This is an optimization exercise on Yosys and OpenROAD, whose aim is small area, not a production implementation.
Where RTL was checked, it was by simulation tests only, not by an equivalence proof against the original.
Not every run is shown, and edits may drop behaviour that the tests do not exercise.
Function not checked in run 6: the RTL went through the layout flow alone.

File: config.mk
export PLATFORM = sky130hd
export DESIGN_NAME = apollo_top
export DESIGN_NICKNAME = apollo_top
export VERILOG_FILES = /design/flow/design.v
export SDC_FILE = /design/flow/constraint.sdc
export NUM_CORES = 4
export LEC_CHECK = 0
export CAP_MARGIN = 20
export CORE_MARGIN = 2
export CORE_UTILIZATION = 40
export PLACE_DENSITY = 0.6
export SLEW_MARGIN = 20
File: run.sh
#!/bin/bash
# synth_recipe.tcl (not shown) runs the flow's synth.tcl, then flattens the netlist and writes it again
# the make line also repeats each setting of config.mk as NAME=value (left out here)
make -C /OpenROAD-flow-scripts/flow DESIGN_CONFIG=/design/flow/config.mk WORK_HOME=/design/flow/orfs CLKGATE_MAP_FILE= SYNTH_SCRIPT=/design/flow/synth_recipe.tcl finish
File: constraint.sdc
create_clock -name core_clock -period 20.0 [get_ports {clk}]
set_input_delay 4.0000 -clock core_clock [delete_from_list [all_inputs] [get_ports {clk}]]
set_output_delay 4.0000 -clock core_clock [all_outputs]
set_load 0.01 [all_outputs]
File: design.v
`timescale 1ns / 1ps
module SHIFT #
(
	parameter SPI_LEN = 4'd8 
) 
 (
  input Clk,
  input SckWr, 
  input SckRd, 
  input Rst,   
  input IsLoad,
  input [SPI_LEN-1:0] DataIn, 
  input SftIn, 
  input SftEn, 
  output SftOut, 
  output reg [SPI_LEN-1:0]DataOut 
  );
  reg [SPI_LEN-1:0] DataInt; 
  assign SftOut=DataInt[7];  
  always @( posedge Clk )
    if( !Rst )begin 
		DataInt <= 0;
		DataOut <= 0;
	 end
	 else if(IsLoad ) DataInt <= DataIn; 
    else if( SftEn ) begin
		if(SckWr) DataInt <= { DataInt [SPI_LEN-2:0], 1'b0 }; 
		if(SckRd) DataOut <= { DataOut [SPI_LEN-2:0], SftIn };
    end
endmodule
`timescale 1ns / 1ps
module spi #
(
parameter SPI_LEN = 4'd8, 
parameter SPI_DIV = 4'd1  
) 
(
Clk,Rst,Sck,Mosi,Miso,RdData,WrData,IsSta,IsDone
);  
input  Clk; 
input  Rst; 
output Sck;  
output Mosi;
input  Miso;
output [SPI_LEN -1:0] RdData;
input  [SPI_LEN -1:0] WrData;
input  IsSta; 
output IsDone;
reg  [1:0] SckState;  
reg  s; 
reg  SckEn;  
reg  IsDone; 
reg  [6:0]SckC;  
reg  [3:0]BitC;  
wire SftOut; 
reg  Sck,SckD1;
wire SckUp,SckNp;
assign SckUp=Sck&&(!SckD1);
assign SckNp=!Sck&&(SckD1);
always @(posedge Clk) if(!Rst) SckD1 <= 1'b0; else SckD1 <= Sck;
always @(posedge Clk)
if(!Rst) BitC <= 4'd0; else
if(SckEn && SckUp) BitC <= BitC + 1'b1; else if(BitC == SPI_LEN) BitC<=4'd0;
assign Mosi=  SftOut ; 
always @(posedge Clk)
if(!Rst)begin
		s<=1'b0; IsDone <= 1'b0; SckEn <= 1'b0;
end
else begin 
		case(s)
		0:  
		begin IsDone <= 1'b0; SckEn <= 1'b0; if( IsSta )s<= 1'b1; end
		1: 
		begin  
		SckEn<=1'b1; if(BitC == SPI_LEN)begin SckEn <= 1'b0; IsDone <= 1'b1; s <= 1'b0;end
		end
		endcase
end
always @(posedge Clk)
if(!Rst)begin SckC <= 7'd0; Sck <= 1'b0; SckState <= 2'd0;end
else begin
		case( SckState )
		0: 
		begin SckC <= 7'd0; Sck <= 1'd0; if( SckEn ) SckState <= 2; end
		1:
		begin 
		Sck <= 1'b1; if( SckC >= SPI_DIV ) begin SckState <= 2; SckC <= 7'd0; end else SckC <= SckC + 1'b1;
		end
		2: 
		begin 
		Sck <= 1'b0;
		if( SckC >= SPI_DIV ) begin  SckC<=7'd0; if( SckEn ) SckState <= 1; else SckState <= 0; end 
		else SckC <= SckC + 1'b1; 
		end
		endcase
end
wire  IsSpiLd;
assign IsSpiLd = IsSta;
			SHIFT#
				(
					.SPI_LEN(SPI_LEN)  
				)
			SHIFT_INST
				( 
					.Clk(Clk), 
					.Rst(Rst),
					.SckWr(SckNp),
					.SckRd(SckUp),
					.IsLoad(IsSpiLd), 
					.DataIn(WrData), 
					.SftIn(Miso), 
					.SftEn(SckEn),  
					.SftOut(SftOut), 
					.DataOut(RdData) 
				 );
endmodule
`timescale 1ns / 1ps
`timescale 1ns / 1ps
module display(clk,rst_n,Sftclk,Lchclk,SDout,Srst_n,Dpy0,Dpy1,Dpy2,Dpy3);
input clk;
input rst_n;
output Sftclk;
output Lchclk;
output SDout;
output Srst_n;
input  [3:0]Dpy0;
input  [3:0]Dpy1;
input  [3:0]Dpy2;
input  [3:0]Dpy3;
parameter 
		zero = 8'b1100_0000,
		one  = 8'b1111_1001,
		two  = 8'b1010_0100,
		three= 8'b1011_0000,
		four = 8'b1001_1001,
		five = 8'b1001_0010,
		six  = 8'b1000_0010,
		seven= 8'b1111_1000,
		eight= 8'b1000_0000,
		nine = 8'b1001_0000;
parameter 
		IDLE =0,
		BYT0 =1,
		BYT0W=2,
		BYT1 =3,
		BYT1W=4;
reg Lchclk;
reg Srst_n;
reg rdy;
reg IsSta;
reg [7:0]WrData;
reg [2:0]s;
reg [2:0]Dpy_n;
reg [3:0]dp;
reg [3:0]data;
reg [7:0]dat;
wire IsDone;
wire [7:0] RdData;
always @(posedge clk or negedge rst_n)begin
	if(!rst_n)begin 
		IsSta <= 1'b0; s<= 1'b0; Lchclk <= 1'b0; Srst_n <= 1'b0;
		rdy <= 1'b0; WrData <= 8'd0;
	end
	else begin
		case(s)
		0 : 
		begin IsSta <= 0; s <= 3'd1; rdy <=0; Srst_n <= 1; end  
		1,2:  
		s <= s + 1'b1;
		3:    
		begin WrData <= dp; IsSta <= 1; Srst_n <=1; s <= 4; Lchclk <= 0;end 
		4:   
		begin IsSta <=0; if( IsDone ) begin s <= 5; Lchclk <= 0; end end   
		5 :   
		begin WrData <= dat ;IsSta <= 1;s <= 6; end     
		6:   
		begin IsSta <=0; if( IsDone ) begin s <= 0; Lchclk <= 1;rdy <= 1;end end
	endcase
	end
end
always @(posedge clk or negedge rst_n) begin
	if(!rst_n)
		Dpy_n <= 3'd0;
	else begin 
			if( rdy ) begin Dpy_n <= Dpy_n + 3'd1; 
			if( Dpy_n == 3'd3 ) Dpy_n <= 3'd0; end	
	end
end
always @( posedge clk or negedge rst_n)begin
		if(!rst_n) begin data <= 4'd0; dp <= 4'd0; end
		else
			case ( Dpy_n ) 
			0:
			begin data <= Dpy0;dp <= 4'b1000;end
			1:
			begin data <= Dpy1;dp <= 4'b0100;end
			2:
			begin data <= Dpy2;dp <= 4'b0010;end
			3:
			begin data <= Dpy3;dp <= 4'b0001;end
			endcase
end
always @(posedge clk or negedge rst_n)begin
		if(!rst_n) dat <= 8'd0;
		else
			case( data ) 
				0: dat <= zero; 
				1: dat <= one;
				2: dat <= two;
				3: dat <= three;
				4: dat <= four;
				5: dat <= five;
				6: dat <= six;
				7: dat <= seven;
				8: dat <= eight;
				9: dat <= nine;
			endcase
end
localparam SPI_LEN =4'd8;
localparam SPI_DIV =4'd1;
spi#(
	.SPI_LEN(SPI_LEN), 
	.SPI_DIV(SPI_DIV)
)
hc595x2(
				.Clk(clk),
				.Rst(rst_n),
				.Sck(Sftclk),
				.Mosi(SDout),
				.Miso(1'b0),
				.RdData(RdData),
				.WrData(WrData),
				.IsSta(IsSta),
				.IsDone(IsDone)
				);
endmodule
module binary2bcd(
      clk,
      rst_n,
      binary,
      state_en,
		refresh,
		BCD
);
parameter   b_length      = 10;
parameter   bcd_len       = 16;
parameter   idle              = 5'b00001;
parameter   shift             = 5'b00010;
parameter   wait_judge   = 5'b00100;
parameter   judge           = 5'b01000;
parameter   add_3          = 5'b10000;
input       clk;
input       rst_n;
input    [b_length-1:0]  binary;
input      state_en;
input refresh;
output reg [bcd_len-1:0]  BCD;
reg  [b_length-1:0]  reg_binary;     
reg  [3:0]    bcd0, bcd1, bcd2, bcd3;
reg  [3:0]    shift_time;                    
reg   [5:0]    c_state, n_state;
reg      add3_en;
reg      change_done;
reg refresh_r;
always@(posedge clk or negedge rst_n)
begin
        if(!rst_n)
              refresh_r <= 1'b0;
       else if(refresh)
             refresh_r <= 1'b1;
end
always@(posedge clk or negedge rst_n)
begin
        if(!rst_n)
              c_state <= idle;
       else
             c_state <= n_state;
end
always@(posedge clk or negedge rst_n)
begin
       if(!rst_n)
                  n_state <= idle;
       else
               case(n_state)
					idle:begin
                               if((binary!=0)&&(state_en == 1'b1)&&(refresh_r == 1'b1))
                                       n_state <= shift;
                              else
                                      n_state <= idle;
                          end
					shift: n_state <= wait_judge;
					wait_judge: begin
										if(change_done==1'b1)
                                    n_state <= idle;
                              else
                                    n_state <= judge;
									end
               judge:begin   
									 if(add3_en)
												n_state <= add_3;
									 else
												n_state <= shift;
                          end
               add_3:begin
                                 n_state <= shift;
                           end
               default: n_state <= idle;  
              endcase
end
always@(posedge clk or negedge rst_n)
begin
         if(!rst_n)
                  begin
                          shift_time  <= 4'b0;
                          change_done <= 1'b0;
                          add3_en  <= 1'b0;
                          reg_binary <= 0;
                          bcd0 <= 4'b0;
                          bcd1 <= 4'b0;
                          bcd2 <= 4'b0;
                          bcd3 <= 4'b0;
                          BCD <= 0;
                 end
         else
           case(n_state)
           idle:begin
                          shift_time <= b_length;
                          reg_binary <= binary;
                          bcd2     <= 4'b0;
                          bcd1     <= 4'b0;
                          bcd0     <= 4'b0;
								  bcd3 <= 4'd0;
                  end
          shift:begin 
                      {bcd3,bcd2,bcd1,bcd0,reg_binary} <= {bcd3,bcd2,bcd1,bcd0,reg_binary}<<1;
                      shift_time <= shift_time-1;
                      if(shift_time==1)     change_done <= 1'b1;
                      else                       change_done <= 1'b0;    
                 end
  wait_judge:begin
                       if((bcd3>=4'd5)||(bcd2>=4'd5)||(bcd1>=4'd5)||(bcd0>=4'd5))
                               add3_en <= 1;
                       else
                               add3_en <= 0;
                      if(change_done==1)   BCD <= {bcd3,bcd2,bcd1,bcd0};
                    end
        judge:  add3_en <= 0;
       add_3: begin
							  if(bcd3 >= 4'd5) bcd3 <= bcd3 + 4'b0011; else bcd3 <= bcd3;
                       if(bcd2>=4'd5) bcd2 <= bcd2 + 4'b0011; else bcd2 <= bcd2;
                       if(bcd1>=4'd5) bcd1 <= bcd1 + 4'b0011; else bcd1 <= bcd1;
                       if(bcd0>=4'd5) bcd0 <= bcd0 + 4'b0011; else bcd0 <= bcd0;
                   end
      default: begin
                           change_done <= 1'b0;
                           add3_en  <= 1'b0;
                  end
           endcase
        end
endmodule
`timescale 1ns / 1ps
module segment_driver(
    input clk,
    input rst_n,
	 input refresh,
	 input[9:0] bin,
	 output Sftclk,
	 output Lchclk,
	 output SDout
    );
wire[15:0] bcd_out;
binary2bcd my_binary2bcd(	.clk(clk),
									.rst_n(rst_n),
									.state_en(1'b1),
									.refresh(refresh),
									.binary(bin),
									.BCD(bcd_out));
display dpy_rssi(	.clk(clk),
						.rst_n(rst_n),
						.Dpy0(bcd_out[3:0]),
						.Dpy1(bcd_out[7:4]),
						.Dpy2(bcd_out[11:8]),
						.Dpy3(bcd_out[15:12]),
						.Sftclk(Sftclk),
						.Lchclk(Lchclk),
						.SDout(SDout));
endmodule
`timescale 1ns / 1ps
module speed_select(clk,rst_n,bps_start,clk_bps,uart_ctrl);
input[2:0] uart_ctrl;
input clk;	 
input rst_n;	
input bps_start;	
output clk_bps;	 
parameter 	bps9600 		= 5208,	 
			 	bps19200 	= 2604,	 
				bps38400 	= 1302,	 
				bps57600 	= 868,	 
				bps115200	= 434;	 
parameter 	bps9600_2 	    = 2604,
				bps19200_2	= 1302,
				bps38400_2	= 651,
				bps57600_2	= 434,
				bps115200_2 = 217;  
reg[12:0] bps_para;	
reg[12:0] bps_para_2;	
reg[12:0] cnt;			
reg clk_bps_r;			
wire[2:0] uart_ctrl_r = uart_ctrl;	 
always @ (posedge clk or negedge rst_n) begin
	if(!rst_n) begin 
			bps_para <= 13'd0;
			bps_para_2 <= 13'd0;	
		end
	else  begin
			case (uart_ctrl_r)	
				3'd0:	begin
						bps_para <= bps9600;
						bps_para_2 <= bps9600_2;
						end
				3'd1:	begin
						bps_para <= bps19200;
						bps_para_2 <= bps19200_2;
						end
				3'd2:	begin
						bps_para <= bps38400;
						bps_para_2 <= bps38400_2;
						end
				3'd3:	begin
						bps_para <= bps57600;
						bps_para_2 <= bps57600_2;
						end
				3'd4:	begin
						bps_para <= bps115200;
						bps_para_2 <= bps115200_2;
						end
				default:begin
				        bps_para <= bps9600;
						bps_para_2 <= bps9600_2;
						end
				endcase
		end
end
always @ (posedge clk or negedge rst_n)
	if(!rst_n) cnt <= 13'd0;
	else if(cnt<bps_para && bps_start) cnt <= cnt+1'b1;	
	else cnt <= 13'd0;
always @ (posedge clk or negedge rst_n)
	if(!rst_n) clk_bps_r <= 1'b0;
	else if(cnt==bps_para_2 && bps_start) clk_bps_r <= 1'b1;	 
	else clk_bps_r <= 1'b0;
assign clk_bps = clk_bps_r;
endmodule
module uart_rx(
				clk,rst_n,
				rs232_rx,rx_data,rx_int,
				clk_bps,bps_start
			);
input clk;		
input rst_n;	
input rs232_rx;	
input clk_bps;	
output reg bps_start;	
output[7:0] rx_data;	
output reg rx_int;	
reg rs232_rx0,rs232_rx1,rs232_rx2,rs232_rx3;	
wire neg_rs232_rx;	
always @ (posedge clk or negedge rst_n) 
	if(!rst_n) begin
		rs232_rx0 <= 1'b0;
		rs232_rx1 <= 1'b0;
		rs232_rx2 <= 1'b0;
		rs232_rx3 <= 1'b0;
	end
	else begin
		rs232_rx0 <= rs232_rx;
		rs232_rx1 <= rs232_rx0;
		rs232_rx2 <= rs232_rx1;
		rs232_rx3 <= rs232_rx2;
	end
assign neg_rs232_rx = rs232_rx3 & rs232_rx2 & ~rs232_rx1 & ~rs232_rx0;
reg[3:0] num;	
always @ (posedge clk or negedge rst_n)
	if(!rst_n) bps_start <= 1'b0;
	else if(!bps_start && neg_rs232_rx) bps_start <= 1'b1;	
	else if((num == 4'd9) && clk_bps) bps_start <= 1'b0;	
reg[7:0] rx_temp_data;	
always @ (posedge clk or negedge rst_n)
	if(!rst_n) begin
		rx_temp_data <= 8'd0;
		num <= 4'd0;
		rx_int <= 1'b0;
	end
	else if(bps_start) begin	
		if(clk_bps) begin		
			if(num < 4'd9) begin
				num <= num+1'b1;
				rx_int <= 1'b0;	
			end
			else begin
				num <= 4'd0;			
				rx_int <= 1'b1;			
			end
			case (num)
				4'd1: rx_temp_data[0] <= rs232_rx;	
				4'd2: rx_temp_data[1] <= rs232_rx;	
				4'd3: rx_temp_data[2] <= rs232_rx;	
				4'd4: rx_temp_data[3] <= rs232_rx;	
				4'd5: rx_temp_data[4] <= rs232_rx;	
				4'd6: rx_temp_data[5] <= rs232_rx;	
				4'd7: rx_temp_data[6] <= rs232_rx;	
				4'd8: rx_temp_data[7] <= rs232_rx;	
				default: ;
			endcase
		end
		else rx_int <= 1'b0;
	end
	else rx_int <= 1'b0;
assign rx_data = rx_temp_data;	
endmodule
`timescale 1ns / 1ps
module uart_tx(clk,rst_n,clk_bps,rx_data,rx_int,rs232_tx,bps_start);
input clk;		 
input rst_n;	
input clk_bps;		 
input[7:0] rx_data;	
input rx_int;		 
output rs232_tx;	 
output bps_start;	
reg rx_int0,rx_int1,rx_int2;	 
wire neg_rx_int;	 
always @ (posedge clk or negedge rst_n) begin
	if(!rst_n) begin
			rx_int0 <= 1'b0;
			rx_int1 <= 1'b0;
			rx_int2 <= 1'b0;
		end
	else begin
			rx_int0 <= rx_int;
			rx_int1 <= rx_int0;
			rx_int2 <= rx_int1;
		end
end
assign neg_rx_int =  ~rx_int1 & rx_int2;	 
reg[7:0] tx_data;	
reg bps_start_r;
reg tx_en;	
reg[3:0] num;
always @ (posedge clk or negedge rst_n) begin
	if(!rst_n) begin
			bps_start_r <= 1'b0;
			tx_en <= 1'b0;
			tx_data <= 8'd0;
		end
	else if(neg_rx_int) begin	
			bps_start_r <= 1'b1;
			tx_data <= rx_data;	
			tx_en <= 1'b1;		
		end
	else if(num==4'd11) begin	
			bps_start_r <= 1'b0;
			tx_en <= 1'b0;
		end
end
assign bps_start = bps_start_r;
reg rs232_tx_r;
always @ (posedge clk or negedge rst_n) begin
	if(!rst_n) begin
			num <= 4'd0;
			rs232_tx_r <= 1'b1;
		end
	else if(tx_en) begin
			if(clk_bps)	begin
					num <= num+1'b1;
					case (num)
						4'd0:	rs232_tx_r <= 1'b0; 	
						4'd1:	rs232_tx_r <= tx_data[0];	 
						4'd2:	rs232_tx_r <= tx_data[1];	 
						4'd3: rs232_tx_r <= tx_data[2];	 
						4'd4: rs232_tx_r <= tx_data[3];	 
						4'd5: rs232_tx_r <= tx_data[4];	 
						4'd6: rs232_tx_r <= tx_data[5];	 
						4'd7:	rs232_tx_r <= tx_data[6];	 
						4'd8: rs232_tx_r <= tx_data[7];	 
						4'd9: rs232_tx_r <= 1'b1;	
					 	default: rs232_tx_r <= 1'b1;
						endcase
				end
			else if(num==4'd11) num <= 4'd0;	
		end
end
assign rs232_tx = rs232_tx_r;
endmodule
`timescale 1ns / 1ps
module my_uart(clk,rst_n,rs232_rx,rs232_tx,tx_in,rx_out,rx_over,tx_write);
input clk;	 
input rst_n;	
input rs232_rx;	 
input[7:0] tx_in; 
input tx_write;   
output rs232_tx;	 
output[7:0] rx_out; 
output rx_over;     
wire bps_start_rx;	
wire clk_bps_rx;		 
speed_select		speed_rx(	.clk(clk),	
										.rst_n(rst_n),
										.bps_start(bps_start_rx),
										.clk_bps(clk_bps_rx),
										.uart_ctrl(3'd4)
										);
uart_rx			uart_rx(		.clk(clk),
									.rst_n(rst_n),
									.rs232_rx(rs232_rx),
									.clk_bps(clk_bps_rx),
									.bps_start(bps_start_rx),
									.rx_data(rx_out),
									.rx_int(rx_over)
									);
wire bps_start_tx;	
wire clk_bps_tx;		 
speed_select		speed_tx(	.clk(clk),	
										.rst_n(rst_n),
										.bps_start(bps_start_tx),
										.clk_bps(clk_bps_tx),
										.uart_ctrl(3'd4)
										);
uart_tx			uart_tx(		.clk(clk),
									.rst_n(rst_n),
									.clk_bps(clk_bps_tx),
									.rx_data(tx_in),
									.rx_int(~tx_write),
									.rs232_tx(rs232_tx),
									.bps_start(bps_start_tx)
									);
endmodule
`timescale 1ns / 1ps
module controller(
    input clk,
    input rst_n,
    input [7:0] rx_out,		 
    input rx_over,			 
	 input [7:0] recv_in,	 
	 input recv_write,	 
    output [7:0] tx_in,	 
    output tx_write,		 
	 output recv_ce,		 
	 output recv_rst,		 
	 output [7:0] scode,	 
	 output scode_rdy,	 
	 output [7:0]level	 
    );
parameter CMD_RESET = 1;
parameter CMD_ON = 2;
parameter CMD_OFF = 3;
parameter CMD_STATUS = 4;
parameter CMD_SILENCE = 5;
parameter CMD_LEVEL = 6;
parameter STATE_IDLE = 0;
parameter STATE_RESET = 1;
parameter STATE_ON = 2;
parameter STATE_OFF = 3;
parameter STATE_STATUS = 4;
parameter STATE_SILENCE = 5;
parameter STATE_RETURN = 6;
parameter STATE_LEVEL = 7;
reg rx_over_r;
wire rx_over_pos;
always @ (posedge clk or negedge rst_n) begin
	if(!rst_n) begin
		rx_over_r <= 1'b0;
		end
	else begin
		rx_over_r <= rx_over;
		end
end
assign rx_over_pos = ~rx_over_r & rx_over;
reg recv_en;	
reg ctr_out;	
reg recv_rst_r;	
reg[3:0] para_cnt;	
reg[7:0] para_buf;
reg[15:0] out_cnt;
reg[3:0] state;
reg[3:0] state_r;
reg[7:0] level_r;
reg[7:0] scode_r;
reg scode_rdy_r;
reg[7:0] tx_in_r;		
reg tx_write_r;
always @ (posedge clk or negedge rst_n) begin
	if(!rst_n) begin
		recv_en <= 1'b0;
		ctr_out <= 1'b0;
		recv_rst_r <= 1'b1;
		level_r <= 8'd100;
		para_cnt <= 4'd0;
		para_buf <= 8'd0;
		out_cnt <= 16'd0;
		state <= STATE_IDLE;
		tx_in_r <= 8'd0;
		tx_write_r <= 1'b0;
		scode_r <= 8'd0;
		scode_rdy_r <= 1'd0;
		end
	else begin
		case(state)
			STATE_IDLE: begin
				if (rx_over_pos) begin
					case(rx_out)
						CMD_RESET: begin  
							state <= STATE_RESET;
							end
						CMD_ON: begin
							state <= STATE_ON;
							end
						CMD_OFF: begin
							state <= STATE_OFF;
							end
						CMD_STATUS: begin
							out_cnt <= 16'd20000;
							state <= STATE_STATUS;
							end
						CMD_SILENCE: state <= STATE_SILENCE;
						CMD_LEVEL: state <= STATE_LEVEL;
						default: state <= STATE_RETURN;
						endcase
					end
				end
			STATE_RESET: begin
					scode_r <= 8'd0;
					scode_rdy_r <= 1'b1;
					recv_rst_r <= 1'b0;
					state <= STATE_RETURN;
				end
			STATE_ON: begin
					scode_r <= 8'd1;
					scode_rdy_r <= 1'b1;
					recv_en <= 1'b1;
					state <= STATE_RETURN;
				end
			STATE_OFF: begin
					scode_r <= 8'd2;
					scode_rdy_r <= 1'd1;
					recv_en <= 1'b0;
					state <= STATE_RETURN;
				end
			STATE_STATUS: begin
					ctr_out <= 1'b1;
					out_cnt <= out_cnt - 16'd1;
					if (out_cnt == 16'd20000) tx_write_r <= 1'b0;
					else if (out_cnt == 16'd19998) begin
							tx_in_r <= {6'd0, recv_en, ctr_out};
							tx_write_r <= 1'b1;
						end
					else if (out_cnt == 16'd10008) begin
							tx_write_r <= 1'b0;
						end
					else if (out_cnt == 16'd9998) begin
							tx_in_r <= level_r;
							tx_write_r <= 1'b1;
						end
					else if (out_cnt == 16'd0)state <= STATE_RETURN;
				end
			STATE_SILENCE: begin
					if (rx_over_pos) begin
						para_buf <= rx_out;
						state <= STATE_RETURN;
					end else
						state <= STATE_SILENCE;
				end
			STATE_LEVEL: begin
					if (rx_over_pos) begin
						scode_r <= rx_out;
						scode_rdy_r <= 1'd1;
						level_r <= rx_out;
						state <= STATE_RETURN;
					end else
						state <= STATE_LEVEL;
				end
			STATE_RETURN: begin
					case(state_r)
						STATE_RESET: begin
								recv_rst_r <= 1'b1;
								state <= STATE_RETURN;
							end
						STATE_ON: begin
								ctr_out <= 1'b1;
								if (recv_en == 1'b1) tx_in_r <= 8'd1;
								else tx_in_r <= 8'd2;
								tx_write_r <= 1'b1;
								state <= STATE_RETURN;
							end
						STATE_OFF: begin
								ctr_out <= 1'b1;
								if (recv_en == 1'b0) tx_in_r <= 8'd1;
								else tx_in_r <= 8'd2;
								tx_write_r <= 1'b1;
								state <= STATE_RETURN;
							end
						STATE_STATUS: begin	 
								if (recv_en == 1'b1) tx_in_r <= 8'd1;
								else tx_in_r <= 8'd2;
								tx_write_r <= 1'b1;
								state <= STATE_RETURN;
							end
						STATE_SILENCE: begin
								if (para_buf == 8'd1) ctr_out <= 1'b1;
								else ctr_out <= 1'b0;
								state <= STATE_RETURN;
							end
						STATE_LEVEL: begin
								tx_in_r <= 8'd1;
								tx_write_r <= 1'b1;
								state <= STATE_RETURN;
							end
						STATE_RETURN: begin
								tx_write_r <= 1'b0;
								scode_rdy_r <= 1'd0;
								state <= STATE_IDLE;
							end
					endcase
				end
			default:	state <= STATE_IDLE;
		endcase
	end
end
always @ (posedge clk or negedge rst_n) begin
	if(!rst_n) begin
		state_r <= STATE_IDLE;
		end
	else begin
		state_r <= state;
		end
end
assign tx_in = ctr_out ? tx_in_r : recv_in;
assign tx_write = ctr_out ? tx_write_r : recv_write;
assign recv_rst = recv_rst_r;
assign recv_ce = recv_en;
assign scode = scode_r;
assign scode_rdy = scode_rdy_r;
assign level = level_r;
endmodule
`timescale 1ns / 1ps
module ad_driver(
    input clk,
    input ce,
    input rst_n,
    input[7:0] din,
    output clk_out,
	 output reg[7:0] dout,
    output ready
    );
reg[3:0] cnt;
always@(posedge clk or negedge rst_n)begin
	if (!rst_n)	cnt <= 4'd0;
	else if (ce)	cnt <= cnt + 4'd1;
end
reg clk_r;
always@(posedge clk or negedge rst_n)begin
	if (!rst_n) begin
		clk_r <= 1'b0;
	end
	else if (ce) begin
		if (cnt == 7)	clk_r <= 1'b1;
		else if (cnt == 15) clk_r <= 1'b0;
	end
end
reg rdy;
always@(posedge clk or negedge rst_n)begin
	if (!rst_n) begin
		dout <= 0;
		rdy <= 1'b0;
	end
	else if (ce) begin
		if (cnt == 8'd10) begin
			dout <= din;
			rdy <= 1'b1;
		end
		else rdy <= 1'b0;
	end
end
assign ready = rdy;
assign clk_out = clk_r;
endmodule
`timescale 1ns / 1ps
module manchester(
    input [15:0] din,
    output [7:0] dout
    );
assign dout[7] = din[15] & (~din[14]);
assign dout[6] = din[13] & (~din[12]);
assign dout[5] = din[11] & (~din[10]);
assign dout[4] = din[9] & (~din[8]);
assign dout[3] = din[7] & (~din[6]);
assign dout[2] = din[5] & (~din[4]);
assign dout[1] = din[3] & (~din[2]);
assign dout[0] = din[1] & (~din[0]);
endmodule
`timescale 1ns / 1ps
module get_data(
	input clk,
    input ce,
   input rst_n,
	input bin,
	input ben,
   output [15:0] uid,
	output [7:0] zid,
	output [7:0] cnt,
	output [7:0] ftype,
   output drdy
   );
parameter HEAD = 4'b1100;
parameter TAIL = 4'b0011;
reg[87:0] bbuf;
always @ (posedge clk or negedge rst_n)
	if(!rst_n) bbuf <= 0;
	else if (ce) begin
	 if (ben) bbuf <= {bbuf[86:0], bin};
	end
wire[15:0] uid_m;
manchester huid_manchester(	.din(bbuf[83:68]),
										.dout(uid_m[15:8]));
manchester luid_manchester(	.din(bbuf[67:52]),
										.dout(uid_m[7:0]));
wire[7:0] zid_m;
manchester zid_manchester(	.din(bbuf[51:36]),
									.dout(zid_m));
wire[7:0] cnt_m;
manchester cnt_manchester(	.din(bbuf[19:4]),
									.dout(cnt_m));
wire[7:0] type_m;
manchester type_manchester(	.din(bbuf[35:20]),
										.dout(type_m));
reg[15:0] uid_r;
reg[7:0] zid_r;
reg[7:0] cnt_r;
reg[7:0] type_r;
reg drdy_r;
always @ (posedge clk or negedge rst_n) begin
	if(!rst_n) begin
		uid_r <= 0;
		zid_r <= 0;
		cnt_r <= 0;
		type_r <= 0;
		drdy_r <= 0;
	end
	else if (ce) begin
	 if (ben) begin
		if ((bbuf[87:84] == HEAD) && (bbuf[3:0] == TAIL)) begin
			uid_r <= uid_m;
			zid_r <= zid_m;
			cnt_r <= cnt_m;
			type_r <= type_m;
			drdy_r <= 1'b1;
		end
	end 
	else drdy_r <= 1'b0;
	end
end
assign uid = uid_r;
assign zid = zid_r;
assign cnt = cnt_r;
assign ftype = type_r;
assign drdy = drdy_r;
endmodule
`timescale 1ns / 1ps
module get_rssi(
	input clk,
    input ce,
   input rst_n,
   input [7:0] din,
   input den,
	input bin,
	input ben,
   output [7:0] dout,
   output drdy
   );
parameter IDLE = 0;
parameter CAL = 1;
parameter OUT = 2;
reg[255:0] d_buf;
always @ (posedge clk or negedge rst_n)
	if(!rst_n) d_buf <= 0;
	else if (ce) begin
	 if(den) d_buf <= {d_buf[247:0], din[7:0]};
	end
wire[7:0] d_delay;
assign d_delay = d_buf[255:248];
reg[1:0] state;
reg[15:0] sum;
reg aver_rdy;
always @ (posedge clk or negedge rst_n) begin
	if(!rst_n) begin
		state <= IDLE;
		sum <= 0;
		aver_rdy <= 1'b0;
	end
	else if (ce) begin
	 begin
		case(state)
			IDLE: begin
				aver_rdy <= 1'b0;
				if (den) begin
					sum <= sum - d_delay;
					state <= CAL;
					end
				else state <= IDLE;
				end
			CAL: begin
				sum <= sum + din;
				aver_rdy <= 1'b1;
				state <= IDLE;
				end
			OUT: begin
				state <= IDLE;
				end
			default: state <= IDLE;
		endcase
	end
	end
end
reg[7:0] aver;
always @ (posedge clk or negedge rst_n)
	if(!rst_n) aver <= 0;
	else if (ce) begin
	 if(aver_rdy) aver <= sum[13:6];
	end
reg[7:0] llv;
always @ (posedge clk or negedge rst_n)
	if(!rst_n) llv <= 0;
	else if (ce) begin
	 if(ben == 1 && bin == 0) llv <= aver;
	end
reg[7:0] hlv;
always @ (posedge clk or negedge rst_n)
	if(!rst_n) hlv <= 0;
	else if (ce) begin
	 if(ben == 1 && bin == 1) hlv <= aver;
	end
reg ben_r;
always @ (posedge clk or negedge rst_n)
	if(!rst_n) ben_r <= 1'b0;
	else if (ce) begin
	 ben_r <= ben;
	end
reg[7:0] rssi;
reg rssi_rdy;
always @ (posedge clk or negedge rst_n)
	if(!rst_n) begin
		rssi <= 0;
		rssi_rdy <= 1'b0;
	end
	else if (ce) begin
	 if(ben_r && bin == 1) begin
		rssi <= hlv - llv;
		rssi_rdy <= 1'b1;
	end
	else rssi_rdy <= 1'b0;
	end
reg[511:0] rssi_buf;
always @ (posedge clk or negedge rst_n)
	if(!rst_n) rssi_buf <= 0;
	else if (ce) begin
	 if(rssi_rdy) rssi_buf <= {rssi_buf[503:0], rssi[7:0]};
	end
wire[7:0] rssi_delay;
assign rssi_delay = rssi_buf[511:504];
reg[1:0] rstate;
reg[15:0] rsum;
reg rssi_aver_rdy;
always @ (posedge clk or negedge rst_n) begin
	if(!rst_n) begin
		rstate <= IDLE;
		rsum <= 0;
		rssi_aver_rdy <= 1'b0;
	end
	else if (ce) begin
	 begin
		case(rstate)
			IDLE: begin
				rssi_aver_rdy <= 1'b0;
				if (rssi_rdy) begin
					rsum <= rsum - rssi_delay;
					rstate <= CAL;
					end
				else rstate <= IDLE;
				end
			CAL: begin
				rsum <= rsum + rssi;
				rssi_aver_rdy <= 1'b1;
				rstate <= IDLE;
				end
			OUT: begin
				rssi_aver_rdy <= 1'b1;
				rstate <= IDLE;
				end
			default: rstate <= IDLE;
		endcase
	end
	end
end
wire[7:0] rssi_aver;
assign rssi_aver = rsum[14:7];
assign dout = rssi_aver;
assign drdy = rssi_aver_rdy;
endmodule
`timescale 1ns / 1ps
module frame_out(
    input clk,
    input ce,
	 input rst_n,
    input [15:0] uid,
    input [7:0] zid,
    input [7:0] cnt,
    input [7:0] ftype,
    input [7:0] rssi,
	 input den,
    output [7:0] dout,
    output drdy
    );
parameter HEAD = 8'hCA;
parameter TAIL = 8'hFE;
parameter O_DURTION = 6000;
reg trans_start;
wire trans_start_pos;
reg[20:0] ocnt;
reg[3:0] fcnt;
always @ (posedge clk or negedge rst_n)
	if(!rst_n) trans_start <= 0;
	else if (ce) begin
	 if (den) trans_start <= 1;
	else if (fcnt > 7) trans_start <= 0;
	end
reg[63:0] frame_buf;
always @ (posedge clk or negedge rst_n)
	if(!rst_n) frame_buf <= 0;
	else if (ce) begin
	 if (trans_start_pos) frame_buf[63:0] <= {HEAD[7:0], uid[15:0], zid[7:0], cnt[7:0], ftype[7:0], rssi[7:0], 8'hFE};
	else if (ocnt == O_DURTION && trans_start == 1) frame_buf[63:0] <= {frame_buf[55:0], 8'd0};
	end
reg trans_start_r;
always @ (posedge clk or negedge rst_n)
	if(!rst_n) trans_start_r <= 0;
	else if (ce) begin
	 trans_start_r <= trans_start;
	end
assign trans_start_pos = trans_start & (~trans_start_r);
always @ (posedge clk or negedge rst_n)
	if(!rst_n) ocnt <= 0;
	else if (ce) begin
	 if (trans_start_pos) ocnt <= 0;
	else if (trans_start == 1)begin
		if (ocnt < O_DURTION) ocnt <= ocnt + 1;
		else ocnt <= 0;
		end
	else ocnt <= 0;
	end
always @ (posedge clk or negedge rst_n)
	if(!rst_n) fcnt <= 0;
	else if (ce) begin
	 if (trans_start_pos) fcnt <= 0;
	else if (trans_start == 1)begin
		if (ocnt == O_DURTION) fcnt <= fcnt + 1;
		end
	else fcnt <= 0;
	end
reg[7:0] dout_r;
reg drdy_r;
always @ (posedge clk or negedge rst_n) begin
	if(!rst_n) begin
		dout_r <= 0;
		drdy_r <= 1'b0;
	end
	else if (ce) begin
	 if (trans_start == 1 && ocnt == 50) begin
		dout_r <= frame_buf[63:56];
		drdy_r <= 1'b1;
	end
	else drdy_r <= 1'b0;
	end
end
assign dout = dout_r;
assign drdy = drdy_r;
endmodule
`timescale 1ns / 1ps
module Num_creat(rst,ahead,behind,Num);
input rst,ahead,behind;
output [3:0] Num; 
reg [3:0] Num;
parameter N=4'b1000;
always @(ahead or behind)
		begin
			case({ahead,behind})
				2'b10:		Num = N+4'b0001;
				2'b01: 		Num = N-4'b0001;
				default: 	Num = N;
			endcase
		end
endmodule
`timescale 1ns / 1ps
module Loop_Filter(rst,ahead_in,behind_in,ahead_out,behind_out);
input rst,ahead_in,behind_in;
output ahead_out,behind_out;
assign ahead_out = ahead_in;
assign behind_out = behind_in;
endmodule
`timescale 1ns / 1ps
module phase_detector(rst,clk,clk_pe,clk_ne,clk_low1,ppmdata,Num_in,enable,ahead,behind); 
input rst,clk,clk_pe,clk_ne,clk_low1,enable,ppmdata;
input [3:0] Num_in;
output ahead,behind;
parameter N = 4'b1000;
reg[3:0] adder,count_num,adder_mid,adder_mid_ahead;
reg add_permit,ahead_mid,behind_mid;
reg firstbit;
always @(posedge clk or negedge rst)
begin
	if(!rst)
		begin
			add_permit <= 1'b0;
			count_num <= 4'b0000;
			adder <= 4'b0000;
			adder_mid <= N/2;
			adder_mid_ahead <=N/2;
			firstbit <= 1'b0;
		end
	else if (clk_pe)
		begin
			if(enable && Num_in == N)
				begin	
					adder_mid_ahead <= adder_mid;
					add_permit <= 1'b1;
					count_num <= count_num + 4'b0001;
					firstbit <= ppmdata;
					adder <= adder + {1'b0,1'b0,1'b0,ppmdata};
				end
			if(!enable && Num_in == N && add_permit)
				begin
					if(count_num == N-4'b0001)
						begin
							count_num <= 4'b0000;
							adder_mid <= adder + {1'b0,1'b0,1'b0,ppmdata};
							adder <= 4'b0000;
						end
					else
						begin
							count_num <=count_num +4'b0001;
							adder <= adder + {1'b0,1'b0,1'b0,ppmdata};
						end
				end
			else if(Num_in != N)
				begin
					firstbit <= ppmdata;
					add_permit <= 1'b0;
					count_num <= 4'b0000;
					adder <= 4'b0000;
					adder_mid <= N/2;
					firstbit <= 1'b0;
				end
		end
end
always @(posedge clk or negedge rst)
begin
	if(!rst)
		begin
			ahead_mid <= 1'b0;
			behind_mid <= 1'b0;
		end
	else if (clk_ne)
		begin
			if(enable && Num_in == N)
				begin
					if((adder_mid < N/2 && !firstbit && adder_mid >0)||(adder_mid > N/2 && adder_mid < N && firstbit))
						begin
							ahead_mid <= 1'b1 ;
							behind_mid <= 1'b0;
						end
					else if((adder_mid < N/2 && adder_mid >0 && firstbit)||(adder_mid > N/2 && adder_mid <N && !firstbit))	
						begin
							ahead_mid <= 1'b0;
							behind_mid <= 1'b1 ;
						end
					else if(adder_mid == N )
						begin
							if(adder_mid_ahead == 0)
								begin
									ahead_mid <= 1'b1 ;
									behind_mid <= 1'b0 ;
								end
							else
								begin
									ahead_mid <= ahead_mid ;
									behind_mid <= behind_mid ;
								end
						end
					else if(adder_mid ==0)
						begin
							if(adder_mid_ahead == N)
								begin
									ahead_mid <= 1'b1 ;
									behind_mid <= 1'b0 ;
								end
							else
								begin
									ahead_mid <= ahead_mid ;
									behind_mid <= behind_mid ;
								end
						end	
					else
						begin	
							ahead_mid <= 1'b0 ;
							behind_mid <= 1'b0 ;
						end
				end
			else
				begin
					ahead_mid <= 1'b0 ;
					behind_mid <= 1'b0 ;					
				end
		end
end
assign ahead = ahead_mid & enable;
assign behind = behind_mid &enable;
endmodule		
`timescale 1ns / 1ps
module clock_devide(rst,Num,clk,clk_pe,enable,clk_low);
input rst,clk,clk_pe;
input[3:0] Num;
output enable,clk_low;
reg enable,clk_low1;
reg[3:0] counter;
reg[3:0] Num_here;
wire clk_low;
parameter N=4'b1000;
assign clk_low=~clk_low1;
always @(posedge clk or negedge rst)
begin
	if(!rst)
		begin
			enable <= 1'b0;
			counter <= 4'b0000;
			clk_low1 <= 1'b0;
			Num_here <= N;
		end
	else if (clk_pe)
		begin
			counter <= counter + 4'b0001;
			case(counter)
				4'b0000:
					begin
						clk_low1 <= ~clk_low1;
						Num_here <= Num;
						enable <= 1'b0;
					end
				N/2:
					begin
						clk_low1 <= ~clk_low1;
					end
				Num_here-4'b0001:
					begin
						enable <= 1'b1;
						counter <= 4'b0000;
					end
				default:	;
			endcase
		end
end
endmodule
`timescale 1ns / 1ps
module bit_synchronize(rst,clk,clk_pe,clk_ne,ppmdata,clk_low); 
input clk,clk_pe,clk_ne,ppmdata,rst;
output clk_low;
wire[3:0] Num;
wire clk_low1 = 1'b0;
wire enable,ahead,behind,ahead_final,behind_final; 
phase_detector 	U1(rst,clk,clk_pe,clk_ne,clk_low1,ppmdata,Num,enable,ahead,behind); 
Loop_Filter  	U2(rst,ahead,behind,ahead_final,behind_final);
Num_creat		U3(rst,ahead_final,behind_final,Num);
clock_devide	U4(rst,Num,clk,clk_pe,enable,clk_low);
endmodule
`timescale 1ns / 1ps
module get_bit(
    input clk,
    input ce,
    input rst_n,
    input din,
    output reg dout,
    output reg drdy
    );
parameter BPS = 125_000;
parameter BPS_CNT = 50000000/2/BPS/8;
reg[199:0] din_r;
always @ (posedge clk or negedge rst_n)
	if(!rst_n) din_r <= 0;
	else if (ce) begin
	 din_r <= {din_r[198:0], din};
	end
reg clk_8th;		
reg[21:0] cnt;
always @ (posedge clk or negedge rst_n) begin
	if(!rst_n) begin
			clk_8th <= 1'b0;
			cnt <= 22'd0;
		end
	else if (ce) begin
	 begin
		if(cnt == BPS_CNT)	begin
			clk_8th <= ~clk_8th;
			cnt <= 22'd0;
		end
		else begin
			cnt <= cnt + 22'd1;
		end
	end
	end
end
wire syn_out;
wire clk_tick = ce && (cnt == BPS_CNT);
wire clk_pe = clk_tick && !clk_8th;
wire clk_ne = clk_tick && clk_8th;
bit_synchronize bit_syn(.clk(clk),
								.clk_pe(clk_pe),
								.clk_ne(clk_ne),
								.rst(rst_n),
								.ppmdata(din),
								.clk_low(syn_out));
reg syn_out_buf;
always @ (posedge clk or negedge rst_n) begin
	if(!rst_n) begin
		syn_out_buf <=  1'b0;
	end
	else if (ce) begin
	 begin
		syn_out_buf <=  syn_out;
	end
	end
end
wire syn_neg;
assign syn_neg = ~syn_out & syn_out_buf;
always @ (posedge clk or negedge rst_n) begin
	if(!rst_n) begin
		dout <= 1'b0;
		drdy <= 1'b0;
	end
	else if (ce) begin
	 begin
		if(syn_neg) begin
			dout <= din;
			drdy <= 1'b1;
		end
		else begin
			drdy <= 1'b0;
		end
	end
	end
end
endmodule
`timescale 1ns / 1ps
module receiver(
    input clk,
    input ce,
    input rst_n,
	 input [7:0] level,
    input [7:0] din,
    input den,
    output [7:0] dout,
    output drdy,
	 output test1,
	 output test2
    );
parameter IDLE = 0;
parameter CAL = 1;
parameter OUT = 2;
wire bdata;
assign bdata = (din > level) ? 1'b1 : 1'b0;
wire bout;
wire brdy;
get_bit get_bit(	.clk(clk),
				.ce(ce),
				.rst_n(rst_n),
				.din(bdata),
				.dout(bout),
				.drdy(brdy));
wire [7:0] rssi;
wire rssi_rdy;
get_rssi get_rssi(	.clk(clk),
				.ce(ce),
							.rst_n(rst_n),
							.din(din),
							.den(den),
							.bin(bout),
							.ben(brdy),
							.dout(rssi),
							.drdy(rssi_rdy));
wire[15:0] uid;
wire[7:0] zid;
wire[7:0] cnt;
wire[7:0] ftype;
wire data_rdy;
get_data get_data(	.clk(clk),
				.ce(ce),
							.rst_n(rst_n),
							.bin(bout),
							.ben(brdy),
							.uid(uid),
							.zid(zid),
							.cnt(cnt),
							.ftype(ftype),
							.drdy(data_rdy));
reg[20:0] data_rdy_r;
always @ (posedge clk or negedge rst_n)
	if (!rst_n) data_rdy_r <= 0;
	else if (ce) begin
	 data_rdy_r <= {data_rdy_r[19:0], data_rdy};
	end
frame_out frame_out(	.clk(clk),
				.ce(ce),
							.rst_n(rst_n),
							.uid(uid),
							.zid(zid),
							.cnt(cnt),
							.ftype(ftype),
							.rssi(rssi),
							.den(data_rdy_r[8]),
							.dout(dout),
							.drdy(drdy));				
assign test1 = bdata;
assign test2 = brdy;
endmodule
`timescale 1ns / 1ps
module apollo_top(
	input clk,
   input rst_n,
	input rs232_rx,	 
	output rs232_tx,	 
	input[7:0] in_ad_data,
	output out_ad_clk,
	output Sftclk,
	output Lchclk,
	output SDout,
	output test1,
	output test2
    );
wire[7:0] tx_in;
wire tx_write;
wire[7:0] rx_out;
wire rx_over;
my_uart	uart(	.clk(clk),
					.rst_n(rst_n),
					.rs232_rx(rs232_rx),
					.rs232_tx(rs232_tx),
					.tx_in(tx_in),
					.tx_write(tx_write),
					.rx_out(rx_out),
					.rx_over(rx_over)
					);
wire[7:0] recv_in;
wire recv_write;
wire recv_en;
wire recv_rst;
wire [7:0] scode;
wire scode_rdy;
wire [7:0] level;
controller controller(	.clk(clk),
								.rst_n(rst_n),
								.rx_out(rx_out),
								.rx_over(rx_over),
								.recv_in(recv_in),
								.recv_write(recv_write),
								.tx_in(tx_in),
								.tx_write(tx_write),
								.recv_ce(recv_en),
								.recv_rst(recv_rst),
								.scode(scode),
								.scode_rdy(scode_rdy),
								.level(level)
								);
segment_driver segment(	.clk(clk),
								.rst_n(rst_n),
								.bin({2'b00, scode}),
								.refresh(scode_rdy),
								.Sftclk(Sftclk),
								.Lchclk(Lchclk),
								.SDout(SDout));
wire[7:0] ad_data_in;
wire ad_data_rdy;
wire recv_rst_n = rst_n & recv_rst;
ad_driver ad_driver(	.clk(clk),
							.ce(recv_en),
							.rst_n(recv_rst_n),
							.din(in_ad_data),
							.clk_out(out_ad_clk),
							.dout(ad_data_in),
							.ready(ad_data_rdy));
receiver receiver(	.clk(clk),
							.ce(recv_en),
							.rst_n(recv_rst_n),
							.level(level),
							.din(ad_data_in),
							.den(ad_data_rdy),
							.dout(recv_in),
							.drdy(recv_write),
							.test1(test1),
							.test2(test2));
endmodule
### Cell density map, run 1

Bar = 100 µm. The die is cut into 38 by 38 equal tiles; dark blue is low, red is high, 0 to 100% covered.
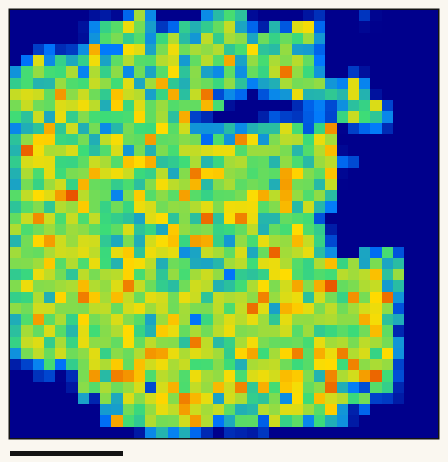
fullest tile	91%
emptiest ninth of the die	north-east
nearly empty tiles	23%
mean over tiles	43%
tiles over 75% full	8.2%

### Routed clock nets over the placement, run 1

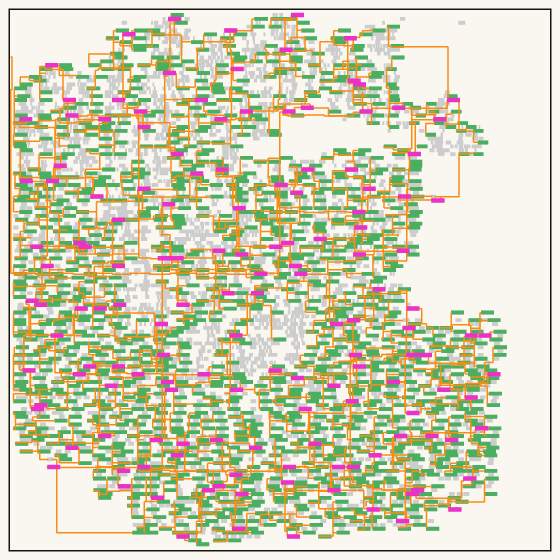
[flip-flops] green | count: 1371
[clock-net drivers] magenta | count: 146
[clock wires] orange | length: 17200 µm
routed clock nets	147
flops lie	all over the die

### Track usage over the die, run 1

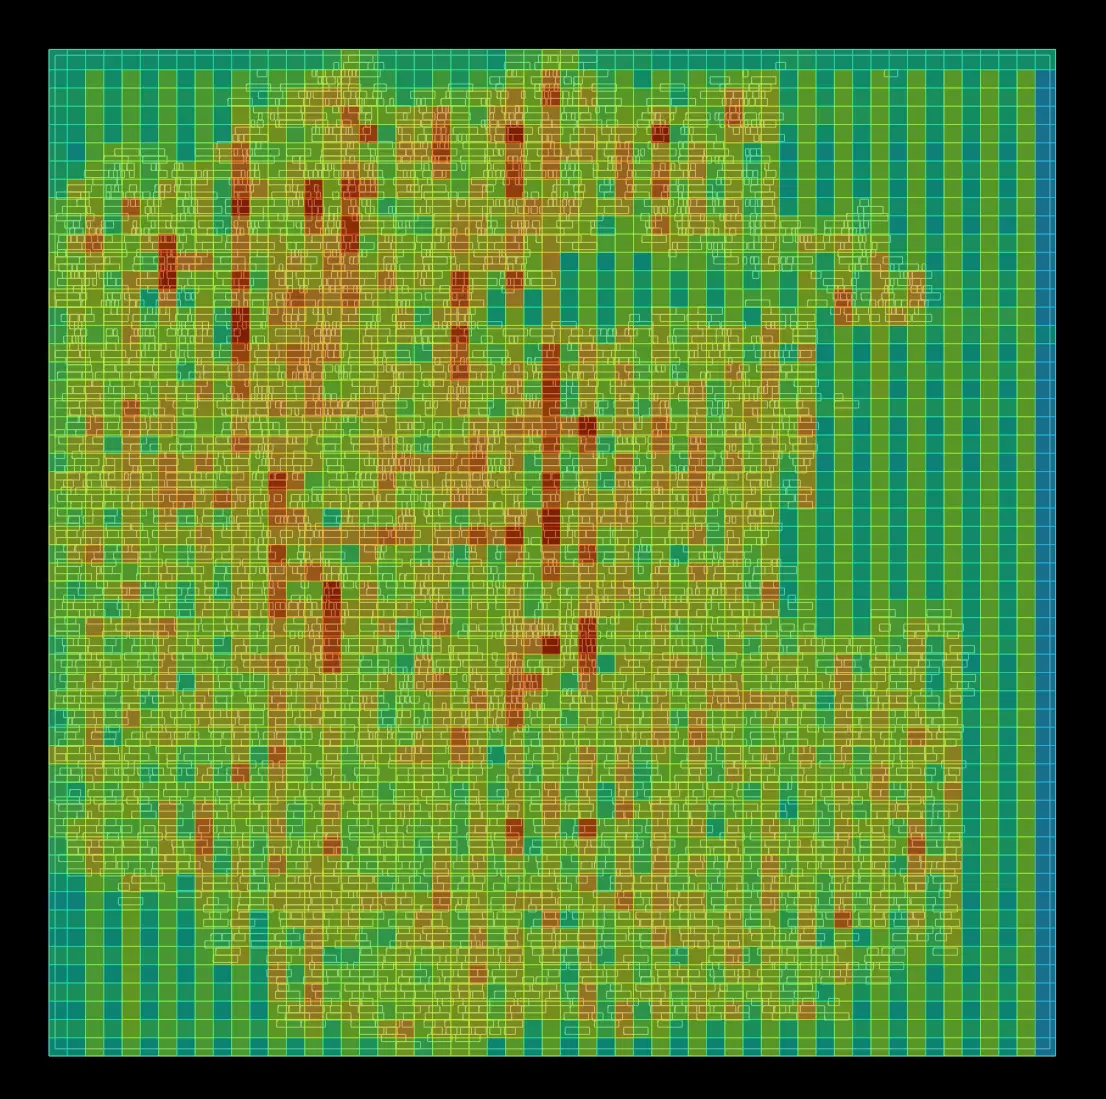
drt wl/cell: 14.4 µm
met2 GRT Util: 19.9%
final core occ: 45.2%

### M2 wires, run 1

Bar = 100 µm. Cells faint in the background.
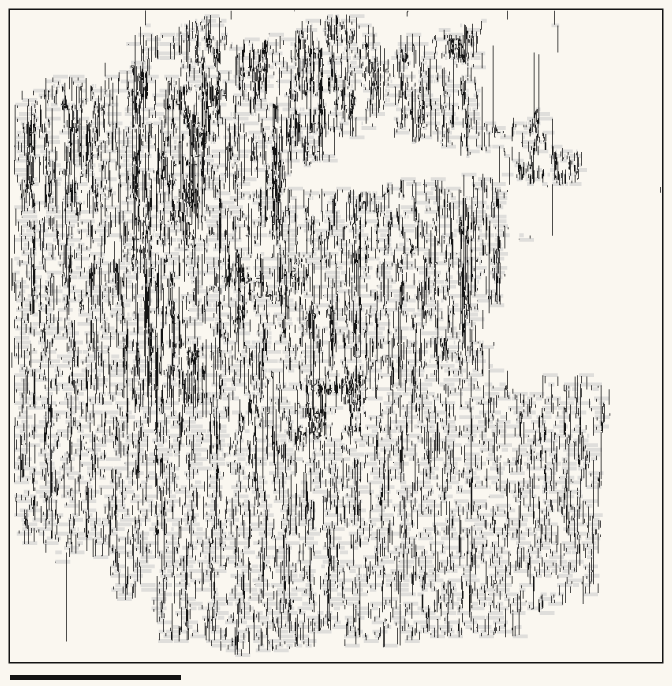
wire length on this layer	41.2 mm
longest straight run	78.4 µm
nets with wire on the layer	3872
main direction	vertical

==> summary.txt, run 1 <==
Outcome
  • Outcome: timing/DRC/antenna clean

Layout
  • Layout area overhead: 12.7%
  • Biggest regs: receiver.get_rssi.rssi_buf: 512 flops, receiver.get_rssi.d_buf: 256 flops, receiver.get_data.bbuf: 88 flops
  • Fillers: 12720
  • Max reg flops: 512
  • Clock buf/inv share: 7.75%
  • Largest class: flip-flops and latches
  • Share of post-route cells with drive strength above 1: 27.8%

Worst hold path
  • Min-delay worst type: flip-flop to flip-flop

Floorplanning
  • Die area: roughly 140000 µm²
  • Die Y-Extent: around 380 µm

Synthesis
  • Simple-Gate Fraction of Synth Area: 7.11%
  • Top_reg_cell synth: dfrtp_1
  • Post-Synth XOR/XNOR Area: ~1.7%
  • Post-Synth Adder-Cell Area: ~2.6%
  • Post-synth top area cell: dfrtp_1
  • Seq/Total Area, Yosys: 60.4%
  • EDFF count, synth: 0
  • Ys Warns: 17

GRT
  • Vias in the first global route: 32181
  • Largest net degree at the start of global routing: 190
  • All-Layer GR Usage: 13.0%

CTS
  • Clk buf depth: 3
  • Root Buffer Master: clkbuf_16
  • Num CTS Buffers: about 150
  • Max H-tree Level: 4
  • Postcts setup bufs: 0

Route
  • DR pass1 iterations: 5

STA
  • Final-report hold violation count: 0
  • Final TNS setup: 0 ns

Critical path
  • Cell Chain, Critical Path: inv_1 > ha_1 > a21o_1 > a21o_1 > a21oi_1 > a21oi_1 > clkdlybuf4s50_1
  • Buf/Inv on CP: 2
==> run 1: metrics by stage <==
step           util (%)  setup WS (ns)  hold WS (ns)  instances  instance area (µm²)
4_1_cts            45.2          12.44         0.345       6368                63800
3_3_place_gp       41.7          11.91         0.335       6101                58800
5_1_grt            45.2          12.34         0.367       6369                63800
6_report           45.2          12.60         0.345       6369                63800
3_5_place_dp       41.7          11.92         0.338       6103                58900
2_1_floorplan         -           4.88         0.331       4348                56600
==> run 1: path summary, 6_finish.rpt <==
check,startpoint,to,slack [ns],cells after the start
max,controller.level_r[5],test1,12.60,7
min in group asynchronous,controller.recv_rst_r,receiver.frame_out.dout_r[7],0.71,1
max in group asynchronous,rst_n,receiver.get_rssi.rssi_buf[392],13.00,5
min,uart.uart_tx.rx_int0,uart.uart_tx.rx_int1,0.34,0
min reg2reg,uart.uart_tx.rx_int0,uart.uart_tx.rx_int1,0.34,0
max reg2reg,controller.recv_rst_r,receiver.get_rssi.rssi_buf[392],16.27,4
==> run 1: per-layer routing <==
layer  track usage (%)  vias up  part of all wire, %
li1                  -    15320                    -
met1              18.4    15903                   50
met2              19.9      295                   45
met3              2.59      159                  3.2
met4              4.45        0                  2.5
met5                 0        -                    0
--- run 2 (changed files replaced; the others as in run 1) ---
==> design.v <==
module apollo_top(
	input clk,
	input rst_n,
	input rs232_rx,
	output rs232_tx,
	input [7:0] in_ad_data,
	output out_ad_clk,
	output Sftclk,
	output Lchclk,
	output SDout,
	output test1,
	output test2
);
reg [3:0] rxs;
always @(posedge clk or negedge rst_n)
	if (!rst_n) rxs <= 4'd0;
	else rxs <= {rxs[2:0], rs232_rx};
wire rx_neg = rxs[3] & rxs[2] & ~rxs[1] & ~rxs[0];
reg rx_busy, rx_bps, rx_int;
reg [8:0] rx_cnt;
reg [3:0] rx_num;
reg [7:0] rx_data;
wire rx_cnt_end = rx_cnt[8] & rx_cnt[7] & rx_cnt[5] & rx_cnt[4] & rx_cnt[1];	 
always @(posedge clk or negedge rst_n)
	if (!rst_n) rx_cnt <= 9'd0;
	else if (rx_busy && !rx_cnt_end) rx_cnt <= rx_cnt + 9'd1;
	else rx_cnt <= 9'd0;
always @(posedge clk or negedge rst_n)
	if (!rst_n) rx_bps <= 1'b0;
	else rx_bps <= rx_busy && (rx_cnt == 9'd217);
wire rx_num9 = rx_num[3] & rx_num[0];
always @(posedge clk or negedge rst_n)
	if (!rst_n) rx_busy <= 1'b0;
	else if (!rx_busy && rx_neg) rx_busy <= 1'b1;
	else if (rx_num9 && rx_bps) rx_busy <= 1'b0;
always @(posedge clk or negedge rst_n)
	if (!rst_n) begin
		rx_num <= 4'd0;
		rx_int <= 1'b0;
	end else if (rx_busy && rx_bps) begin
		if (!rx_num9) begin rx_num <= rx_num + 4'd1; rx_int <= 1'b0; end
		else begin rx_num <= 4'd0; rx_int <= 1'b1; end
	end else rx_int <= 1'b0;
always @(posedge clk)
	if (rx_busy && rx_bps)
		case (rx_num)
			4'd1: rx_data[0] <= rs232_rx;
			4'd2: rx_data[1] <= rs232_rx;
			4'd3: rx_data[2] <= rs232_rx;
			4'd4: rx_data[3] <= rs232_rx;
			4'd5: rx_data[4] <= rs232_rx;
			4'd6: rx_data[5] <= rs232_rx;
			4'd7: rx_data[6] <= rs232_rx;
			4'd8: rx_data[7] <= rs232_rx;
			default: ;
		endcase
wire tx_write;
wire [7:0] tx_in;
reg [2:0] tw;
always @(posedge clk or negedge rst_n)
	if (!rst_n) tw <= 3'b111;
	else tw <= {tw[1:0], tx_write};
wire tx_start = tw[1] & ~tw[2];
reg tx_en, tx_bps, txr;
reg [7:0] tx_data;
reg [3:0] tx_num;
reg [8:0] tx_cnt;
wire tx_num11 = tx_num[3] & tx_num[1] & tx_num[0];
always @(posedge clk or negedge rst_n)
	if (!rst_n) tx_en <= 1'b0;
	else if (tx_start) tx_en <= 1'b1;
	else if (tx_num11) tx_en <= 1'b0;
always @(posedge clk)
	if (tx_start) tx_data <= tx_in;
wire tx_cnt_end = tx_cnt[8] & tx_cnt[7] & tx_cnt[5] & tx_cnt[4] & tx_cnt[1];
always @(posedge clk or negedge rst_n)
	if (!rst_n) tx_cnt <= 9'd0;
	else if (tx_en && !tx_cnt_end) tx_cnt <= tx_cnt + 9'd1;
	else tx_cnt <= 9'd0;
always @(posedge clk or negedge rst_n)
	if (!rst_n) tx_bps <= 1'b0;
	else tx_bps <= tx_en && (tx_cnt == 9'd217);
always @(posedge clk or negedge rst_n)
	if (!rst_n) begin
		tx_num <= 4'd0;
		txr <= 1'b1;
	end else if (tx_en) begin
		if (tx_bps) begin
			tx_num <= tx_num + 4'd1;
			case (tx_num)
				4'd0: txr <= 1'b0;
				4'd1: txr <= tx_data[0];
				4'd2: txr <= tx_data[1];
				4'd3: txr <= tx_data[2];
				4'd4: txr <= tx_data[3];
				4'd5: txr <= tx_data[4];
				4'd6: txr <= tx_data[5];
				4'd7: txr <= tx_data[6];
				4'd8: txr <= tx_data[7];
				default: txr <= 1'b1;
			endcase
		end else if (tx_num11) tx_num <= 4'd0;
	end
assign rs232_tx = txr;
localparam S_IDLE = 3'd0, S_RESET = 3'd1, S_ON = 3'd2, S_OFF = 3'd3,
           S_STATUS = 3'd4, S_SILENCE = 3'd5, S_RETURN = 3'd6, S_LEVEL = 3'd7;
reg [2:0] state, state_r;
reg recv_en, ctr_out, recv_rst_r, p1, scode_rdy_r, tx_write_r, txsel;
reg [1:0] txl;
reg [14:0] out_cnt;
reg [7:0] level_r, scode_r;
always @(posedge clk or negedge rst_n)
	if (!rst_n) begin
		recv_en <= 1'b0; ctr_out <= 1'b0; recv_rst_r <= 1'b1; level_r <= 8'd100;
		p1 <= 1'b0; out_cnt <= 15'd0; state <= S_IDLE; txl <= 2'd0; txsel <= 1'b0;
		tx_write_r <= 1'b0; scode_r <= 8'd0; scode_rdy_r <= 1'b0;
	end else case (state)
		S_IDLE:
			if (rx_int)
				case (rx_data)
					8'd1: state <= S_RESET;
					8'd2: state <= S_ON;
					8'd3: state <= S_OFF;
					8'd4: begin out_cnt <= 15'd20000; state <= S_STATUS; end
					8'd5: state <= S_SILENCE;
					8'd6: state <= S_LEVEL;
					default: state <= S_RETURN;
				endcase
		S_RESET: begin scode_r <= 8'd0; scode_rdy_r <= 1'b1; recv_rst_r <= 1'b0; state <= S_RETURN; end
		S_ON:    begin scode_r <= 8'd1; scode_rdy_r <= 1'b1; recv_en <= 1'b1; state <= S_RETURN; end
		S_OFF:   begin scode_r <= 8'd2; scode_rdy_r <= 1'b1; recv_en <= 1'b0; state <= S_RETURN; end
		S_STATUS: begin
			ctr_out <= 1'b1;
			out_cnt <= out_cnt - 15'd1;
			if (out_cnt == 15'd20000) tx_write_r <= 1'b0;
			else if (out_cnt == 15'd19998) begin txl <= {recv_en, ctr_out}; txsel <= 1'b0; tx_write_r <= 1'b1; end
			else if (out_cnt == 15'd10008) tx_write_r <= 1'b0;
			else if (out_cnt == 15'd9998) begin txsel <= 1'b1; tx_write_r <= 1'b1; end
			else if (out_cnt == 15'd0) state <= S_RETURN;
		end
		S_SILENCE:
			if (rx_int) begin p1 <= (rx_data == 8'd1); state <= S_RETURN; end
		S_LEVEL:
			if (rx_int) begin scode_r <= rx_data; scode_rdy_r <= 1'b1; level_r <= rx_data; state <= S_RETURN; end
		S_RETURN:
			case (state_r)
				S_RESET: recv_rst_r <= 1'b1;
				S_ON:      begin ctr_out <= 1'b1; txl <= recv_en ? 2'd1 : 2'd2; txsel <= 1'b0; tx_write_r <= 1'b1; end
				S_OFF:     begin ctr_out <= 1'b1; txl <= recv_en ? 2'd2 : 2'd1; txsel <= 1'b0; tx_write_r <= 1'b1; end
				S_STATUS:  begin txl <= recv_en ? 2'd1 : 2'd2; txsel <= 1'b0; tx_write_r <= 1'b1; end
				S_SILENCE: ctr_out <= p1;
				S_LEVEL:   begin txl <= 2'd1; txsel <= 1'b0; tx_write_r <= 1'b1; end
				S_RETURN:  begin tx_write_r <= 1'b0; scode_rdy_r <= 1'b0; state <= S_IDLE; end
				default: ;
			endcase
		default: state <= S_IDLE;
	endcase
always @(posedge clk or negedge rst_n)
	if (!rst_n) state_r <= S_IDLE;
	else state_r <= state;
wire [7:0] recv_in;
wire recv_write;
assign tx_in = ctr_out ? (txsel ? level_r : {6'd0, txl}) : recv_in;
assign tx_write = ctr_out ? tx_write_r : recv_write;
wire ce = recv_en;
wire rrst_n = rst_n & recv_rst_r;
reg [3:0] acnt;
reg [7:0] adout;
always @(posedge clk or negedge rrst_n)
	if (!rrst_n) acnt <= 4'd0;
	else if (ce) acnt <= acnt + 4'd1;
always @(posedge clk or negedge rrst_n)
	if (!rrst_n) adout <= 8'd0;
	else if (ce && acnt == 4'd10) adout <= in_ad_data;
assign out_ad_clk = acnt[3];
wire den = (acnt == 4'd11);	 
wire a12 = (acnt == 4'd12);
wire a13 = (acnt == 4'd13);
wire bdata = adout > level_r;
assign test1 = bdata;
reg [4:0] gcnt;
reg g8;
wire g25 = gcnt[4] & gcnt[3] & gcnt[0];
always @(posedge clk or negedge rrst_n)
	if (!rrst_n) begin gcnt <= 5'd0; g8 <= 1'b0; end
	else if (ce) begin
		if (g25) begin g8 <= ~g8; gcnt <= 5'd0; end
		else gcnt <= gcnt + 5'd1;
	end
wire pe = ce & g25 & ~g8;
wire ne = ce & g25 & g8;
wire g3 = (gcnt == 5'd3);
wire g4 = (gcnt == 5'd4);
wire g11 = (gcnt == 5'd11);
reg [3:0] cdc;
reg clk_low1, cd_en, nh9, nh7;
reg ahead_mid, behind_mid;
wire ahead = ahead_mid & cd_en;
wire behind = behind_mid & cd_en;
wire num8 = ~ahead & ~behind;
wire [3:0] nhm1 = nh9 ? 4'd8 : (nh7 ? 4'd6 : 4'd7);
always @(posedge clk or negedge rrst_n)
	if (!rrst_n) begin cdc <= 4'd0; clk_low1 <= 1'b0; cd_en <= 1'b0; nh9 <= 1'b0; nh7 <= 1'b0; end
	else if (pe) begin
		cdc <= cdc + 4'd1;
		if (cdc == 4'd0) begin clk_low1 <= ~clk_low1; nh9 <= ahead; nh7 <= behind; cd_en <= 1'b0; end
		else if (cdc == 4'd4) clk_low1 <= ~clk_low1;
		else if (cdc == nhm1) begin cd_en <= 1'b1; cdc <= 4'd0; end
	end
reg [3:0] adder, count_num, adder_mid, adder_mid_ahead;
reg add_permit, firstbit;
always @(posedge clk or negedge rrst_n)
	if (!rrst_n) begin
		add_permit <= 1'b0; count_num <= 4'd0; adder <= 4'd0;
		adder_mid <= 4'd4; adder_mid_ahead <= 4'd4; firstbit <= 1'b0;
	end else if (pe) begin
		if (cd_en && num8) begin
			adder_mid_ahead <= adder_mid;
			add_permit <= 1'b1;
			count_num <= count_num + 4'd1;
			firstbit <= bdata;
			adder <= adder + {3'd0, bdata};
		end
		if (!cd_en && add_permit) begin
			if (count_num == 4'd7) begin
				count_num <= 4'd0;
				adder_mid <= adder + {3'd0, bdata};
				adder <= 4'd0;
			end else begin
				count_num <= count_num + 4'd1;
				adder <= adder + {3'd0, bdata};
			end
		end else if (!num8) begin
			add_permit <= 1'b0; count_num <= 4'd0; adder <= 4'd0; adder_mid <= 4'd4; firstbit <= 1'b0;
		end
	end
wire am_lo = (adder_mid != 4'd0) && (adder_mid < 4'd4);
wire am_hi = (adder_mid > 4'd4) && (adder_mid < 4'd8);
wire pd_ahead = (am_lo & ~firstbit) | (am_hi & firstbit)
	| ((adder_mid == 4'd8) & (adder_mid_ahead == 4'd0))
	| ((adder_mid == 4'd0) & (adder_mid_ahead == 4'd8));
wire pd_behind = (am_lo & firstbit) | (am_hi & ~firstbit);
always @(posedge clk or negedge rrst_n)
	if (!rrst_n) begin ahead_mid <= 1'b0; behind_mid <= 1'b0; end
	else if (ne) begin
		ahead_mid <= cd_en & num8 & pd_ahead;
		behind_mid <= cd_en & num8 & pd_behind;
	end
reg syn_buf, ben;
reg bin;
wire syn_neg = clk_low1 & syn_buf;
always @(posedge clk or negedge rrst_n)
	if (!rrst_n) begin syn_buf <= 1'b0; ben <= 1'b0; end
	else if (ce) begin syn_buf <= ~clk_low1; ben <= syn_neg; end
always @(posedge clk)
	if (ce && syn_neg) bin <= bdata;
assign test2 = ben;
reg [5:0] ph;
always @(posedge clk or negedge rrst_n)
	if (!rrst_n) ph <= 6'd0;
	else ph <= ph + 6'd1;
reg [255:0] dring;
reg [4:0] dwp;
reg dW, dlap;
reg [7:0] dnxt;
wire dpend = (ce & den) | dW;
wire dwr = dpend & (ph[3:0] == dwp[4:1]);
wire [15:0] d15 = dring[255:240];
wire [15:0] d14 = dring[239:224];
always @(posedge clk)
	dring <= {dring[239:0],
		(dwr & dwp[0]) ? adout : d15[15:8],
		(dwr & ~dwp[0]) ? adout : d15[7:0]};
always @(posedge clk or negedge rrst_n)
	if (!rrst_n) begin dwp <= 5'd0; dW <= 1'b0; dlap <= 1'b1; dnxt <= 8'd0; end
	else begin
		dW <= dpend & ~dwr;
		if (dwr) begin
			dwp <= dwp + 5'd1;
			if (dwp == 5'd30) dlap <= 1'b0;
			dnxt <= dlap ? 8'd0 : (dwp[0] ? d14[7:0] : d15[15:8]);
		end
	end
reg [12:0] sum;
reg [6:0] aver;
always @(posedge clk or negedge rrst_n)
	if (!rrst_n) sum <= 13'd0;
	else if (ce) begin
		if (den) sum <= sum - {5'd0, dnxt};
		else if (a12) sum <= sum + {5'd0, adout};
	end
always @(posedge clk)
	if (ce && a13) aver <= sum[12:6];
reg [6:0] llv;
reg [7:0] rssi;
reg rflag;
always @(posedge clk or negedge rrst_n)
	if (!rrst_n) llv <= 7'd0;
	else if (ce && ben && !bin) llv <= aver;
always @(posedge clk)
	if (ce && ben && bin) rssi <= {1'b0, aver} - {1'b0, llv};
always @(posedge clk or negedge rrst_n)
	if (!rrst_n) rflag <= 1'b0;
	else if (ce) begin
		if (ben && bin) rflag <= 1'b1;
		else if (g4) rflag <= 1'b0;
	end
reg [511:0] rring;
reg [5:0] rwp;
reg rW, rlap;
reg [7:0] rnxt;
wire rpend = (ce & rflag & g3) | rW;
wire rwr = rpend & (ph == rwp);
always @(posedge clk)
	rring <= {rring[503:0], rwr ? rssi : rring[511:504]};
always @(posedge clk or negedge rrst_n)
	if (!rrst_n) begin rwp <= 6'd0; rW <= 1'b0; rlap <= 1'b1; rnxt <= 8'd0; end
	else begin
		rW <= rpend & ~rwr;
		if (rwr) begin
			rwp <= rwp + 6'd1;
			if (rwp == 6'd62) rlap <= 1'b0;
			rnxt <= rlap ? 8'd0 : rring[503:496];
		end
	end
reg [14:0] rsum;
always @(posedge clk or negedge rrst_n)
	if (!rrst_n) rsum <= 15'd0;
	else if (ce && rflag) begin
		if (g3) rsum <= rsum - {7'd0, rnxt};
		else if (g4) rsum <= rsum + {7'd0, rssi};
	end
reg [43:0] bbe;	 
reg [43:0] bbo;	 
always @(posedge clk or negedge rrst_n)
	if (!rrst_n) bbe <= 44'd0;
	else if (ce && ben) bbe <= {bbo[42:0], bin};
always @(posedge clk)
	if (ce && ben) bbo <= bbe;
wire [87:0] bbuf;
genvar gi;
generate for (gi = 0; gi < 44; gi = gi + 1) begin : g_bb
	assign bbuf[2*gi] = bbe[gi];
	assign bbuf[2*gi+1] = bbo[gi];
end endgenerate
wire match = bbuf[87] & bbuf[86] & ~bbuf[85] & ~bbuf[84] & ~bbuf[3] & ~bbuf[2] & bbuf[1] & bbuf[0];
reg dpend_f;	 
always @(posedge clk or negedge rrst_n)
	if (!rrst_n) dpend_f <= 1'b0;
	else if (ce) begin
		if (ben && match) dpend_f <= 1'b1;
		else if (g11) dpend_f <= 1'b0;
	end
wire fden = dpend_f & g11;
function [7:0] man;
	input [15:0] d;
	integer k;
	begin
		for (k = 0; k < 8; k = k + 1) man[k] = d[2*k+1] & ~d[2*k];
	end
endfunction
reg ts, ts_r;
reg [12:0] ocnt;
reg [3:0] fcnt;
wire tsp = ts & ~ts_r;
wire oc6000 = ocnt[12] & ocnt[10] & ocnt[9] & ocnt[8] & ocnt[6] & ocnt[5] & ocnt[4];
wire oc50 = (ocnt == 13'd50);
always @(posedge clk or negedge rrst_n)
	if (!rrst_n) begin ts <= 1'b0; ts_r <= 1'b0; end
	else if (ce) begin
		ts_r <= ts;
		if (fden) ts <= 1'b1;
		else if (fcnt[3]) ts <= 1'b0;
	end
always @(posedge clk or negedge rrst_n)
	if (!rrst_n) begin ocnt <= 13'd0; fcnt <= 4'd0; end
	else if (ce) begin
		if (tsp) begin ocnt <= 13'd0; fcnt <= 4'd0; end
		else if (ts) begin
			if (oc6000) begin ocnt <= 13'd0; fcnt <= fcnt + 4'd1; end
			else ocnt <= ocnt + 13'd1;
		end else begin ocnt <= 13'd0; fcnt <= 4'd0; end
	end
reg [7:0] f_uh, f_ul, f_zid, f_cnt, f_typ, f_rssi;
always @(posedge clk)
	if (ce && tsp) begin
		f_uh <= man(bbuf[84:69]);
		f_ul <= man(bbuf[68:53]);
		f_zid <= man(bbuf[52:37]);
		f_typ <= man(bbuf[36:21]);
		f_cnt <= man(bbuf[20:5]);
		f_rssi <= rsum[14:7];
	end
reg [7:0] fb;
always @(*)
	case (fcnt[2:0])
		3'd0: fb = 8'hCA;
		3'd1: fb = f_uh;
		3'd2: fb = f_ul;
		3'd3: fb = f_zid;
		3'd4: fb = f_cnt;
		3'd5: fb = f_typ;
		3'd6: fb = f_rssi;
		default: fb = 8'hFE;
	endcase
reg [7:0] dout_r;
reg drdy_r;
always @(posedge clk or negedge rrst_n)
	if (!rrst_n) begin dout_r <= 8'd0; drdy_r <= 1'b0; end
	else if (ce) begin
		if (ts && oc50) begin dout_r <= fb; drdy_r <= 1'b1; end
		else drdy_r <= 1'b0;
	end
assign recv_in = dout_r;
assign recv_write = drdy_r;
reg refresh_r;
always @(posedge clk or negedge rst_n)
	if (!rst_n) refresh_r <= 1'b0;
	else if (scode_rdy_r) refresh_r <= 1'b1;
localparam B_IDLE = 3'd0, B_SHIFT = 3'd1, B_WJ = 3'd2, B_JUDGE = 3'd3, B_ADD = 3'd4;
reg [2:0] bst;
reg [3:0] shift_time;
reg change_done, add3_en;
reg [7:0] rb;
reg [1:0] b2;
reg [3:0] b1, b0;
reg [9:0] bcd;
always @(posedge clk or negedge rst_n)
	if (!rst_n) bst <= B_IDLE;
	else case (bst)
		B_IDLE: if ((scode_r != 8'd0) && refresh_r) bst <= B_SHIFT;
		B_SHIFT: bst <= B_WJ;
		B_WJ: bst <= change_done ? B_IDLE : B_JUDGE;
		B_JUDGE: bst <= add3_en ? B_ADD : B_SHIFT;
		B_ADD: bst <= B_SHIFT;
		default: bst <= B_IDLE;
	endcase
wire early = shift_time[3] & (shift_time[1] | shift_time[0]);	 
always @(posedge clk)
	case (bst)
		B_IDLE: begin shift_time <= 4'd10; rb <= scode_r; b2 <= 2'd0; b1 <= 4'd0; b0 <= 4'd0; end
		B_SHIFT: begin
			{b2, b1, b0} <= {b2[0], b1, b0, early ? 1'b0 : rb[7]};
			if (!early) rb <= {rb[6:0], 1'b0};
			shift_time <= shift_time - 4'd1;
			change_done <= (shift_time == 4'd1);
		end
		B_WJ: add3_en <= (b1 >= 4'd5) || (b0 >= 4'd5);
		B_JUDGE: add3_en <= 1'b0;
		B_ADD: begin
			if (b1 >= 4'd5) b1 <= b1 + 4'd3;
			if (b0 >= 4'd5) b0 <= b0 + 4'd3;
		end
		default: ;
	endcase
always @(posedge clk or negedge rst_n)
	if (!rst_n) bcd <= 10'd0;
	else if (bst == B_WJ && change_done) bcd <= {b2, b1, b0};
reg [6:0] pc;
reg lch;
reg [1:0] dpy_n;
reg [3:0] dig;
always @(posedge clk or negedge rst_n)
	if (!rst_n) pc <= 7'd78;
	else if (pc == 7'd78) pc <= 7'd0;
	else pc <= pc + 7'd1;
always @(posedge clk or negedge rst_n)
	if (!rst_n) lch <= 1'b0;
	else if (pc == 7'd77) lch <= 1'b1;
	else if (pc == 7'd2) lch <= 1'b0;
always @(posedge clk or negedge rst_n)
	if (!rst_n) dpy_n <= 2'd0;
	else if (pc == 7'd78 && lch) dpy_n <= dpy_n + 2'd1;
always @(posedge clk or negedge rst_n)
	if (!rst_n) dig <= 4'd0;
	else if (pc == 7'd38)
		case (dpy_n)
			2'd0: dig <= bcd[3:0];
			2'd1: dig <= bcd[7:4];
			2'd2: dig <= {2'd0, bcd[9:8]};
			default: dig <= 4'd0;
		endcase
reg [7:0] seg;
always @(*)
	case (dig)
		4'd0: seg = 8'b1100_0000;
		4'd1: seg = 8'b1111_1001;
		4'd2: seg = 8'b1010_0100;
		4'd3: seg = 8'b1011_0000;
		4'd4: seg = 8'b1001_1001;
		4'd5: seg = 8'b1001_0010;
		4'd6: seg = 8'b1000_0010;
		4'd7: seg = 8'b1111_1000;
		4'd8: seg = 8'b1000_0000;
		default: seg = 8'b1001_0000;
	endcase
reg sd, sck;
always @(*) begin
	sd = 1'b0;
	if (pc >= 7'd24 && pc <= 7'd27) sd = (dpy_n == 2'd0);
	else if (pc >= 7'd28 && pc <= 7'd31) sd = (dpy_n == 2'd1);
	else if (pc >= 7'd32 && pc <= 7'd35) sd = (dpy_n == 2'd2);
	else if (pc >= 7'd36 && pc <= 7'd41) sd = (dpy_n == 2'd3);
	else if (pc >= 7'd42 && pc <= 7'd49) sd = seg[7];
	else if (pc >= 7'd50 && pc <= 7'd53) sd = seg[6];
	else if (pc >= 7'd54 && pc <= 7'd57) sd = seg[5];
	else if (pc >= 7'd58 && pc <= 7'd61) sd = seg[4];
	else if (pc >= 7'd62 && pc <= 7'd65) sd = seg[3];
	else if (pc >= 7'd66 && pc <= 7'd69) sd = seg[2];
	else if (pc >= 7'd70 && pc <= 7'd73) sd = seg[1];
	else if (pc >= 7'd74 || pc <= 7'd3) sd = seg[0];
	sck = ((pc >= 7'd9 && pc <= 7'd38) && (pc[1] ^ pc[0]))
	   || ((pc >= 7'd47 && pc <= 7'd76) && (pc[1:0] == 2'd3 || pc[1:0] == 2'd0));
end
assign Sftclk = sck;
assign Lchclk = lch;
assign SDout = sd;
endmodule
==> config.mk <==
export PLATFORM = sky130hd
export DESIGN_NAME = apollo_top
export DESIGN_NICKNAME = apollo_top
export VERILOG_FILES = /design/flow/design.v
export SDC_FILE = /design/flow/constraint.sdc
export NUM_CORES = 4
export LEC_CHECK = 0
export CAP_MARGIN = 20
export CORE_MARGIN = 2
export CORE_UTILIZATION = 60
export CTS_BUF_LIST = sky130_fd_sc_hd__clkbuf_4
export PLACE_DENSITY = 0.75
export SLEW_MARGIN = 20
==> summary.txt, run 2 <==
Synthesis
  • Post-Synth XOR/XNOR Area: 2.54% (+0.84 points)
  • Top_reg_cell synth: dfxtp_1
  • Simple-Gate Fraction of Synth Area: 8.26% (+1.2 points)
  • Main combinational cell family by area after synthesis: simple AND/OR/NAND/NOR gates
  • Post-synth top area cell: dfxtp_1
  • Ys Warns: 1 (-16)
  • Post-Synth Adder-Cell Area: 3.49% (+0.93 points)
  • Seq/Total Area, Yosys: 73.3% (+13 points)
  • EDFF count, synth: 148 (+148)

Placement
  • DP Area: 38600 µm² (-34%)
  • Cells after DPL: 3581 (-41%)

Critical path
  • Crit path capture: SDout
  • RR Endpoint: rsum[14]
  • Cell depth of the worst flop-to-flop path: 16 (+12)
  • Total stage count of the critical path: 8 (+1)
  • R2r setup slk: 16.03 ns (-0.24 ns)
  • Buf/Inv on CP: 1 (-1)
  • Cell Chain, Critical Path: nand2_1 > or4b_2 > o31ai_1 > o211ai_1 > a221oi_1 > nor4_1 > o21ai_0 > clkdlybuf4s50_1
  • Crit. Startpoint: pc[3]
  • FF-to-FF Start: gcnt[0]

Route
  • DR pass1 iterations: 5 (unchanged)
  • Met1 wire length: 29.6 mm (-35%)
  • Top sig layer: met4
  • Metal2 WL: 30.4 mm (-26%)
  • Drt wl/cell: 15.9 µm (+10%)

STA
  • Final-report hold violation count: 0 (unchanged)
  • Tcrit/Tclk final: 40.4%
  • Final TNS setup: 0 ns (unchanged)

Layout
  • Fillers: 4273 (-66%)
  • Share of post-route cells with drive strength above 1: 19.3% (-8.5 points)
  • Largest class: flip-flops and latches
  • Biggest regs: rring: 512 flops, dring: 256 flops
  • Max reg flops: 512 (unchanged)
  • Layout area overhead: 12.6% (about the same)
  • Clock buf/inv share: 8.70% (+0.95 points)
  • Fin cells: 4093 (-36%)

Worst hold path
  • Hold path startpoint: rring[450]
  • Cell depth of the worst hold path: 0 (unchanged)
  • Min-delay worst type: flip-flop to flip-flop
  • Worst hold endpoint: rring[458]

GRT
  • Vias in the first global route: 22182 (-31%)
  • All-Layer GR Usage: 21.1% (+8.1 points)
  • Global-route layer with the greatest usage: met2
  • Met2 GRT Util: 32.5% (+13 points)

CTS
  • Num CTS Buffers: 301 (+110%)
  • Max H-tree Level: 5 (+1)
  • Root Buffer Master: clkbuf_4
  • Clk buf depth: 4 (+1)

Floorplanning
  • Die Y-Extent: 254 µm (-33%)
  • Die area: 64600 µm² (-55%)

Run
  • Max cap viols: 0

Outcome
  • Outcome: timing/DRC/antenna clean
-- run 2: cell types whose count changed after synthesis, moves of 16 or more --
cell	previous run	this run
clkbuf_1	172	59
edfxtp_1	0	148
nor2b_1	24	61
a21oi_1	97	78
mux2_2	943	120
nand2b_1	60	25
dfxtp_1	26	768
a21o_1	31	15
nand2_1	366	199
dfrtp_1	1336	291
mux2i_1	78	21
o21ai_0	287	152
-- run 2: per-stage QoR --
| step | utilization [%] | hold slack, ns | setup slack [ns] |
|---|---|---|---|
| floorplan | - | 0.310 | 9.78 |
| global placement | 62.4 | 0.310 | 12.92 |
| detailed placement | 62.4 | 0.312 | 13.00 |
| CTS | 68.4 | 0.201 | 11.85 |
| global route | 68.4 | 0.232 | 11.65 |
| finish | 68.4 | 0.217 | 11.93 |
### Routed clock nets over the placement, run 2

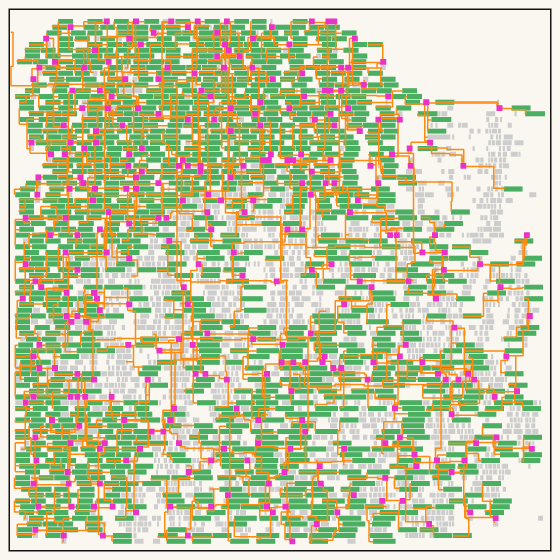
[clock wires] orange | length: 14500 µm
[clock-net drivers] magenta | count: 301
[flip-flops] green | count: 1223
routed clock nets	302
flops lie	all over the die

### Cell density map, run 2

Bar = 100 µm. The die is cut into 25 by 25 equal tiles; dark blue is low, red is high, 0 to 100% covered.
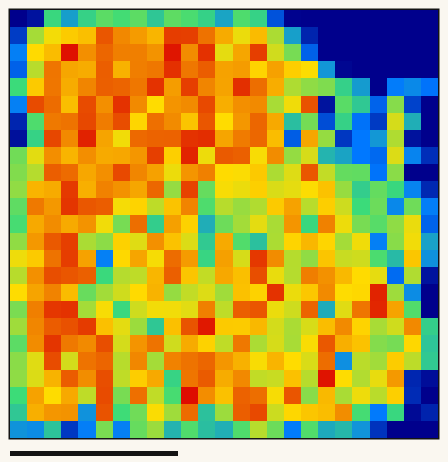
nearly empty tiles	6.7%
fullest tile	99%
emptiest ninth of the die	north-east
tiles over 75% full	46%
mean over tiles	64%
final core occ: 68.4%
Initial Utilization: 60.8%
core area: 61800 µm²

==> inputs of run 3 (changes only) <==
--- a/config.mk
+++ b/config.mk
@@ -9,5 +9,4 @@
 export CORE_MARGIN = 2
-export CORE_UTILIZATION = 60
-export CTS_BUF_LIST = sky130_fd_sc_hd__clkbuf_4
-export PLACE_DENSITY = 0.75
+export CORE_UTILIZATION = 40
+export PLACE_DENSITY = 0.6
 export SLEW_MARGIN = 20
==> summary.txt, run 3 <==
Synthesis
  • Post-Synth XOR/XNOR Area: 2.54% (unchanged)
  • Top_reg_cell synth: dfxtp_1
  • EDFF count, synth: 148 (unchanged)
  • Seq/Total Area, Yosys: 73.3% (unchanged)
  • Syn Std Cell Area: 37600 µm²
  • Main combinational cell family by area after synthesis: simple AND/OR/NAND/NOR gates
  • Simple-Gate Fraction of Synth Area: 8.26% (unchanged)
  • Post-Synth Adder-Cell Area: 3.49% (unchanged)
  • Ys Warns: 1 (unchanged)

GRT
  • Vias in the first global route: 20349 (-8.3%)
  • All-Layer GR Usage: 13.5% (-7.6 points)
  • Met2 GRT Util: 20.9% (-12 points)

Placement
  • Place WS: 12.57 ns (-0.428 ns)

STA
  • Hold Slack: 0.301 ns (+0.0840 ns)
  • Tcrit/Tclk final: 38.7% (-1.7 points)
  • Final setup margin: 12.27 ns (+0.340 ns)
  • Final-report hold violation count: 0 (unchanged)
  • Final TNS setup: 0 ns (unchanged)

Route
  • Top sig layer: met4
  • Met1 wire length: 31.0 mm (+4.6%)
  • Metal2 WL: 28.1 mm (-7.3%)
  • DR pass1 iterations: 7 (+2)

Critical path
  • FF-to-FF Start: gcnt[0]
  • Buf/Inv on CP: 1 (unchanged)
  • R2r setup slk: 15.95 ns (-0.08 ns)
  • Total stage count of the critical path: 8 (unchanged)
  • Crit path capture: SDout
  • Cell Chain, Critical Path: nand2_1 > or4b_2 > o31ai_1 > o211ai_1 > a221oi_1 > nor4_1 > o21ai_0 > clkdlybuf4s50_1
  • RR Endpoint: rsum[14]

Floorplanning
  • Die Y-Extent: 310 µm (+22%)
  • Die area: 96400 µm² (+49%)

CTS
  • Num CTS Buffers: 112 (-63%)
  • Max H-tree Level: 3 (-2)
  • Clk buf depth: 3 (-1)
  • Root Buffer Master: clkbuf_16

Layout
  • Biggest regs: rring: 512 flops, dring: 256 flops
  • Share of post-route cells with drive strength above 1: 11.9% (-7.4 points)
  • Fin cells: 4208 (+2.8%)
  • Max reg flops: 512 (unchanged)
  • Layout area overhead: 14.4%
  • Fillers: 8149 (+91%)
  • Clock buf/inv share: 8.87% (+0.17 points)

Run
  • Max cap viols: 0 (unchanged)

Worst hold path
  • Hold path startpoint: rring[317]
  • Cell depth of the worst hold path: 0 (unchanged)
  • Worst hold endpoint: rring[325]

Outcome
  • Outcome: timing/DRC/antenna clean
==> run 3: cell count changes in the layout (fill, tap and decap cells not counted), moves of 3 or more <==
cell | before | now
clkbuf_1 | 0 | 22
clkbuf_16 | 0 | 114
clkbuf_4 | 448 | 0
clkbuf_8 | 0 | 20
clkinv_1 | 42 | 4
clkinv_16 | 0 | 6
clkinv_2 | 3 | 28
diode_2 | 11 | 0
inv_2 | 4 | 1
inv_6 | 0 | 4
==> run 3: logic make-up after synthesis <==
kind of cell | count (synthesis)
and+or+nand+nor | 642
xor gates and xnor gates | 109
muxes | 141
DFF | 1223
adders and majority gates | 103
AOI/OAI and AO/OA | 396
buffers and inverters | 173
### Cell density map, run 3

Bar = 100 µm. The die is cut into 31 by 31 equal tiles; dark blue is low, red is high, 0 to 100% covered.
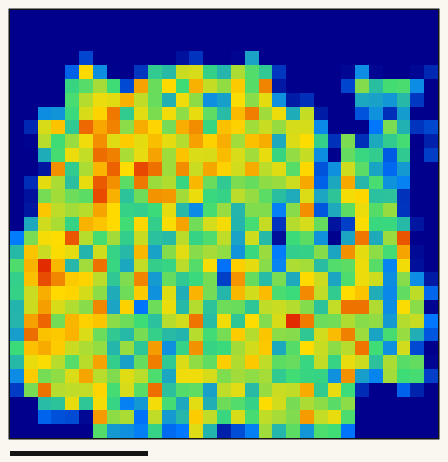
fullest tile	95%
nearly empty tiles	23%
emptiest ninth of the die	north-east
mean over tiles	43%
core area: 93200 µm²
final core occ: 46.1%
Initial Utilization: 40.3%

### The metal 1 layer, run 3

Bar = 100 µm. Supply wires on this layer in grey. Cells faint in the background.
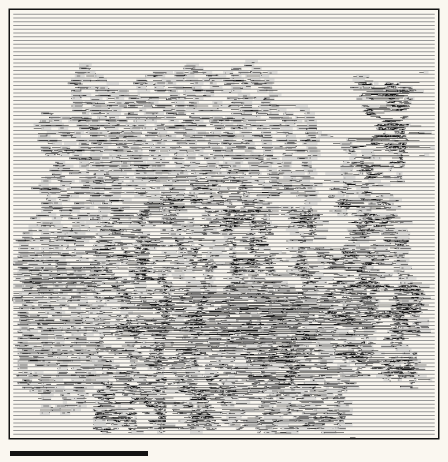
share of all routed wire	49%
main direction	horizontal
Vias: 19960
final WL: 63.2 mm
GR Util met1: 19.0%

==> inputs of run 4 (changes only) <==
--- a/config.mk
+++ b/config.mk
@@ -10,2 +10,4 @@
 export CORE_UTILIZATION = 40
+export CTS_BUF_LIST = sky130_fd_sc_hd__clkbuf_2 sky130_fd_sc_hd__clkbuf_4
+export CTS_CLUSTER_SIZE = 30
 export PLACE_DENSITY = 0.6
==> summary.txt, run 4 <==
Outcome
  • Outcome: timing/DRC/antenna clean

Route
  • DR pass1 iterations: 5 (-2)
  • Metal2 WL: 29.2 mm (+3.8%)
  • Met1 wire length: 31.2 mm (+0.75%)
  • Top sig layer: met4

Layout
  • Clock buf/inv share: 8.84% (-0.035 points)
  • Area of the multi-input gates: 9410 µm²
  • Fillers: 8371 (+2.7%)
  • #MultiIn Comb: 1391
  • Share of post-route cells with drive strength above 1: 20.0% (+8.0 points)
  • Fin cells: 4530 (+7.7%)
  • Commonest non-fill, non-tap cells in the layout: dfxtp_1 (768), clkbuf_4 (472), dfrtp_1 (291)
  • Layout area overhead: 14.4% (about the same)
  • Biggest regs: rring: 512 flops, dring: 256 flops
  • Max reg flops: 512 (unchanged)
  • # diodes: 5

CTS
  • Clk buf depth: 4 (+1)
  • Max H-tree Level: 5 (+2)
  • Clk sinks: between 1000 and 1500
  • Root Buffer Master: clkbuf_4
  • Num CTS Buffers: 310 (+180%)

STA
  • Max Transition Viols Final: 0
  • Tcrit/Tclk final: 40.5% (+1.8 points)
  • Hold Slack: 0.253 ns (-0.0476 ns)
  • Final setup margin: 11.91 ns (-0.363 ns)
  • Final TNS setup: 0 ns (unchanged)
  • Final-report hold violation count: 0 (unchanged)

Floorplanning
  • Die area: 96400 µm² (unchanged)
  • Initial Utilization: 40.3% (unchanged)
  • Die Y-Extent: 310 µm (unchanged)
  • Core area: 93200 µm² (unchanged)

Critical path
  • Crit-path max FO: 16
  • FF-to-FF Start: gcnt[1]
  • Cell Chain, Critical Path: nand2_1 > or4b_2 > o31ai_1 > o211ai_1 > a221oi_1 > nor4_1 > o21ai_0 > clkdlybuf4s50_1
  • Buf/Inv on CP: 1 (unchanged)
  • Critical-path top delay cell: dfstp_2

Synthesis
  • Main combinational cell family by area after synthesis: simple AND/OR/NAND/NOR gates
  • Post-Synth XOR/XNOR Area: 2.54% (unchanged)
  • Post-Synth Adder-Cell Area: 3.49% (unchanged)
  • Ys Warns: 1 (unchanged)
  • Syn Std Cell Area: 37600 µm² (unchanged)
  • Top_reg_cell synth: dfxtp_1
  • Seq/Total Area, Yosys: 73.3% (unchanged)
  • Synthesized area per cell: 13.5 µm²
  • EDFF count, synth: 148 (unchanged)
  • Simple-Gate Fraction of Synth Area: 8.26% (unchanged)

GRT
  • All-Layer GR Usage: 14.0% (+0.57 points)
  • GR Util met1: 18.6% (-0.46 points)
  • First-pass GRT wire length: roughly 110 mm
  • Vias in the first global route: 22192 (+9.1%)

Worst hold path
  • Hold path startpoint: rring[402]

Placement
  • Place WS: 12.57 ns (unchanged)

Run
  • Max cap viols: 0 (unchanged)
[run 4: changes by cell type in the layout (fill, tap and decap cells not counted), moves of 5 or more]
cell and delta:
clkbuf_8 -20, clkbuf_16 -114, clkinv_1 +39, bufinv_16 -5, diode_2 +5, clkinv_2 -26
clkbuf_1 -22, clkbuf_4 +472, clkinv_16 -6
[run 4: worst paths after layout]
path	endpoint	slack, ns	depth (start not counted)
max	SDout	11.91	8
min	rring[410]	0.25	0
max reg2reg	rsum[14]	15.92	16
min reg2reg	rring[410]	0.25	0
max in group asynchronous	sum[6]	14.28	4
min in group asynchronous	fcnt[3]	0.48	1
[run 4: worst register-to-register path, cell delays in order, from the launching register on]
cell,delay (ns)
dfrtp_1,0.41
ha_1,0.27
nand2b_1,0.10
nor3_1,0.16
buf_4,0.24
nand2_1,0.08
o21ai_0,0.08
ha_1,0.20
inv_1,0.06
fa_1,0.43
a211oi_1,0.32
o21a_1,0.20
o31ai_1,0.13
o311a_2,0.41
or4b_1,0.49
a32oi_1,0.23
a21oi_1,0.07
### Track usage over the die, run 4

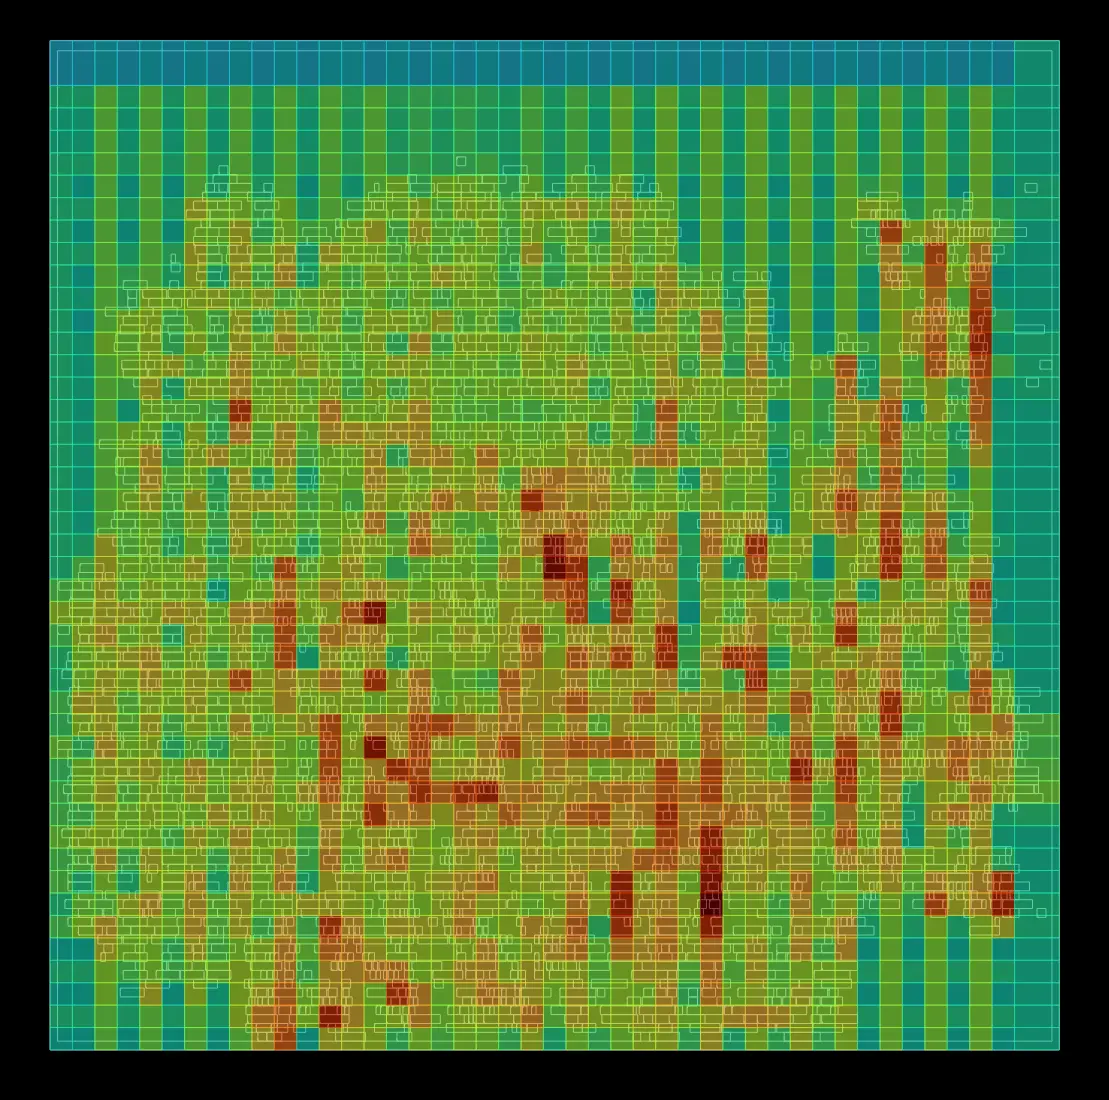
drt wl/cell: 14.4 µm
met2 GRT Util: 21.1%
M3 GR Usage: 3.71%
global-route layer with the greatest usage: met2
final core occ: 46.1%

### M2 wires, run 4

Bar = 100 µm. Cells faint in the background.
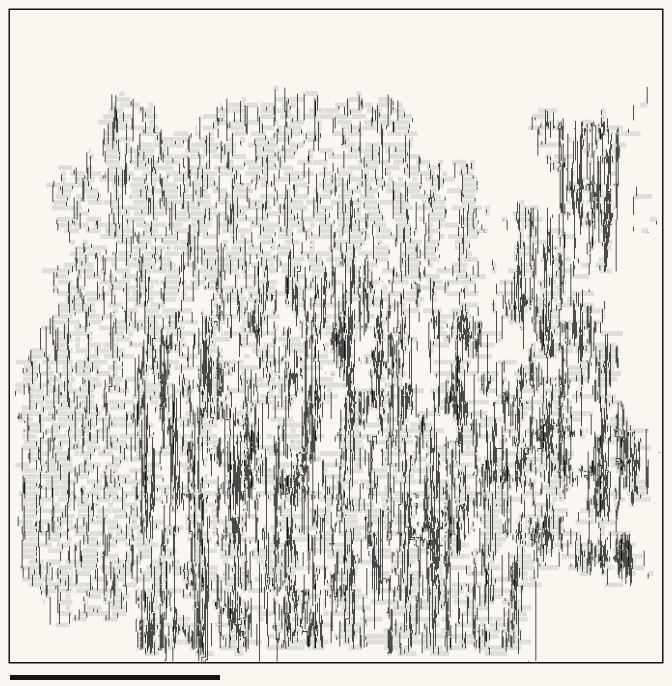
main direction	vertical
share of all routed wire	45%
longest straight run	62.9 µm
wire length on this layer	29.2 mm
Vias: 21122
final WL: 65.0 mm

==> inputs of run 5 (changes only) <==
--- a/design.v
+++ b/design.v
@@ -23,5 +23,4 @@
 wire rx_cnt_end = rx_cnt[8] & rx_cnt[7] & rx_cnt[5] & rx_cnt[4] & rx_cnt[1];	 
-always @(posedge clk or negedge rst_n)
-	if (!rst_n) rx_cnt <= 9'd0;
-	else if (rx_busy && !rx_cnt_end) rx_cnt <= rx_cnt + 9'd1;
+always @(posedge clk)
+	if (rx_busy && !rx_cnt_end) rx_cnt <= rx_cnt + 9'd1;
 	else rx_cnt <= 9'd0;
@@ -75,5 +74,4 @@
 wire tx_cnt_end = tx_cnt[8] & tx_cnt[7] & tx_cnt[5] & tx_cnt[4] & tx_cnt[1];
-always @(posedge clk or negedge rst_n)
-	if (!rst_n) tx_cnt <= 9'd0;
-	else if (tx_en && !tx_cnt_end) tx_cnt <= tx_cnt + 9'd1;
+always @(posedge clk)
+	if (tx_en && !tx_cnt_end) tx_cnt <= tx_cnt + 9'd1;
 	else tx_cnt <= 9'd0;
@@ -114,4 +112,4 @@
 		recv_en <= 1'b0; ctr_out <= 1'b0; recv_rst_r <= 1'b1; level_r <= 8'd100;
-		p1 <= 1'b0; out_cnt <= 15'd0; state <= S_IDLE; txl <= 2'd0; txsel <= 1'b0;
-		tx_write_r <= 1'b0; scode_r <= 8'd0; scode_rdy_r <= 1'b0;
+		p1 <= 1'b0; state <= S_IDLE; txl <= 2'd0; txsel <= 1'b0;
+		tx_write_r <= 1'b0; scode_rdy_r <= 1'b0;
 	end else case (state)
@@ -123,3 +121,3 @@
 					8'd3: state <= S_OFF;
-					8'd4: begin out_cnt <= 15'd20000; state <= S_STATUS; end
+					8'd4: state <= S_STATUS;
 					8'd5: state <= S_SILENCE;
@@ -128,8 +126,7 @@
 				endcase
-		S_RESET: begin scode_r <= 8'd0; scode_rdy_r <= 1'b1; recv_rst_r <= 1'b0; state <= S_RETURN; end
-		S_ON:    begin scode_r <= 8'd1; scode_rdy_r <= 1'b1; recv_en <= 1'b1; state <= S_RETURN; end
-		S_OFF:   begin scode_r <= 8'd2; scode_rdy_r <= 1'b1; recv_en <= 1'b0; state <= S_RETURN; end
+		S_RESET: begin scode_rdy_r <= 1'b1; recv_rst_r <= 1'b0; state <= S_RETURN; end
+		S_ON:    begin scode_rdy_r <= 1'b1; recv_en <= 1'b1; state <= S_RETURN; end
+		S_OFF:   begin scode_rdy_r <= 1'b1; recv_en <= 1'b0; state <= S_RETURN; end
 		S_STATUS: begin
 			ctr_out <= 1'b1;
-			out_cnt <= out_cnt - 15'd1;
 			if (out_cnt == 15'd20000) tx_write_r <= 1'b0;
@@ -143,3 +140,3 @@
 		S_LEVEL:
-			if (rx_int) begin scode_r <= rx_data; scode_rdy_r <= 1'b1; level_r <= rx_data; state <= S_RETURN; end
+			if (rx_int) begin scode_rdy_r <= 1'b1; level_r <= rx_data; state <= S_RETURN; end
 		S_RETURN:
@@ -157,2 +154,13 @@
 	endcase
+always @(posedge clk)
+	if (state == S_IDLE && rx_int && rx_data == 8'd4) out_cnt <= 15'd20000;
+	else if (state == S_STATUS) out_cnt <= out_cnt - 15'd1;
+always @(posedge clk)
+	case (state)
+		S_RESET: scode_r <= 8'd0;
+		S_ON: scode_r <= 8'd1;
+		S_OFF: scode_r <= 8'd2;
+		S_LEVEL: if (rx_int) scode_r <= rx_data;
+		default: ;
+	endcase
 always @(posedge clk or negedge rst_n)
@@ -176,3 +184,2 @@
 wire den = (acnt == 4'd11);	 
-wire a12 = (acnt == 4'd12);
 wire a13 = (acnt == 4'd13);
@@ -261,34 +268,22 @@
 	else ph <= ph + 6'd1;
-reg [255:0] dring;
-reg [4:0] dwp;
-reg dW, dlap;
-reg [7:0] dnxt;
-wire dpend = (ce & den) | dW;
-wire dwr = dpend & (ph[3:0] == dwp[4:1]);
-wire [15:0] d15 = dring[255:240];
-wire [15:0] d14 = dring[239:224];
-always @(posedge clk)
-	dring <= {dring[239:0],
-		(dwr & dwp[0]) ? adout : d15[15:8],
-		(dwr & ~dwp[0]) ? adout : d15[7:0]};
+reg [12:0] pv;
 always @(posedge clk or negedge rrst_n)
-	if (!rrst_n) begin dwp <= 5'd0; dW <= 1'b0; dlap <= 1'b1; dnxt <= 8'd0; end
-	else begin
-		dW <= dpend & ~dwr;
-		if (dwr) begin
-			dwp <= dwp + 5'd1;
-			if (dwp == 5'd30) dlap <= 1'b0;
-			dnxt <= dlap ? 8'd0 : (dwp[0] ? d14[7:0] : d15[15:8]);
-		end
-	end
-reg [12:0] sum;
-reg [6:0] aver;
+	if (!rrst_n) pv <= 13'd0;
+	else if (ce && a13) pv <= pv + {5'd0, adout};
+wire snap = ce & g8 & (gcnt == 5'd9);	 
+wire [3:0] nhm2 = nh9 ? 4'd7 : (nh7 ? 4'd5 : 4'd6);
+reg [12:0] k7, k8, bas;
+always @(posedge clk)
+	if (snap && (cdc == nhm2 || (cdc == 4'd0 && pd_ahead))) k7 <= pv;
+always @(posedge clk)
+	if (snap && cdc == nhm1) k8 <= pv;
+reg fb1;
 always @(posedge clk or negedge rrst_n)
-	if (!rrst_n) sum <= 13'd0;
-	else if (ce) begin
-		if (den) sum <= sum - {5'd0, dnxt};
-		else if (a12) sum <= sum + {5'd0, adout};
+	if (!rrst_n) begin bas <= 13'd0; fb1 <= 1'b1; end
+	else if (ce && ben) begin
+		fb1 <= 1'b0;
+		if (!fb1) bas <= (nh7 | nh9) ? k7 : k8;
 	end
-always @(posedge clk)
-	if (ce && a13) aver <= sum[12:6];
+wire [12:0] avs = pv - bas;
+wire [6:0] aver = avs[12:6];
 reg [6:0] llv;
@@ -374,5 +369,4 @@
 	end
-always @(posedge clk or negedge rrst_n)
-	if (!rrst_n) begin ocnt <= 13'd0; fcnt <= 4'd0; end
-	else if (ce) begin
+always @(posedge clk)
+	if (ce) begin
 		if (tsp) begin ocnt <= 13'd0; fcnt <= 4'd0; end
@@ -393,5 +387,8 @@
 	end
+reg sent_any;
+wire pre50 = (ocnt <= 13'd50);
+wire [2:0] idx = fcnt[2:0] - {2'd0, pre50};
 reg [7:0] fb;
 always @(*)
-	case (fcnt[2:0])
+	case (idx)
 		3'd0: fb = 8'hCA;
@@ -405,11 +402,10 @@
 	endcase
-reg [7:0] dout_r;
 reg drdy_r;
 always @(posedge clk or negedge rrst_n)
-	if (!rrst_n) begin dout_r <= 8'd0; drdy_r <= 1'b0; end
+	if (!rrst_n) begin sent_any <= 1'b0; drdy_r <= 1'b0; end
 	else if (ce) begin
-		if (ts && oc50) begin dout_r <= fb; drdy_r <= 1'b1; end
+		if (ts && oc50) begin sent_any <= 1'b1; drdy_r <= 1'b1; end
 		else drdy_r <= 1'b0;
 	end
-assign recv_in = dout_r;
+assign recv_in = sent_any ? fb : 8'd0;
 assign recv_write = drdy_r;
--- a/config.mk
+++ b/config.mk
@@ -10,4 +10,2 @@
 export CORE_UTILIZATION = 40
-export CTS_BUF_LIST = sky130_fd_sc_hd__clkbuf_2 sky130_fd_sc_hd__clkbuf_4
-export CTS_CLUSTER_SIZE = 30
 export PLACE_DENSITY = 0.6
==> summary.txt, run 5 <==
STA
  • Tcrit/Tclk final: 37.9% (-2.6 points)
  • Final TNS setup: 0 ns (unchanged)
  • Hold Slack: 0.313 ns (+0.0598 ns)
  • Final setup margin: 12.43 ns (+0.523 ns)

Layout
  • Layout area overhead: 14.1%
  • Max reg flops: 512 (unchanged)
  • #MultiIn Comb: 1346 (-3.2%)
  • Area of the multi-input gates: 9230 µm² (-2.0%)
  • Leading cell type in the layout, fill and taps excluded: dfxtp_1
  • Biggest regs: rring: 512 flops, bbe: 44 flops, bbo: 44 flops
  • Share of post-route cells with drive strength above 1: 11.5% (-8.5 points)
  • Fin cells: 3684 (-19%)
  • Commonest non-fill, non-tap cells in the layout: dfxtp_1 (545), dfrtp_1 (225), edfxtp_1 (192)
  • Fillers: 7079 (-15%)

Critical path
  • Cell Chain, Critical Path: inv_1 > ha_1 > o21bai_1 > nor3b_1 > o21ai_1 > mux2_2 > o32ai_1 > o211a_1 > a221o_1 > clkdlybuf4s50_1
  • Crit path capture: SDout
  • RR Endpoint: rsum[12]
  • Total stage count of the critical path: 10 (+2)
  • FF-to-FF Start: gcnt[0]
  • Crit-path max FO: 12 (-4)
  • Setup CP Type: flip-flop to output port
  • Critical-path top delay cell: dfstp_2

Run
  • Max cap viols: 0 (unchanged)

Synthesis
  • Synthesized area per cell: 13.1 µm² (-2.7%)
  • Post-Synth Adder-Cell Area: 4.11% (+0.61 points)
  • Ys Warns: 1 (unchanged)
  • EDFF count, synth: 192 (+30%)
  • Syn Std Cell Area: 32600 µm² (-13%)
  • Simple-Gate Fraction of Synth Area: 9.86% (+1.6 points)
  • Post-Synth XOR/XNOR Area: 3.09% (+0.55 points)
  • Top_reg_cell synth: dfxtp_1

Worst hold path
  • Cell depth of the worst hold path: 0 (unchanged)

Route
  • Vias: 17714 (-16%)
  • DR pass1 iterations: 7 (+2)
  • Drt wl/cell: 15.0 µm (+4.5%)

Floorplanning
  • Die area: 83700 µm² (-13%)
  • Core area: 80500 µm² (-14%)
  • Die Y-Extent: 289 µm (-6.8%)
  • Initial Utilization: 40.4% (+0.099 points)

CTS
  • Num CTS Buffers: 96 (-69%)
  • Clk sinks: 978 (-20%)
  • Clk buf depth: 3 (-1)
  • Root Buffer Master: clkbuf_16

GRT
  • All-Layer GR Usage: 13.6% (-0.43 points)
  • First-pass GRT wire length: 92.9 mm (-15%)
  • Vias in the first global route: 18068 (-19%)

Outcome
  • Outcome: timing/DRC/antenna clean
-- run 5: cell count changes in the layout (fill, tap and decap cells not counted), moves of 16 or more --
| cell | before | now |
|---|---|---|
| o21ai_0 | 151 | 99 |
| clkbuf_4 | 472 | 0 |
| dfrtp_1 | 291 | 225 |
| o21ai_1 | 3 | 21 |
| dfxtp_1 | 768 | 545 |
| clkbuf_1 | 0 | 26 |
| nand2_1 | 199 | 180 |
| clkinv_1 | 43 | 1 |
| edfxtp_1 | 148 | 192 |
| a21oi_1 | 78 | 62 |
| clkbuf_8 | 0 | 17 |
| clkbuf_16 | 0 | 102 |
| mux2_2 | 120 | 90 |
-- run 5: metal layers --
metal / vias up / wire, µm / share of wire (%) / track usage (%)
met5: - / 0 / 0 / 0
met1: 8575 / 26700 / 48 / 18.9
met2: 277 / 24900 / 45 / 21.3
met4: 0 / 1360 / 2.5 / 4.77
met3: 109 / 2300 / 4.2 / 2.54
li1: 8753 / - / - / -
### The whole layout, all layers, run 5

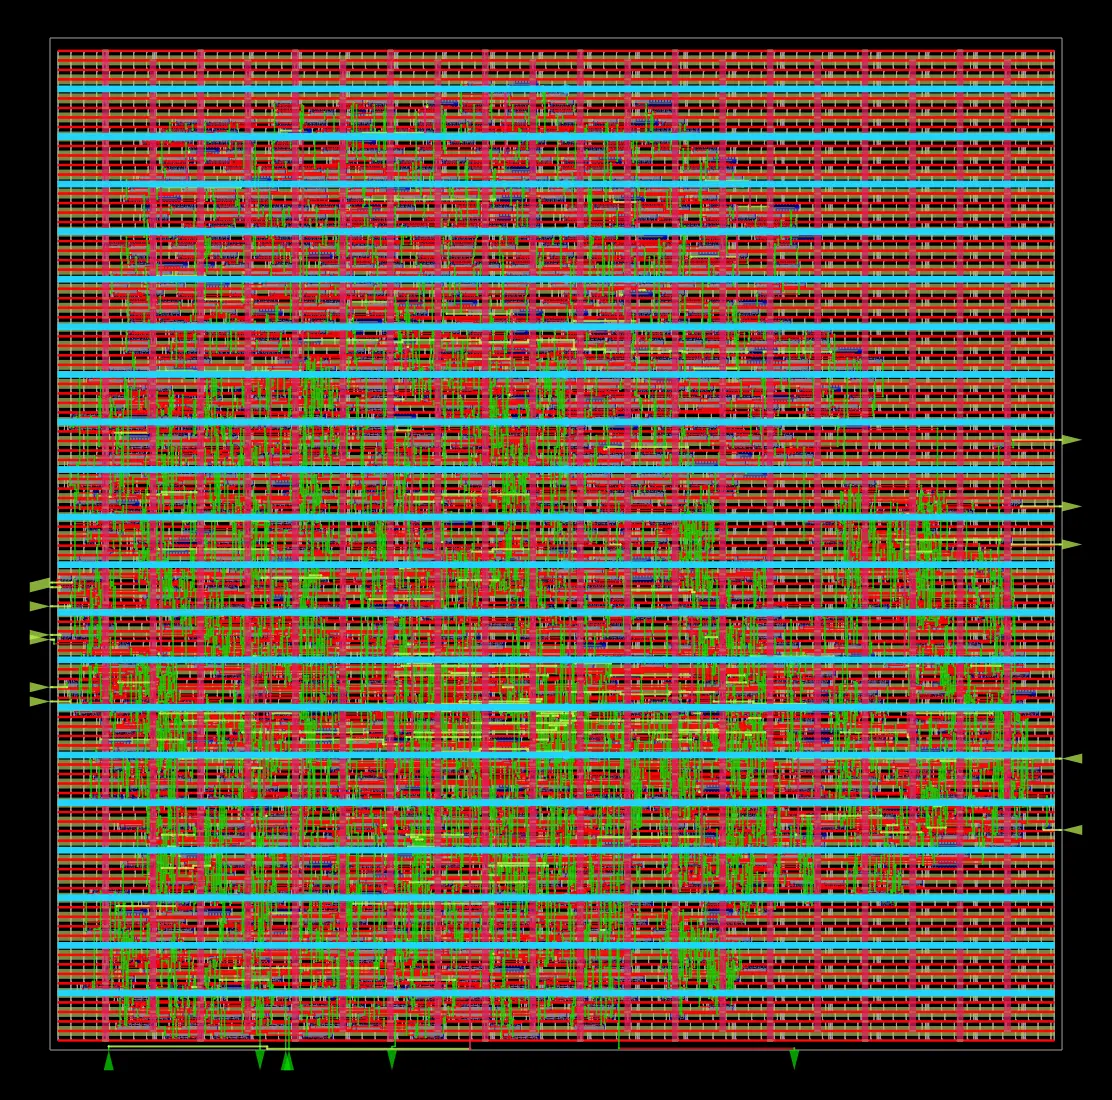
io pins: 18
final core occ: 46.1%
final WL: 55.3 mm
final instance area: 37100 µm²

### Cell density map, run 5

Bar = 100 µm. The die is cut into 29 by 29 equal tiles; dark blue is low, red is high, 0 to 100% covered.
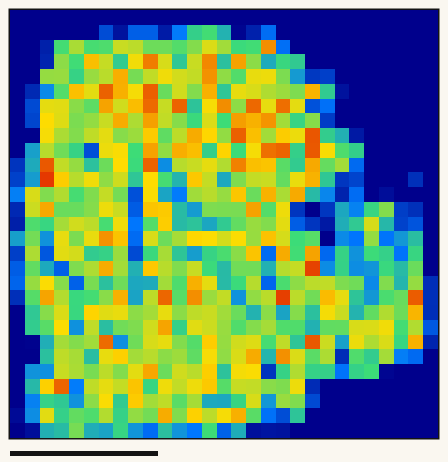
fullest tile	94%
nearly empty tiles	22%
mean over tiles	43%
emptiest ninth of the die	north-east
tiles over 75% full	11%

==> inputs of run 6 (changes only) <==
--- a/design.v
+++ b/design.v
@@ -327,9 +327,4 @@
 	end
-reg [43:0] bbe;	 
-reg [43:0] bbo;	 
-always @(posedge clk or negedge rrst_n)
-	if (!rrst_n) bbe <= 44'd0;
-	else if (ce && ben) bbe <= {bbo[42:0], bin};
-always @(posedge clk)
-	if (ce && ben) bbo <= bbe;
+reg [43:0] bre;	 
+reg [43:0] bro;	 
 wire [87:0] bbuf;
@@ -337,6 +332,25 @@
 generate for (gi = 0; gi < 44; gi = gi + 1) begin : g_bb
-	assign bbuf[2*gi] = bbe[gi];
-	assign bbuf[2*gi+1] = bbo[gi];
+	assign bbuf[2*gi] = bre[gi];
+	assign bbuf[2*gi+1] = bro[gi];
 end endgenerate
-wire match = bbuf[87] & bbuf[86] & ~bbuf[85] & ~bbuf[84] & ~bbuf[3] & ~bbuf[2] & bbuf[1] & bbuf[0];
+reg [6:0] phc;
+reg bW, mflag;
+wire aligned = (phc == 7'd0);
+wire bpush = aligned & (bW | (ce & ben));
+always @(posedge clk or negedge rrst_n)
+	if (!rrst_n) bre <= 44'd0;
+	else bre <= {bro[42:0], bpush ? bin : bro[43]};
+always @(posedge clk)
+	bro <= bre;
+always @(posedge clk or negedge rrst_n)
+	if (!rrst_n) begin phc <= 7'd0; bW <= 1'b0; end
+	else begin
+		if (bpush || (phc[6] & phc[4] & phc[2] & phc[1] & phc[0])) phc <= 7'd0;
+		else phc <= phc + 7'd1;
+		if (bpush) bW <= 1'b0;
+		else if (ce && ben) bW <= 1'b1;
+	end
+always @(posedge clk)
+	if (aligned)
+		mflag <= bbuf[87] & bbuf[86] & ~bbuf[85] & ~bbuf[84] & ~bbuf[3] & ~bbuf[2] & bbuf[1] & bbuf[0];
 reg dpend_f;	 
@@ -345,3 +359,3 @@
 	else if (ce) begin
-		if (ben && match) dpend_f <= 1'b1;
+		if (ben && mflag) dpend_f <= 1'b1;
 		else if (g11) dpend_f <= 1'b0;
@@ -378,4 +392,10 @@
 reg [7:0] f_uh, f_ul, f_zid, f_cnt, f_typ, f_rssi;
+reg floadW;
+wire fload = floadW & aligned & ~bW;
+always @(posedge clk or negedge rrst_n)
+	if (!rrst_n) floadW <= 1'b0;
+	else if (fload) floadW <= 1'b0;
+	else if (ce && tsp) floadW <= 1'b1;
 always @(posedge clk)
-	if (ce && tsp) begin
+	if (fload) begin
 		f_uh <= man(bbuf[84:69]);
@@ -385,4 +405,5 @@
 		f_cnt <= man(bbuf[20:5]);
-		f_rssi <= rsum[14:7];
 	end
+always @(posedge clk)
+	if (ce && tsp) f_rssi <= rsum[14:7];
 reg sent_any;
--- a/config.mk
+++ b/config.mk
@@ -10,2 +10,4 @@
 export CORE_UTILIZATION = 40
+export CTS_CLUSTER_DIAMETER = 80
+export CTS_CLUSTER_SIZE = 30
 export PLACE_DENSITY = 0.6
==> summary.txt, run 6 <==
Floorplanning
  • Die area: 82400 µm² (-1.6%)
  • Core area: 79100 µm² (-1.8%)
  • Die Y-Extent: 287 µm (-0.78%)
  • Io pins: 18 (unchanged)
  • Initial Utilization: 40.5% (+0.073 points)

Worst hold path
  • Cell depth of the worst hold path: 0 (unchanged)

GRT
  • Vias in the first global route: 17292 (-4.3%)
  • First-pass GRT wire length: 88.2 mm (-5.1%)
  • All-Layer GR Usage: 12.9% (-0.66 points)

Critical path
  • Crit-path max FO: 14 (+2)
  • Crit path capture: SDout
  • Critical-path top delay cell: dfstp_2
  • FF-to-FF Start: ocnt[9]
  • RR Endpoint: tx_data[2]
  • Total stage count of the critical path: 10 (unchanged)
  • Cell Chain, Critical Path: inv_1 > ha_1 > o21ba_2 > a211o_1 > nor3b_1 > nand2_1 > nor3_1 > a21oi_1 > a21oi_1 > clkdlybuf4s50_1

Layout
  • Area of the multi-input gates: 8830 µm² (-4.3%)
  • Layout area overhead: 8.46%
  • Max reg flops: 512 (unchanged)
  • Biggest regs: rring: 512 flops, bre: 44 flops, bro: 44 flops
  • Leading cell type in the layout, fill and taps excluded: dfxtp_1
  • Final core occ: 43.9% (-2.2 points)
  • Commonest non-fill, non-tap cells in the layout: dfxtp_1 (589), dfrtp_1 (234), nand2_1 (208)
  • #MultiIn Comb: 1343 (-0.22%)

STA
  • Tcrit/Tclk final: 37.0% (-0.81 points)
  • Max Transition Viols Final: 0
  • Hold Slack: 0.320 ns (+0.00632 ns)

Synthesis
  • Synthesized area per cell: 12.8 µm² (-2.6%)
  • Syn Std Cell Area: 32000 µm² (-1.6%)
  • EDFF count, synth: 149 (-22%)
  • Top_reg_cell synth: dfxtp_1
  • Ys Warns: 1 (unchanged)

Outcome
  • Outcome: timing/DRC/antenna clean

Run
  • Max cap viols: 0 (unchanged)

CTS
  • Root Buffer Master: clkbuf_16
  • Clk buf depth: 3 (unchanged)
  • Num CTS Buffers: 42 (-56%)

Route
  • DR pass1 iterations: 5 (-2)

Placement
  • Routability cong.: 0.787
==> run 6: cell count changes after synthesis, sizes merged, moves of 10 or more <==
cell    delta
a21oi     +14
a31oi     -10
buf       -17
clkbuf    +22
dfxtp     +44
edfxtp    -43
inv       +14
mux2      -48
nand2     +28
nand3b    +10
nor2b     -10
o21bai    +11
xor2      +10
==> run 6: through the flow <==
stage          area, µm²  std cells  setup WS, ns
2_1_floorplan      32000       2506         10.31
3_3_place_gp       33300       3512         13.18
3_5_place_dp       33300       3512         13.20
4_1_cts            34700       3586         12.52
5_1_grt            34700       3587         12.26
6_report           34700       3587         12.59
==> run 6: kinds of logic (layout without fill, tap and decap cells) <==
kind of cell	after synthesis	count (layout)	synth area share, %
DFF	988	988	70.4
and+or+nand+nor	686	686	10.5
AOI/OAI and AO/OA	362	362	7.07
buffers and inverters	175	206	2.16
xor gates and xnor gates	115	115	3.14
adders and majority gates	107	107	4.25
muxes	73	73	2.48
==> run 6: metal layers <==
layer	wire (µm)	GRT usage (%)	up-vias
li1	-	-	8564
met1	26100	18.3	8417
met2	23900	21.0	186
met3	1390	1.65	66
met4	980	3.27	0
met5	0	0	-
### Routed clock nets over the placement, run 6

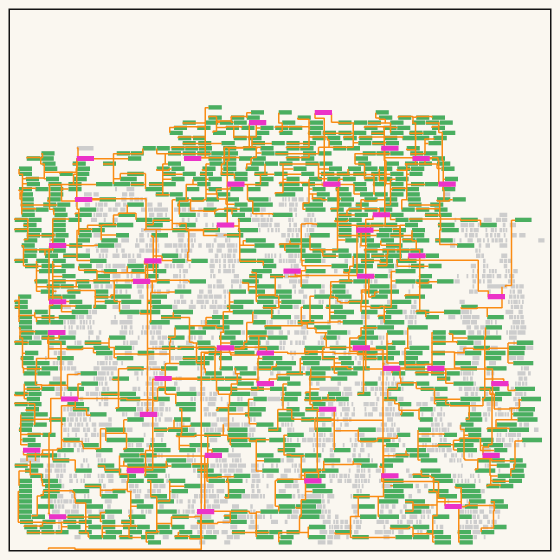
[flip-flops] green | count: 988
[clock wires] orange | length: 9210 µm
[clock-net drivers] magenta | count: 42
routed clock nets	43

### The metal 1 layer, run 6

Bar = 100 µm. Supply wires on this layer in grey. Cells faint in the background.
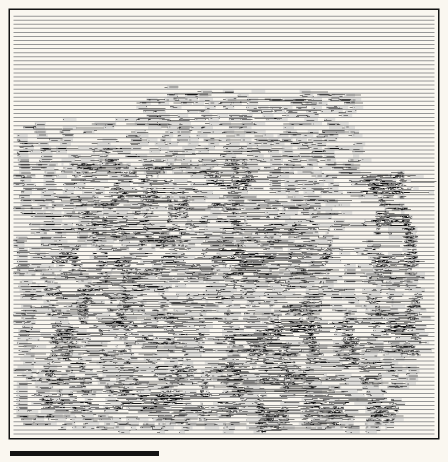
nets with wire on the layer	2503
share of all routed wire	50%
final WL: 52.4 mm
Vias: 17233

==> inputs of run 7 (changes only) <==
--- a/design.v
+++ b/design.v
@@ -22,5 +22,5 @@
 reg [7:0] rx_data;
-wire rx_cnt_end = rx_cnt[8] & rx_cnt[7] & rx_cnt[5] & rx_cnt[4] & rx_cnt[1];	 
+wire rx_cnt_end = (rx_cnt == 9'd364);
 always @(posedge clk)
-	if (rx_busy && !rx_cnt_end) rx_cnt <= rx_cnt + 9'd1;
+	if (rx_busy && !rx_cnt_end) rx_cnt <= {rx_cnt[7:0], ~(rx_cnt[8] ^ rx_cnt[4])};
 	else rx_cnt <= 9'd0;
@@ -28,3 +28,3 @@
 	if (!rst_n) rx_bps <= 1'b0;
-	else rx_bps <= rx_busy && (rx_cnt == 9'd217);
+	else rx_bps <= rx_busy && (rx_cnt == 9'd77);
 wire rx_num9 = rx_num[3] & rx_num[0];
@@ -73,5 +73,5 @@
 	if (tx_start) tx_data <= tx_in;
-wire tx_cnt_end = tx_cnt[8] & tx_cnt[7] & tx_cnt[5] & tx_cnt[4] & tx_cnt[1];
+wire tx_cnt_end = (tx_cnt == 9'd364);
 always @(posedge clk)
-	if (tx_en && !tx_cnt_end) tx_cnt <= tx_cnt + 9'd1;
+	if (tx_en && !tx_cnt_end) tx_cnt <= {tx_cnt[7:0], ~(tx_cnt[8] ^ tx_cnt[4])};
 	else tx_cnt <= 9'd0;
@@ -79,3 +79,3 @@
 	if (!rst_n) tx_bps <= 1'b0;
-	else tx_bps <= tx_en && (tx_cnt == 9'd217);
+	else tx_bps <= tx_en && (tx_cnt == 9'd77);
 always @(posedge clk or negedge rst_n)
@@ -131,7 +131,7 @@
 			ctr_out <= 1'b1;
-			if (out_cnt == 15'd20000) tx_write_r <= 1'b0;
-			else if (out_cnt == 15'd19998) begin txl <= {recv_en, ctr_out}; txsel <= 1'b0; tx_write_r <= 1'b1; end
-			else if (out_cnt == 15'd10008) tx_write_r <= 1'b0;
-			else if (out_cnt == 15'd9998) begin txsel <= 1'b1; tx_write_r <= 1'b1; end
-			else if (out_cnt == 15'd0) state <= S_RETURN;
+			if (out_cnt == 15'd0) tx_write_r <= 1'b0;
+			else if (out_cnt == 15'd3) begin txl <= {recv_en, ctr_out}; txsel <= 1'b0; tx_write_r <= 1'b1; end
+			else if (out_cnt == 15'd24978) tx_write_r <= 1'b0;
+			else if (out_cnt == 15'd19178) begin txsel <= 1'b1; tx_write_r <= 1'b1; end
+			else if (out_cnt == 15'd17894) state <= S_RETURN;
 		end
@@ -155,4 +155,4 @@
 always @(posedge clk)
-	if (state == S_IDLE && rx_int && rx_data == 8'd4) out_cnt <= 15'd20000;
-	else if (state == S_STATUS) out_cnt <= out_cnt - 15'd1;
+	if (state == S_IDLE && rx_int && rx_data == 8'd4) out_cnt <= 15'd0;
+	else if (state == S_STATUS) out_cnt <= {out_cnt[13:0], ~(out_cnt[14] ^ out_cnt[13])};
 always @(posedge clk)
@@ -264,6 +264,2 @@
 assign test2 = ben;
-reg [5:0] ph;
-always @(posedge clk or negedge rrst_n)
-	if (!rrst_n) ph <= 6'd0;
-	else ph <= ph + 6'd1;
 reg [12:0] pv;
@@ -303,18 +299,16 @@
 reg [511:0] rring;
-reg [5:0] rwp;
-reg rW, rlap;
+reg [5:0] rd;
+reg rW, rclr;
 reg [7:0] rnxt;
 wire rpend = (ce & rflag & g3) | rW;
-wire rwr = rpend & (ph == rwp);
+wire rwr = rpend & (rd == 6'd0);
 always @(posedge clk)
-	rring <= {rring[503:0], rwr ? rssi : rring[511:504]};
+	rring <= {rring[503:0], rwr ? rssi : (rclr ? 8'd0 : rring[511:504])};
 always @(posedge clk or negedge rrst_n)
-	if (!rrst_n) begin rwp <= 6'd0; rW <= 1'b0; rlap <= 1'b1; rnxt <= 8'd0; end
+	if (!rrst_n) begin rd <= 6'd0; rW <= 1'b0; rclr <= 1'b1; rnxt <= 8'd0; end
 	else begin
+		if (!rwr) rd <= rd - 6'd1;
+		if (rd == 6'd1) rclr <= 1'b0;
 		rW <= rpend & ~rwr;
-		if (rwr) begin
-			rwp <= rwp + 6'd1;
-			if (rwp == 6'd62) rlap <= 1'b0;
-			rnxt <= rlap ? 8'd0 : rring[503:496];
-		end
+		if (rwr) rnxt <= rring[503:496];
 	end
@@ -374,4 +368,6 @@
 wire tsp = ts & ~ts_r;
-wire oc6000 = ocnt[12] & ocnt[10] & ocnt[9] & ocnt[8] & ocnt[6] & ocnt[5] & ocnt[4];
-wire oc50 = (ocnt == 13'd50);
+wire oc6000 = (ocnt == 13'd1111);
+wire oc50 = (ocnt == 13'd315);
+wire [12:0] ocnt_nx = {ocnt[11:0], ~(ocnt[12] ^ ocnt[3] ^ ocnt[2] ^ ocnt[0])};
+reg pre50;	 
 always @(posedge clk or negedge rrst_n)
@@ -388,3 +384,3 @@
 			if (oc6000) begin ocnt <= 13'd0; fcnt <= fcnt + 4'd1; end
-			else ocnt <= ocnt + 13'd1;
+			else ocnt <= ocnt_nx;
 		end else begin ocnt <= 13'd0; fcnt <= 4'd0; end
@@ -409,3 +405,7 @@
 reg sent_any;
-wire pre50 = (ocnt <= 13'd50);
+always @(posedge clk)
+	if (ce) begin
+		if (tsp || !ts || oc6000) pre50 <= 1'b1;
+		else if (oc50) pre50 <= 1'b0;
+	end
 wire [2:0] idx = fcnt[2:0] - {2'd0, pre50};
==> summary.txt, run 7 <==
Synthesis
  • Main combinational cell family by area after synthesis: simple AND/OR/NAND/NOR gates
  • Syn Std Cell Area: 31200 µm² (-2.5%)
  • Mux cell area share after synthesis: 3.00% (+0.52 points)
  • Post-Synth Adder-Cell Area: 3.96% (-0.29 points)
  • Simple-Gate Fraction of Synth Area: 9.83% (-0.71 points)
  • Post-Synth XOR/XNOR Area: 2.27% (-0.87 points)
  • Ys Warns: 1 (unchanged)
  • EDFF count, synth: 150 (+0.67%)
  • Top_reg_cell synth: dfxtp_1
  • Synthesized area per cell: 13.1 µm² (+2.8%)

GRT
  • Largest net degree at the start of global routing: 81
  • Vias in the first global route: 16407 (-5.1%)
  • First-pass GRT wire length: 84.7 mm (-4.0%)
  • All-Layer GR Usage: 12.7% (-0.23 points)

CTS
  • Clk buf depth: 3 (unchanged)
  • Root Buffer Master: clkbuf_16

STA
  • Final-report hold violation count: 0
  • Tcrit/Tclk final: 39.4% (+2.4 points)
  • Final setup margin: 12.11 ns (-0.480 ns)
  • Hold Slack: 0.326 ns (+0.00661 ns)
  • Max Transition Viols Final: 0 (unchanged)

Layout
  • Biggest regs: rring: 512 flops, bre: 44 flops, bro: 44 flops
  • Layout area overhead: 8.26%
  • Area of the multi-input gates: 8280 µm² (-6.2%)
  • Max reg flops: 512 (unchanged)
  • Final instance area: 33800 µm² (-2.7%)
  • Fin cells: 3454 (-3.7%)
  • Final core occ: 43.7% (-0.18 points)

Route
  • Iteration-0 DRC Markers: 952
  • Vias: 16333 (-5.2%)
  • DR pass1 iterations: 7 (+2)
  • Final WL: 51.0 mm (-2.6%)

Outcome
  • Outcome: timing/DRC/antenna clean

Floorplanning
  • Io pins: 18 (unchanged)
  • Die area: 80400 µm² (-2.4%)
  • Initial Utilization: 40.4% (-0.092 points)
  • Die Y-Extent: 283 µm (-1.2%)

Placement
  • Routability cong.: 0.796 (+1.1%)
  • Place WS: 12.80 ns (-0.402 ns)
  • Cells after DPL: 3387 (-3.6%)
  • DP Area: 32600 µm² (-2.2%)

Run
  • Max cap viols: 0 (unchanged)

Critical path
  • Crit-path max FO: 12 (-2)
  • Crit path capture: SDout
  • FF-to-FF Start: gcnt[0]
  • RR Endpoint: rsum[12]
  • Worst Setup Start Kind: flip-flop

Worst hold path
  • Cell depth of the worst hold path: 0 (unchanged)
  • Min-delay worst type: flip-flop to flip-flop
==> run 7: worst max-delay path: stages (launching register included) <==
cell	delay [ns]
dfrtp_1	0.62
ha_1	0.39
o21ba_2	0.25
a2111oi_4	0.40
mux2i_1	0.25
a221oi_1	0.10
a31o_2	0.24
o311a_1	0.10
o21ai_0	0.29
clkdlybuf4s50_1	0.62
==> run 7: worst min-delay path by stage <==
stage,end,slack (ns)
2_1_floorplan,rring[100],0.31
3_3_place_gp,rring[380],0.31
3_5_place_dp,rring[357],0.31
4_1_cts,rring[191],0.32
5_1_grt,rring[191],0.33
6_report,rring[191],0.33
==> run 7: cell families (layout without fill, tap and decap cells) <==
| kind of cell | Yosys count | in the layout |
|---|---|---|
| flops | 983 | 983 |
| simple gates | 621 | 621 |
| compound gates | 361 | 361 |
| mux | 87 | 87 |
| fa+ha+maj | 97 | 97 |
| buf+inv | 147 | 184 |
| xor+xnor | 81 | 81 |
==> run 7: metal layers <==
layer | vias to the layer above | GRT usage [%] | wire, µm
li1 | 8118 | - | -
met1 | 7955 | 17.9 | 25100
met2 | 189 | 20.3 | 23100
met3 | 71 | 1.91 | 1600
met4 | 0 | 3.94 | 1300
met5 | - | 0 | 0
### M2 wires, run 7

Bar = 100 µm. Cells faint in the background.
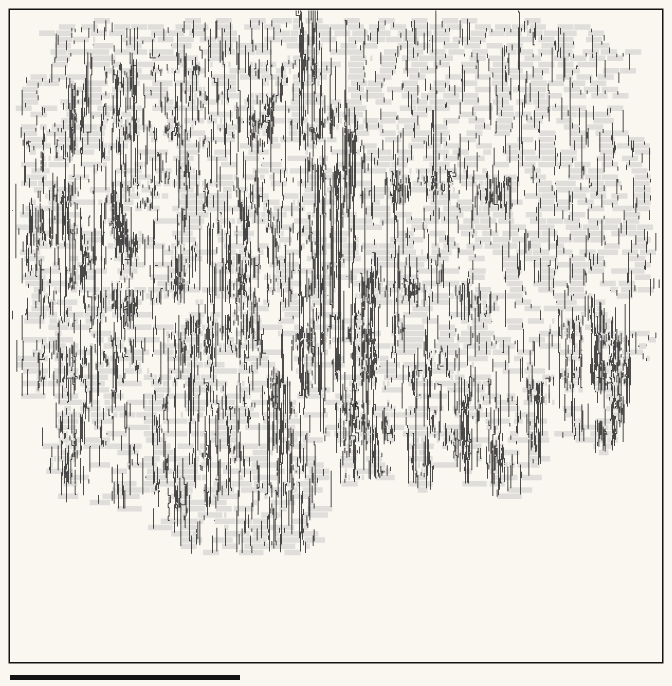
share of all routed wire	45%
wire length on this layer	23.1 mm

### Cell density map, run 7

Bar = 100 µm. The die is cut into 28 by 28 equal tiles; dark blue is low, red is high, 0 to 100% covered.
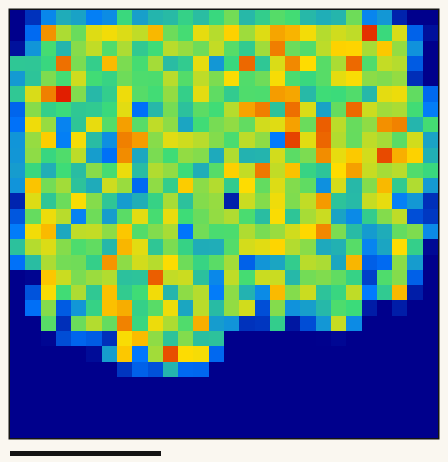
tiles over 75% full	8.7%
mean over tiles	41%
fullest tile	97%

==> inputs of run 8 (changes only) <==
--- a/design.v
+++ b/design.v
@@ -43,14 +43,4 @@
 always @(posedge clk)
-	if (rx_busy && rx_bps)
-		case (rx_num)
-			4'd1: rx_data[0] <= rs232_rx;
-			4'd2: rx_data[1] <= rs232_rx;
-			4'd3: rx_data[2] <= rs232_rx;
-			4'd4: rx_data[3] <= rs232_rx;
-			4'd5: rx_data[4] <= rs232_rx;
-			4'd6: rx_data[5] <= rs232_rx;
-			4'd7: rx_data[6] <= rs232_rx;
-			4'd8: rx_data[7] <= rs232_rx;
-			default: ;
-		endcase
+	if (rx_busy && rx_bps && rx_num != 4'd0 && !rx_num9)
+		rx_data <= {rs232_rx, rx_data[7:1]};
 wire tx_write;
@@ -108,3 +98,5 @@
 reg [14:0] out_cnt;
-reg [7:0] level_r, scode_r;
+reg [7:0] level_r;
+reg [1:0] ssel;	 
+wire [7:0] scode_r = (ssel == 2'd3) ? level_r : {6'd0, ssel};
 always @(posedge clk or negedge rst_n)
@@ -159,6 +151,6 @@
 	case (state)
-		S_RESET: scode_r <= 8'd0;
-		S_ON: scode_r <= 8'd1;
-		S_OFF: scode_r <= 8'd2;
-		S_LEVEL: if (rx_int) scode_r <= rx_data;
+		S_RESET: ssel <= 2'd0;
+		S_ON: ssel <= 2'd1;
+		S_OFF: ssel <= 2'd2;
+		S_LEVEL: if (rx_int) ssel <= 2'd3;
 		default: ;
@@ -439,3 +431,2 @@
 reg [3:0] shift_time;
-reg change_done, add3_en;
 reg [7:0] rb;
@@ -449,4 +440,4 @@
 		B_SHIFT: bst <= B_WJ;
-		B_WJ: bst <= change_done ? B_IDLE : B_JUDGE;
-		B_JUDGE: bst <= add3_en ? B_ADD : B_SHIFT;
+		B_WJ: bst <= cdone ? B_IDLE : B_JUDGE;
+		B_JUDGE: bst <= (ge1 | ge0) ? B_ADD : B_SHIFT;
 		B_ADD: bst <= B_SHIFT;
@@ -455,2 +446,5 @@
 wire early = shift_time[3] & (shift_time[1] | shift_time[0]);	 
+wire cdone = (shift_time == 4'd0);	 
+wire ge1 = (b1 >= 4'd5);
+wire ge0 = (b0 >= 4'd5);
 always @(posedge clk)
@@ -462,9 +456,6 @@
 			shift_time <= shift_time - 4'd1;
-			change_done <= (shift_time == 4'd1);
 		end
-		B_WJ: add3_en <= (b1 >= 4'd5) || (b0 >= 4'd5);
-		B_JUDGE: add3_en <= 1'b0;
 		B_ADD: begin
-			if (b1 >= 4'd5) b1 <= b1 + 4'd3;
-			if (b0 >= 4'd5) b0 <= b0 + 4'd3;
+			if (ge1) b1 <= b1 + 4'd3;
+			if (ge0) b0 <= b0 + 4'd3;
 		end
@@ -474,4 +465,5 @@
 	if (!rst_n) bcd <= 10'd0;
-	else if (bst == B_WJ && change_done) bcd <= {b2, b1, b0};
-reg [6:0] pc;
+	else if (bst == B_WJ && cdone) bcd <= {b2, b1, b0};
+reg db;	 
+reg [5:0] dq;
 reg lch;
@@ -479,16 +471,17 @@
 reg [3:0] dig;
+wire dq_end = db ? (dq[5] & dq[3]) : (dq[5] & dq[2] & dq[0]);	 
 always @(posedge clk or negedge rst_n)
-	if (!rst_n) pc <= 7'd78;
-	else if (pc == 7'd78) pc <= 7'd0;
-	else pc <= pc + 7'd1;
+	if (!rst_n) begin db <= 1'b1; dq <= 6'd36; end
+	else if (dq_end) begin db <= ~db; dq <= 6'd0; end
+	else dq <= dq + 6'd1;
 always @(posedge clk or negedge rst_n)
 	if (!rst_n) lch <= 1'b0;
-	else if (pc == 7'd77) lch <= 1'b1;
-	else if (pc == 7'd2) lch <= 1'b0;
+	else if (db && dq == 6'd35) lch <= 1'b1;
+	else if (db && dq == 6'd39) lch <= 1'b0;
 always @(posedge clk or negedge rst_n)
 	if (!rst_n) dpy_n <= 2'd0;
-	else if (pc == 7'd78 && lch) dpy_n <= dpy_n + 2'd1;
+	else if (db && dq == 6'd36 && lch) dpy_n <= dpy_n + 2'd1;
 always @(posedge clk or negedge rst_n)
 	if (!rst_n) dig <= 4'd0;
-	else if (pc == 7'd38)
+	else if (!db && dq == 6'd34)
 		case (dpy_n)
@@ -513,23 +506,18 @@
 	endcase
-reg sd, sck;
-always @(*) begin
-	sd = 1'b0;
-	if (pc >= 7'd24 && pc <= 7'd27) sd = (dpy_n == 2'd0);
-	else if (pc >= 7'd28 && pc <= 7'd31) sd = (dpy_n == 2'd1);
-	else if (pc >= 7'd32 && pc <= 7'd35) sd = (dpy_n == 2'd2);
-	else if (pc >= 7'd36 && pc <= 7'd41) sd = (dpy_n == 2'd3);
-	else if (pc >= 7'd42 && pc <= 7'd49) sd = seg[7];
-	else if (pc >= 7'd50 && pc <= 7'd53) sd = seg[6];
-	else if (pc >= 7'd54 && pc <= 7'd57) sd = seg[5];
-	else if (pc >= 7'd58 && pc <= 7'd61) sd = seg[4];
-	else if (pc >= 7'd62 && pc <= 7'd65) sd = seg[3];
-	else if (pc >= 7'd66 && pc <= 7'd69) sd = seg[2];
-	else if (pc >= 7'd70 && pc <= 7'd73) sd = seg[1];
-	else if (pc >= 7'd74 || pc <= 7'd3) sd = seg[0];
-	sck = ((pc >= 7'd9 && pc <= 7'd38) && (pc[1] ^ pc[0]))
-	   || ((pc >= 7'd47 && pc <= 7'd76) && (pc[1:0] == 2'd3 || pc[1:0] == 2'd0));
-end
-assign Sftclk = sck;
+reg [2:0] bi;	 
+always @(*)
+	case (dq[5:2])
+		4'd0, 4'd1: bi = 3'd7;
+		4'd2: bi = 3'd6;
+		4'd3: bi = 3'd5;
+		4'd4: bi = 3'd4;
+		4'd5: bi = 3'd3;
+		4'd6: bi = 3'd2;
+		4'd7: bi = 3'd1;
+		default: bi = 3'd0;
+	endcase
+wire [7:0] sel_byte = {4'd0, dpy_n == 2'd0, dpy_n == 2'd1, dpy_n == 2'd2, dpy_n == 2'd3};
+assign Sftclk = (dq[1] ^ dq[0]) & (dq[5:2] != 4'd0) & (dq[5:2] != 4'd9);
 assign Lchclk = lch;
-assign SDout = sd;
+assign SDout = db ? seg[bi] : sel_byte[bi];
 endmodule
--- a/config.mk
+++ b/config.mk
@@ -9,6 +9,6 @@
 export CORE_MARGIN = 2
-export CORE_UTILIZATION = 40
+export CORE_UTILIZATION = 55
 export CTS_CLUSTER_DIAMETER = 80
 export CTS_CLUSTER_SIZE = 30
-export PLACE_DENSITY = 0.6
+export PLACE_DENSITY = 0.7
 export SLEW_MARGIN = 20
==> summary.txt, run 8 <==
Layout
  • Layout area overhead: 7.22%
  • Biggest regs: rring: 512 flops, bre: 44 flops, bro: 44 flops
  • Final core occ: 59.8% (+16 points)
  • Max reg flops: 512 (unchanged)

Synthesis
  • Synth Area in Compound Gates: 7.07%
  • EDFF count, synth: 142 (-5.3%)
  • Post-Synth Adder-Cell Area: 4.10% (+0.14 points)
  • Mux cell area share after synthesis: 2.79% (-0.21 points)
  • Synthesized area per cell: 13.2 µm² (+0.36%)
  • Post-Synth XOR/XNOR Area: 2.28% (+0.0060 points)
  • Ys Warns: 1 (unchanged)

Critical path
  • Max stage delay on crit path: 0.63 ns (about the same)
  • FF-to-FF Start: gcnt[0]
  • Worst Setup Start Kind: flip-flop
  • Family with the most delay on the worst path: compound AO/OA/AOI/OAI gates
  • Crit path capture: SDout
  • RR Endpoint: rsum[10]
  • Buf/Inv on CP: 2 (+1)
  • Critical-path top delay cell: dfstp_2
  • Crit-path max FO: 9 (-3)
  • Cell Chain, Critical Path: inv_1 > ha_1 > nor2b_1 > a211oi_4 > mux2_2 > a211oi_1 > nor3_1 > a21oi_1 > o21ai_1 > clkdlybuf4s50_1

Route
  • Iteration-0 DRC Markers: 878 (-7.8%)
  • DR pass1 iterations: 5 (-2)
  • DR WL met3: 1.57 mm (-2.0%)
  • Top sig layer: met5
  • Metal2 WL: 22.2 mm (-3.7%)
  • Met1 wire length: 23.3 mm (-7.2%)

Worst hold path
  • Worst hold endpoint: rring[133]
  • Cell depth of the worst hold path: 0 (unchanged)
  • Min-delay worst type: flip-flop to flip-flop

STA
  • Max Transition Viols Final: 0 (unchanged)
  • Tcrit/Tclk final: 38.2% (-1.3 points)
  • Final-report hold violation count: 0 (unchanged)

GRT
  • Largest net degree at the start of global routing: 72 (-11%)
  • Global-route layer with the greatest usage: met2
  • GR Util met1: 24.4% (+6.5 points)
  • Vias in the first global route: 15996 (-2.5%)
  • M3 GR Usage: 2.76% (+0.84 points)
  • First-pass GRT wire length: 80.9 mm (-4.4%)

Floorplanning
  • Io pins: 18 (unchanged)
  • Rows: 86
  • Initial Utilization: 55.8% (+15 points)
  • Die Y-Extent: 241 µm (-15%)

Placement
  • Routability cong.: 0.825 (+3.7%)
  • Dpl hpwl: 31.3 mm

Run
  • Max cap viols: 0 (unchanged)

Outcome
  • Outcome: timing/DRC/antenna clean
-- run 8: cell count changes in the layout (fill, tap and decap cells not counted), moves of 8 or more --
cell      before  now
a21oi_1       73   84
and2_1        45   31
mux2i_1       35   26
o21a_1        12    4
edfxtp_1     150  142
o31ai_1       17    9
nor2_1       121  111
-- run 8: layout make-up --
class | instances | area [µm²] | area share [%]
Sequential cell | 975 | 22200 | 67.2
Multi-Input combinational cell | 1208 | 8040 | 24.4
Clock buffer | 55 | 1060 | 3.20
Tap cell | 748 | 936 | 2.84
Inverter | 91 | 342 | 1.04
Timing Repair Buffer | 31 | 277 | 0.838
Clock inverter | 12 | 165 | 0.501
-- run 8: metrics by stage --
step	area, µm²	instances	hold slack (ns)	setup WS [ns]
2_1_floorplan	30800	2333	0.310	10.50
3_3_place_gp	31700	3052	0.310	13.12
3_5_place_dp	31700	3052	0.312	13.02
4_1_cts	33000	3119	0.327	12.34
5_1_grt	33000	3120	0.332	12.13
6_report	33000	3120	0.325	12.37
### M2 wires, run 8

Bar = 50 µm. Cells faint in the background.
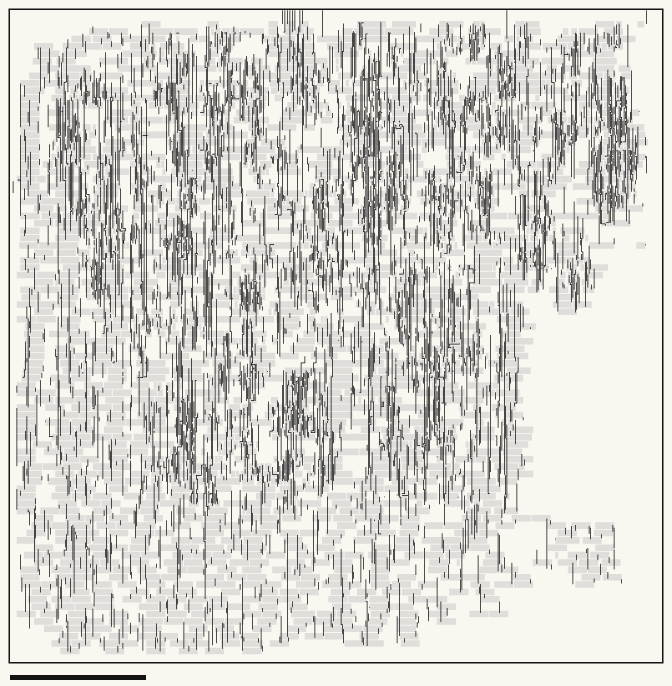
main direction	vertical
wire length on this layer	22.2 mm
nets with wire on the layer	2080
longest straight run	57.1 µm
met2 GRT Util: 27.5%
Vias: 16082
final WL: 48.4 mm

### Cell density map, run 8

Bar = 50 µm. The die is cut into 24 by 24 equal tiles; dark blue is low, red is high, 0 to 100% covered.
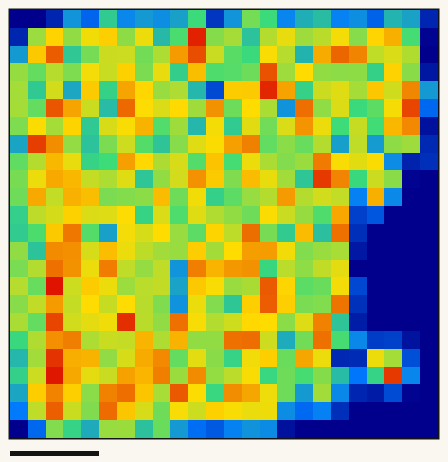
nearly empty tiles	9.5%
mean over tiles	55%
fullest tile	98%
emptiest ninth of the die	south-east

==> inputs of run 9 (changes only) <==
--- a/config.mk
+++ b/config.mk
@@ -9,6 +9,6 @@
 export CORE_MARGIN = 2
-export CORE_UTILIZATION = 55
+export CORE_UTILIZATION = 40
 export CTS_CLUSTER_DIAMETER = 80
 export CTS_CLUSTER_SIZE = 30
-export PLACE_DENSITY = 0.7
+export PLACE_DENSITY = 0.6
 export SLEW_MARGIN = 20
==> summary.txt, run 9 <==
Outcome
  • Outcome: timing/DRC/antenna clean

GRT
  • Largest net degree at the start of global routing: 72 (unchanged)

Critical path
  • Max stage delay on crit path: 0.63 ns (about the same)
  • Crit path capture: SDout
  • Cell Chain, Critical Path: inv_1 > ha_1 > nor2b_1 > a211oi_4 > mux2_2 > a211oi_1 > nor3_1 > a21oi_1 > o21ai_1 > clkdlybuf4s50_1
  • Crit-path max FO: 9 (unchanged)
  • Family with the most delay on the worst path: compound AO/OA/AOI/OAI gates

Layout
  • Register Area: 22200 µm² (unchanged)
  • Fin cells: 3407 (+9.2%)
  • Clock buf/inv share: 4.14% (+0.44 points)
  • Final instance area: 33500 µm² (+1.6%)
  • Seq_cells: 975 (unchanged)
  • Clkbuf count: 52 (-5.5%)
  • Fraction of cell area in non-clock buffers: 0.881% (+0.043 points)
  • Largest class: flip-flops and latches
  • Nonclk buf count: 33 (+6.5%)

Synthesis
  • Synthesized area per cell: 13.2 µm² (unchanged)
  • EDFF count, synth: 142 (unchanged)

Floorplanning
  • Tapcell count: 1030 (+38%)
  • Rows: 101 (+17%)
  • Initial Utilization: 40.5% (-15 points)
  • Io pins: 18 (unchanged)

Placement
  • Cells after DPL: 3336 (+9.3%)

STA
  • Final setup margin: 12.33 ns (-0.0410 ns)

Worst hold path
  • Min-delay worst type: flip-flop to flip-flop

Route
  • DR pass1 iterations: 5 (unchanged)
-- run 9: cell counts after synthesis --
No cell type changed its count.
-- run 9: cells by family (layout without fill, tap and decap cells) --
| group | Yosys count | in the layout | share of synthesized area (%) |
|---|---|---|---|
| DFF | 975 | 975 | 72.1 |
| and+or+nand+nor | 598 | 598 | 9.78 |
| AOI/OAI and AO/OA | 352 | 352 | 7.07 |
| buffers and inverters | 150 | 194 | 1.91 |
| adders and majority gates | 99 | 99 | 4.10 |
| xor gates and xnor gates | 80 | 80 | 2.28 |
| muxes | 79 | 79 | 2.78 |
-- run 9: worst reg2reg max path: stages (launching register included) --
cell and delay (ns):
dfrtp_1 0.49, ha_1 0.27, nor4b_4 0.21, buf_4 0.29, nand2_1 0.08, o21ai_0 0.08, ha_1 0.20, inv_1 0.06
fa_1 0.42, a211oi_1 0.26, o21bai_1 0.12, a21o_1 0.24, a21o_1 0.19, a21oi_1 0.22, xor2_1 0.15, o21ai_0 0.08
-- run 9: routing by layer --
layer / vias up / track usage (%) / routed length [µm]
met5: - / 0 / 0
met4: 0 / 4.24 / 1410
met3: 91 / 1.68 / 1220
met2: 174 / 19.8 / 21700
met1: 7796 / 18.0 / 24300
li1: 7965 / - / -
### The metal 1 layer, run 9

Bar = 100 µm. Supply wires on this layer in grey. Cells faint in the background.
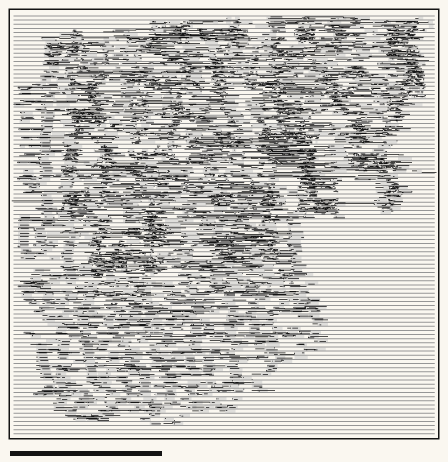
longest straight run	49.7 µm
nets with wire on the layer	2354

### Track usage over the die, run 9

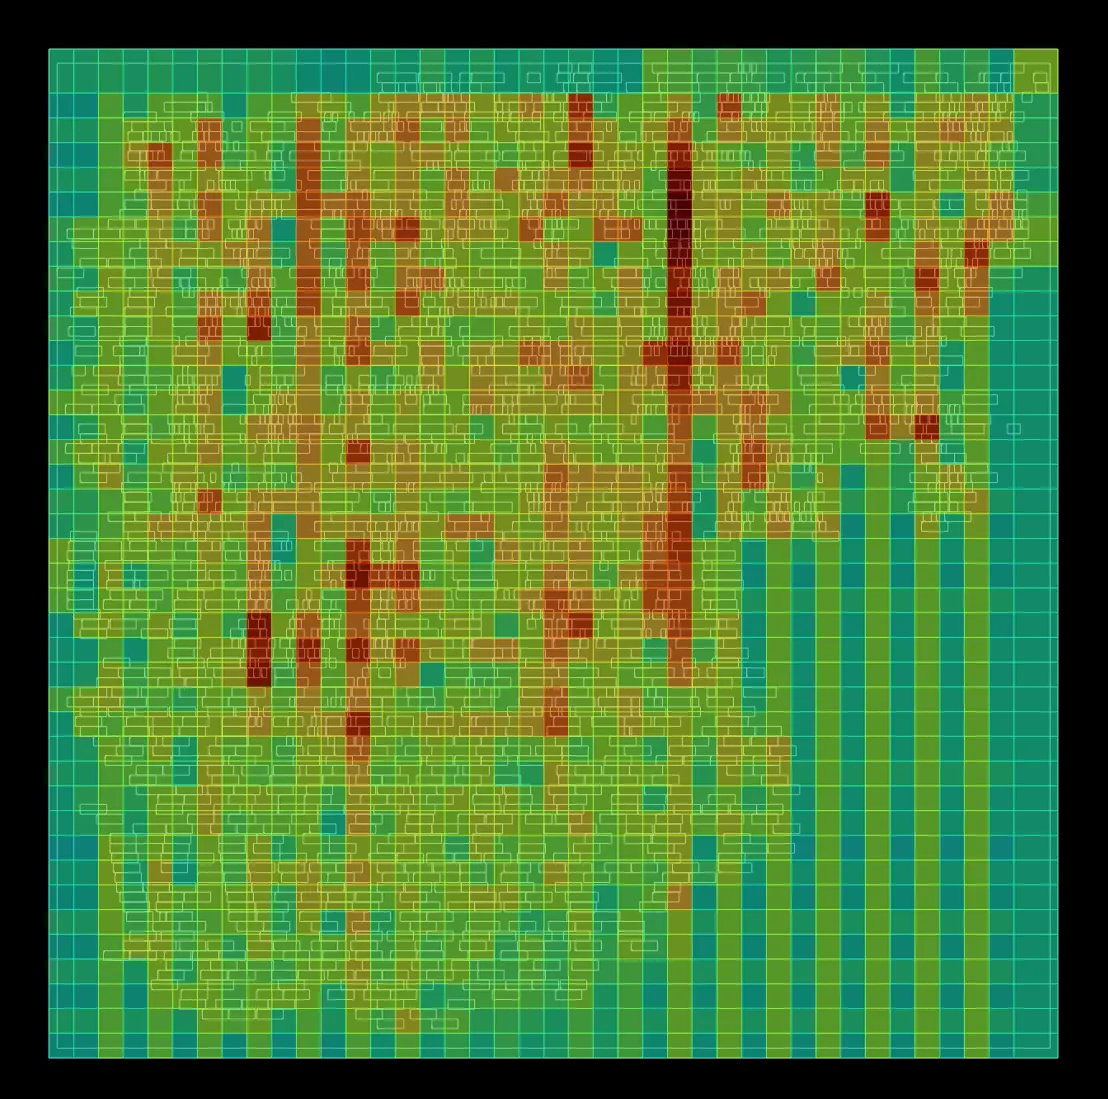
final core occ: 44.1%
drt wl/cell: 14.3 µm

==> inputs of run 10 (changes only) <==
--- a/design.v
+++ b/design.v
@@ -18,3 +18,3 @@
 wire rx_neg = rxs[3] & rxs[2] & ~rxs[1] & ~rxs[0];
-reg rx_busy, rx_bps, rx_int;
+reg rx_busy, rx_int;
 reg [8:0] rx_cnt;
@@ -26,5 +26,3 @@
 	else rx_cnt <= 9'd0;
-always @(posedge clk or negedge rst_n)
-	if (!rst_n) rx_bps <= 1'b0;
-	else rx_bps <= rx_busy && (rx_cnt == 9'd77);
+wire rx_bps = (rx_cnt == 9'd155);	 
 wire rx_num9 = rx_num[3] & rx_num[0];
@@ -52,3 +50,3 @@
 wire tx_start = tw[1] & ~tw[2];
-reg tx_en, tx_bps, txr;
+reg tx_en, txr;
 reg [7:0] tx_data;
@@ -67,5 +65,3 @@
 	else tx_cnt <= 9'd0;
-always @(posedge clk or negedge rst_n)
-	if (!rst_n) tx_bps <= 1'b0;
-	else tx_bps <= tx_en && (tx_cnt == 9'd77);
+wire tx_bps = (tx_cnt == 9'd155);
 always @(posedge clk or negedge rst_n)
@@ -94,4 +90,6 @@
            S_STATUS = 3'd4, S_SILENCE = 3'd5, S_RETURN = 3'd6, S_LEVEL = 3'd7;
-reg [2:0] state, state_r;
-reg recv_en, ctr_out, recv_rst_r, p1, scode_rdy_r, tx_write_r, txsel;
+reg [3:0] cst;
+wire [2:0] cs = cst[2:0];
+wire in_ret = cst[3];
+reg recv_en, ctr_out, recv_rst_r, p1, tx_write_r, txsel, refresh_r;
 reg [1:0] txl;
@@ -104,5 +102,5 @@
 		recv_en <= 1'b0; ctr_out <= 1'b0; recv_rst_r <= 1'b1; level_r <= 8'd100;
-		p1 <= 1'b0; state <= S_IDLE; txl <= 2'd0; txsel <= 1'b0;
-		tx_write_r <= 1'b0; scode_rdy_r <= 1'b0;
-	end else case (state)
+		p1 <= 1'b0; cst <= {1'b0, S_IDLE}; txl <= 2'd0; txsel <= 1'b0;
+		tx_write_r <= 1'b0; refresh_r <= 1'b0;
+	end else if (!in_ret) case (cs)
 		S_IDLE:
@@ -110,13 +108,13 @@
 				case (rx_data)
-					8'd1: state <= S_RESET;
-					8'd2: state <= S_ON;
-					8'd3: state <= S_OFF;
-					8'd4: state <= S_STATUS;
-					8'd5: state <= S_SILENCE;
-					8'd6: state <= S_LEVEL;
-					default: state <= S_RETURN;
+					8'd1: cst <= {1'b0, S_RESET};
+					8'd2: cst <= {1'b0, S_ON};
+					8'd3: cst <= {1'b0, S_OFF};
+					8'd4: cst <= {1'b0, S_STATUS};
+					8'd5: cst <= {1'b0, S_SILENCE};
+					8'd6: cst <= {1'b0, S_LEVEL};
+					default: cst <= {1'b1, S_IDLE};
 				endcase
-		S_RESET: begin scode_rdy_r <= 1'b1; recv_rst_r <= 1'b0; state <= S_RETURN; end
-		S_ON:    begin scode_rdy_r <= 1'b1; recv_en <= 1'b1; state <= S_RETURN; end
-		S_OFF:   begin scode_rdy_r <= 1'b1; recv_en <= 1'b0; state <= S_RETURN; end
+		S_RESET: begin recv_rst_r <= 1'b0; cst <= {1'b1, S_RESET}; end
+		S_ON:    begin recv_en <= 1'b1; cst <= {1'b1, S_ON}; end
+		S_OFF:   begin recv_en <= 1'b0; cst <= {1'b1, S_OFF}; end
 		S_STATUS: begin
@@ -127,35 +125,35 @@
 			else if (out_cnt == 15'd19178) begin txsel <= 1'b1; tx_write_r <= 1'b1; end
-			else if (out_cnt == 15'd17894) state <= S_RETURN;
+			else if (out_cnt == 15'd17894) cst <= {1'b1, S_STATUS};
 		end
 		S_SILENCE:
-			if (rx_int) begin p1 <= (rx_data == 8'd1); state <= S_RETURN; end
+			if (rx_int) begin p1 <= (rx_data == 8'd1); cst <= {1'b1, S_SILENCE}; end
 		S_LEVEL:
-			if (rx_int) begin scode_rdy_r <= 1'b1; level_r <= rx_data; state <= S_RETURN; end
-		S_RETURN:
-			case (state_r)
-				S_RESET: recv_rst_r <= 1'b1;
-				S_ON:      begin ctr_out <= 1'b1; txl <= recv_en ? 2'd1 : 2'd2; txsel <= 1'b0; tx_write_r <= 1'b1; end
-				S_OFF:     begin ctr_out <= 1'b1; txl <= recv_en ? 2'd2 : 2'd1; txsel <= 1'b0; tx_write_r <= 1'b1; end
-				S_STATUS:  begin txl <= recv_en ? 2'd1 : 2'd2; txsel <= 1'b0; tx_write_r <= 1'b1; end
-				S_SILENCE: ctr_out <= p1;
-				S_LEVEL:   begin txl <= 2'd1; txsel <= 1'b0; tx_write_r <= 1'b1; end
-				S_RETURN:  begin tx_write_r <= 1'b0; scode_rdy_r <= 1'b0; state <= S_IDLE; end
-				default: ;
-			endcase
-		default: state <= S_IDLE;
-	endcase
-always @(posedge clk)
-	if (state == S_IDLE && rx_int && rx_data == 8'd4) out_cnt <= 15'd0;
-	else if (state == S_STATUS) out_cnt <= {out_cnt[13:0], ~(out_cnt[14] ^ out_cnt[13])};
-always @(posedge clk)
-	case (state)
-		S_RESET: ssel <= 2'd0;
-		S_ON: ssel <= 2'd1;
-		S_OFF: ssel <= 2'd2;
-		S_LEVEL: if (rx_int) ssel <= 2'd3;
-		default: ;
-	endcase
-always @(posedge clk or negedge rst_n)
-	if (!rst_n) state_r <= S_IDLE;
-	else state_r <= state;
+			if (rx_int) begin level_r <= rx_data; cst <= {1'b1, S_LEVEL}; end
+		default: cst <= {1'b0, S_IDLE};
+	endcase else begin
+		if (cs == S_RETURN) cst <= {1'b0, S_IDLE};
+		else cst <= {1'b1, S_RETURN};
+		case (cs)
+			S_RESET:   begin recv_rst_r <= 1'b1; refresh_r <= 1'b1; end
+			S_ON:      begin refresh_r <= 1'b1; ctr_out <= 1'b1; txl <= recv_en ? 2'd1 : 2'd2; txsel <= 1'b0; tx_write_r <= 1'b1; end
+			S_OFF:     begin refresh_r <= 1'b1; ctr_out <= 1'b1; txl <= recv_en ? 2'd2 : 2'd1; txsel <= 1'b0; tx_write_r <= 1'b1; end
+			S_STATUS:  begin txl <= recv_en ? 2'd1 : 2'd2; txsel <= 1'b0; tx_write_r <= 1'b1; end
+			S_SILENCE: ctr_out <= p1;
+			S_LEVEL:   begin refresh_r <= 1'b1; txl <= 2'd1; txsel <= 1'b0; tx_write_r <= 1'b1; end
+			S_RETURN:  tx_write_r <= 1'b0;
+			default: ;
+		endcase
+	end
+always @(posedge clk)
+	if (!in_ret && cs == S_IDLE && rx_int && rx_data == 8'd4) out_cnt <= 15'd0;
+	else if (!in_ret && cs == S_STATUS) out_cnt <= {out_cnt[13:0], ~(out_cnt[14] ^ out_cnt[13])};
+always @(posedge clk)
+	if (!in_ret)
+		case (cs)
+			S_RESET: ssel <= 2'd0;
+			S_ON: ssel <= 2'd1;
+			S_OFF: ssel <= 2'd2;
+			S_LEVEL: if (rx_int) ssel <= 2'd3;
+			default: ;
+		endcase
 wire [7:0] recv_in;
@@ -247,8 +245,5 @@
 	end
-reg syn_buf, ben;
 reg bin;
-wire syn_neg = clk_low1 & syn_buf;
-always @(posedge clk or negedge rrst_n)
-	if (!rrst_n) begin syn_buf <= 1'b0; ben <= 1'b0; end
-	else if (ce) begin syn_buf <= ~clk_low1; ben <= syn_neg; end
+wire syn_neg = g8 & (gcnt == 5'd0) & (cdc == 4'd1);
+wire ben = g8 & (gcnt == 5'd1) & (cdc == 4'd1);
 always @(posedge clk)
@@ -256,22 +251,20 @@
 assign test2 = ben;
-reg [12:0] pv;
-always @(posedge clk or negedge rrst_n)
-	if (!rrst_n) pv <= 13'd0;
-	else if (ce && a13) pv <= pv + {5'd0, adout};
+reg [12:0] wr, k7, k8;
+reg fb1;
 wire snap = ce & g8 & (gcnt == 5'd9);	 
 wire [3:0] nhm2 = nh9 ? 4'd7 : (nh7 ? 4'd5 : 4'd6);
-reg [12:0] k7, k8, bas;
 always @(posedge clk)
-	if (snap && (cdc == nhm2 || (cdc == 4'd0 && pd_ahead))) k7 <= pv;
+	if (snap && (cdc == nhm2 || (cdc == 4'd0 && pd_ahead))) k7 <= wr;
 always @(posedge clk)
-	if (snap && cdc == nhm1) k8 <= pv;
-reg fb1;
+	if (snap && cdc == nhm1) k8 <= wr;
+wire [12:0] ksel = (nh7 | nh9) ? k7 : k8;
+wire wr_add = ce & a13;
+wire wr_sub = ce & ben & ~fb1;
 always @(posedge clk or negedge rrst_n)
-	if (!rrst_n) begin bas <= 13'd0; fb1 <= 1'b1; end
-	else if (ce && ben) begin
-		fb1 <= 1'b0;
-		if (!fb1) bas <= (nh7 | nh9) ? k7 : k8;
+	if (!rrst_n) begin wr <= 13'd0; fb1 <= 1'b1; end
+	else begin
+		if (wr_add | wr_sub) wr <= wr + (wr_add ? {5'd0, adout} : ~ksel) + {12'd0, ~wr_add};
+		if (ce && ben) fb1 <= 1'b0;
 	end
-wire [12:0] avs = pv - bas;
-wire [6:0] aver = avs[12:6];
+wire [6:0] aver = wr[12:6];
 reg [6:0] llv;
@@ -309,6 +302,4 @@
 	if (!rrst_n) rsum <= 15'd0;
-	else if (ce && rflag) begin
-		if (g3) rsum <= rsum - {7'd0, rnxt};
-		else if (g4) rsum <= rsum + {7'd0, rssi};
-	end
+	else if (ce && rflag && (g3 || g4))
+		rsum <= rsum + (g4 ? {7'd0, rssi} : {7'h7f, ~rnxt}) + {14'd0, ~g4};
 reg [43:0] bre;	 
@@ -424,6 +415,2 @@
 assign recv_write = drdy_r;
-reg refresh_r;
-always @(posedge clk or negedge rst_n)
-	if (!rst_n) refresh_r <= 1'b0;
-	else if (scode_rdy_r) refresh_r <= 1'b1;
 localparam B_IDLE = 3'd0, B_SHIFT = 3'd1, B_WJ = 3'd2, B_JUDGE = 3'd3, B_ADD = 3'd4;
--- a/config.mk
+++ b/config.mk
@@ -9,6 +9,6 @@
 export CORE_MARGIN = 2
-export CORE_UTILIZATION = 40
+export CORE_UTILIZATION = 65
 export CTS_CLUSTER_DIAMETER = 80
 export CTS_CLUSTER_SIZE = 30
-export PLACE_DENSITY = 0.6
+export PLACE_DENSITY = 0.8
 export SLEW_MARGIN = 20
==> summary.txt, run 10 <==
Outcome
  • Outcome: timing/DRC/antenna clean

Floorplanning
  • Rows: 78 (-23%)
  • Die area: 48000 µm²
  • Initial Utilization: 66.1% (+26 points)
  • Io pins: 18 (unchanged)

GRT
  • M3 GR Usage: 3.26% (+1.6 points)
  • Vias in the first global route: 16532
  • GRT Residual Overflow: 0
  • Global-route layer with the greatest usage: met2

Synthesis
  • Post-Synth XOR/XNOR Area: 1.92% (-0.36 points)
  • EDFF count, synth: 142 (unchanged)
  • Mux cell area share after synthesis: 2.67% (-0.12 points)
  • Simple-Gate Fraction of Synth Area: 10.0% (+0.23 points)
  • Synth Area in Compound Gates: 7.44% (+0.37 points)
  • Share of the synthesized area in the top cell type: 39.2%
  • Main combinational cell family by area after synthesis: simple AND/OR/NAND/NOR gates

Worst hold path
  • Min-delay worst type: flip-flop to flip-flop

Route
  • Metal2 WL: 25.4 mm (+17%)
  • Top sig layer: met4
  • Drt wl/cell: 17.7 µm (+24%)
  • DR pass1 iterations: 7 (+2)

CTS
  • PostCTS Resize Cnt: 0

Layout
  • Final core occ: 70.4% (+26 points)
  • Fin cells: 2933 (-14%)
  • Final instance area: 32000 µm² (-4.6%)

STA
  • Tcrit/Tclk final: 36.9%

Critical path
  • Crit path capture: SDout
  • Crit-path max FO: 8 (-1)

Placement
  • Cells after DPL: 2866 (-14%)
==> run 10: final cells by class <==
| type | instances | area (µm²) | share of cell area, % |
|---|---|---|---|
| Sequential cell | 954 | 21700 | 67.7 |
| Multi-Input combinational cell | 1200 | 7840 | 24.5 |
| Clock buffer | 57 | 1060 | 3.33 |
| Tap cell | 600 | 751 | 2.35 |
| Inverter | 79 | 297 | 0.927 |
| Timing Repair Buffer | 33 | 285 | 0.892 |
| Clock inverter | 10 | 109 | 0.340 |
==> run 10: kinds of logic after synthesis <==
| group | count (synthesis) |
|---|---|
| muxes | 71 |
| DFF | 954 |
| AOI/OAI and AO/OA | 366 |
| adders and majority gates | 93 |
| buffers and inverters | 146 |
| and+or+nand+nor | 605 |
| xor gates and xnor gates | 65 |
==> run 10: critical path, cell delays in order, from the launching register on <==
cell,delay [ns]
dfstp_2,0.63
inv_1,0.10
ha_1,0.28
nand2_1,0.07
a21oi_1,0.41
xnor2_1,0.12
o211ai_1,0.19
nand3_1,0.10
a21o_1,0.17
a31oi_1,0.16
clkdlybuf4s50_1,0.55
### The metal 1 layer, run 10

Bar = 50 µm. Supply wires on this layer in grey. Cells faint in the background.
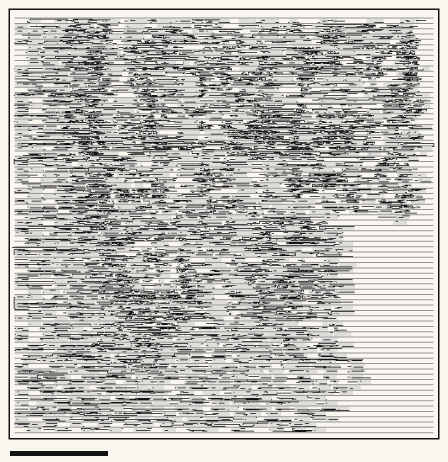
main direction	horizontal
share of all routed wire	44%
Vias: 16448
final WL: 51.9 mm
GR Util met1: 30.3%

### M2 wires, run 10

Bar = 50 µm. Cells faint in the background.
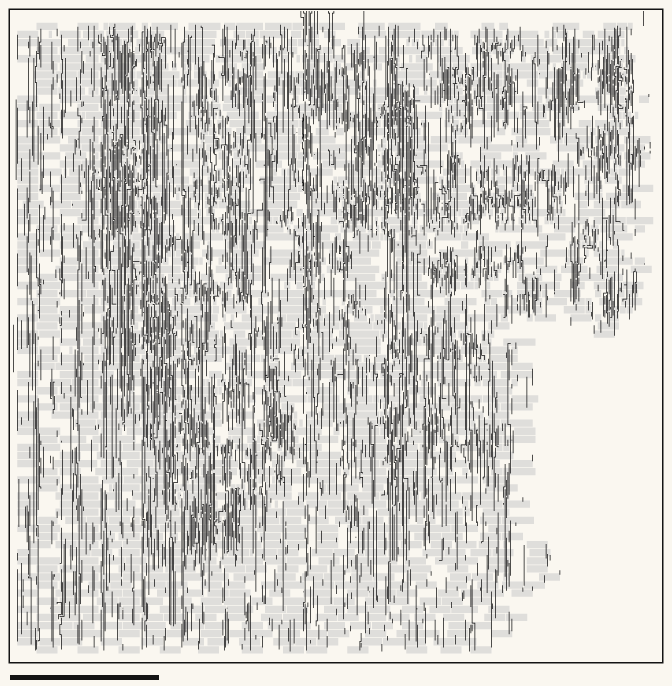
nets with wire on the layer	2105
longest straight run	71.7 µm
wire length on this layer	25.4 mm
met2 GRT Util: 37.3%

==> inputs of run 11 (changes only) <==
--- a/config.mk
+++ b/config.mk
@@ -9,6 +9,6 @@
 export CORE_MARGIN = 2
-export CORE_UTILIZATION = 65
+export CORE_UTILIZATION = 55
 export CTS_CLUSTER_DIAMETER = 80
 export CTS_CLUSTER_SIZE = 30
-export PLACE_DENSITY = 0.8
+export PLACE_DENSITY = 0.7
 export SLEW_MARGIN = 20
==> summary.txt, run 11 <==
Synthesis
  • Most frequent cell after synthesis: dfxtp_1
  • Simple-Gate Fraction of Synth Area: 10.0% (unchanged)
  • Mux cell area share after synthesis: 2.67% (unchanged)
  • Synth Area in Compound Gates: 7.44% (unchanged)
  • Post-Synth XOR/XNOR Area: 1.92% (unchanged)
  • Post-synth top area cell: dfxtp_1
  • Main combinational cell family by area after synthesis: simple AND/OR/NAND/NOR gates
  • Share of the synthesized area in the top cell type: 39.2% (unchanged)
  • EDFF count, synth: 142 (unchanged)
  • Yosys reg bits: around 950

STA
  • Measured slew at the worst slew-check pin: 0.913 ns
  • Hold Slack: 0.314 ns
  • Tcrit/Tclk final: 37.0% (+0.11 points)

Floorplanning
  • Io pins: 18 (unchanged)
  • Rows: 85 (+9.0%)
  • Die Y-Extent: around 240 µm
  • Die area: 56500 µm² (+18%)

Route
  • DR pass1 iterations: 5 (-2)
  • Vias: 15931 (-3.1%)
  • Final WL: 48.5 mm (-6.5%)
  • Metal2 WL: 22.4 mm (-12%)
  • Top sig layer: met5

GRT
  • All-Layer GR Usage: 17.6%
  • Global-route layer with the greatest usage: met2
  • M3 GR Usage: 2.51% (-0.75 points)
  • Initial antenna violation count: 4
  • GR Util met1: 24.9% (-5.3 points)
  • Met2 GRT Util: 28.4% (-8.9 points)
  • Vias in the first global route: 15801 (-4.4%)
  • GRT Residual Overflow: 0 (unchanged)

Worst hold path
  • Min-delay worst type: flip-flop to flip-flop
  • Cell depth of the worst hold path: 0

Critical path
  • Family with the most delay on the worst path: compound AO/OA/AOI/OAI gates
  • Buf/Inv on CP: 2 (unchanged)
  • Cell Chain, Critical Path: inv_1 > ha_1 > nand2_1 > a21oi_1 > xnor2_1 > o211ai_1 > nand3_1 > a21o_1 > a31oi_1 > clkdlybuf4s50_1
  • Critical-path top delay cell: dfstp_2
  • Crit-path max FO: 8 (unchanged)
  • Crit end category: output port
  • Max stage delay on crit path: 0.63 ns (about the same)

Layout
  • Fin cells: 3036 (+3.5%)
  • # diodes: 0
  • Register name with the most flops: rring
  • Max reg flops: 512

Placement
  • Cells after DPL: 2961 (+3.3%)

CTS
  • Clk sinks: 954
  • PostCTS Resize Cnt: 0 (unchanged)

Outcome
  • Outcome: timing/DRC/antenna clean
run 11: cell count changes in the layout (fill, tap and decap cells not counted), moves of 2 or more:
cell	delta
inv_6	-2
inv_16	+4
clkbuf_16	+2
buf_6	+2
buf_4	-2
clkbuf_8	+2
run 11: worst max-delay path by stage:
stage                                             to  cells after the start  start  slack (ns)
after floorplan           asynchronous set/reset pin                      1  rst_n       11.03
after global placement                       bre[39]                      5  rst_n       12.82
after detailed placement                     bre[38]                      5  rst_n       12.78
after CTS                                      SDout                     10  dq[2]       12.55
after global routing                           SDout                     10  dq[2]       12.35
final                                          SDout                     10  dq[2]       12.60
run 11: stage by stage:
stage | util, % | area (µm²)
6_report | 59.8 | 32300
5_1_grt | 59.8 | 32300
4_1_cts | 59.8 | 32300
3_5_place_dp | 57.4 | 30900
2_1_floorplan | - | 30100
3_3_place_gp | 57.4 | 30900
run 11: final cells by class:
cell class                 count  area, µm²  share of cell area (%)
sequential                   954      21700                    67.1
clock inverter                12        173                   0.535
tap                          696        871                    2.70
clock buffer                  62       1150                    3.55
multi-input combinational   1200       7830                    24.3
timing repair buffer          33        293                   0.907
inverter                      79        297                   0.919
### Routed clock nets over the placement, run 11

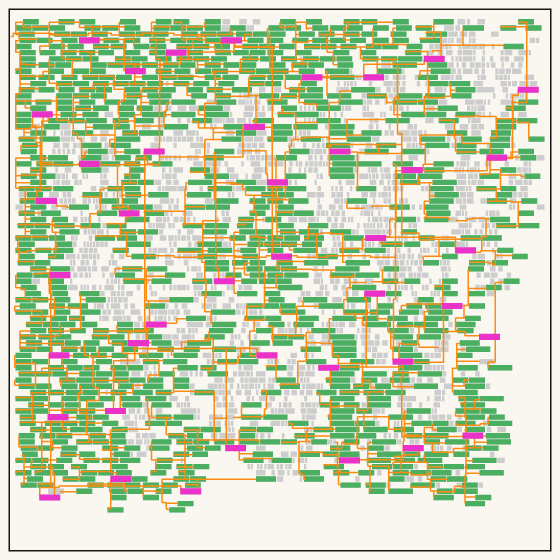
[flip-flops] green | count: 954
[clock-net drivers] magenta | count: 41
[clock wires] orange | length: 8500 µm
routed clock nets	42
Fin Clk Skew: 0.0284 ns

### Cell density map, run 11

Bar = 50 µm. The die is cut into 24 by 24 equal tiles; dark blue is low, red is high, 0 to 100% covered.
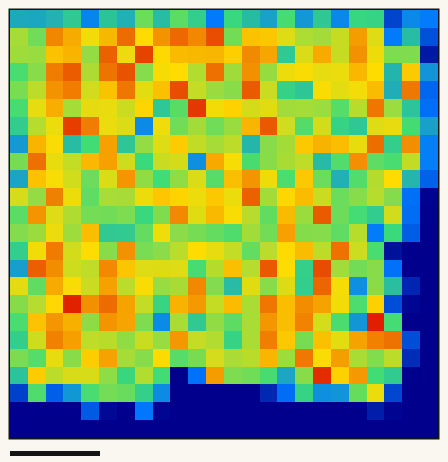
fullest tile	97%
mean over tiles	56%
nearly empty tiles	12%
tiles over 75% full	25%
final core occ: 59.8%
Initial Utilization: 55.7%

==> inputs of run 12 (changes only) <==
--- a/design.v
+++ b/design.v
@@ -313,8 +313,8 @@
 reg [6:0] phc;
-reg bW, mflag;
+reg bW, mflag, bclr;
 wire aligned = (phc == 7'd0);
 wire bpush = aligned & (bW | (ce & ben));
-always @(posedge clk or negedge rrst_n)
-	if (!rrst_n) bre <= 44'd0;
-	else bre <= {bro[42:0], bpush ? bin : bro[43]};
+wire phc_end = phc[6] & phc[4] & phc[2] & phc[1] & phc[0];	 
+always @(posedge clk)
+	bre <= {bro[42:0], bpush ? bin : (bro[43] & ~bclr)};
 always @(posedge clk)
@@ -322,6 +322,7 @@
 always @(posedge clk or negedge rrst_n)
-	if (!rrst_n) begin phc <= 7'd0; bW <= 1'b0; end
+	if (!rrst_n) begin phc <= 7'd0; bW <= 1'b0; bclr <= 1'b1; end
 	else begin
-		if (bpush || (phc[6] & phc[4] & phc[2] & phc[1] & phc[0])) phc <= 7'd0;
+		if (bpush || phc_end) phc <= 7'd0;
 		else phc <= phc + 7'd1;
+		if (phc_end) bclr <= 1'b0;
 		if (bpush) bW <= 1'b0;
@@ -331,3 +332,3 @@
 	if (aligned)
-		mflag <= bbuf[87] & bbuf[86] & ~bbuf[85] & ~bbuf[84] & ~bbuf[3] & ~bbuf[2] & bbuf[1] & bbuf[0];
+		mflag <= ~bclr & bbuf[87] & bbuf[86] & ~bbuf[85] & ~bbuf[84] & ~bbuf[3] & ~bbuf[2] & bbuf[1] & bbuf[0];
 reg dpend_f;	 
--- a/config.mk
+++ b/config.mk
@@ -9,6 +9,6 @@
 export CORE_MARGIN = 2
-export CORE_UTILIZATION = 55
+export CORE_UTILIZATION = 65
 export CTS_CLUSTER_DIAMETER = 80
 export CTS_CLUSTER_SIZE = 30
-export PLACE_DENSITY = 0.7
+export PLACE_DENSITY = 0.8
 export SLEW_MARGIN = 20
==> summary.txt, run 12 <==
Synthesis
  • Simple-Gate Fraction of Synth Area: 11.1% (+1.1 points)
  • EDFF count, synth: 142 (unchanged)
  • Post-Synth XOR/XNOR Area: 1.81% (-0.11 points)
  • Yosys reg bits: 955 (+0.10%)
  • Main combinational cell family by area after synthesis: simple AND/OR/NAND/NOR gates
  • Post-synth top area cell: dfxtp_1
  • Share of the synthesized area in the top cell type: 42.2% (+3.0 points)

GRT
  • GRT Residual Overflow: 0 (unchanged)
  • Vias in the first global route: 16471 (+4.2%)
  • All-Layer GR Usage: 22.3% (+4.7 points)
  • Initial antenna violation count: 0 (-4)

Critical path
  • Critical-path top delay cell: dfstp_2
  • Crit end category: output port
  • Cell Chain, Critical Path: inv_1 > ha_1 > or2_2 > a21oi_1 > mux2_2 > a211o_1 > a31o_1 > a22o_1 > clkdlybuf4s50_1
  • Crit path capture: SDout
  • Crit-path max FO: 8 (unchanged)

STA
  • Fin Clk Skew: 0.0298 ns (+0.00148 ns)
  • Hold Slack: 0.330 ns (+0.0163 ns)
  • Measured slew at the worst slew-check pin: 0.938 ns (+0.0257 ns)

Layout
  • Register name with the most flops: rring
  • # diodes: 0 (unchanged)
  • Max reg flops: 512 (unchanged)
  • Final instance area: 32100 µm² (-0.62%)
  • Final core occ: 70.5% (+11 points)

Outcome
  • Outcome: timing/DRC/antenna clean

Route
  • Final WL: 51.3 mm (+5.7%)
  • DR pass1 iterations: 6 (+1)

Worst hold path
  • Cell depth of the worst hold path: 0 (unchanged)

Placement
  • Cells after DPL: 2902 (-2.0%)

CTS
  • PostCTS Resize Cnt: 0 (unchanged)
  • Clk sinks: 955 (+0.10%)

Floorplanning
  • Initial Utilization: 66.0% (+10 points)
  • Die Y-Extent: 219 µm (-7.9%)
  • Die area: 47900 µm² (-15%)
  • Io pins: 18 (unchanged)
==> run 12: cell type report <==
type / count / area (µm²)
Clock buffer: 52 / 1110
Multi-Input combinational cell: 1232 / 7970
Tap cell: 600 / 751
Clock inverter: 14 / 188
Timing Repair Buffer: 29 / 263
Fill cell: 3047 / 13400
Sequential cell: 955 / 21500
Inverter: 87 / 327
==> run 12: worst max-delay path, delay by kind of cell (launching register included) <==
family / cells / cell delay [ns]
muxes: 1 / 0.36
AOI/OAI and AO/OA: 4 / 0.95
adders and majority gates: 1 / 0.19
DFF: 1 / 0.64
and+or+nand+nor: 1 / 0.31
buffers and inverters: 2 / 0.58
==> run 12: per-layer routing <==
| metal | GRT usage [%] | vias to the layer above | routed length (µm) |
|---|---|---|---|
| met4 | 5.86 | 0 | 1110 |
| li1 | - | 7977 | - |
| met2 | 36.3 | 396 | 24300 |
| met1 | 31.2 | 7972 | 23300 |
| met3 | 3.88 | 83 | 2570 |
| met5 | 0 | - | 0 |
### M2 wires, run 12

Bar = 50 µm. Cells faint in the background.
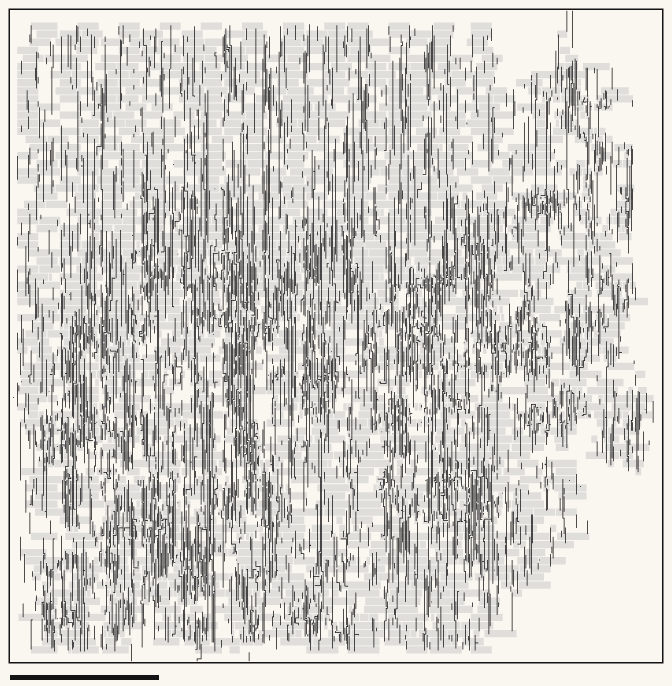
nets with wire on the layer	2109
wire length on this layer	24.3 mm
share of all routed wire	47%
longest straight run	64.3 µm

### Cell density map, run 12

Bar = 50 µm. The die is cut into 22 by 22 equal tiles; dark blue is low, red is high, 0 to 100% covered.
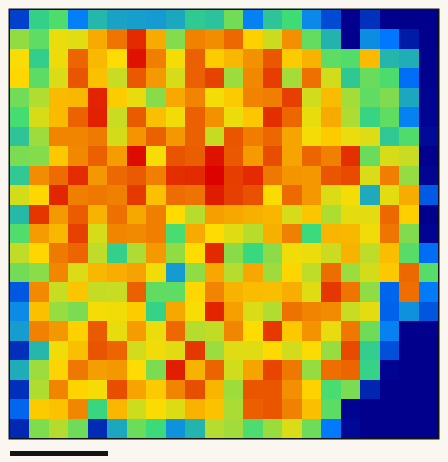
nearly empty tiles	7.0%
tiles over 75% full	47%
mean over tiles	65%

==> inputs of run 13 (changes only) <==
--- a/design.v
+++ b/design.v
@@ -192,3 +192,5 @@
 reg [3:0] cdc;
-reg clk_low1, cd_en, nh9, nh7;
+reg clk_low1, nh9, nh7;
+reg fb1;	 
+wire cd_en = (cdc == 4'd0) & ~fb1;
 reg ahead_mid, behind_mid;
@@ -199,8 +201,8 @@
 always @(posedge clk or negedge rrst_n)
-	if (!rrst_n) begin cdc <= 4'd0; clk_low1 <= 1'b0; cd_en <= 1'b0; nh9 <= 1'b0; nh7 <= 1'b0; end
+	if (!rrst_n) begin cdc <= 4'd0; clk_low1 <= 1'b0; nh9 <= 1'b0; nh7 <= 1'b0; end
 	else if (pe) begin
 		cdc <= cdc + 4'd1;
-		if (cdc == 4'd0) begin clk_low1 <= ~clk_low1; nh9 <= ahead; nh7 <= behind; cd_en <= 1'b0; end
+		if (cdc == 4'd0) begin clk_low1 <= ~clk_low1; nh9 <= ahead; nh7 <= behind; end
 		else if (cdc == 4'd4) clk_low1 <= ~clk_low1;
-		else if (cdc == nhm1) begin cd_en <= 1'b1; cdc <= 4'd0; end
+		else if (cdc == nhm1) cdc <= 4'd0;
 	end
@@ -252,3 +254,2 @@
 reg [12:0] wr, k7, k8;
-reg fb1;
 wire snap = ce & g8 & (gcnt == 5'd9);	 
@@ -355,3 +356,2 @@
 wire [12:0] ocnt_nx = {ocnt[11:0], ~(ocnt[12] ^ ocnt[3] ^ ocnt[2] ^ ocnt[0])};
-reg pre50;	 
 always @(posedge clk or negedge rrst_n)
@@ -365,7 +365,15 @@
 	if (ce) begin
-		if (tsp) begin ocnt <= 13'd0; fcnt <= 4'd0; end
+		if (tsp) ocnt <= 13'd0;
 		else if (ts) begin
-			if (oc6000) begin ocnt <= 13'd0; fcnt <= fcnt + 4'd1; end
+			if (oc6000) ocnt <= 13'd0;
 			else ocnt <= ocnt_nx;
-		end else begin ocnt <= 13'd0; fcnt <= 4'd0; end
+		end else ocnt <= 13'd0;
+	end
+always @(posedge clk or negedge rrst_n)
+	if (!rrst_n) fcnt <= 4'd8;
+	else if (ce) begin
+		if (tsp) fcnt <= 4'd0;
+		else if (ts) begin
+			if (oc6000) fcnt <= fcnt + 4'd1;
+		end else fcnt <= 4'd0;
 	end
@@ -388,12 +396,5 @@
 	if (ce && tsp) f_rssi <= rsum[14:7];
-reg sent_any;
-always @(posedge clk)
-	if (ce) begin
-		if (tsp || !ts || oc6000) pre50 <= 1'b1;
-		else if (oc50) pre50 <= 1'b0;
-	end
-wire [2:0] idx = fcnt[2:0] - {2'd0, pre50};
 reg [7:0] fb;
 always @(*)
-	case (idx)
+	case (fcnt[2:0])
 		3'd0: fb = 8'hCA;
@@ -409,8 +410,5 @@
 always @(posedge clk or negedge rrst_n)
-	if (!rrst_n) begin sent_any <= 1'b0; drdy_r <= 1'b0; end
-	else if (ce) begin
-		if (ts && oc50) begin sent_any <= 1'b1; drdy_r <= 1'b1; end
-		else drdy_r <= 1'b0;
-	end
-assign recv_in = sent_any ? fb : 8'd0;
+	if (!rrst_n) drdy_r <= 1'b0;
+	else if (ce) drdy_r <= ts && oc50;
+assign recv_in = fcnt[3] ? 8'd0 : fb;
 assign recv_write = drdy_r;
==> summary.txt, run 13 <==
STA
  • Fin Clk Skew: 0.0230 ns (-0.00683 ns)
  • Measured slew at the worst slew-check pin: 0.946 ns (+0.00744 ns)
  • Hold Slack: 0.328 ns (-0.00247 ns)

Critical path
  • Cell Chain, Critical Path: inv_2 > ha_1 > nor2b_1 > a211oi_4 > mux2i_1 > o211ai_1 > nor4bb_1 > a2bb2oi_1 > clkdlybuf4s50_1
  • Crit end category: output port
  • Critical-path top delay cell: dfstp_2

GRT
  • Global-route layer with the greatest usage: met2
  • Vias in the first global route: 15956 (-3.1%)
  • Met2 GRT Util: 34.6% (-1.7 points)
  • All-Layer GR Usage: 21.5% (-0.73 points)

Layout
  • Max reg flops: 512 (unchanged)
  • # diodes: 0 (unchanged)
  • Register name with the most flops: rring
  • Area of the multi-input gates: 7860 µm² (-1.4%)

Route
  • Metal2 WL: 23.4 mm (-4.0%)
  • Met1 wire length: 22.9 mm (-1.8%)
  • DR WL met3: 2.26 mm (-12%)
  • Final WL: 49.6 mm (-3.2%)
  • DR pass1 iterations: 5 (-1)

Synthesis
  • Yosys reg bits: 952 (-0.31%)
  • Share of the synthesized area in the top cell type: 42.6% (+0.38 points)
  • EDFF count, synth: 137 (-3.5%)
  • Post-synth top area cell: dfxtp_1

Outcome
  • Outcome: timing/DRC/antenna clean

Placement
  • Cells after DPL: 2847 (-1.9%)
[run 13: cell types whose count changed after synthesis, sizes merged, moves of 7 or more]
| cell | delta |
|---|---|
| a211oi | +9 |
| a22o | -7 |
| a311oi | -7 |
| buf | -10 |
| inv | -10 |
| mux2 | +8 |
| nand2 | -19 |
| nand3 | -12 |
| nor3 | -7 |
| o21ai | -7 |
| xnor2 | -9 |
[run 13: worst paths after layout]
kind | start | end | slack [ns] | cells after the start
setup / recovery | dq[2] | SDout | 12.43 | 9
hold / removal | rring[9] | rring[17] | 0.33 | 0
setup reg to reg | gcnt[0] | rsum[14] | 15.86 | 14
hold reg to reg | rring[9] | rring[17] | 0.33 | 0
max in group asynchronous | rst_n | adder[1] | 14.33 | 4
min in group asynchronous | recv_rst_r | adout[0] | 0.74 | 1
[run 13: kinds of logic after synthesis]
kind of cell	after synthesis	synth area share, %
flops	952	71.8
simple gates	597	10.1
compound gates	374	7.97
buf+inv	131	1.84
fa+ha+maj	96	4.16
mux	68	2.53
xor+xnor	55	1.62
[run 13: area by class of cell]
type	count	area share, %
clock buffers	50	3.34
clock inverters	15	0.540
well taps	600	2.37
inverters	77	0.911
repair buffers	28	0.781
flip-flops and latches	952	67.3
multi-input cells	1190	24.8
### Cell density map, run 13

Bar = 50 µm. The die is cut into 22 by 22 equal tiles; dark blue is low, red is high, 0 to 100% covered.
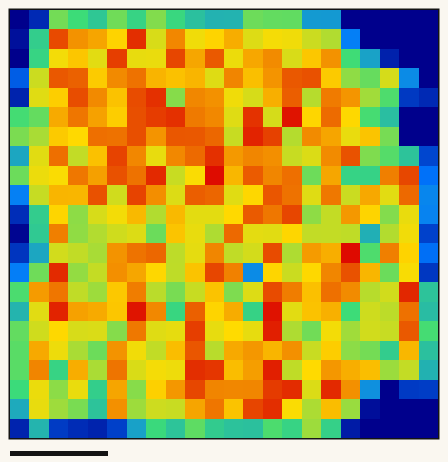
emptiest ninth of the die	north-east
mean over tiles	65%
tiles over 75% full	44%
Initial Utilization: 65.7%
core area: 45300 µm²
final core occ: 70.1%

### The whole layout, all layers, run 13

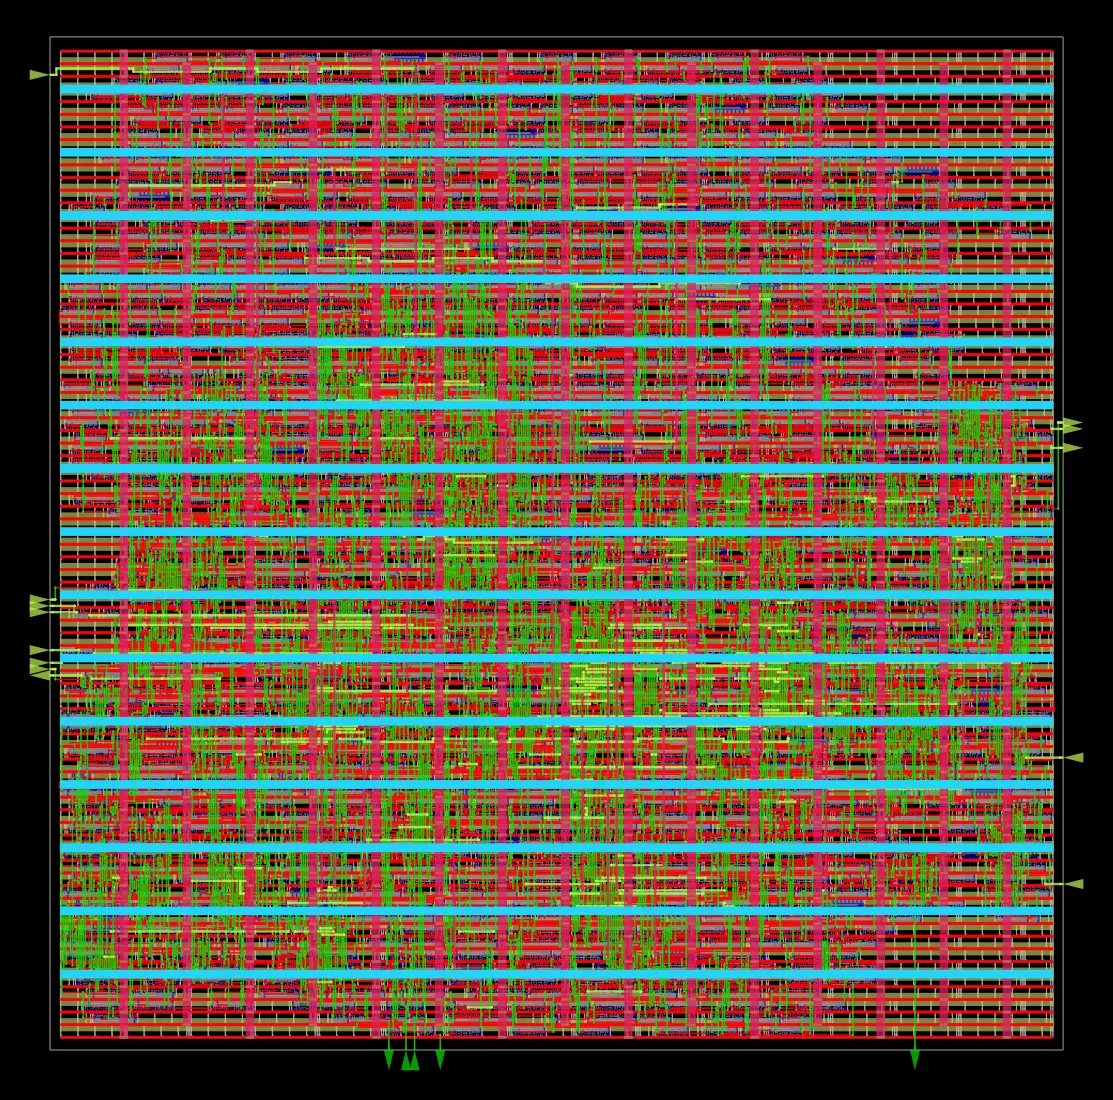
Rows: 78
Die Y-Extent: 218 µm

==> inputs of run 14 (changes only) <==
==> flow/run.sh (new file) <==
#!/bin/bash
# The standard layout (standard.sh: standard synthesis, floorplan,
# placement, CTS, routing, finish) with one change: clock tree synthesis
# gets the same clustering as config.mk but inserts no dummy loads.
set -e
export CTS_ARGS="-sink_clustering_enable -repair_clock_nets -sink_clustering_size 30 -sink_clustering_max_diameter 80 -dont_use_dummy_load"
bash standard.sh > standard.log 2>&1
==> standard.sh (new file) <==
#!/bin/bash
# synth_recipe.tcl (not shown) runs the flow's synth.tcl, then flattens the netlist and writes it again
# the make line also repeats each setting of config.mk as NAME=value (left out here)
make -C /OpenROAD-flow-scripts/flow DESIGN_CONFIG=/design/flow/config.mk WORK_HOME=/design/flow/orfs CLKGATE_MAP_FILE= SYNTH_SCRIPT=/design/flow/synth_recipe.tcl "${@:-finish}"
removed: run.sh
==> summary.txt, run 14 <==
Synthesis
  • Post-synth top area cell: dfxtp_1
  • Yosys reg bits: 952 (unchanged)
  • EDFF count, synth: 137 (unchanged)
  • Synth async-reset ratio: 19.1%
  • Share of the synthesized area in the top cell type: 42.6% (unchanged)
  • Most frequent cell after synthesis: dfxtp_1

STA
  • RSZ-0062 raised after global routing: false
  • Measured slew at the worst slew-check pin: 0.997 ns (+0.0512 ns)

Critical path
  • Crit end category: output port
  • Cell depth of the worst flop-to-flop path: 14 (unchanged)
  • Crit. Startpoint: dq[2]
  • R2r setup slk: 15.84 ns (-0.02 ns)
  • FF-to-FF Start: gcnt[0]
  • RR Endpoint: rsum[14]
  • Crit path capture: SDout

Route
  • Metal2 WL: 23.2 mm (-0.51%)
  • DR pass1 iterations: 7 (+2)
  • Top sig layer: met4
  • Met1 wire length: 22.7 mm (-0.86%)
  • DR WL met3: 2.30 mm (+2.0%)
  • Iteration-0 DRC Markers: roughly 1000

Floorplanning
  • Die Y-Extent: 218 µm (unchanged)
  • Core area: 45300 µm² (unchanged)
  • Initial Utilization: 65.7% (unchanged)
  • Rows: 78 (unchanged)

Layout
  • Max reg flops: 512 (unchanged)
  • # diodes: 0 (unchanged)

GRT
  • Vias in the first global route: 16020 (+0.40%)
  • All-Layer GR Usage: 21.5% (-0.063 points)

Placement
  • Cells after DPL: 2847 (unchanged)

Outcome
  • Outcome: timing/DRC/antenna clean

Worst hold path
  • Cell depth of the worst hold path: 0 (unchanged)
  • Hold path startpoint: rring[249]
  • Worst hold endpoint: rring[257]

CTS
  • Root Buffer Master: clkbuf_16
==> run 14: cell counts after synthesis <==
No cell type changed its count.
==> run 14: logic make-up after synthesis <==
group                    Yosys count  synth area share, %
AO/OA/AOI/OAI                    374                 7.97
XOR/XNOR                          55                 1.62
adder cells (fa/ha/maj)           96                 4.16
buffers and inverters            131                 1.84
flip-flops                       952                 71.8
multiplexers                      68                 2.53
AND/OR/NAND/NOR                  597                 10.1
==> run 14: metal layers <==
layer  vias up  track usage, %
met5         -               0
met4         0            6.03
met3        87            3.79
met2       355            34.7
met1      7849            30.2
li1       7817               -
==> run 14: critical path: stages (launching register included) <==
cell and delay (ns):
dfstp_2 0.63, inv_2 0.10, ha_1 0.20, nor2b_1 0.15, a211oi_4 0.46, mux2i_1 0.17
o211ai_1 0.19, nor4bb_1 0.34, a2bb2oi_1 0.19, clkdlybuf4s50_1 0.56
==> run 14: final cells by class <==
type,instances,area [µm²]
Timing Repair Buffer,28,248
Multi-Input combinational cell,1190,7860
Clock buffer,41,1030
Fill cell,3065,13700
Tap cell,600,751
Sequential cell,952,21400
Inverter,77,289
### Routed clock nets over the placement, run 14

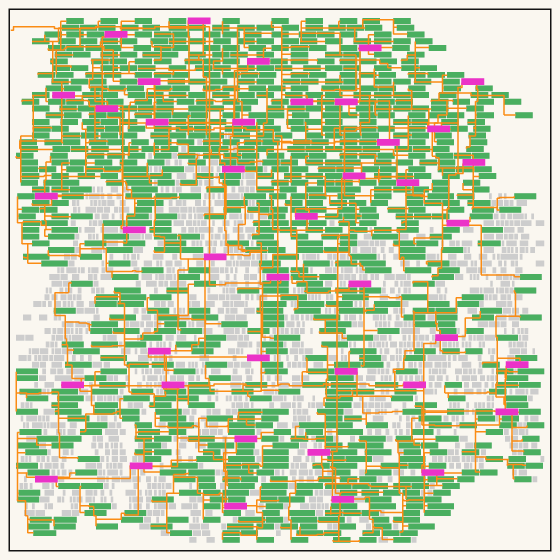
[clock wires] orange | length: 8310 µm
[clock-net drivers] magenta | count: 41
[flip-flops] green | count: 952
flops lie	all over the die
routed clock nets	42
clock latency on the worst-skew pair: 0.60 ns
Fin Clk Skew: 0.0502 ns

### The whole layout, all layers, run 14

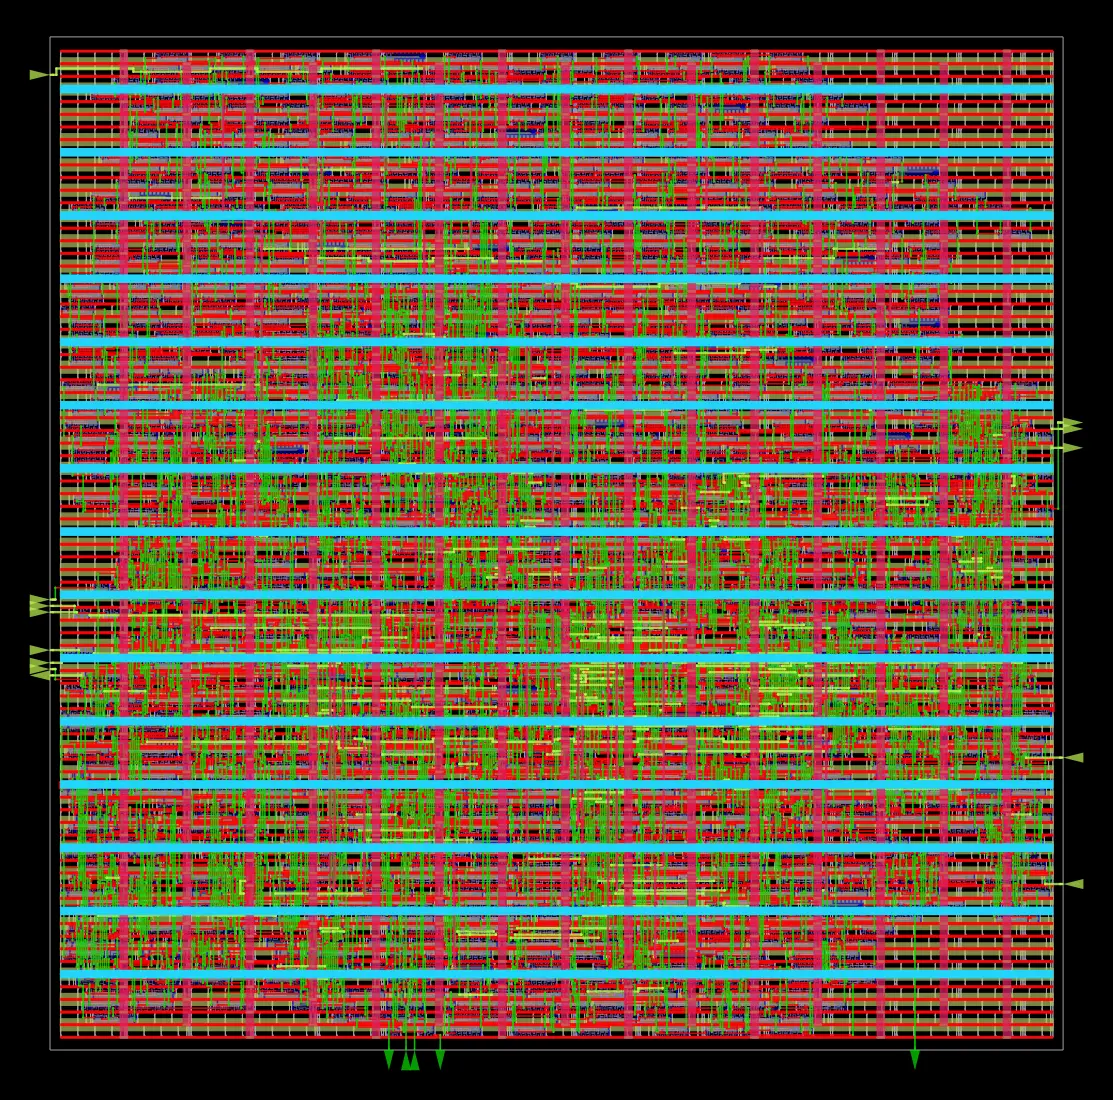
die area: 47500 µm²
final core occ: 69.6%
final WL: 49.4 mm
final instance area: 31500 µm²

==> inputs of run 15 (changes only) <==
--- a/design.v
+++ b/design.v
@@ -188,4 +188,2 @@
 wire ne = ce & g25 & g8;
-wire g3 = (gcnt == 5'd3);
-wire g4 = (gcnt == 5'd4);
 wire g11 = (gcnt == 5'd11);
@@ -208,3 +206,4 @@
 	end
-reg [3:0] adder, count_num, adder_mid, adder_mid_ahead;
+reg [3:0] adder, count_num, adder_mid;
+reg ama0, ama8;	 
 reg add_permit, firstbit;
@@ -213,6 +212,7 @@
 		add_permit <= 1'b0; count_num <= 4'd0; adder <= 4'd0;
-		adder_mid <= 4'd4; adder_mid_ahead <= 4'd4; firstbit <= 1'b0;
+		adder_mid <= 4'd4; ama0 <= 1'b0; ama8 <= 1'b0; firstbit <= 1'b0;
 	end else if (pe) begin
 		if (cd_en && num8) begin
-			adder_mid_ahead <= adder_mid;
+			ama0 <= (adder_mid == 4'd0);
+			ama8 <= (adder_mid == 4'd8);
 			add_permit <= 1'b1;
@@ -238,4 +238,4 @@
 wire pd_ahead = (am_lo & ~firstbit) | (am_hi & firstbit)
-	| ((adder_mid == 4'd8) & (adder_mid_ahead == 4'd0))
-	| ((adder_mid == 4'd0) & (adder_mid_ahead == 4'd8));
+	| ((adder_mid == 4'd8) & ama0)
+	| ((adder_mid == 4'd0) & ama8);
 wire pd_behind = (am_lo & firstbit) | (am_hi & ~firstbit);
@@ -272,3 +272,2 @@
 reg [7:0] rssi;
-reg rflag;
 always @(posedge clk or negedge rrst_n)
@@ -278,8 +277,2 @@
 	if (ce && ben && bin) rssi <= {1'b0, aver} - {1'b0, llv};
-always @(posedge clk or negedge rrst_n)
-	if (!rrst_n) rflag <= 1'b0;
-	else if (ce) begin
-		if (ben && bin) rflag <= 1'b1;
-		else if (g4) rflag <= 1'b0;
-	end
 reg [511:0] rring;
@@ -287,5 +280,3 @@
 reg rW, rclr;
-reg [7:0] rnxt;
-wire rpend = (ce & rflag & g3) | rW;
-wire rwr = rpend & (rd == 6'd0);
+wire rwr = rW & (rd == 6'd0);
 always @(posedge clk)
@@ -293,3 +284,3 @@
 always @(posedge clk or negedge rrst_n)
-	if (!rrst_n) begin rd <= 6'd0; rW <= 1'b0; rclr <= 1'b1; rnxt <= 8'd0; end
+	if (!rrst_n) begin rd <= 6'd0; rW <= 1'b0; rclr <= 1'b1; end
 	else begin
@@ -297,10 +288,5 @@
 		if (rd == 6'd1) rclr <= 1'b0;
-		rW <= rpend & ~rwr;
-		if (rwr) rnxt <= rring[503:496];
+		if (rwr) rW <= 1'b0;
+		else if (ce && ben && bin) rW <= 1'b1;
 	end
-reg [14:0] rsum;
-always @(posedge clk or negedge rrst_n)
-	if (!rrst_n) rsum <= 15'd0;
-	else if (ce && rflag && (g3 || g4))
-		rsum <= rsum + (g4 ? {7'd0, rssi} : {7'h7f, ~rnxt}) + {14'd0, ~g4};
 reg [43:0] bre;	 
@@ -379,3 +365,18 @@
 	end
-reg [7:0] f_uh, f_ul, f_zid, f_cnt, f_typ, f_rssi;
+reg [7:0] f_uh, f_ul, f_zid, f_cnt, f_typ;
+reg [14:0] racc;	 
+reg spend, sact;
+wire sstart = spend & ~rW & (rd == 6'd0);
+always @(posedge clk or negedge rrst_n)
+	if (!rrst_n) begin spend <= 1'b0; sact <= 1'b0; end
+	else begin
+		if (ce && tsp) spend <= 1'b1;
+		else if (sstart) spend <= 1'b0;
+		if (sstart) sact <= 1'b1;
+		else if (rd == 6'd1) sact <= 1'b0;
+	end
+always @(posedge clk)
+	if (sstart) racc <= {7'd0, rring[511:504]};
+	else if (sact) racc <= racc + {7'd0, rring[511:504]};
+wire [7:0] f_rssi = racc[14:7];
 reg floadW;
@@ -394,4 +395,2 @@
 	end
-always @(posedge clk)
-	if (ce && tsp) f_rssi <= rsum[14:7];
 reg [7:0] fb;
@@ -439,4 +438,3 @@
 		B_SHIFT: begin
-			{b2, b1, b0} <= {b2[0], b1, b0, early ? 1'b0 : rb[7]};
-			if (!early) rb <= {rb[6:0], 1'b0};
+			{b2, b1, b0} <= {b2[0], b1, b0, early ? 1'b0 : rb[shift_time[2:0] - 3'd1]};
 			shift_time <= shift_time - 4'd1;
==> run.sh (new file) <==
#!/bin/bash
# synth_recipe.tcl (not shown) runs the flow's synth.tcl, then flattens the netlist and writes it again
# the make line also repeats each setting of config.mk as NAME=value (left out here)
make -C /OpenROAD-flow-scripts/flow DESIGN_CONFIG=/design/flow/config.mk WORK_HOME=/design/flow/orfs CLKGATE_MAP_FILE= SYNTH_SCRIPT=/design/flow/synth_recipe.tcl finish
removed: flow/run.sh
removed: standard.sh
==> summary.txt, run 15 <==
Layout
  • Final instance area: 30800 µm² (-2.3%)
  • Layout area overhead: 7.18%
  • Fillers: 2989 (-2.5%)
  • Commonest non-fill, non-tap cells in the layout: dfxtp_1 (640), nand2_1 (145), dfrtp_1 (142)
  • Final core occ: 70.1% (+0.50 points)
  • Max reg flops: 512 (unchanged)

Placement
  • Cells after DPL: 2740 (-3.8%)
  • Place WS: between 10 and 15 ns

Outcome
  • Outcome: timing/DRC/antenna clean

Synthesis
  • Share of the synthesized area in the top cell type: 44.6% (+2.0 points)
  • Most frequent cell after synthesis: dfxtp_1
  • Synth async-reset ratio: 16.9% (-2.2 points)
  • Synth Area in Compound Gates: 7.20% (-0.77 points)
  • Main combinational cell family by area after synthesis: simple AND/OR/NAND/NOR gates
  • Simple-Gate Fraction of Synth Area: 10.1% (-0.032 points)
  • Post-Synth XOR/XNOR Area: 1.77% (+0.15 points)
  • EDFF count, synth: 137 (unchanged)
  • Post-synth top area cell: dfxtp_1
  • Netlist cell types: 75
  • Yosys reg bits: 935 (-1.8%)
  • Synthesized area per cell: 13.3 µm²
  • Mux cell area share after synthesis: 2.52% (-0.012 points)

Critical path
  • Buf/Inv on CP: 2 (unchanged)
  • Required time of the critical path: 16.00 ns
  • Cell Chain, Critical Path: inv_1 > ha_1 > nor2b_1 > a211oi_2 > mux2_2 > a211oi_1 > nor4b_1 > a211o_1 > clkdlybuf4s50_1
  • Family with the most delay on the worst path: compound AO/OA/AOI/OAI gates
  • Critical-path top delay cell: dfstp_2
  • Max stage delay on crit path: 0.64 ns (about the same)
  • Crit end category: output port

GRT
  • M3 GR Usage: 3.90% (+0.11 points)
  • Met2 GRT Util: 34.6% (-0.089 points)
  • Vias in the first global route: 15526 (-3.1%)
  • GRT Residual Overflow: 0
  • Global-route layer with the greatest usage: met2
  • All-Layer GR Usage: 21.3% (-0.22 points)

Route
  • DR pass1 iterations: 5 (-2)
  • Iteration-0 DRC Markers: 1334 (+30%)

Worst hold path
  • Min-delay worst type: flip-flop to flip-flop

STA
  • RSZ-0062 raised after global routing: false
  • Fin Clk Skew: 0.0176 ns (-0.0327 ns)
  • Measured slew at the worst slew-check pin: 0.941 ns (-0.0561 ns)

CTS
  • Max H-tree Level: 2
  • Clock latency on the worst-skew pair: 0.61 ns (about the same)
  • Root Buffer Master: clkbuf_16
  • Hold_buf cts: 0

Floorplanning
  • Die area: 45900 µm² (-3.3%)
  • Initial Utilization: 65.4% (-0.25 points)
  • Core area: 43900 µm² (-3.0%)
## run 15: cell type report
type	count	area [µm²]	share of cell area, %
tap	592	741	2.40
sequential	935	20900	67.8
clock inverter	12	178	0.577
timing repair buffer	32	278	0.901
clock buffer	52	1050	3.39
multi-input combinational	1097	7350	23.9
antenna	2	5.00	0.0162
inverter	84	315	1.02
## run 15: worst paths after layout
kind | start | to | slack, ns | depth (start not counted)
min reg2reg | rring[212] | rring[220] | 0.33 | 0
max | dq[2] | SDout | 12.12 | 9
max reg2reg | recv_en | wr[12] | 16.30 | 15
min | rring[212] | rring[220] | 0.33 | 0
max in group asynchronous | rst_n | ama0 | 15.29 | 3
min in group asynchronous | recv_rst_r | rd[2] | 0.47 | 1
## run 15: kinds of logic after synthesis
kind of cell,count (synthesis)
xor gates and xnor gates,58
adders and majority gates,89
and+or+nand+nor,560
buffers and inverters,136
muxes,65
DFF,935
AOI/OAI and AO/OA,325
## run 15: routing by layer
metal | part of all wire (%) | wire length (µm) | up-vias
li1 | - | - | 7513
met1 | 46 | 22200 | 7470
met2 | 46 | 22500 | 337
met3 | 4.5 | 2200 | 94
met4 | 3.1 | 1510 | 4
met5 | 0.054 | 26 | -
### M2 wires, run 15

Bar = 50 µm. Cells faint in the background.
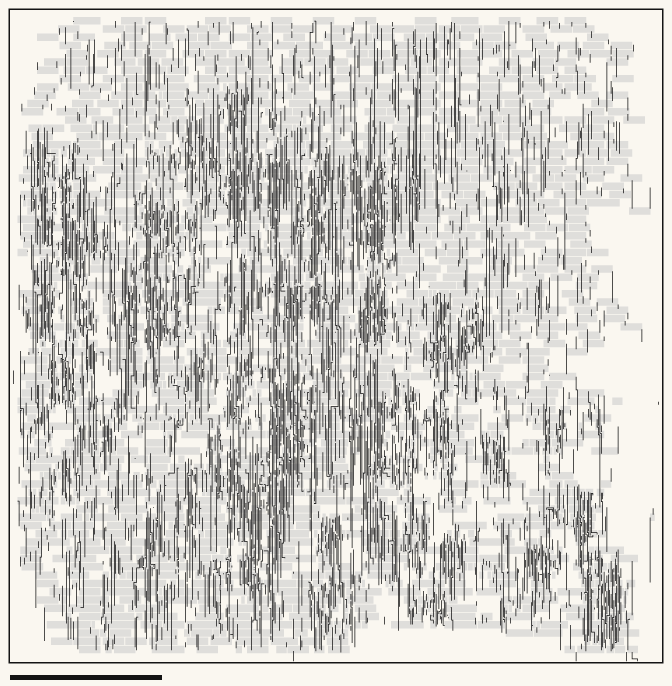
longest straight run	59.8 µm
wire length on this layer	22.5 mm
main direction	vertical
share of all routed wire	46%
nets with wire on the layer	1957

### The metal 1 layer, run 15

Bar = 50 µm. Supply wires on this layer in grey. Cells faint in the background.
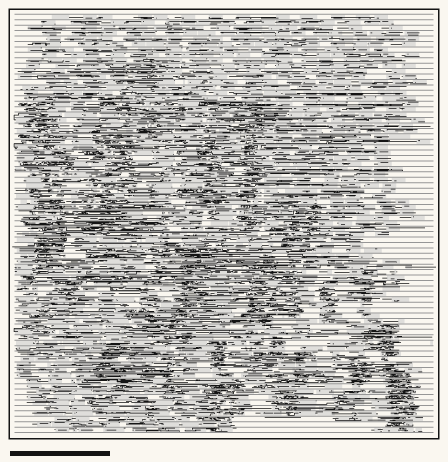
nets with wire on the layer	2192
longest straight run	70.8 µm
Vias: 15418
final WL: 48.4 mm
GR Util met1: 29.2%

==> inputs of run 16 (changes only) <==
==> flow/run.sh (new file) <==
#!/bin/bash
set -e
export BUFFER_PORTS_ARGS="-buffer_cell sky130_fd_sc_hd__buf_1"
export CTS_ARGS="-sink_clustering_enable -repair_clock_nets -sink_clustering_size 30 -sink_clustering_max_diameter 80 -dont_use_dummy_load"
bash standard.sh > standard.log 2>&1
==> standard.sh (new file) <==
#!/bin/bash
# synth_recipe.tcl (not shown) runs the flow's synth.tcl, then flattens the netlist and writes it again
# the make line also repeats each setting of config.mk as NAME=value (left out here)
make -C /OpenROAD-flow-scripts/flow DESIGN_CONFIG=/design/flow/config.mk WORK_HOME=/design/flow/orfs CLKGATE_MAP_FILE= SYNTH_SCRIPT=/design/flow/synth_recipe.tcl "${@:-finish}"
removed: run.sh
==> summary.txt, run 16 <==
Outcome
  • Outcome: timing/DRC/antenna clean

Route
  • Iteration-0 DRC Markers: 1181 (-11%)

Synthesis
  • Most frequent cell after synthesis: dfxtp_1
  • Share of the synthesized area in the top cell type: 44.6% (unchanged)
  • Yosys reg bits: 935 (unchanged)
  • Post-synth top area cell: dfxtp_1
  • Netlist cell types: 75 (unchanged)
  • EDFF count, synth: 137 (unchanged)
  • Synth async-reset ratio: 16.9% (unchanged)
  • Synthesized area per cell: 13.3 µm² (unchanged)

GRT
  • Vias in the first global route: 15467 (-0.38%)
  • Global-route layer with the greatest usage: met2
  • All-Layer GR Usage: 21.3% (about the same)
  • M3 GR Usage: 3.12% (-0.78 points)
  • Met2 GRT Util: 35.0% (+0.45 points)

Critical path
  • Crit path capture: SDout
  • R2r setup slk: 16.32 ns (+0.02 ns)
  • Crit end category: output port

Layout
  • Layout area overhead: 6.02%
  • Final core occ: 69.4% (-0.76 points)

Worst hold path
  • Cell depth of the worst hold path: 0 (unchanged)
  • Hold path startpoint: rring[335]

Floorplanning
  • Core area: 43900 µm² (unchanged)

STA
  • Measured slew at the worst slew-check pin: 0.884 ns (-0.0564 ns)
  • Fin Clk Skew: 0.0969 ns (+0.0793 ns)
run 16: changes by cell type in the layout (fill, tap and decap cells not counted), moves of 2 or more:
cell and delta:
clkinv_4 -2, clkinv_8 -2, inv_12 -2, buf_1 +16, inv_6 -2, clkdlybuf4s50_1 -16
clkbuf_1 -12
run 16: cell families after synthesis:
group | Yosys count | share of synthesized area (%)
mux | 65 | 2.52
xor+xnor | 58 | 1.77
buf+inv | 136 | 1.79
compound gates | 325 | 7.20
simple gates | 560 | 10.1
fa+ha+maj | 89 | 3.98
flops | 935 | 72.7
run 16: layout make-up:
class	instances	area, µm²
diodes	1	2.50
clock buffers	40	1000
fillers	3008	13500
inverters	84	315
multi-input cells	1097	7350
flip-flops and latches	935	20900
well taps	592	741
repair buffers	31	170
### Routed clock nets over the placement, run 16

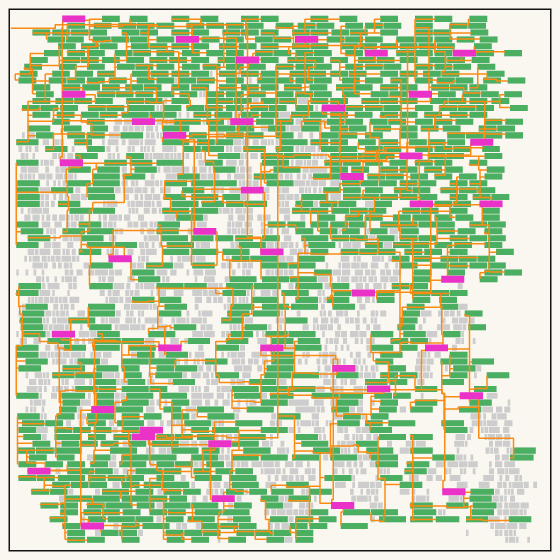
[clock wires] orange | length: 8050 µm
[clock-net drivers] magenta | count: 40
[flip-flops] green | count: 935
flops lie	all over the die

### The metal 1 layer, run 16

Bar = 50 µm. Supply wires on this layer in grey. Cells faint in the background.
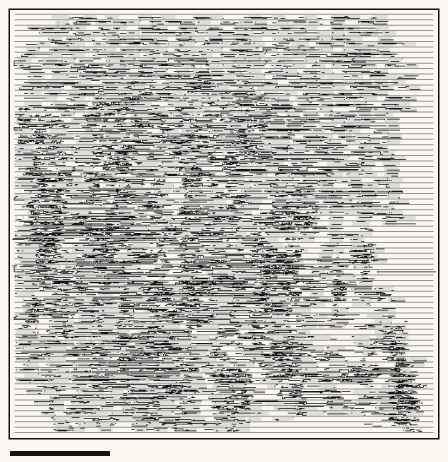
longest straight run	38.2 µm
wire length on this layer	22.1 mm
share of all routed wire	46%
Vias: 15341
final WL: 48.1 mm
GR Util met1: 29.4%

==> inputs of run 17 (changes only) <==
--- a/design.v
+++ b/design.v
@@ -190,3 +190,3 @@
 reg [3:0] cdc;
-reg clk_low1, nh9, nh7;
+reg nh9, nh7;
 reg fb1;	 
@@ -199,7 +199,6 @@
 always @(posedge clk or negedge rrst_n)
-	if (!rrst_n) begin cdc <= 4'd0; clk_low1 <= 1'b0; nh9 <= 1'b0; nh7 <= 1'b0; end
+	if (!rrst_n) begin cdc <= 4'd0; nh9 <= 1'b0; nh7 <= 1'b0; end
 	else if (pe) begin
 		cdc <= cdc + 4'd1;
-		if (cdc == 4'd0) begin clk_low1 <= ~clk_low1; nh9 <= ahead; nh7 <= behind; end
-		else if (cdc == 4'd4) clk_low1 <= ~clk_low1;
+		if (cdc == 4'd0) begin nh9 <= ahead; nh7 <= behind; end
 		else if (cdc == nhm1) cdc <= 4'd0;
@@ -420,2 +419,6 @@
 reg [9:0] bcd;
+wire early = shift_time[3] & (shift_time[1] | shift_time[0]);	 
+wire cdone = (shift_time == 4'd0);	 
+wire ge1 = (b1 >= 4'd5);
+wire ge0 = (b0 >= 4'd5);
 always @(posedge clk or negedge rst_n)
@@ -430,6 +433,2 @@
 	endcase
-wire early = shift_time[3] & (shift_time[1] | shift_time[0]);	 
-wire cdone = (shift_time == 4'd0);	 
-wire ge1 = (b1 >= 4'd5);
-wire ge0 = (b0 >= 4'd5);
 always @(posedge clk)
==> summary.txt, run 17 <==
Outcome
  • Outcome: timing/DRC/antenna clean

Worst hold path
  • Hold path startpoint: rring[409]
  • Cell depth of the worst hold path: 0 (unchanged)

Route
  • Iteration-0 DRC Markers: 1280 (+8.4%)

GRT
  • All-Layer GR Usage: 20.8% (-0.49 points)
  • M3 GR Usage: 3.74% (+0.62 points)
  • Vias in the first global route: 15487 (+0.13%)
  • Global-route layer with the greatest usage: met2
  • Met2 GRT Util: 34.2% (-0.82 points)

STA
  • Fin Clk Skew: 0.0696 ns (-0.0272 ns)
  • Measured slew at the worst slew-check pin: 0.989 ns (+0.105 ns)

Layout
  • Fillers: 2977 (-1.0%)
  • Layout area overhead: 5.75%
  • Register Area: 20900 µm² (unchanged)
  • Area of the multi-input gates: 7340 µm² (-0.19%)
  • # diodes: 0 (-1)

Critical path
  • R2r setup slk: 16.32 ns (about the same)
  • Crit path capture: test1
  • Crit end category: output port

Synthesis
  • Yosys reg bits: 935 (unchanged)
  • Synth Area in Compound Gates: 7.68% (+0.48 points)
  • Mux cell area share after synthesis: 1.85% (-0.67 points)
  • Synthesized area per cell: 13.3 µm² (+0.36%)
  • Post-Synth Adder-Cell Area: 3.97% (-0.0082 points)
  • Most frequent cell after synthesis: dfxtp_1
  • Post-synth top area cell: dfxtp_1
  • Post-Synth XOR/XNOR Area: 1.98% (+0.21 points)
  • EDFF count, synth: 137 (unchanged)

CTS
  • Clock latency on the worst-skew pair: approximately 0.6 ns
-- run 17: cell types whose count changed in the layout (fill, tap and decap cells not counted), sizes merged, moves of 7 or more --
cell,before,now
and3,17,24
xor2,28,35
nor2,130,101
nand2,145,186
a32o,10,3
a21oi,71,87
a22o,7,17
mux2i,24,6
-- run 17: worst reg2reg max path: stages, from the launching register on --
cell      delay [ns]
dfrtp_1         0.38
buf_4           0.28
nand4_1         0.20
buf_4           0.22
clkinv_1        0.28
o21ai_0         0.31
fa_1            0.25
inv_1           0.06
fa_1            0.42
a211oi_1        0.35
o21ai_1         0.19
a221oi_2        0.28
xnor2_1         0.15
nor2_1          0.07
xor2_1          0.18
-- run 17: cell type report --
class	instances	share of cell area (%)
Multi-Input combinational cell	1094	24.1
Sequential cell	935	68.8
Clock buffer	39	3.21
Inverter	83	1.02
Timing Repair Buffer	26	0.436
Tap cell	592	2.44
-- run 17: logic make-up after synthesis --
| group | Yosys count |
|---|---|
| multiplexers | 46 |
| AO/OA/AOI/OAI | 344 |
| XOR/XNOR | 65 |
| flip-flops | 935 |
| buffers and inverters | 131 |
| adder cells (fa/ha/maj) | 89 |
| AND/OR/NAND/NOR | 550 |
### The metal 1 layer, run 17

Bar = 50 µm. Supply wires on this layer in grey. Cells faint in the background.
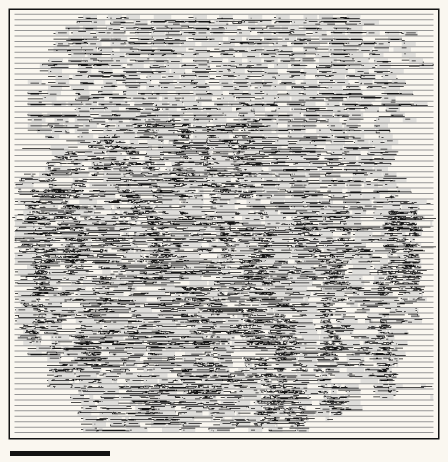
longest straight run	38.2 µm
wire length on this layer	21.1 mm
nets with wire on the layer	2179
Vias: 15166
final WL: 46.8 mm
GR Util met1: 28.2%

### Cell density map, run 17

Bar = 50 µm. The die is cut into 21 by 21 equal tiles; dark blue is low, red is high, 0 to 100% covered.
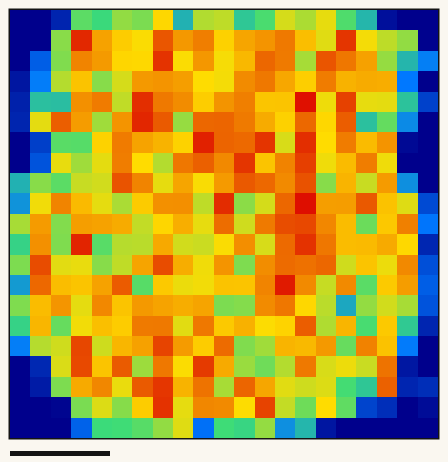
nearly empty tiles	7.5%
mean over tiles	65%
fullest tile	98%
emptiest ninth of the die	south-east
tiles over 75% full	49%
Initial Utilization: 65.4%
final core occ: 69.2%
core area: 43900 µm²

==> inputs of run 18 (changes only) <==
--- a/design.v
+++ b/design.v
@@ -270,3 +270,3 @@
 reg [6:0] llv;
-reg [7:0] rssi;
+reg [6:0] asnap;	 
 always @(posedge clk or negedge rrst_n)
@@ -275,3 +275,4 @@
 always @(posedge clk)
-	if (ce && ben && bin) rssi <= {1'b0, aver} - {1'b0, llv};
+	if (ce && ben && bin) asnap <= aver;
+wire [7:0] rssi = {1'b0, asnap} - {1'b0, llv};
 reg [511:0] rring;
@@ -302,3 +303,3 @@
 wire bpush = aligned & (bW | (ce & ben));
-wire phc_end = phc[6] & phc[4] & phc[2] & phc[1] & phc[0];	 
+wire phc_end = (phc == 7'd16);	 
 always @(posedge clk)
@@ -311,3 +312,3 @@
 		if (bpush || phc_end) phc <= 7'd0;
-		else phc <= phc + 7'd1;
+		else phc <= {phc[5:0], ~(phc[6] ^ phc[5])};
 		if (phc_end) bclr <= 1'b0;
@@ -406,8 +407,4 @@
 	endcase
-reg drdy_r;
-always @(posedge clk or negedge rrst_n)
-	if (!rrst_n) drdy_r <= 1'b0;
-	else if (ce) drdy_r <= ts && oc50;
 assign recv_in = fcnt[3] ? 8'd0 : fb;
-assign recv_write = drdy_r;
+assign recv_write = ts & (ocnt == 13'd631);	 
 localparam B_IDLE = 3'd0, B_SHIFT = 3'd1, B_WJ = 3'd2, B_JUDGE = 3'd3, B_ADD = 3'd4;
==> summary.txt, run 18 <==
Outcome
  • Outcome: timing/DRC/antenna clean

GRT
  • Initial antenna violation count: 0
  • M3 GR Usage: 2.87% (-0.87 points)
  • Met2 GRT Util: 34.5% (+0.32 points)
  • GR Util met1: 29.5% (+1.2 points)
  • All-Layer GR Usage: 21.0% (+0.27 points)
  • Global-route layer with the greatest usage: met2
  • Vias in the first global route: 15413 (-0.48%)

Layout
  • Nonclk buf count: 27 (+3.8%)
  • Multi-input combinational area share: 24.0% (-0.13 points)
  • Fillers: 2895 (-2.8%)
  • # diodes: 0 (unchanged)
  • Seq_cells: 933 (-0.21%)
  • Inverters, non-clock: 79 (-4.8%)
  • Fraction of cell area in non-clock buffers: 0.463% (+0.027 points)
  • Area of the multi-input gates: 7260 µm² (-1.0%)
  • Register Area: 20800 µm² (-0.26%)
  • Clock buf/inv share: 3.23% (+0.016 points)
  • #MultiIn Comb: 1082 (-1.1%)
  • Layout area overhead: 5.69% (about the same)
  • Largest class: flip-flops and latches
  • Sequential portion of the cell area: 68.9% (+0.15 points)

CTS
  • Hold_buf cts: 0
  • Clock latency on the worst-skew pair: 0.60 ns (about the same)

Synthesis
  • Yosys reg bits: 933 (-0.21%)
  • Mux cell area share after synthesis: 2.47% (+0.62 points)
  • Post-synth top area cell: dfxtp_1
  • Simple-Gate Fraction of Synth Area: 9.65%
  • Synthesized area per cell: 13.3 µm² (about the same)
  • Post-Synth XOR/XNOR Area: 1.71% (-0.27 points)
  • Post-Synth Adder-Cell Area: 3.86% (-0.11 points)
  • Synth Area in Compound Gates: 7.55% (-0.13 points)

STA
  • Fin Clk Skew: 0.0650 ns (-0.00460 ns)
  • Measured slew at the worst slew-check pin: 0.902 ns (-0.0875 ns)

Critical path
  • Crit end category: output port
  • R2r setup slk: 16.56 ns (+0.24 ns)
  • Required time of the critical path: roughly 16 ns
  • RR Endpoint: wr[12]

Floorplanning
  • Tapcell count: 585 (-1.2%)

Worst hold path
  • Hold path startpoint: rring[232]
  • Cell depth of the worst hold path: 0 (unchanged)

Route
  • Iteration-0 DRC Markers: 1114 (-13%)
  • Vias: 15175 (+0.059%)

Placement
  • Routability cong.: 0.845
[run 18: cell types whose count changed after synthesis, moves of 5 or more]
| cell | previous run | this run |
|---|---|---|
| mux2_2 | 27 | 50 |
| nand2_1 | 185 | 171 |
| o21ai_0 | 62 | 99 |
| o31ai_1 | 7 | 13 |
| buf_2 | 22 | 9 |
| mux2_1 | 11 | 0 |
| nor3_1 | 14 | 21 |
| o21a_1 | 7 | 12 |
| clkbuf_1 | 22 | 44 |
| a22o_1 | 17 | 10 |
| a22oi_1 | 11 | 5 |
| o21ai_1 | 45 | 3 |
| xor2_1 | 35 | 25 |
[run 18: metrics by stage]
stage | util, % | cells | setup WS (ns) | hold slack (ns)
after floorplan | - | 2151 | 13.20 | 0.310
after global placement | 67.6 | 2706 | 13.48 | 0.310
after detailed placement | 67.6 | 2706 | 13.40 | 0.312
after CTS | 69.9 | 2745 | 12.77 | 0.299
after global routing | 69.9 | 2745 | 12.66 | 0.301
final | 69.9 | 2745 | 12.80 | 0.294
### Cell density map, run 18

Bar = 50 µm. The die is cut into 21 by 21 equal tiles; dark blue is low, red is high, 0 to 100% covered.
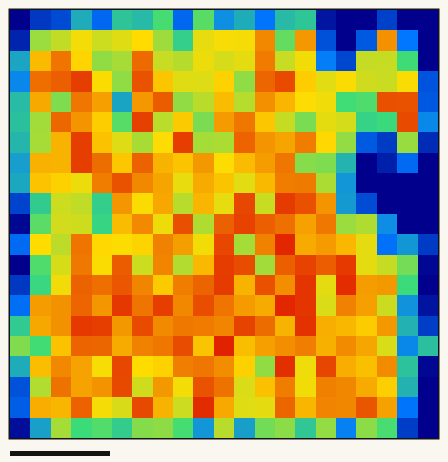
fullest tile	96%
tiles over 75% full	48%
mean over tiles	65%
nearly empty tiles	6.1%
final core occ: 69.9%
core area: 43300 µm²
Initial Utilization: 66.2%

### The metal 1 layer, run 18

Bar = 50 µm. Supply wires on this layer in grey. Cells faint in the background.
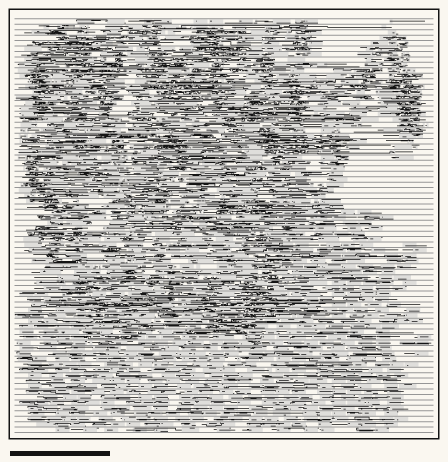
main direction	horizontal
wire length on this layer	21.4 mm
longest straight run	48.8 µm

==> inputs of run 19 (changes only) <==
==> flow/run.sh (replaced) <==
#!/bin/bash
set -e
export BUFFER_PORTS_ARGS="-buffer_cell sky130_fd_sc_hd__buf_1"
export CTS_ARGS="-sink_clustering_enable -repair_clock_nets -sink_clustering_size 30 -sink_clustering_max_diameter 80 -dont_use_dummy_load -root_buf sky130_fd_sc_hd__clkbuf_4 -tree_buf sky130_fd_sc_hd__clkbuf_4 -sink_clustering_buffer sky130_fd_sc_hd__clkbuf_16"
bash standard.sh > standard.log 2>&1
==> summary.txt, run 19 <==
Outcome
  • Outcome: timing/DRC/antenna clean

Layout
  • Max reg flops: 512
  • Layout area overhead: 5.39%
  • Fillers: 2888 (-0.24%)
  • Fin cells: 2746 (+0.036%)
  • Final core occ: 69.7% (-0.20 points)

Placement
  • Routability cong.: 0.845 (unchanged)
  • Cells after DPL: 2706 (unchanged)
  • Place WS: 13.40 ns (unchanged)

Critical path
  • Crit end category: output port
  • Required time of the critical path: 16.00 ns (about the same)
  • R2r setup slk: 16.62 ns (+0.06 ns)
  • RR Endpoint: wr[12]

GRT
  • All-Layer GR Usage: 21.0% (-0.054 points)
  • Vias in the first global route: 15395 (-0.12%)

Worst hold path
  • Cell depth of the worst hold path: 0 (unchanged)
  • Hold path startpoint: bre[43]

Synthesis
  • Post-Synth Adder-Cell Area: 3.86% (unchanged)
  • Mux cell area share after synthesis: 2.47% (unchanged)
  • Synthesized area per cell: 13.3 µm² (unchanged)
  • Synth Area in Compound Gates: 7.55% (unchanged)
  • Simple-Gate Fraction of Synth Area: 9.65% (unchanged)
  • Post-synth top area cell: dfxtp_1
  • Yosys reg bits: 933 (unchanged)
  • Main combinational cell family by area after synthesis: simple AND/OR/NAND/NOR gates

STA
  • Final setup margin: 12.52 ns (-0.288 ns)
  • Measured slew at the worst slew-check pin: 0.930 ns (+0.0277 ns)
  • Hold Slack: 0.252 ns (-0.0417 ns)

Route
  • Vias: 15246 (+0.47%)
  • Iteration-0 DRC Markers: 1149 (+3.1%)

Floorplanning
  • Initial Utilization: 66.2% (unchanged)
  • Core area: 43300 µm² (unchanged)

CTS
  • Hold_buf cts: 0 (unchanged)
  • Clock latency on the worst-skew pair: 0.93 ns (+0.33 ns)
run 19: changes by cell type in the layout (fill, tap and decap cells not counted), sizes merged:
cell | previous run | this run
diode | 0 | 1
run 19: cell type report:
cell class,count,area (µm²),share of cell area (%)
Sequential cell,933,20800,69.1
Tap cell,585,732,2.43
Antenna cell,1,2.50,0.00830
Inverter,79,297,0.983
Timing Repair Buffer,27,140,0.465
Multi-Input combinational cell,1082,7260,24.1
Clock buffer,39,888,2.94
run 19: worst max path at each step:
| stage | start | slack, ns | end | depth (start not counted) |
|---|---|---|---|---|
| 2_1_floorplan | rst_n | 13.20 | asynchronous set/reset pin | 1 |
| 3_3_place_gp | dq[2] | 13.48 | SDout | 9 |
| 3_5_place_dp | dq[2] | 13.40 | SDout | 9 |
| 4_1_cts | dq[2] | 12.43 | SDout | 9 |
| 5_1_grt | dq[2] | 12.34 | SDout | 9 |
| 6_report | dq[2] | 12.52 | SDout | 9 |
run 19: per-layer routing:
| metal | global-route usage (%) | up-vias |
|---|---|---|
| met4 | 6.63 | 0 |
| met5 | 0 | - |
| met3 | 2.71 | 81 |
| met2 | 34.4 | 322 |
| li1 | - | 7371 |
| met1 | 29.5 | 7472 |
### Routed clock nets over the placement, run 19

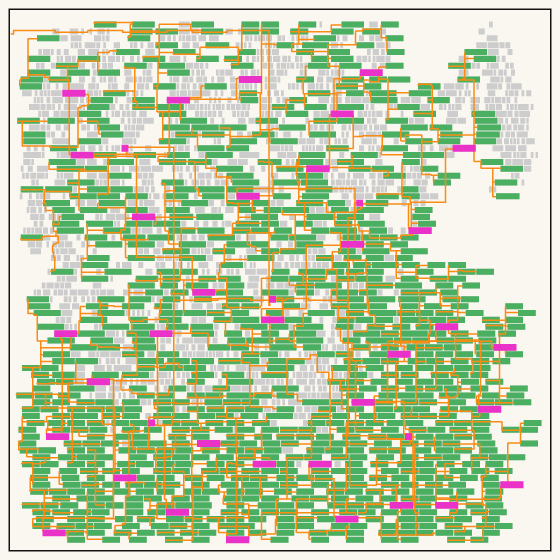
[clock wires] orange | length: 8020 µm
[clock-net drivers] magenta | count: 39
[flip-flops] green | count: 933
routed clock nets	40
flops lie	all over the die

### Cell density map, run 19

Bar = 50 µm. The die is cut into 21 by 21 equal tiles; dark blue is low, red is high, 0 to 100% covered.
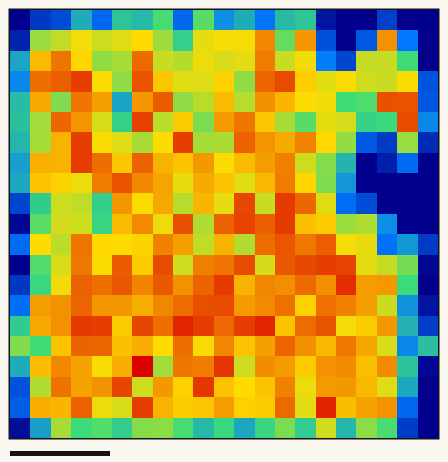
nearly empty tiles	6.1%
mean over tiles	64%
tiles over 75% full	48%
fullest tile	100%

==> inputs of run 20 (changes only) <==
--- a/design.v
+++ b/design.v
@@ -303,3 +303,3 @@
 wire bpush = aligned & (bW | (ce & ben));
-wire phc_end = (phc == 7'd16);	 
+wire phc_end = phc[6] & phc[4] & phc[2] & phc[1] & phc[0];	 
 always @(posedge clk)
@@ -312,3 +312,3 @@
 		if (bpush || phc_end) phc <= 7'd0;
-		else phc <= {phc[5:0], ~(phc[6] ^ phc[5])};
+		else phc <= phc + 7'd1;
 		if (phc_end) bclr <= 1'b0;
@@ -328,9 +328,2 @@
 wire fden = dpend_f & g11;
-function [7:0] man;
-	input [15:0] d;
-	integer k;
-	begin
-		for (k = 0; k < 8; k = k + 1) man[k] = d[2*k+1] & ~d[2*k];
-	end
-endfunction
 reg ts, ts_r;
@@ -365,3 +358,2 @@
 	end
-reg [7:0] f_uh, f_ul, f_zid, f_cnt, f_typ;
 reg [14:0] racc;	 
@@ -381,15 +373,21 @@
 wire [7:0] f_rssi = racc[14:7];
-reg floadW;
+reg [39:0] fc;
+reg floadW, floading, fshp, fshact;
 wire fload = floadW & aligned & ~bW;
+wire ftap = bbuf[86] & ~bbuf[85];
+wire fc_sh = (floading & ~phc[0] & (phc != 7'd0)) | fshact;
+always @(posedge clk)
+	if (fc_sh) fc <= {fc[38:0], ftap};
 always @(posedge clk or negedge rrst_n)
-	if (!rrst_n) floadW <= 1'b0;
-	else if (fload) floadW <= 1'b0;
-	else if (ce && tsp) floadW <= 1'b1;
-always @(posedge clk)
-	if (fload) begin
-		f_uh <= man(bbuf[84:69]);
-		f_ul <= man(bbuf[68:53]);
-		f_zid <= man(bbuf[52:37]);
-		f_typ <= man(bbuf[36:21]);
-		f_cnt <= man(bbuf[20:5]);
+	if (!rrst_n) begin floadW <= 1'b0; floading <= 1'b0; fshp <= 1'b0; fshact <= 1'b0; end
+	else begin
+		if (fload) floadW <= 1'b0;
+		else if (ce && tsp) floadW <= 1'b1;
+		if (fload) floading <= 1'b1;
+		else if (phc == 7'd80) floading <= 1'b0;
+		if (ce && ts && ocnt == 13'd6453 && (fcnt == 4'd1 || fcnt == 4'd2 || fcnt == 4'd3))
+			fshp <= 1'b1;	 
+		else if (fshp && phc == 7'd7) fshp <= 1'b0;
+		if (fshp && phc == 7'd7) fshact <= 1'b1;	 
+		else if (phc == 7'd15) fshact <= 1'b0;
 	end
@@ -399,9 +397,6 @@
 		3'd0: fb = 8'hCA;
-		3'd1: fb = f_uh;
-		3'd2: fb = f_ul;
-		3'd3: fb = f_zid;
-		3'd4: fb = f_cnt;
-		3'd5: fb = f_typ;
+		3'd4: fb = fc[31:24];
 		3'd6: fb = f_rssi;
-		default: fb = 8'hFE;
+		3'd7: fb = 8'hFE;
+		default: fb = fc[39:32];
 	endcase
==> summary.txt, run 20 <==
Placement
  • Place WS: 13.48 ns (+0.0798 ns)
  • Cells after DPL: 2707 (+0.037%)
  • Routability cong.: 0.857 (+1.3%)

Critical path
  • Crit end category: output port
  • Crit path capture: SDout
  • Total stage count of the critical path: 9 (unchanged)
  • Crit. Startpoint: dq[2]
  • R2r setup slk: 16.20 ns (-0.42 ns)
  • Required time of the critical path: 16.00 ns (about the same)

Synthesis
  • Yosys reg bits: 936 (+0.32%)
  • Netlist cell types: just over 80
  • Synth async-reset ratio: 17.1%
  • Synthesized area per cell: 13.3 µm² (-0.35%)
  • Post-synth top area cell: dfxtp_1
  • Share of the synthesized area in the top cell type: between 40 and 50%

Layout
  • Fillers: 2918 (+1.0%)
  • Layout area overhead: 5.43% (about the same)
  • Final core occ: 69.7% (about the same)
  • Commonest non-fill, non-tap cells in the layout: dfxtp_1 (640), nand2_1 (172), dfrtp_1 (144)
  • Max reg flops: 512 (unchanged)
  • Fin cells: 2748 (+0.073%)

GRT
  • All-Layer GR Usage: 20.9% (-0.12 points)
  • Vias in the first global route: 15067 (-2.1%)
  • Largest net degree at the start of global routing: 73
  • M3 GR Usage: 3.15% (+0.44 points)
  • Global-route layer with the greatest usage: met2
  • Met2 GRT Util: 32.5% (-1.9 points)

Outcome
  • Outcome: timing/DRC/antenna clean

Worst hold path
  • Hold path startpoint: rring[351]

CTS
  • Clk sinks: about 940
  • Clock slew at reported path FFs: approximately 0.10 ns
  • Root Buffer Master: clkbuf_4
  • Hold_buf cts: 0 (unchanged)
  • Clock latency on the worst-skew pair: 0.93 ns (about the same)

STA
  • Final setup margin: 12.62 ns (+0.102 ns)
  • Hold Slack: 0.270 ns (+0.0173 ns)
  • Number of setup violations in the final report: 0
  • Measured slew at the worst slew-check pin: 0.995 ns (+0.0651 ns)

Route
  • Iteration-0 DRC Markers: 1509 (+31%)

Floorplanning
  • Rows: 76
-- run 20: changes by cell type after synthesis, moves of 7 or more --
cell / delta
a31oi_1: +7
nor2b_1: -34
mux2_2: -19
clkbuf_1: -9
nor2_1: +23
o21ai_0: +23
-- run 20: final cells by class --
cell class | instances | area, µm² | share of cell area (%)
clock buffers | 40 | 913 | 3.04
flip-flops and latches | 936 | 20900 | 69.6
repair buffers | 25 | 125 | 0.416
inverters | 74 | 278 | 0.924
diodes | 1 | 2.50 | 0.00832
well taps | 585 | 732 | 2.43
multi-input cells | 1087 | 7100 | 23.6
-- run 20: kinds of logic after synthesis --
kind of cell    after synthesis  share of synthesized area (%)
compound gates              361                           7.83
xor+xnor                     59                           1.81
fa+ha+maj                    89                           4.00
buf+inv                     128                           1.79
flops                       936                           73.3
mux                          40                           1.63
simple gates                538                           9.60
### Cell density map, run 20

Bar = 50 µm. The die is cut into 21 by 21 equal tiles; dark blue is low, red is high, 0 to 100% covered.
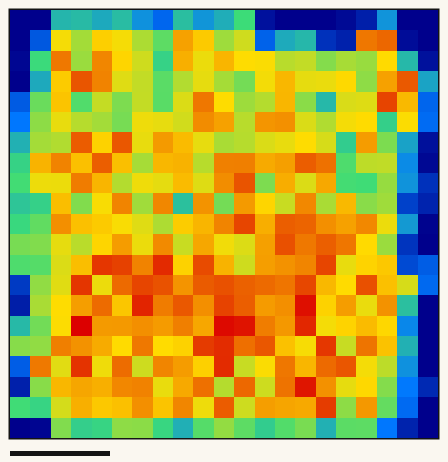
nearly empty tiles	5.0%
tiles over 75% full	44%
fullest tile	100%
emptiest ninth of the die	north-east
Initial Utilization: 66.1%
core area: 43200 µm²

### The metal 1 layer, run 20

Bar = 50 µm. Supply wires on this layer in grey. Cells faint in the background.
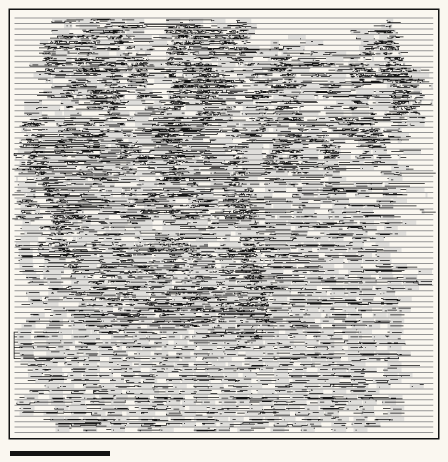
main direction	horizontal
nets with wire on the layer	2164
wire length on this layer	21.3 mm
GR Util met1: 30.1%
final WL: 45.9 mm
Vias: 15314

static timing again, ports no longer ideal:
The flow's constraints put no driver on any port. The routed layouts listed below were extracted and timed again, unchanged, in two steps.
Step 1, drivers: a clkbuf_16 drives clk and a buf_2 each remaining input, both assumed.
Step 2 also shifts input and output timing later by t, the mid clock arrival at the registers, as if the neighbouring blocks saw the same clock.
Slacks: ideal / step 1 / step 2; pairs: ideal / step 1.
run	t, ns	setup slack, ns	hold slack, ns	worst setup path after step 2	pins driven straight from the clock port
run 1	0.814	12.604 / 12.536 / 12.221	0.345 / 0.345 / 0.345	input, reset recovery	1
run 2	1.147	11.930 / 11.873 / 13.021	0.217 / 0.217 / 0.217	register to output	1
run 3	0.728	12.270 / 12.207 / 12.936	0.301 / 0.301 / 0.301	register to output	1
run 4	1.100	11.907 / 11.848 / 12.948	0.253 / 0.253 / 0.253	register to output	1
run 5	0.693	12.429 / 12.370 / 13.062	0.313 / 0.313 / 0.313	register to output	1
run 6	0.643	12.591 / 12.536 / 13.179	0.320 / 0.320 / 0.320	register to output	1
run 7	0.673	12.111 / 12.047 / 12.720	0.326 / 0.326 / 0.326	register to output	1
run 8	0.670	12.368 / 12.309 / 12.979	0.325 / 0.325 / 0.325	register to output	1
run 9	0.659	12.327 / 12.266 / 12.925	0.313 / 0.313 / 0.313	register to output	1
run 10	0.645	12.621 / 12.564 / 13.209	0.324 / 0.324 / 0.324	register to output	1
run 11	0.651	12.600 / 12.543 / 13.195	0.314 / 0.314 / 0.314	register to output	1
run 12	0.656	12.386 / 12.329 / 12.985	0.330 / 0.330 / 0.330	register to output	1
run 13	0.647	12.431 / 12.374 / 13.021	0.328 / 0.328 / 0.328	register to output	1
run 14	0.629	12.442 / 12.385 / 13.014	0.314 / 0.314 / 0.314	register to output	1
run 15	0.652	12.121 / 12.065 / 12.717	0.330 / 0.330 / 0.330	register to output	1
run 16	0.617	12.609 / 12.555 / 13.172	0.280 / 0.280 / 0.280	register to output	1
run 17	0.627	13.220 / 13.164 / 13.791	0.264 / 0.264 / 0.264	register to output	1
run 18	0.625	12.803 / 12.742 / 13.367	0.294 / 0.294 / 0.294	register to output	1
run 19	0.907	12.515 / 12.457 / 13.364	0.252 / 0.252 / 0.252	register to output	1
run 20	0.905	12.618 / 12.569 / 13.474	0.270 / 0.270 / 0.270	register to output	1
After both steps every run listed still meets setup and hold. The setup slack of run 1, which loses most, moves by -0.068 ns with the drivers and by -0.383 ns with both steps. The worst setup slack also covers recovery checks on asynchronous resets.
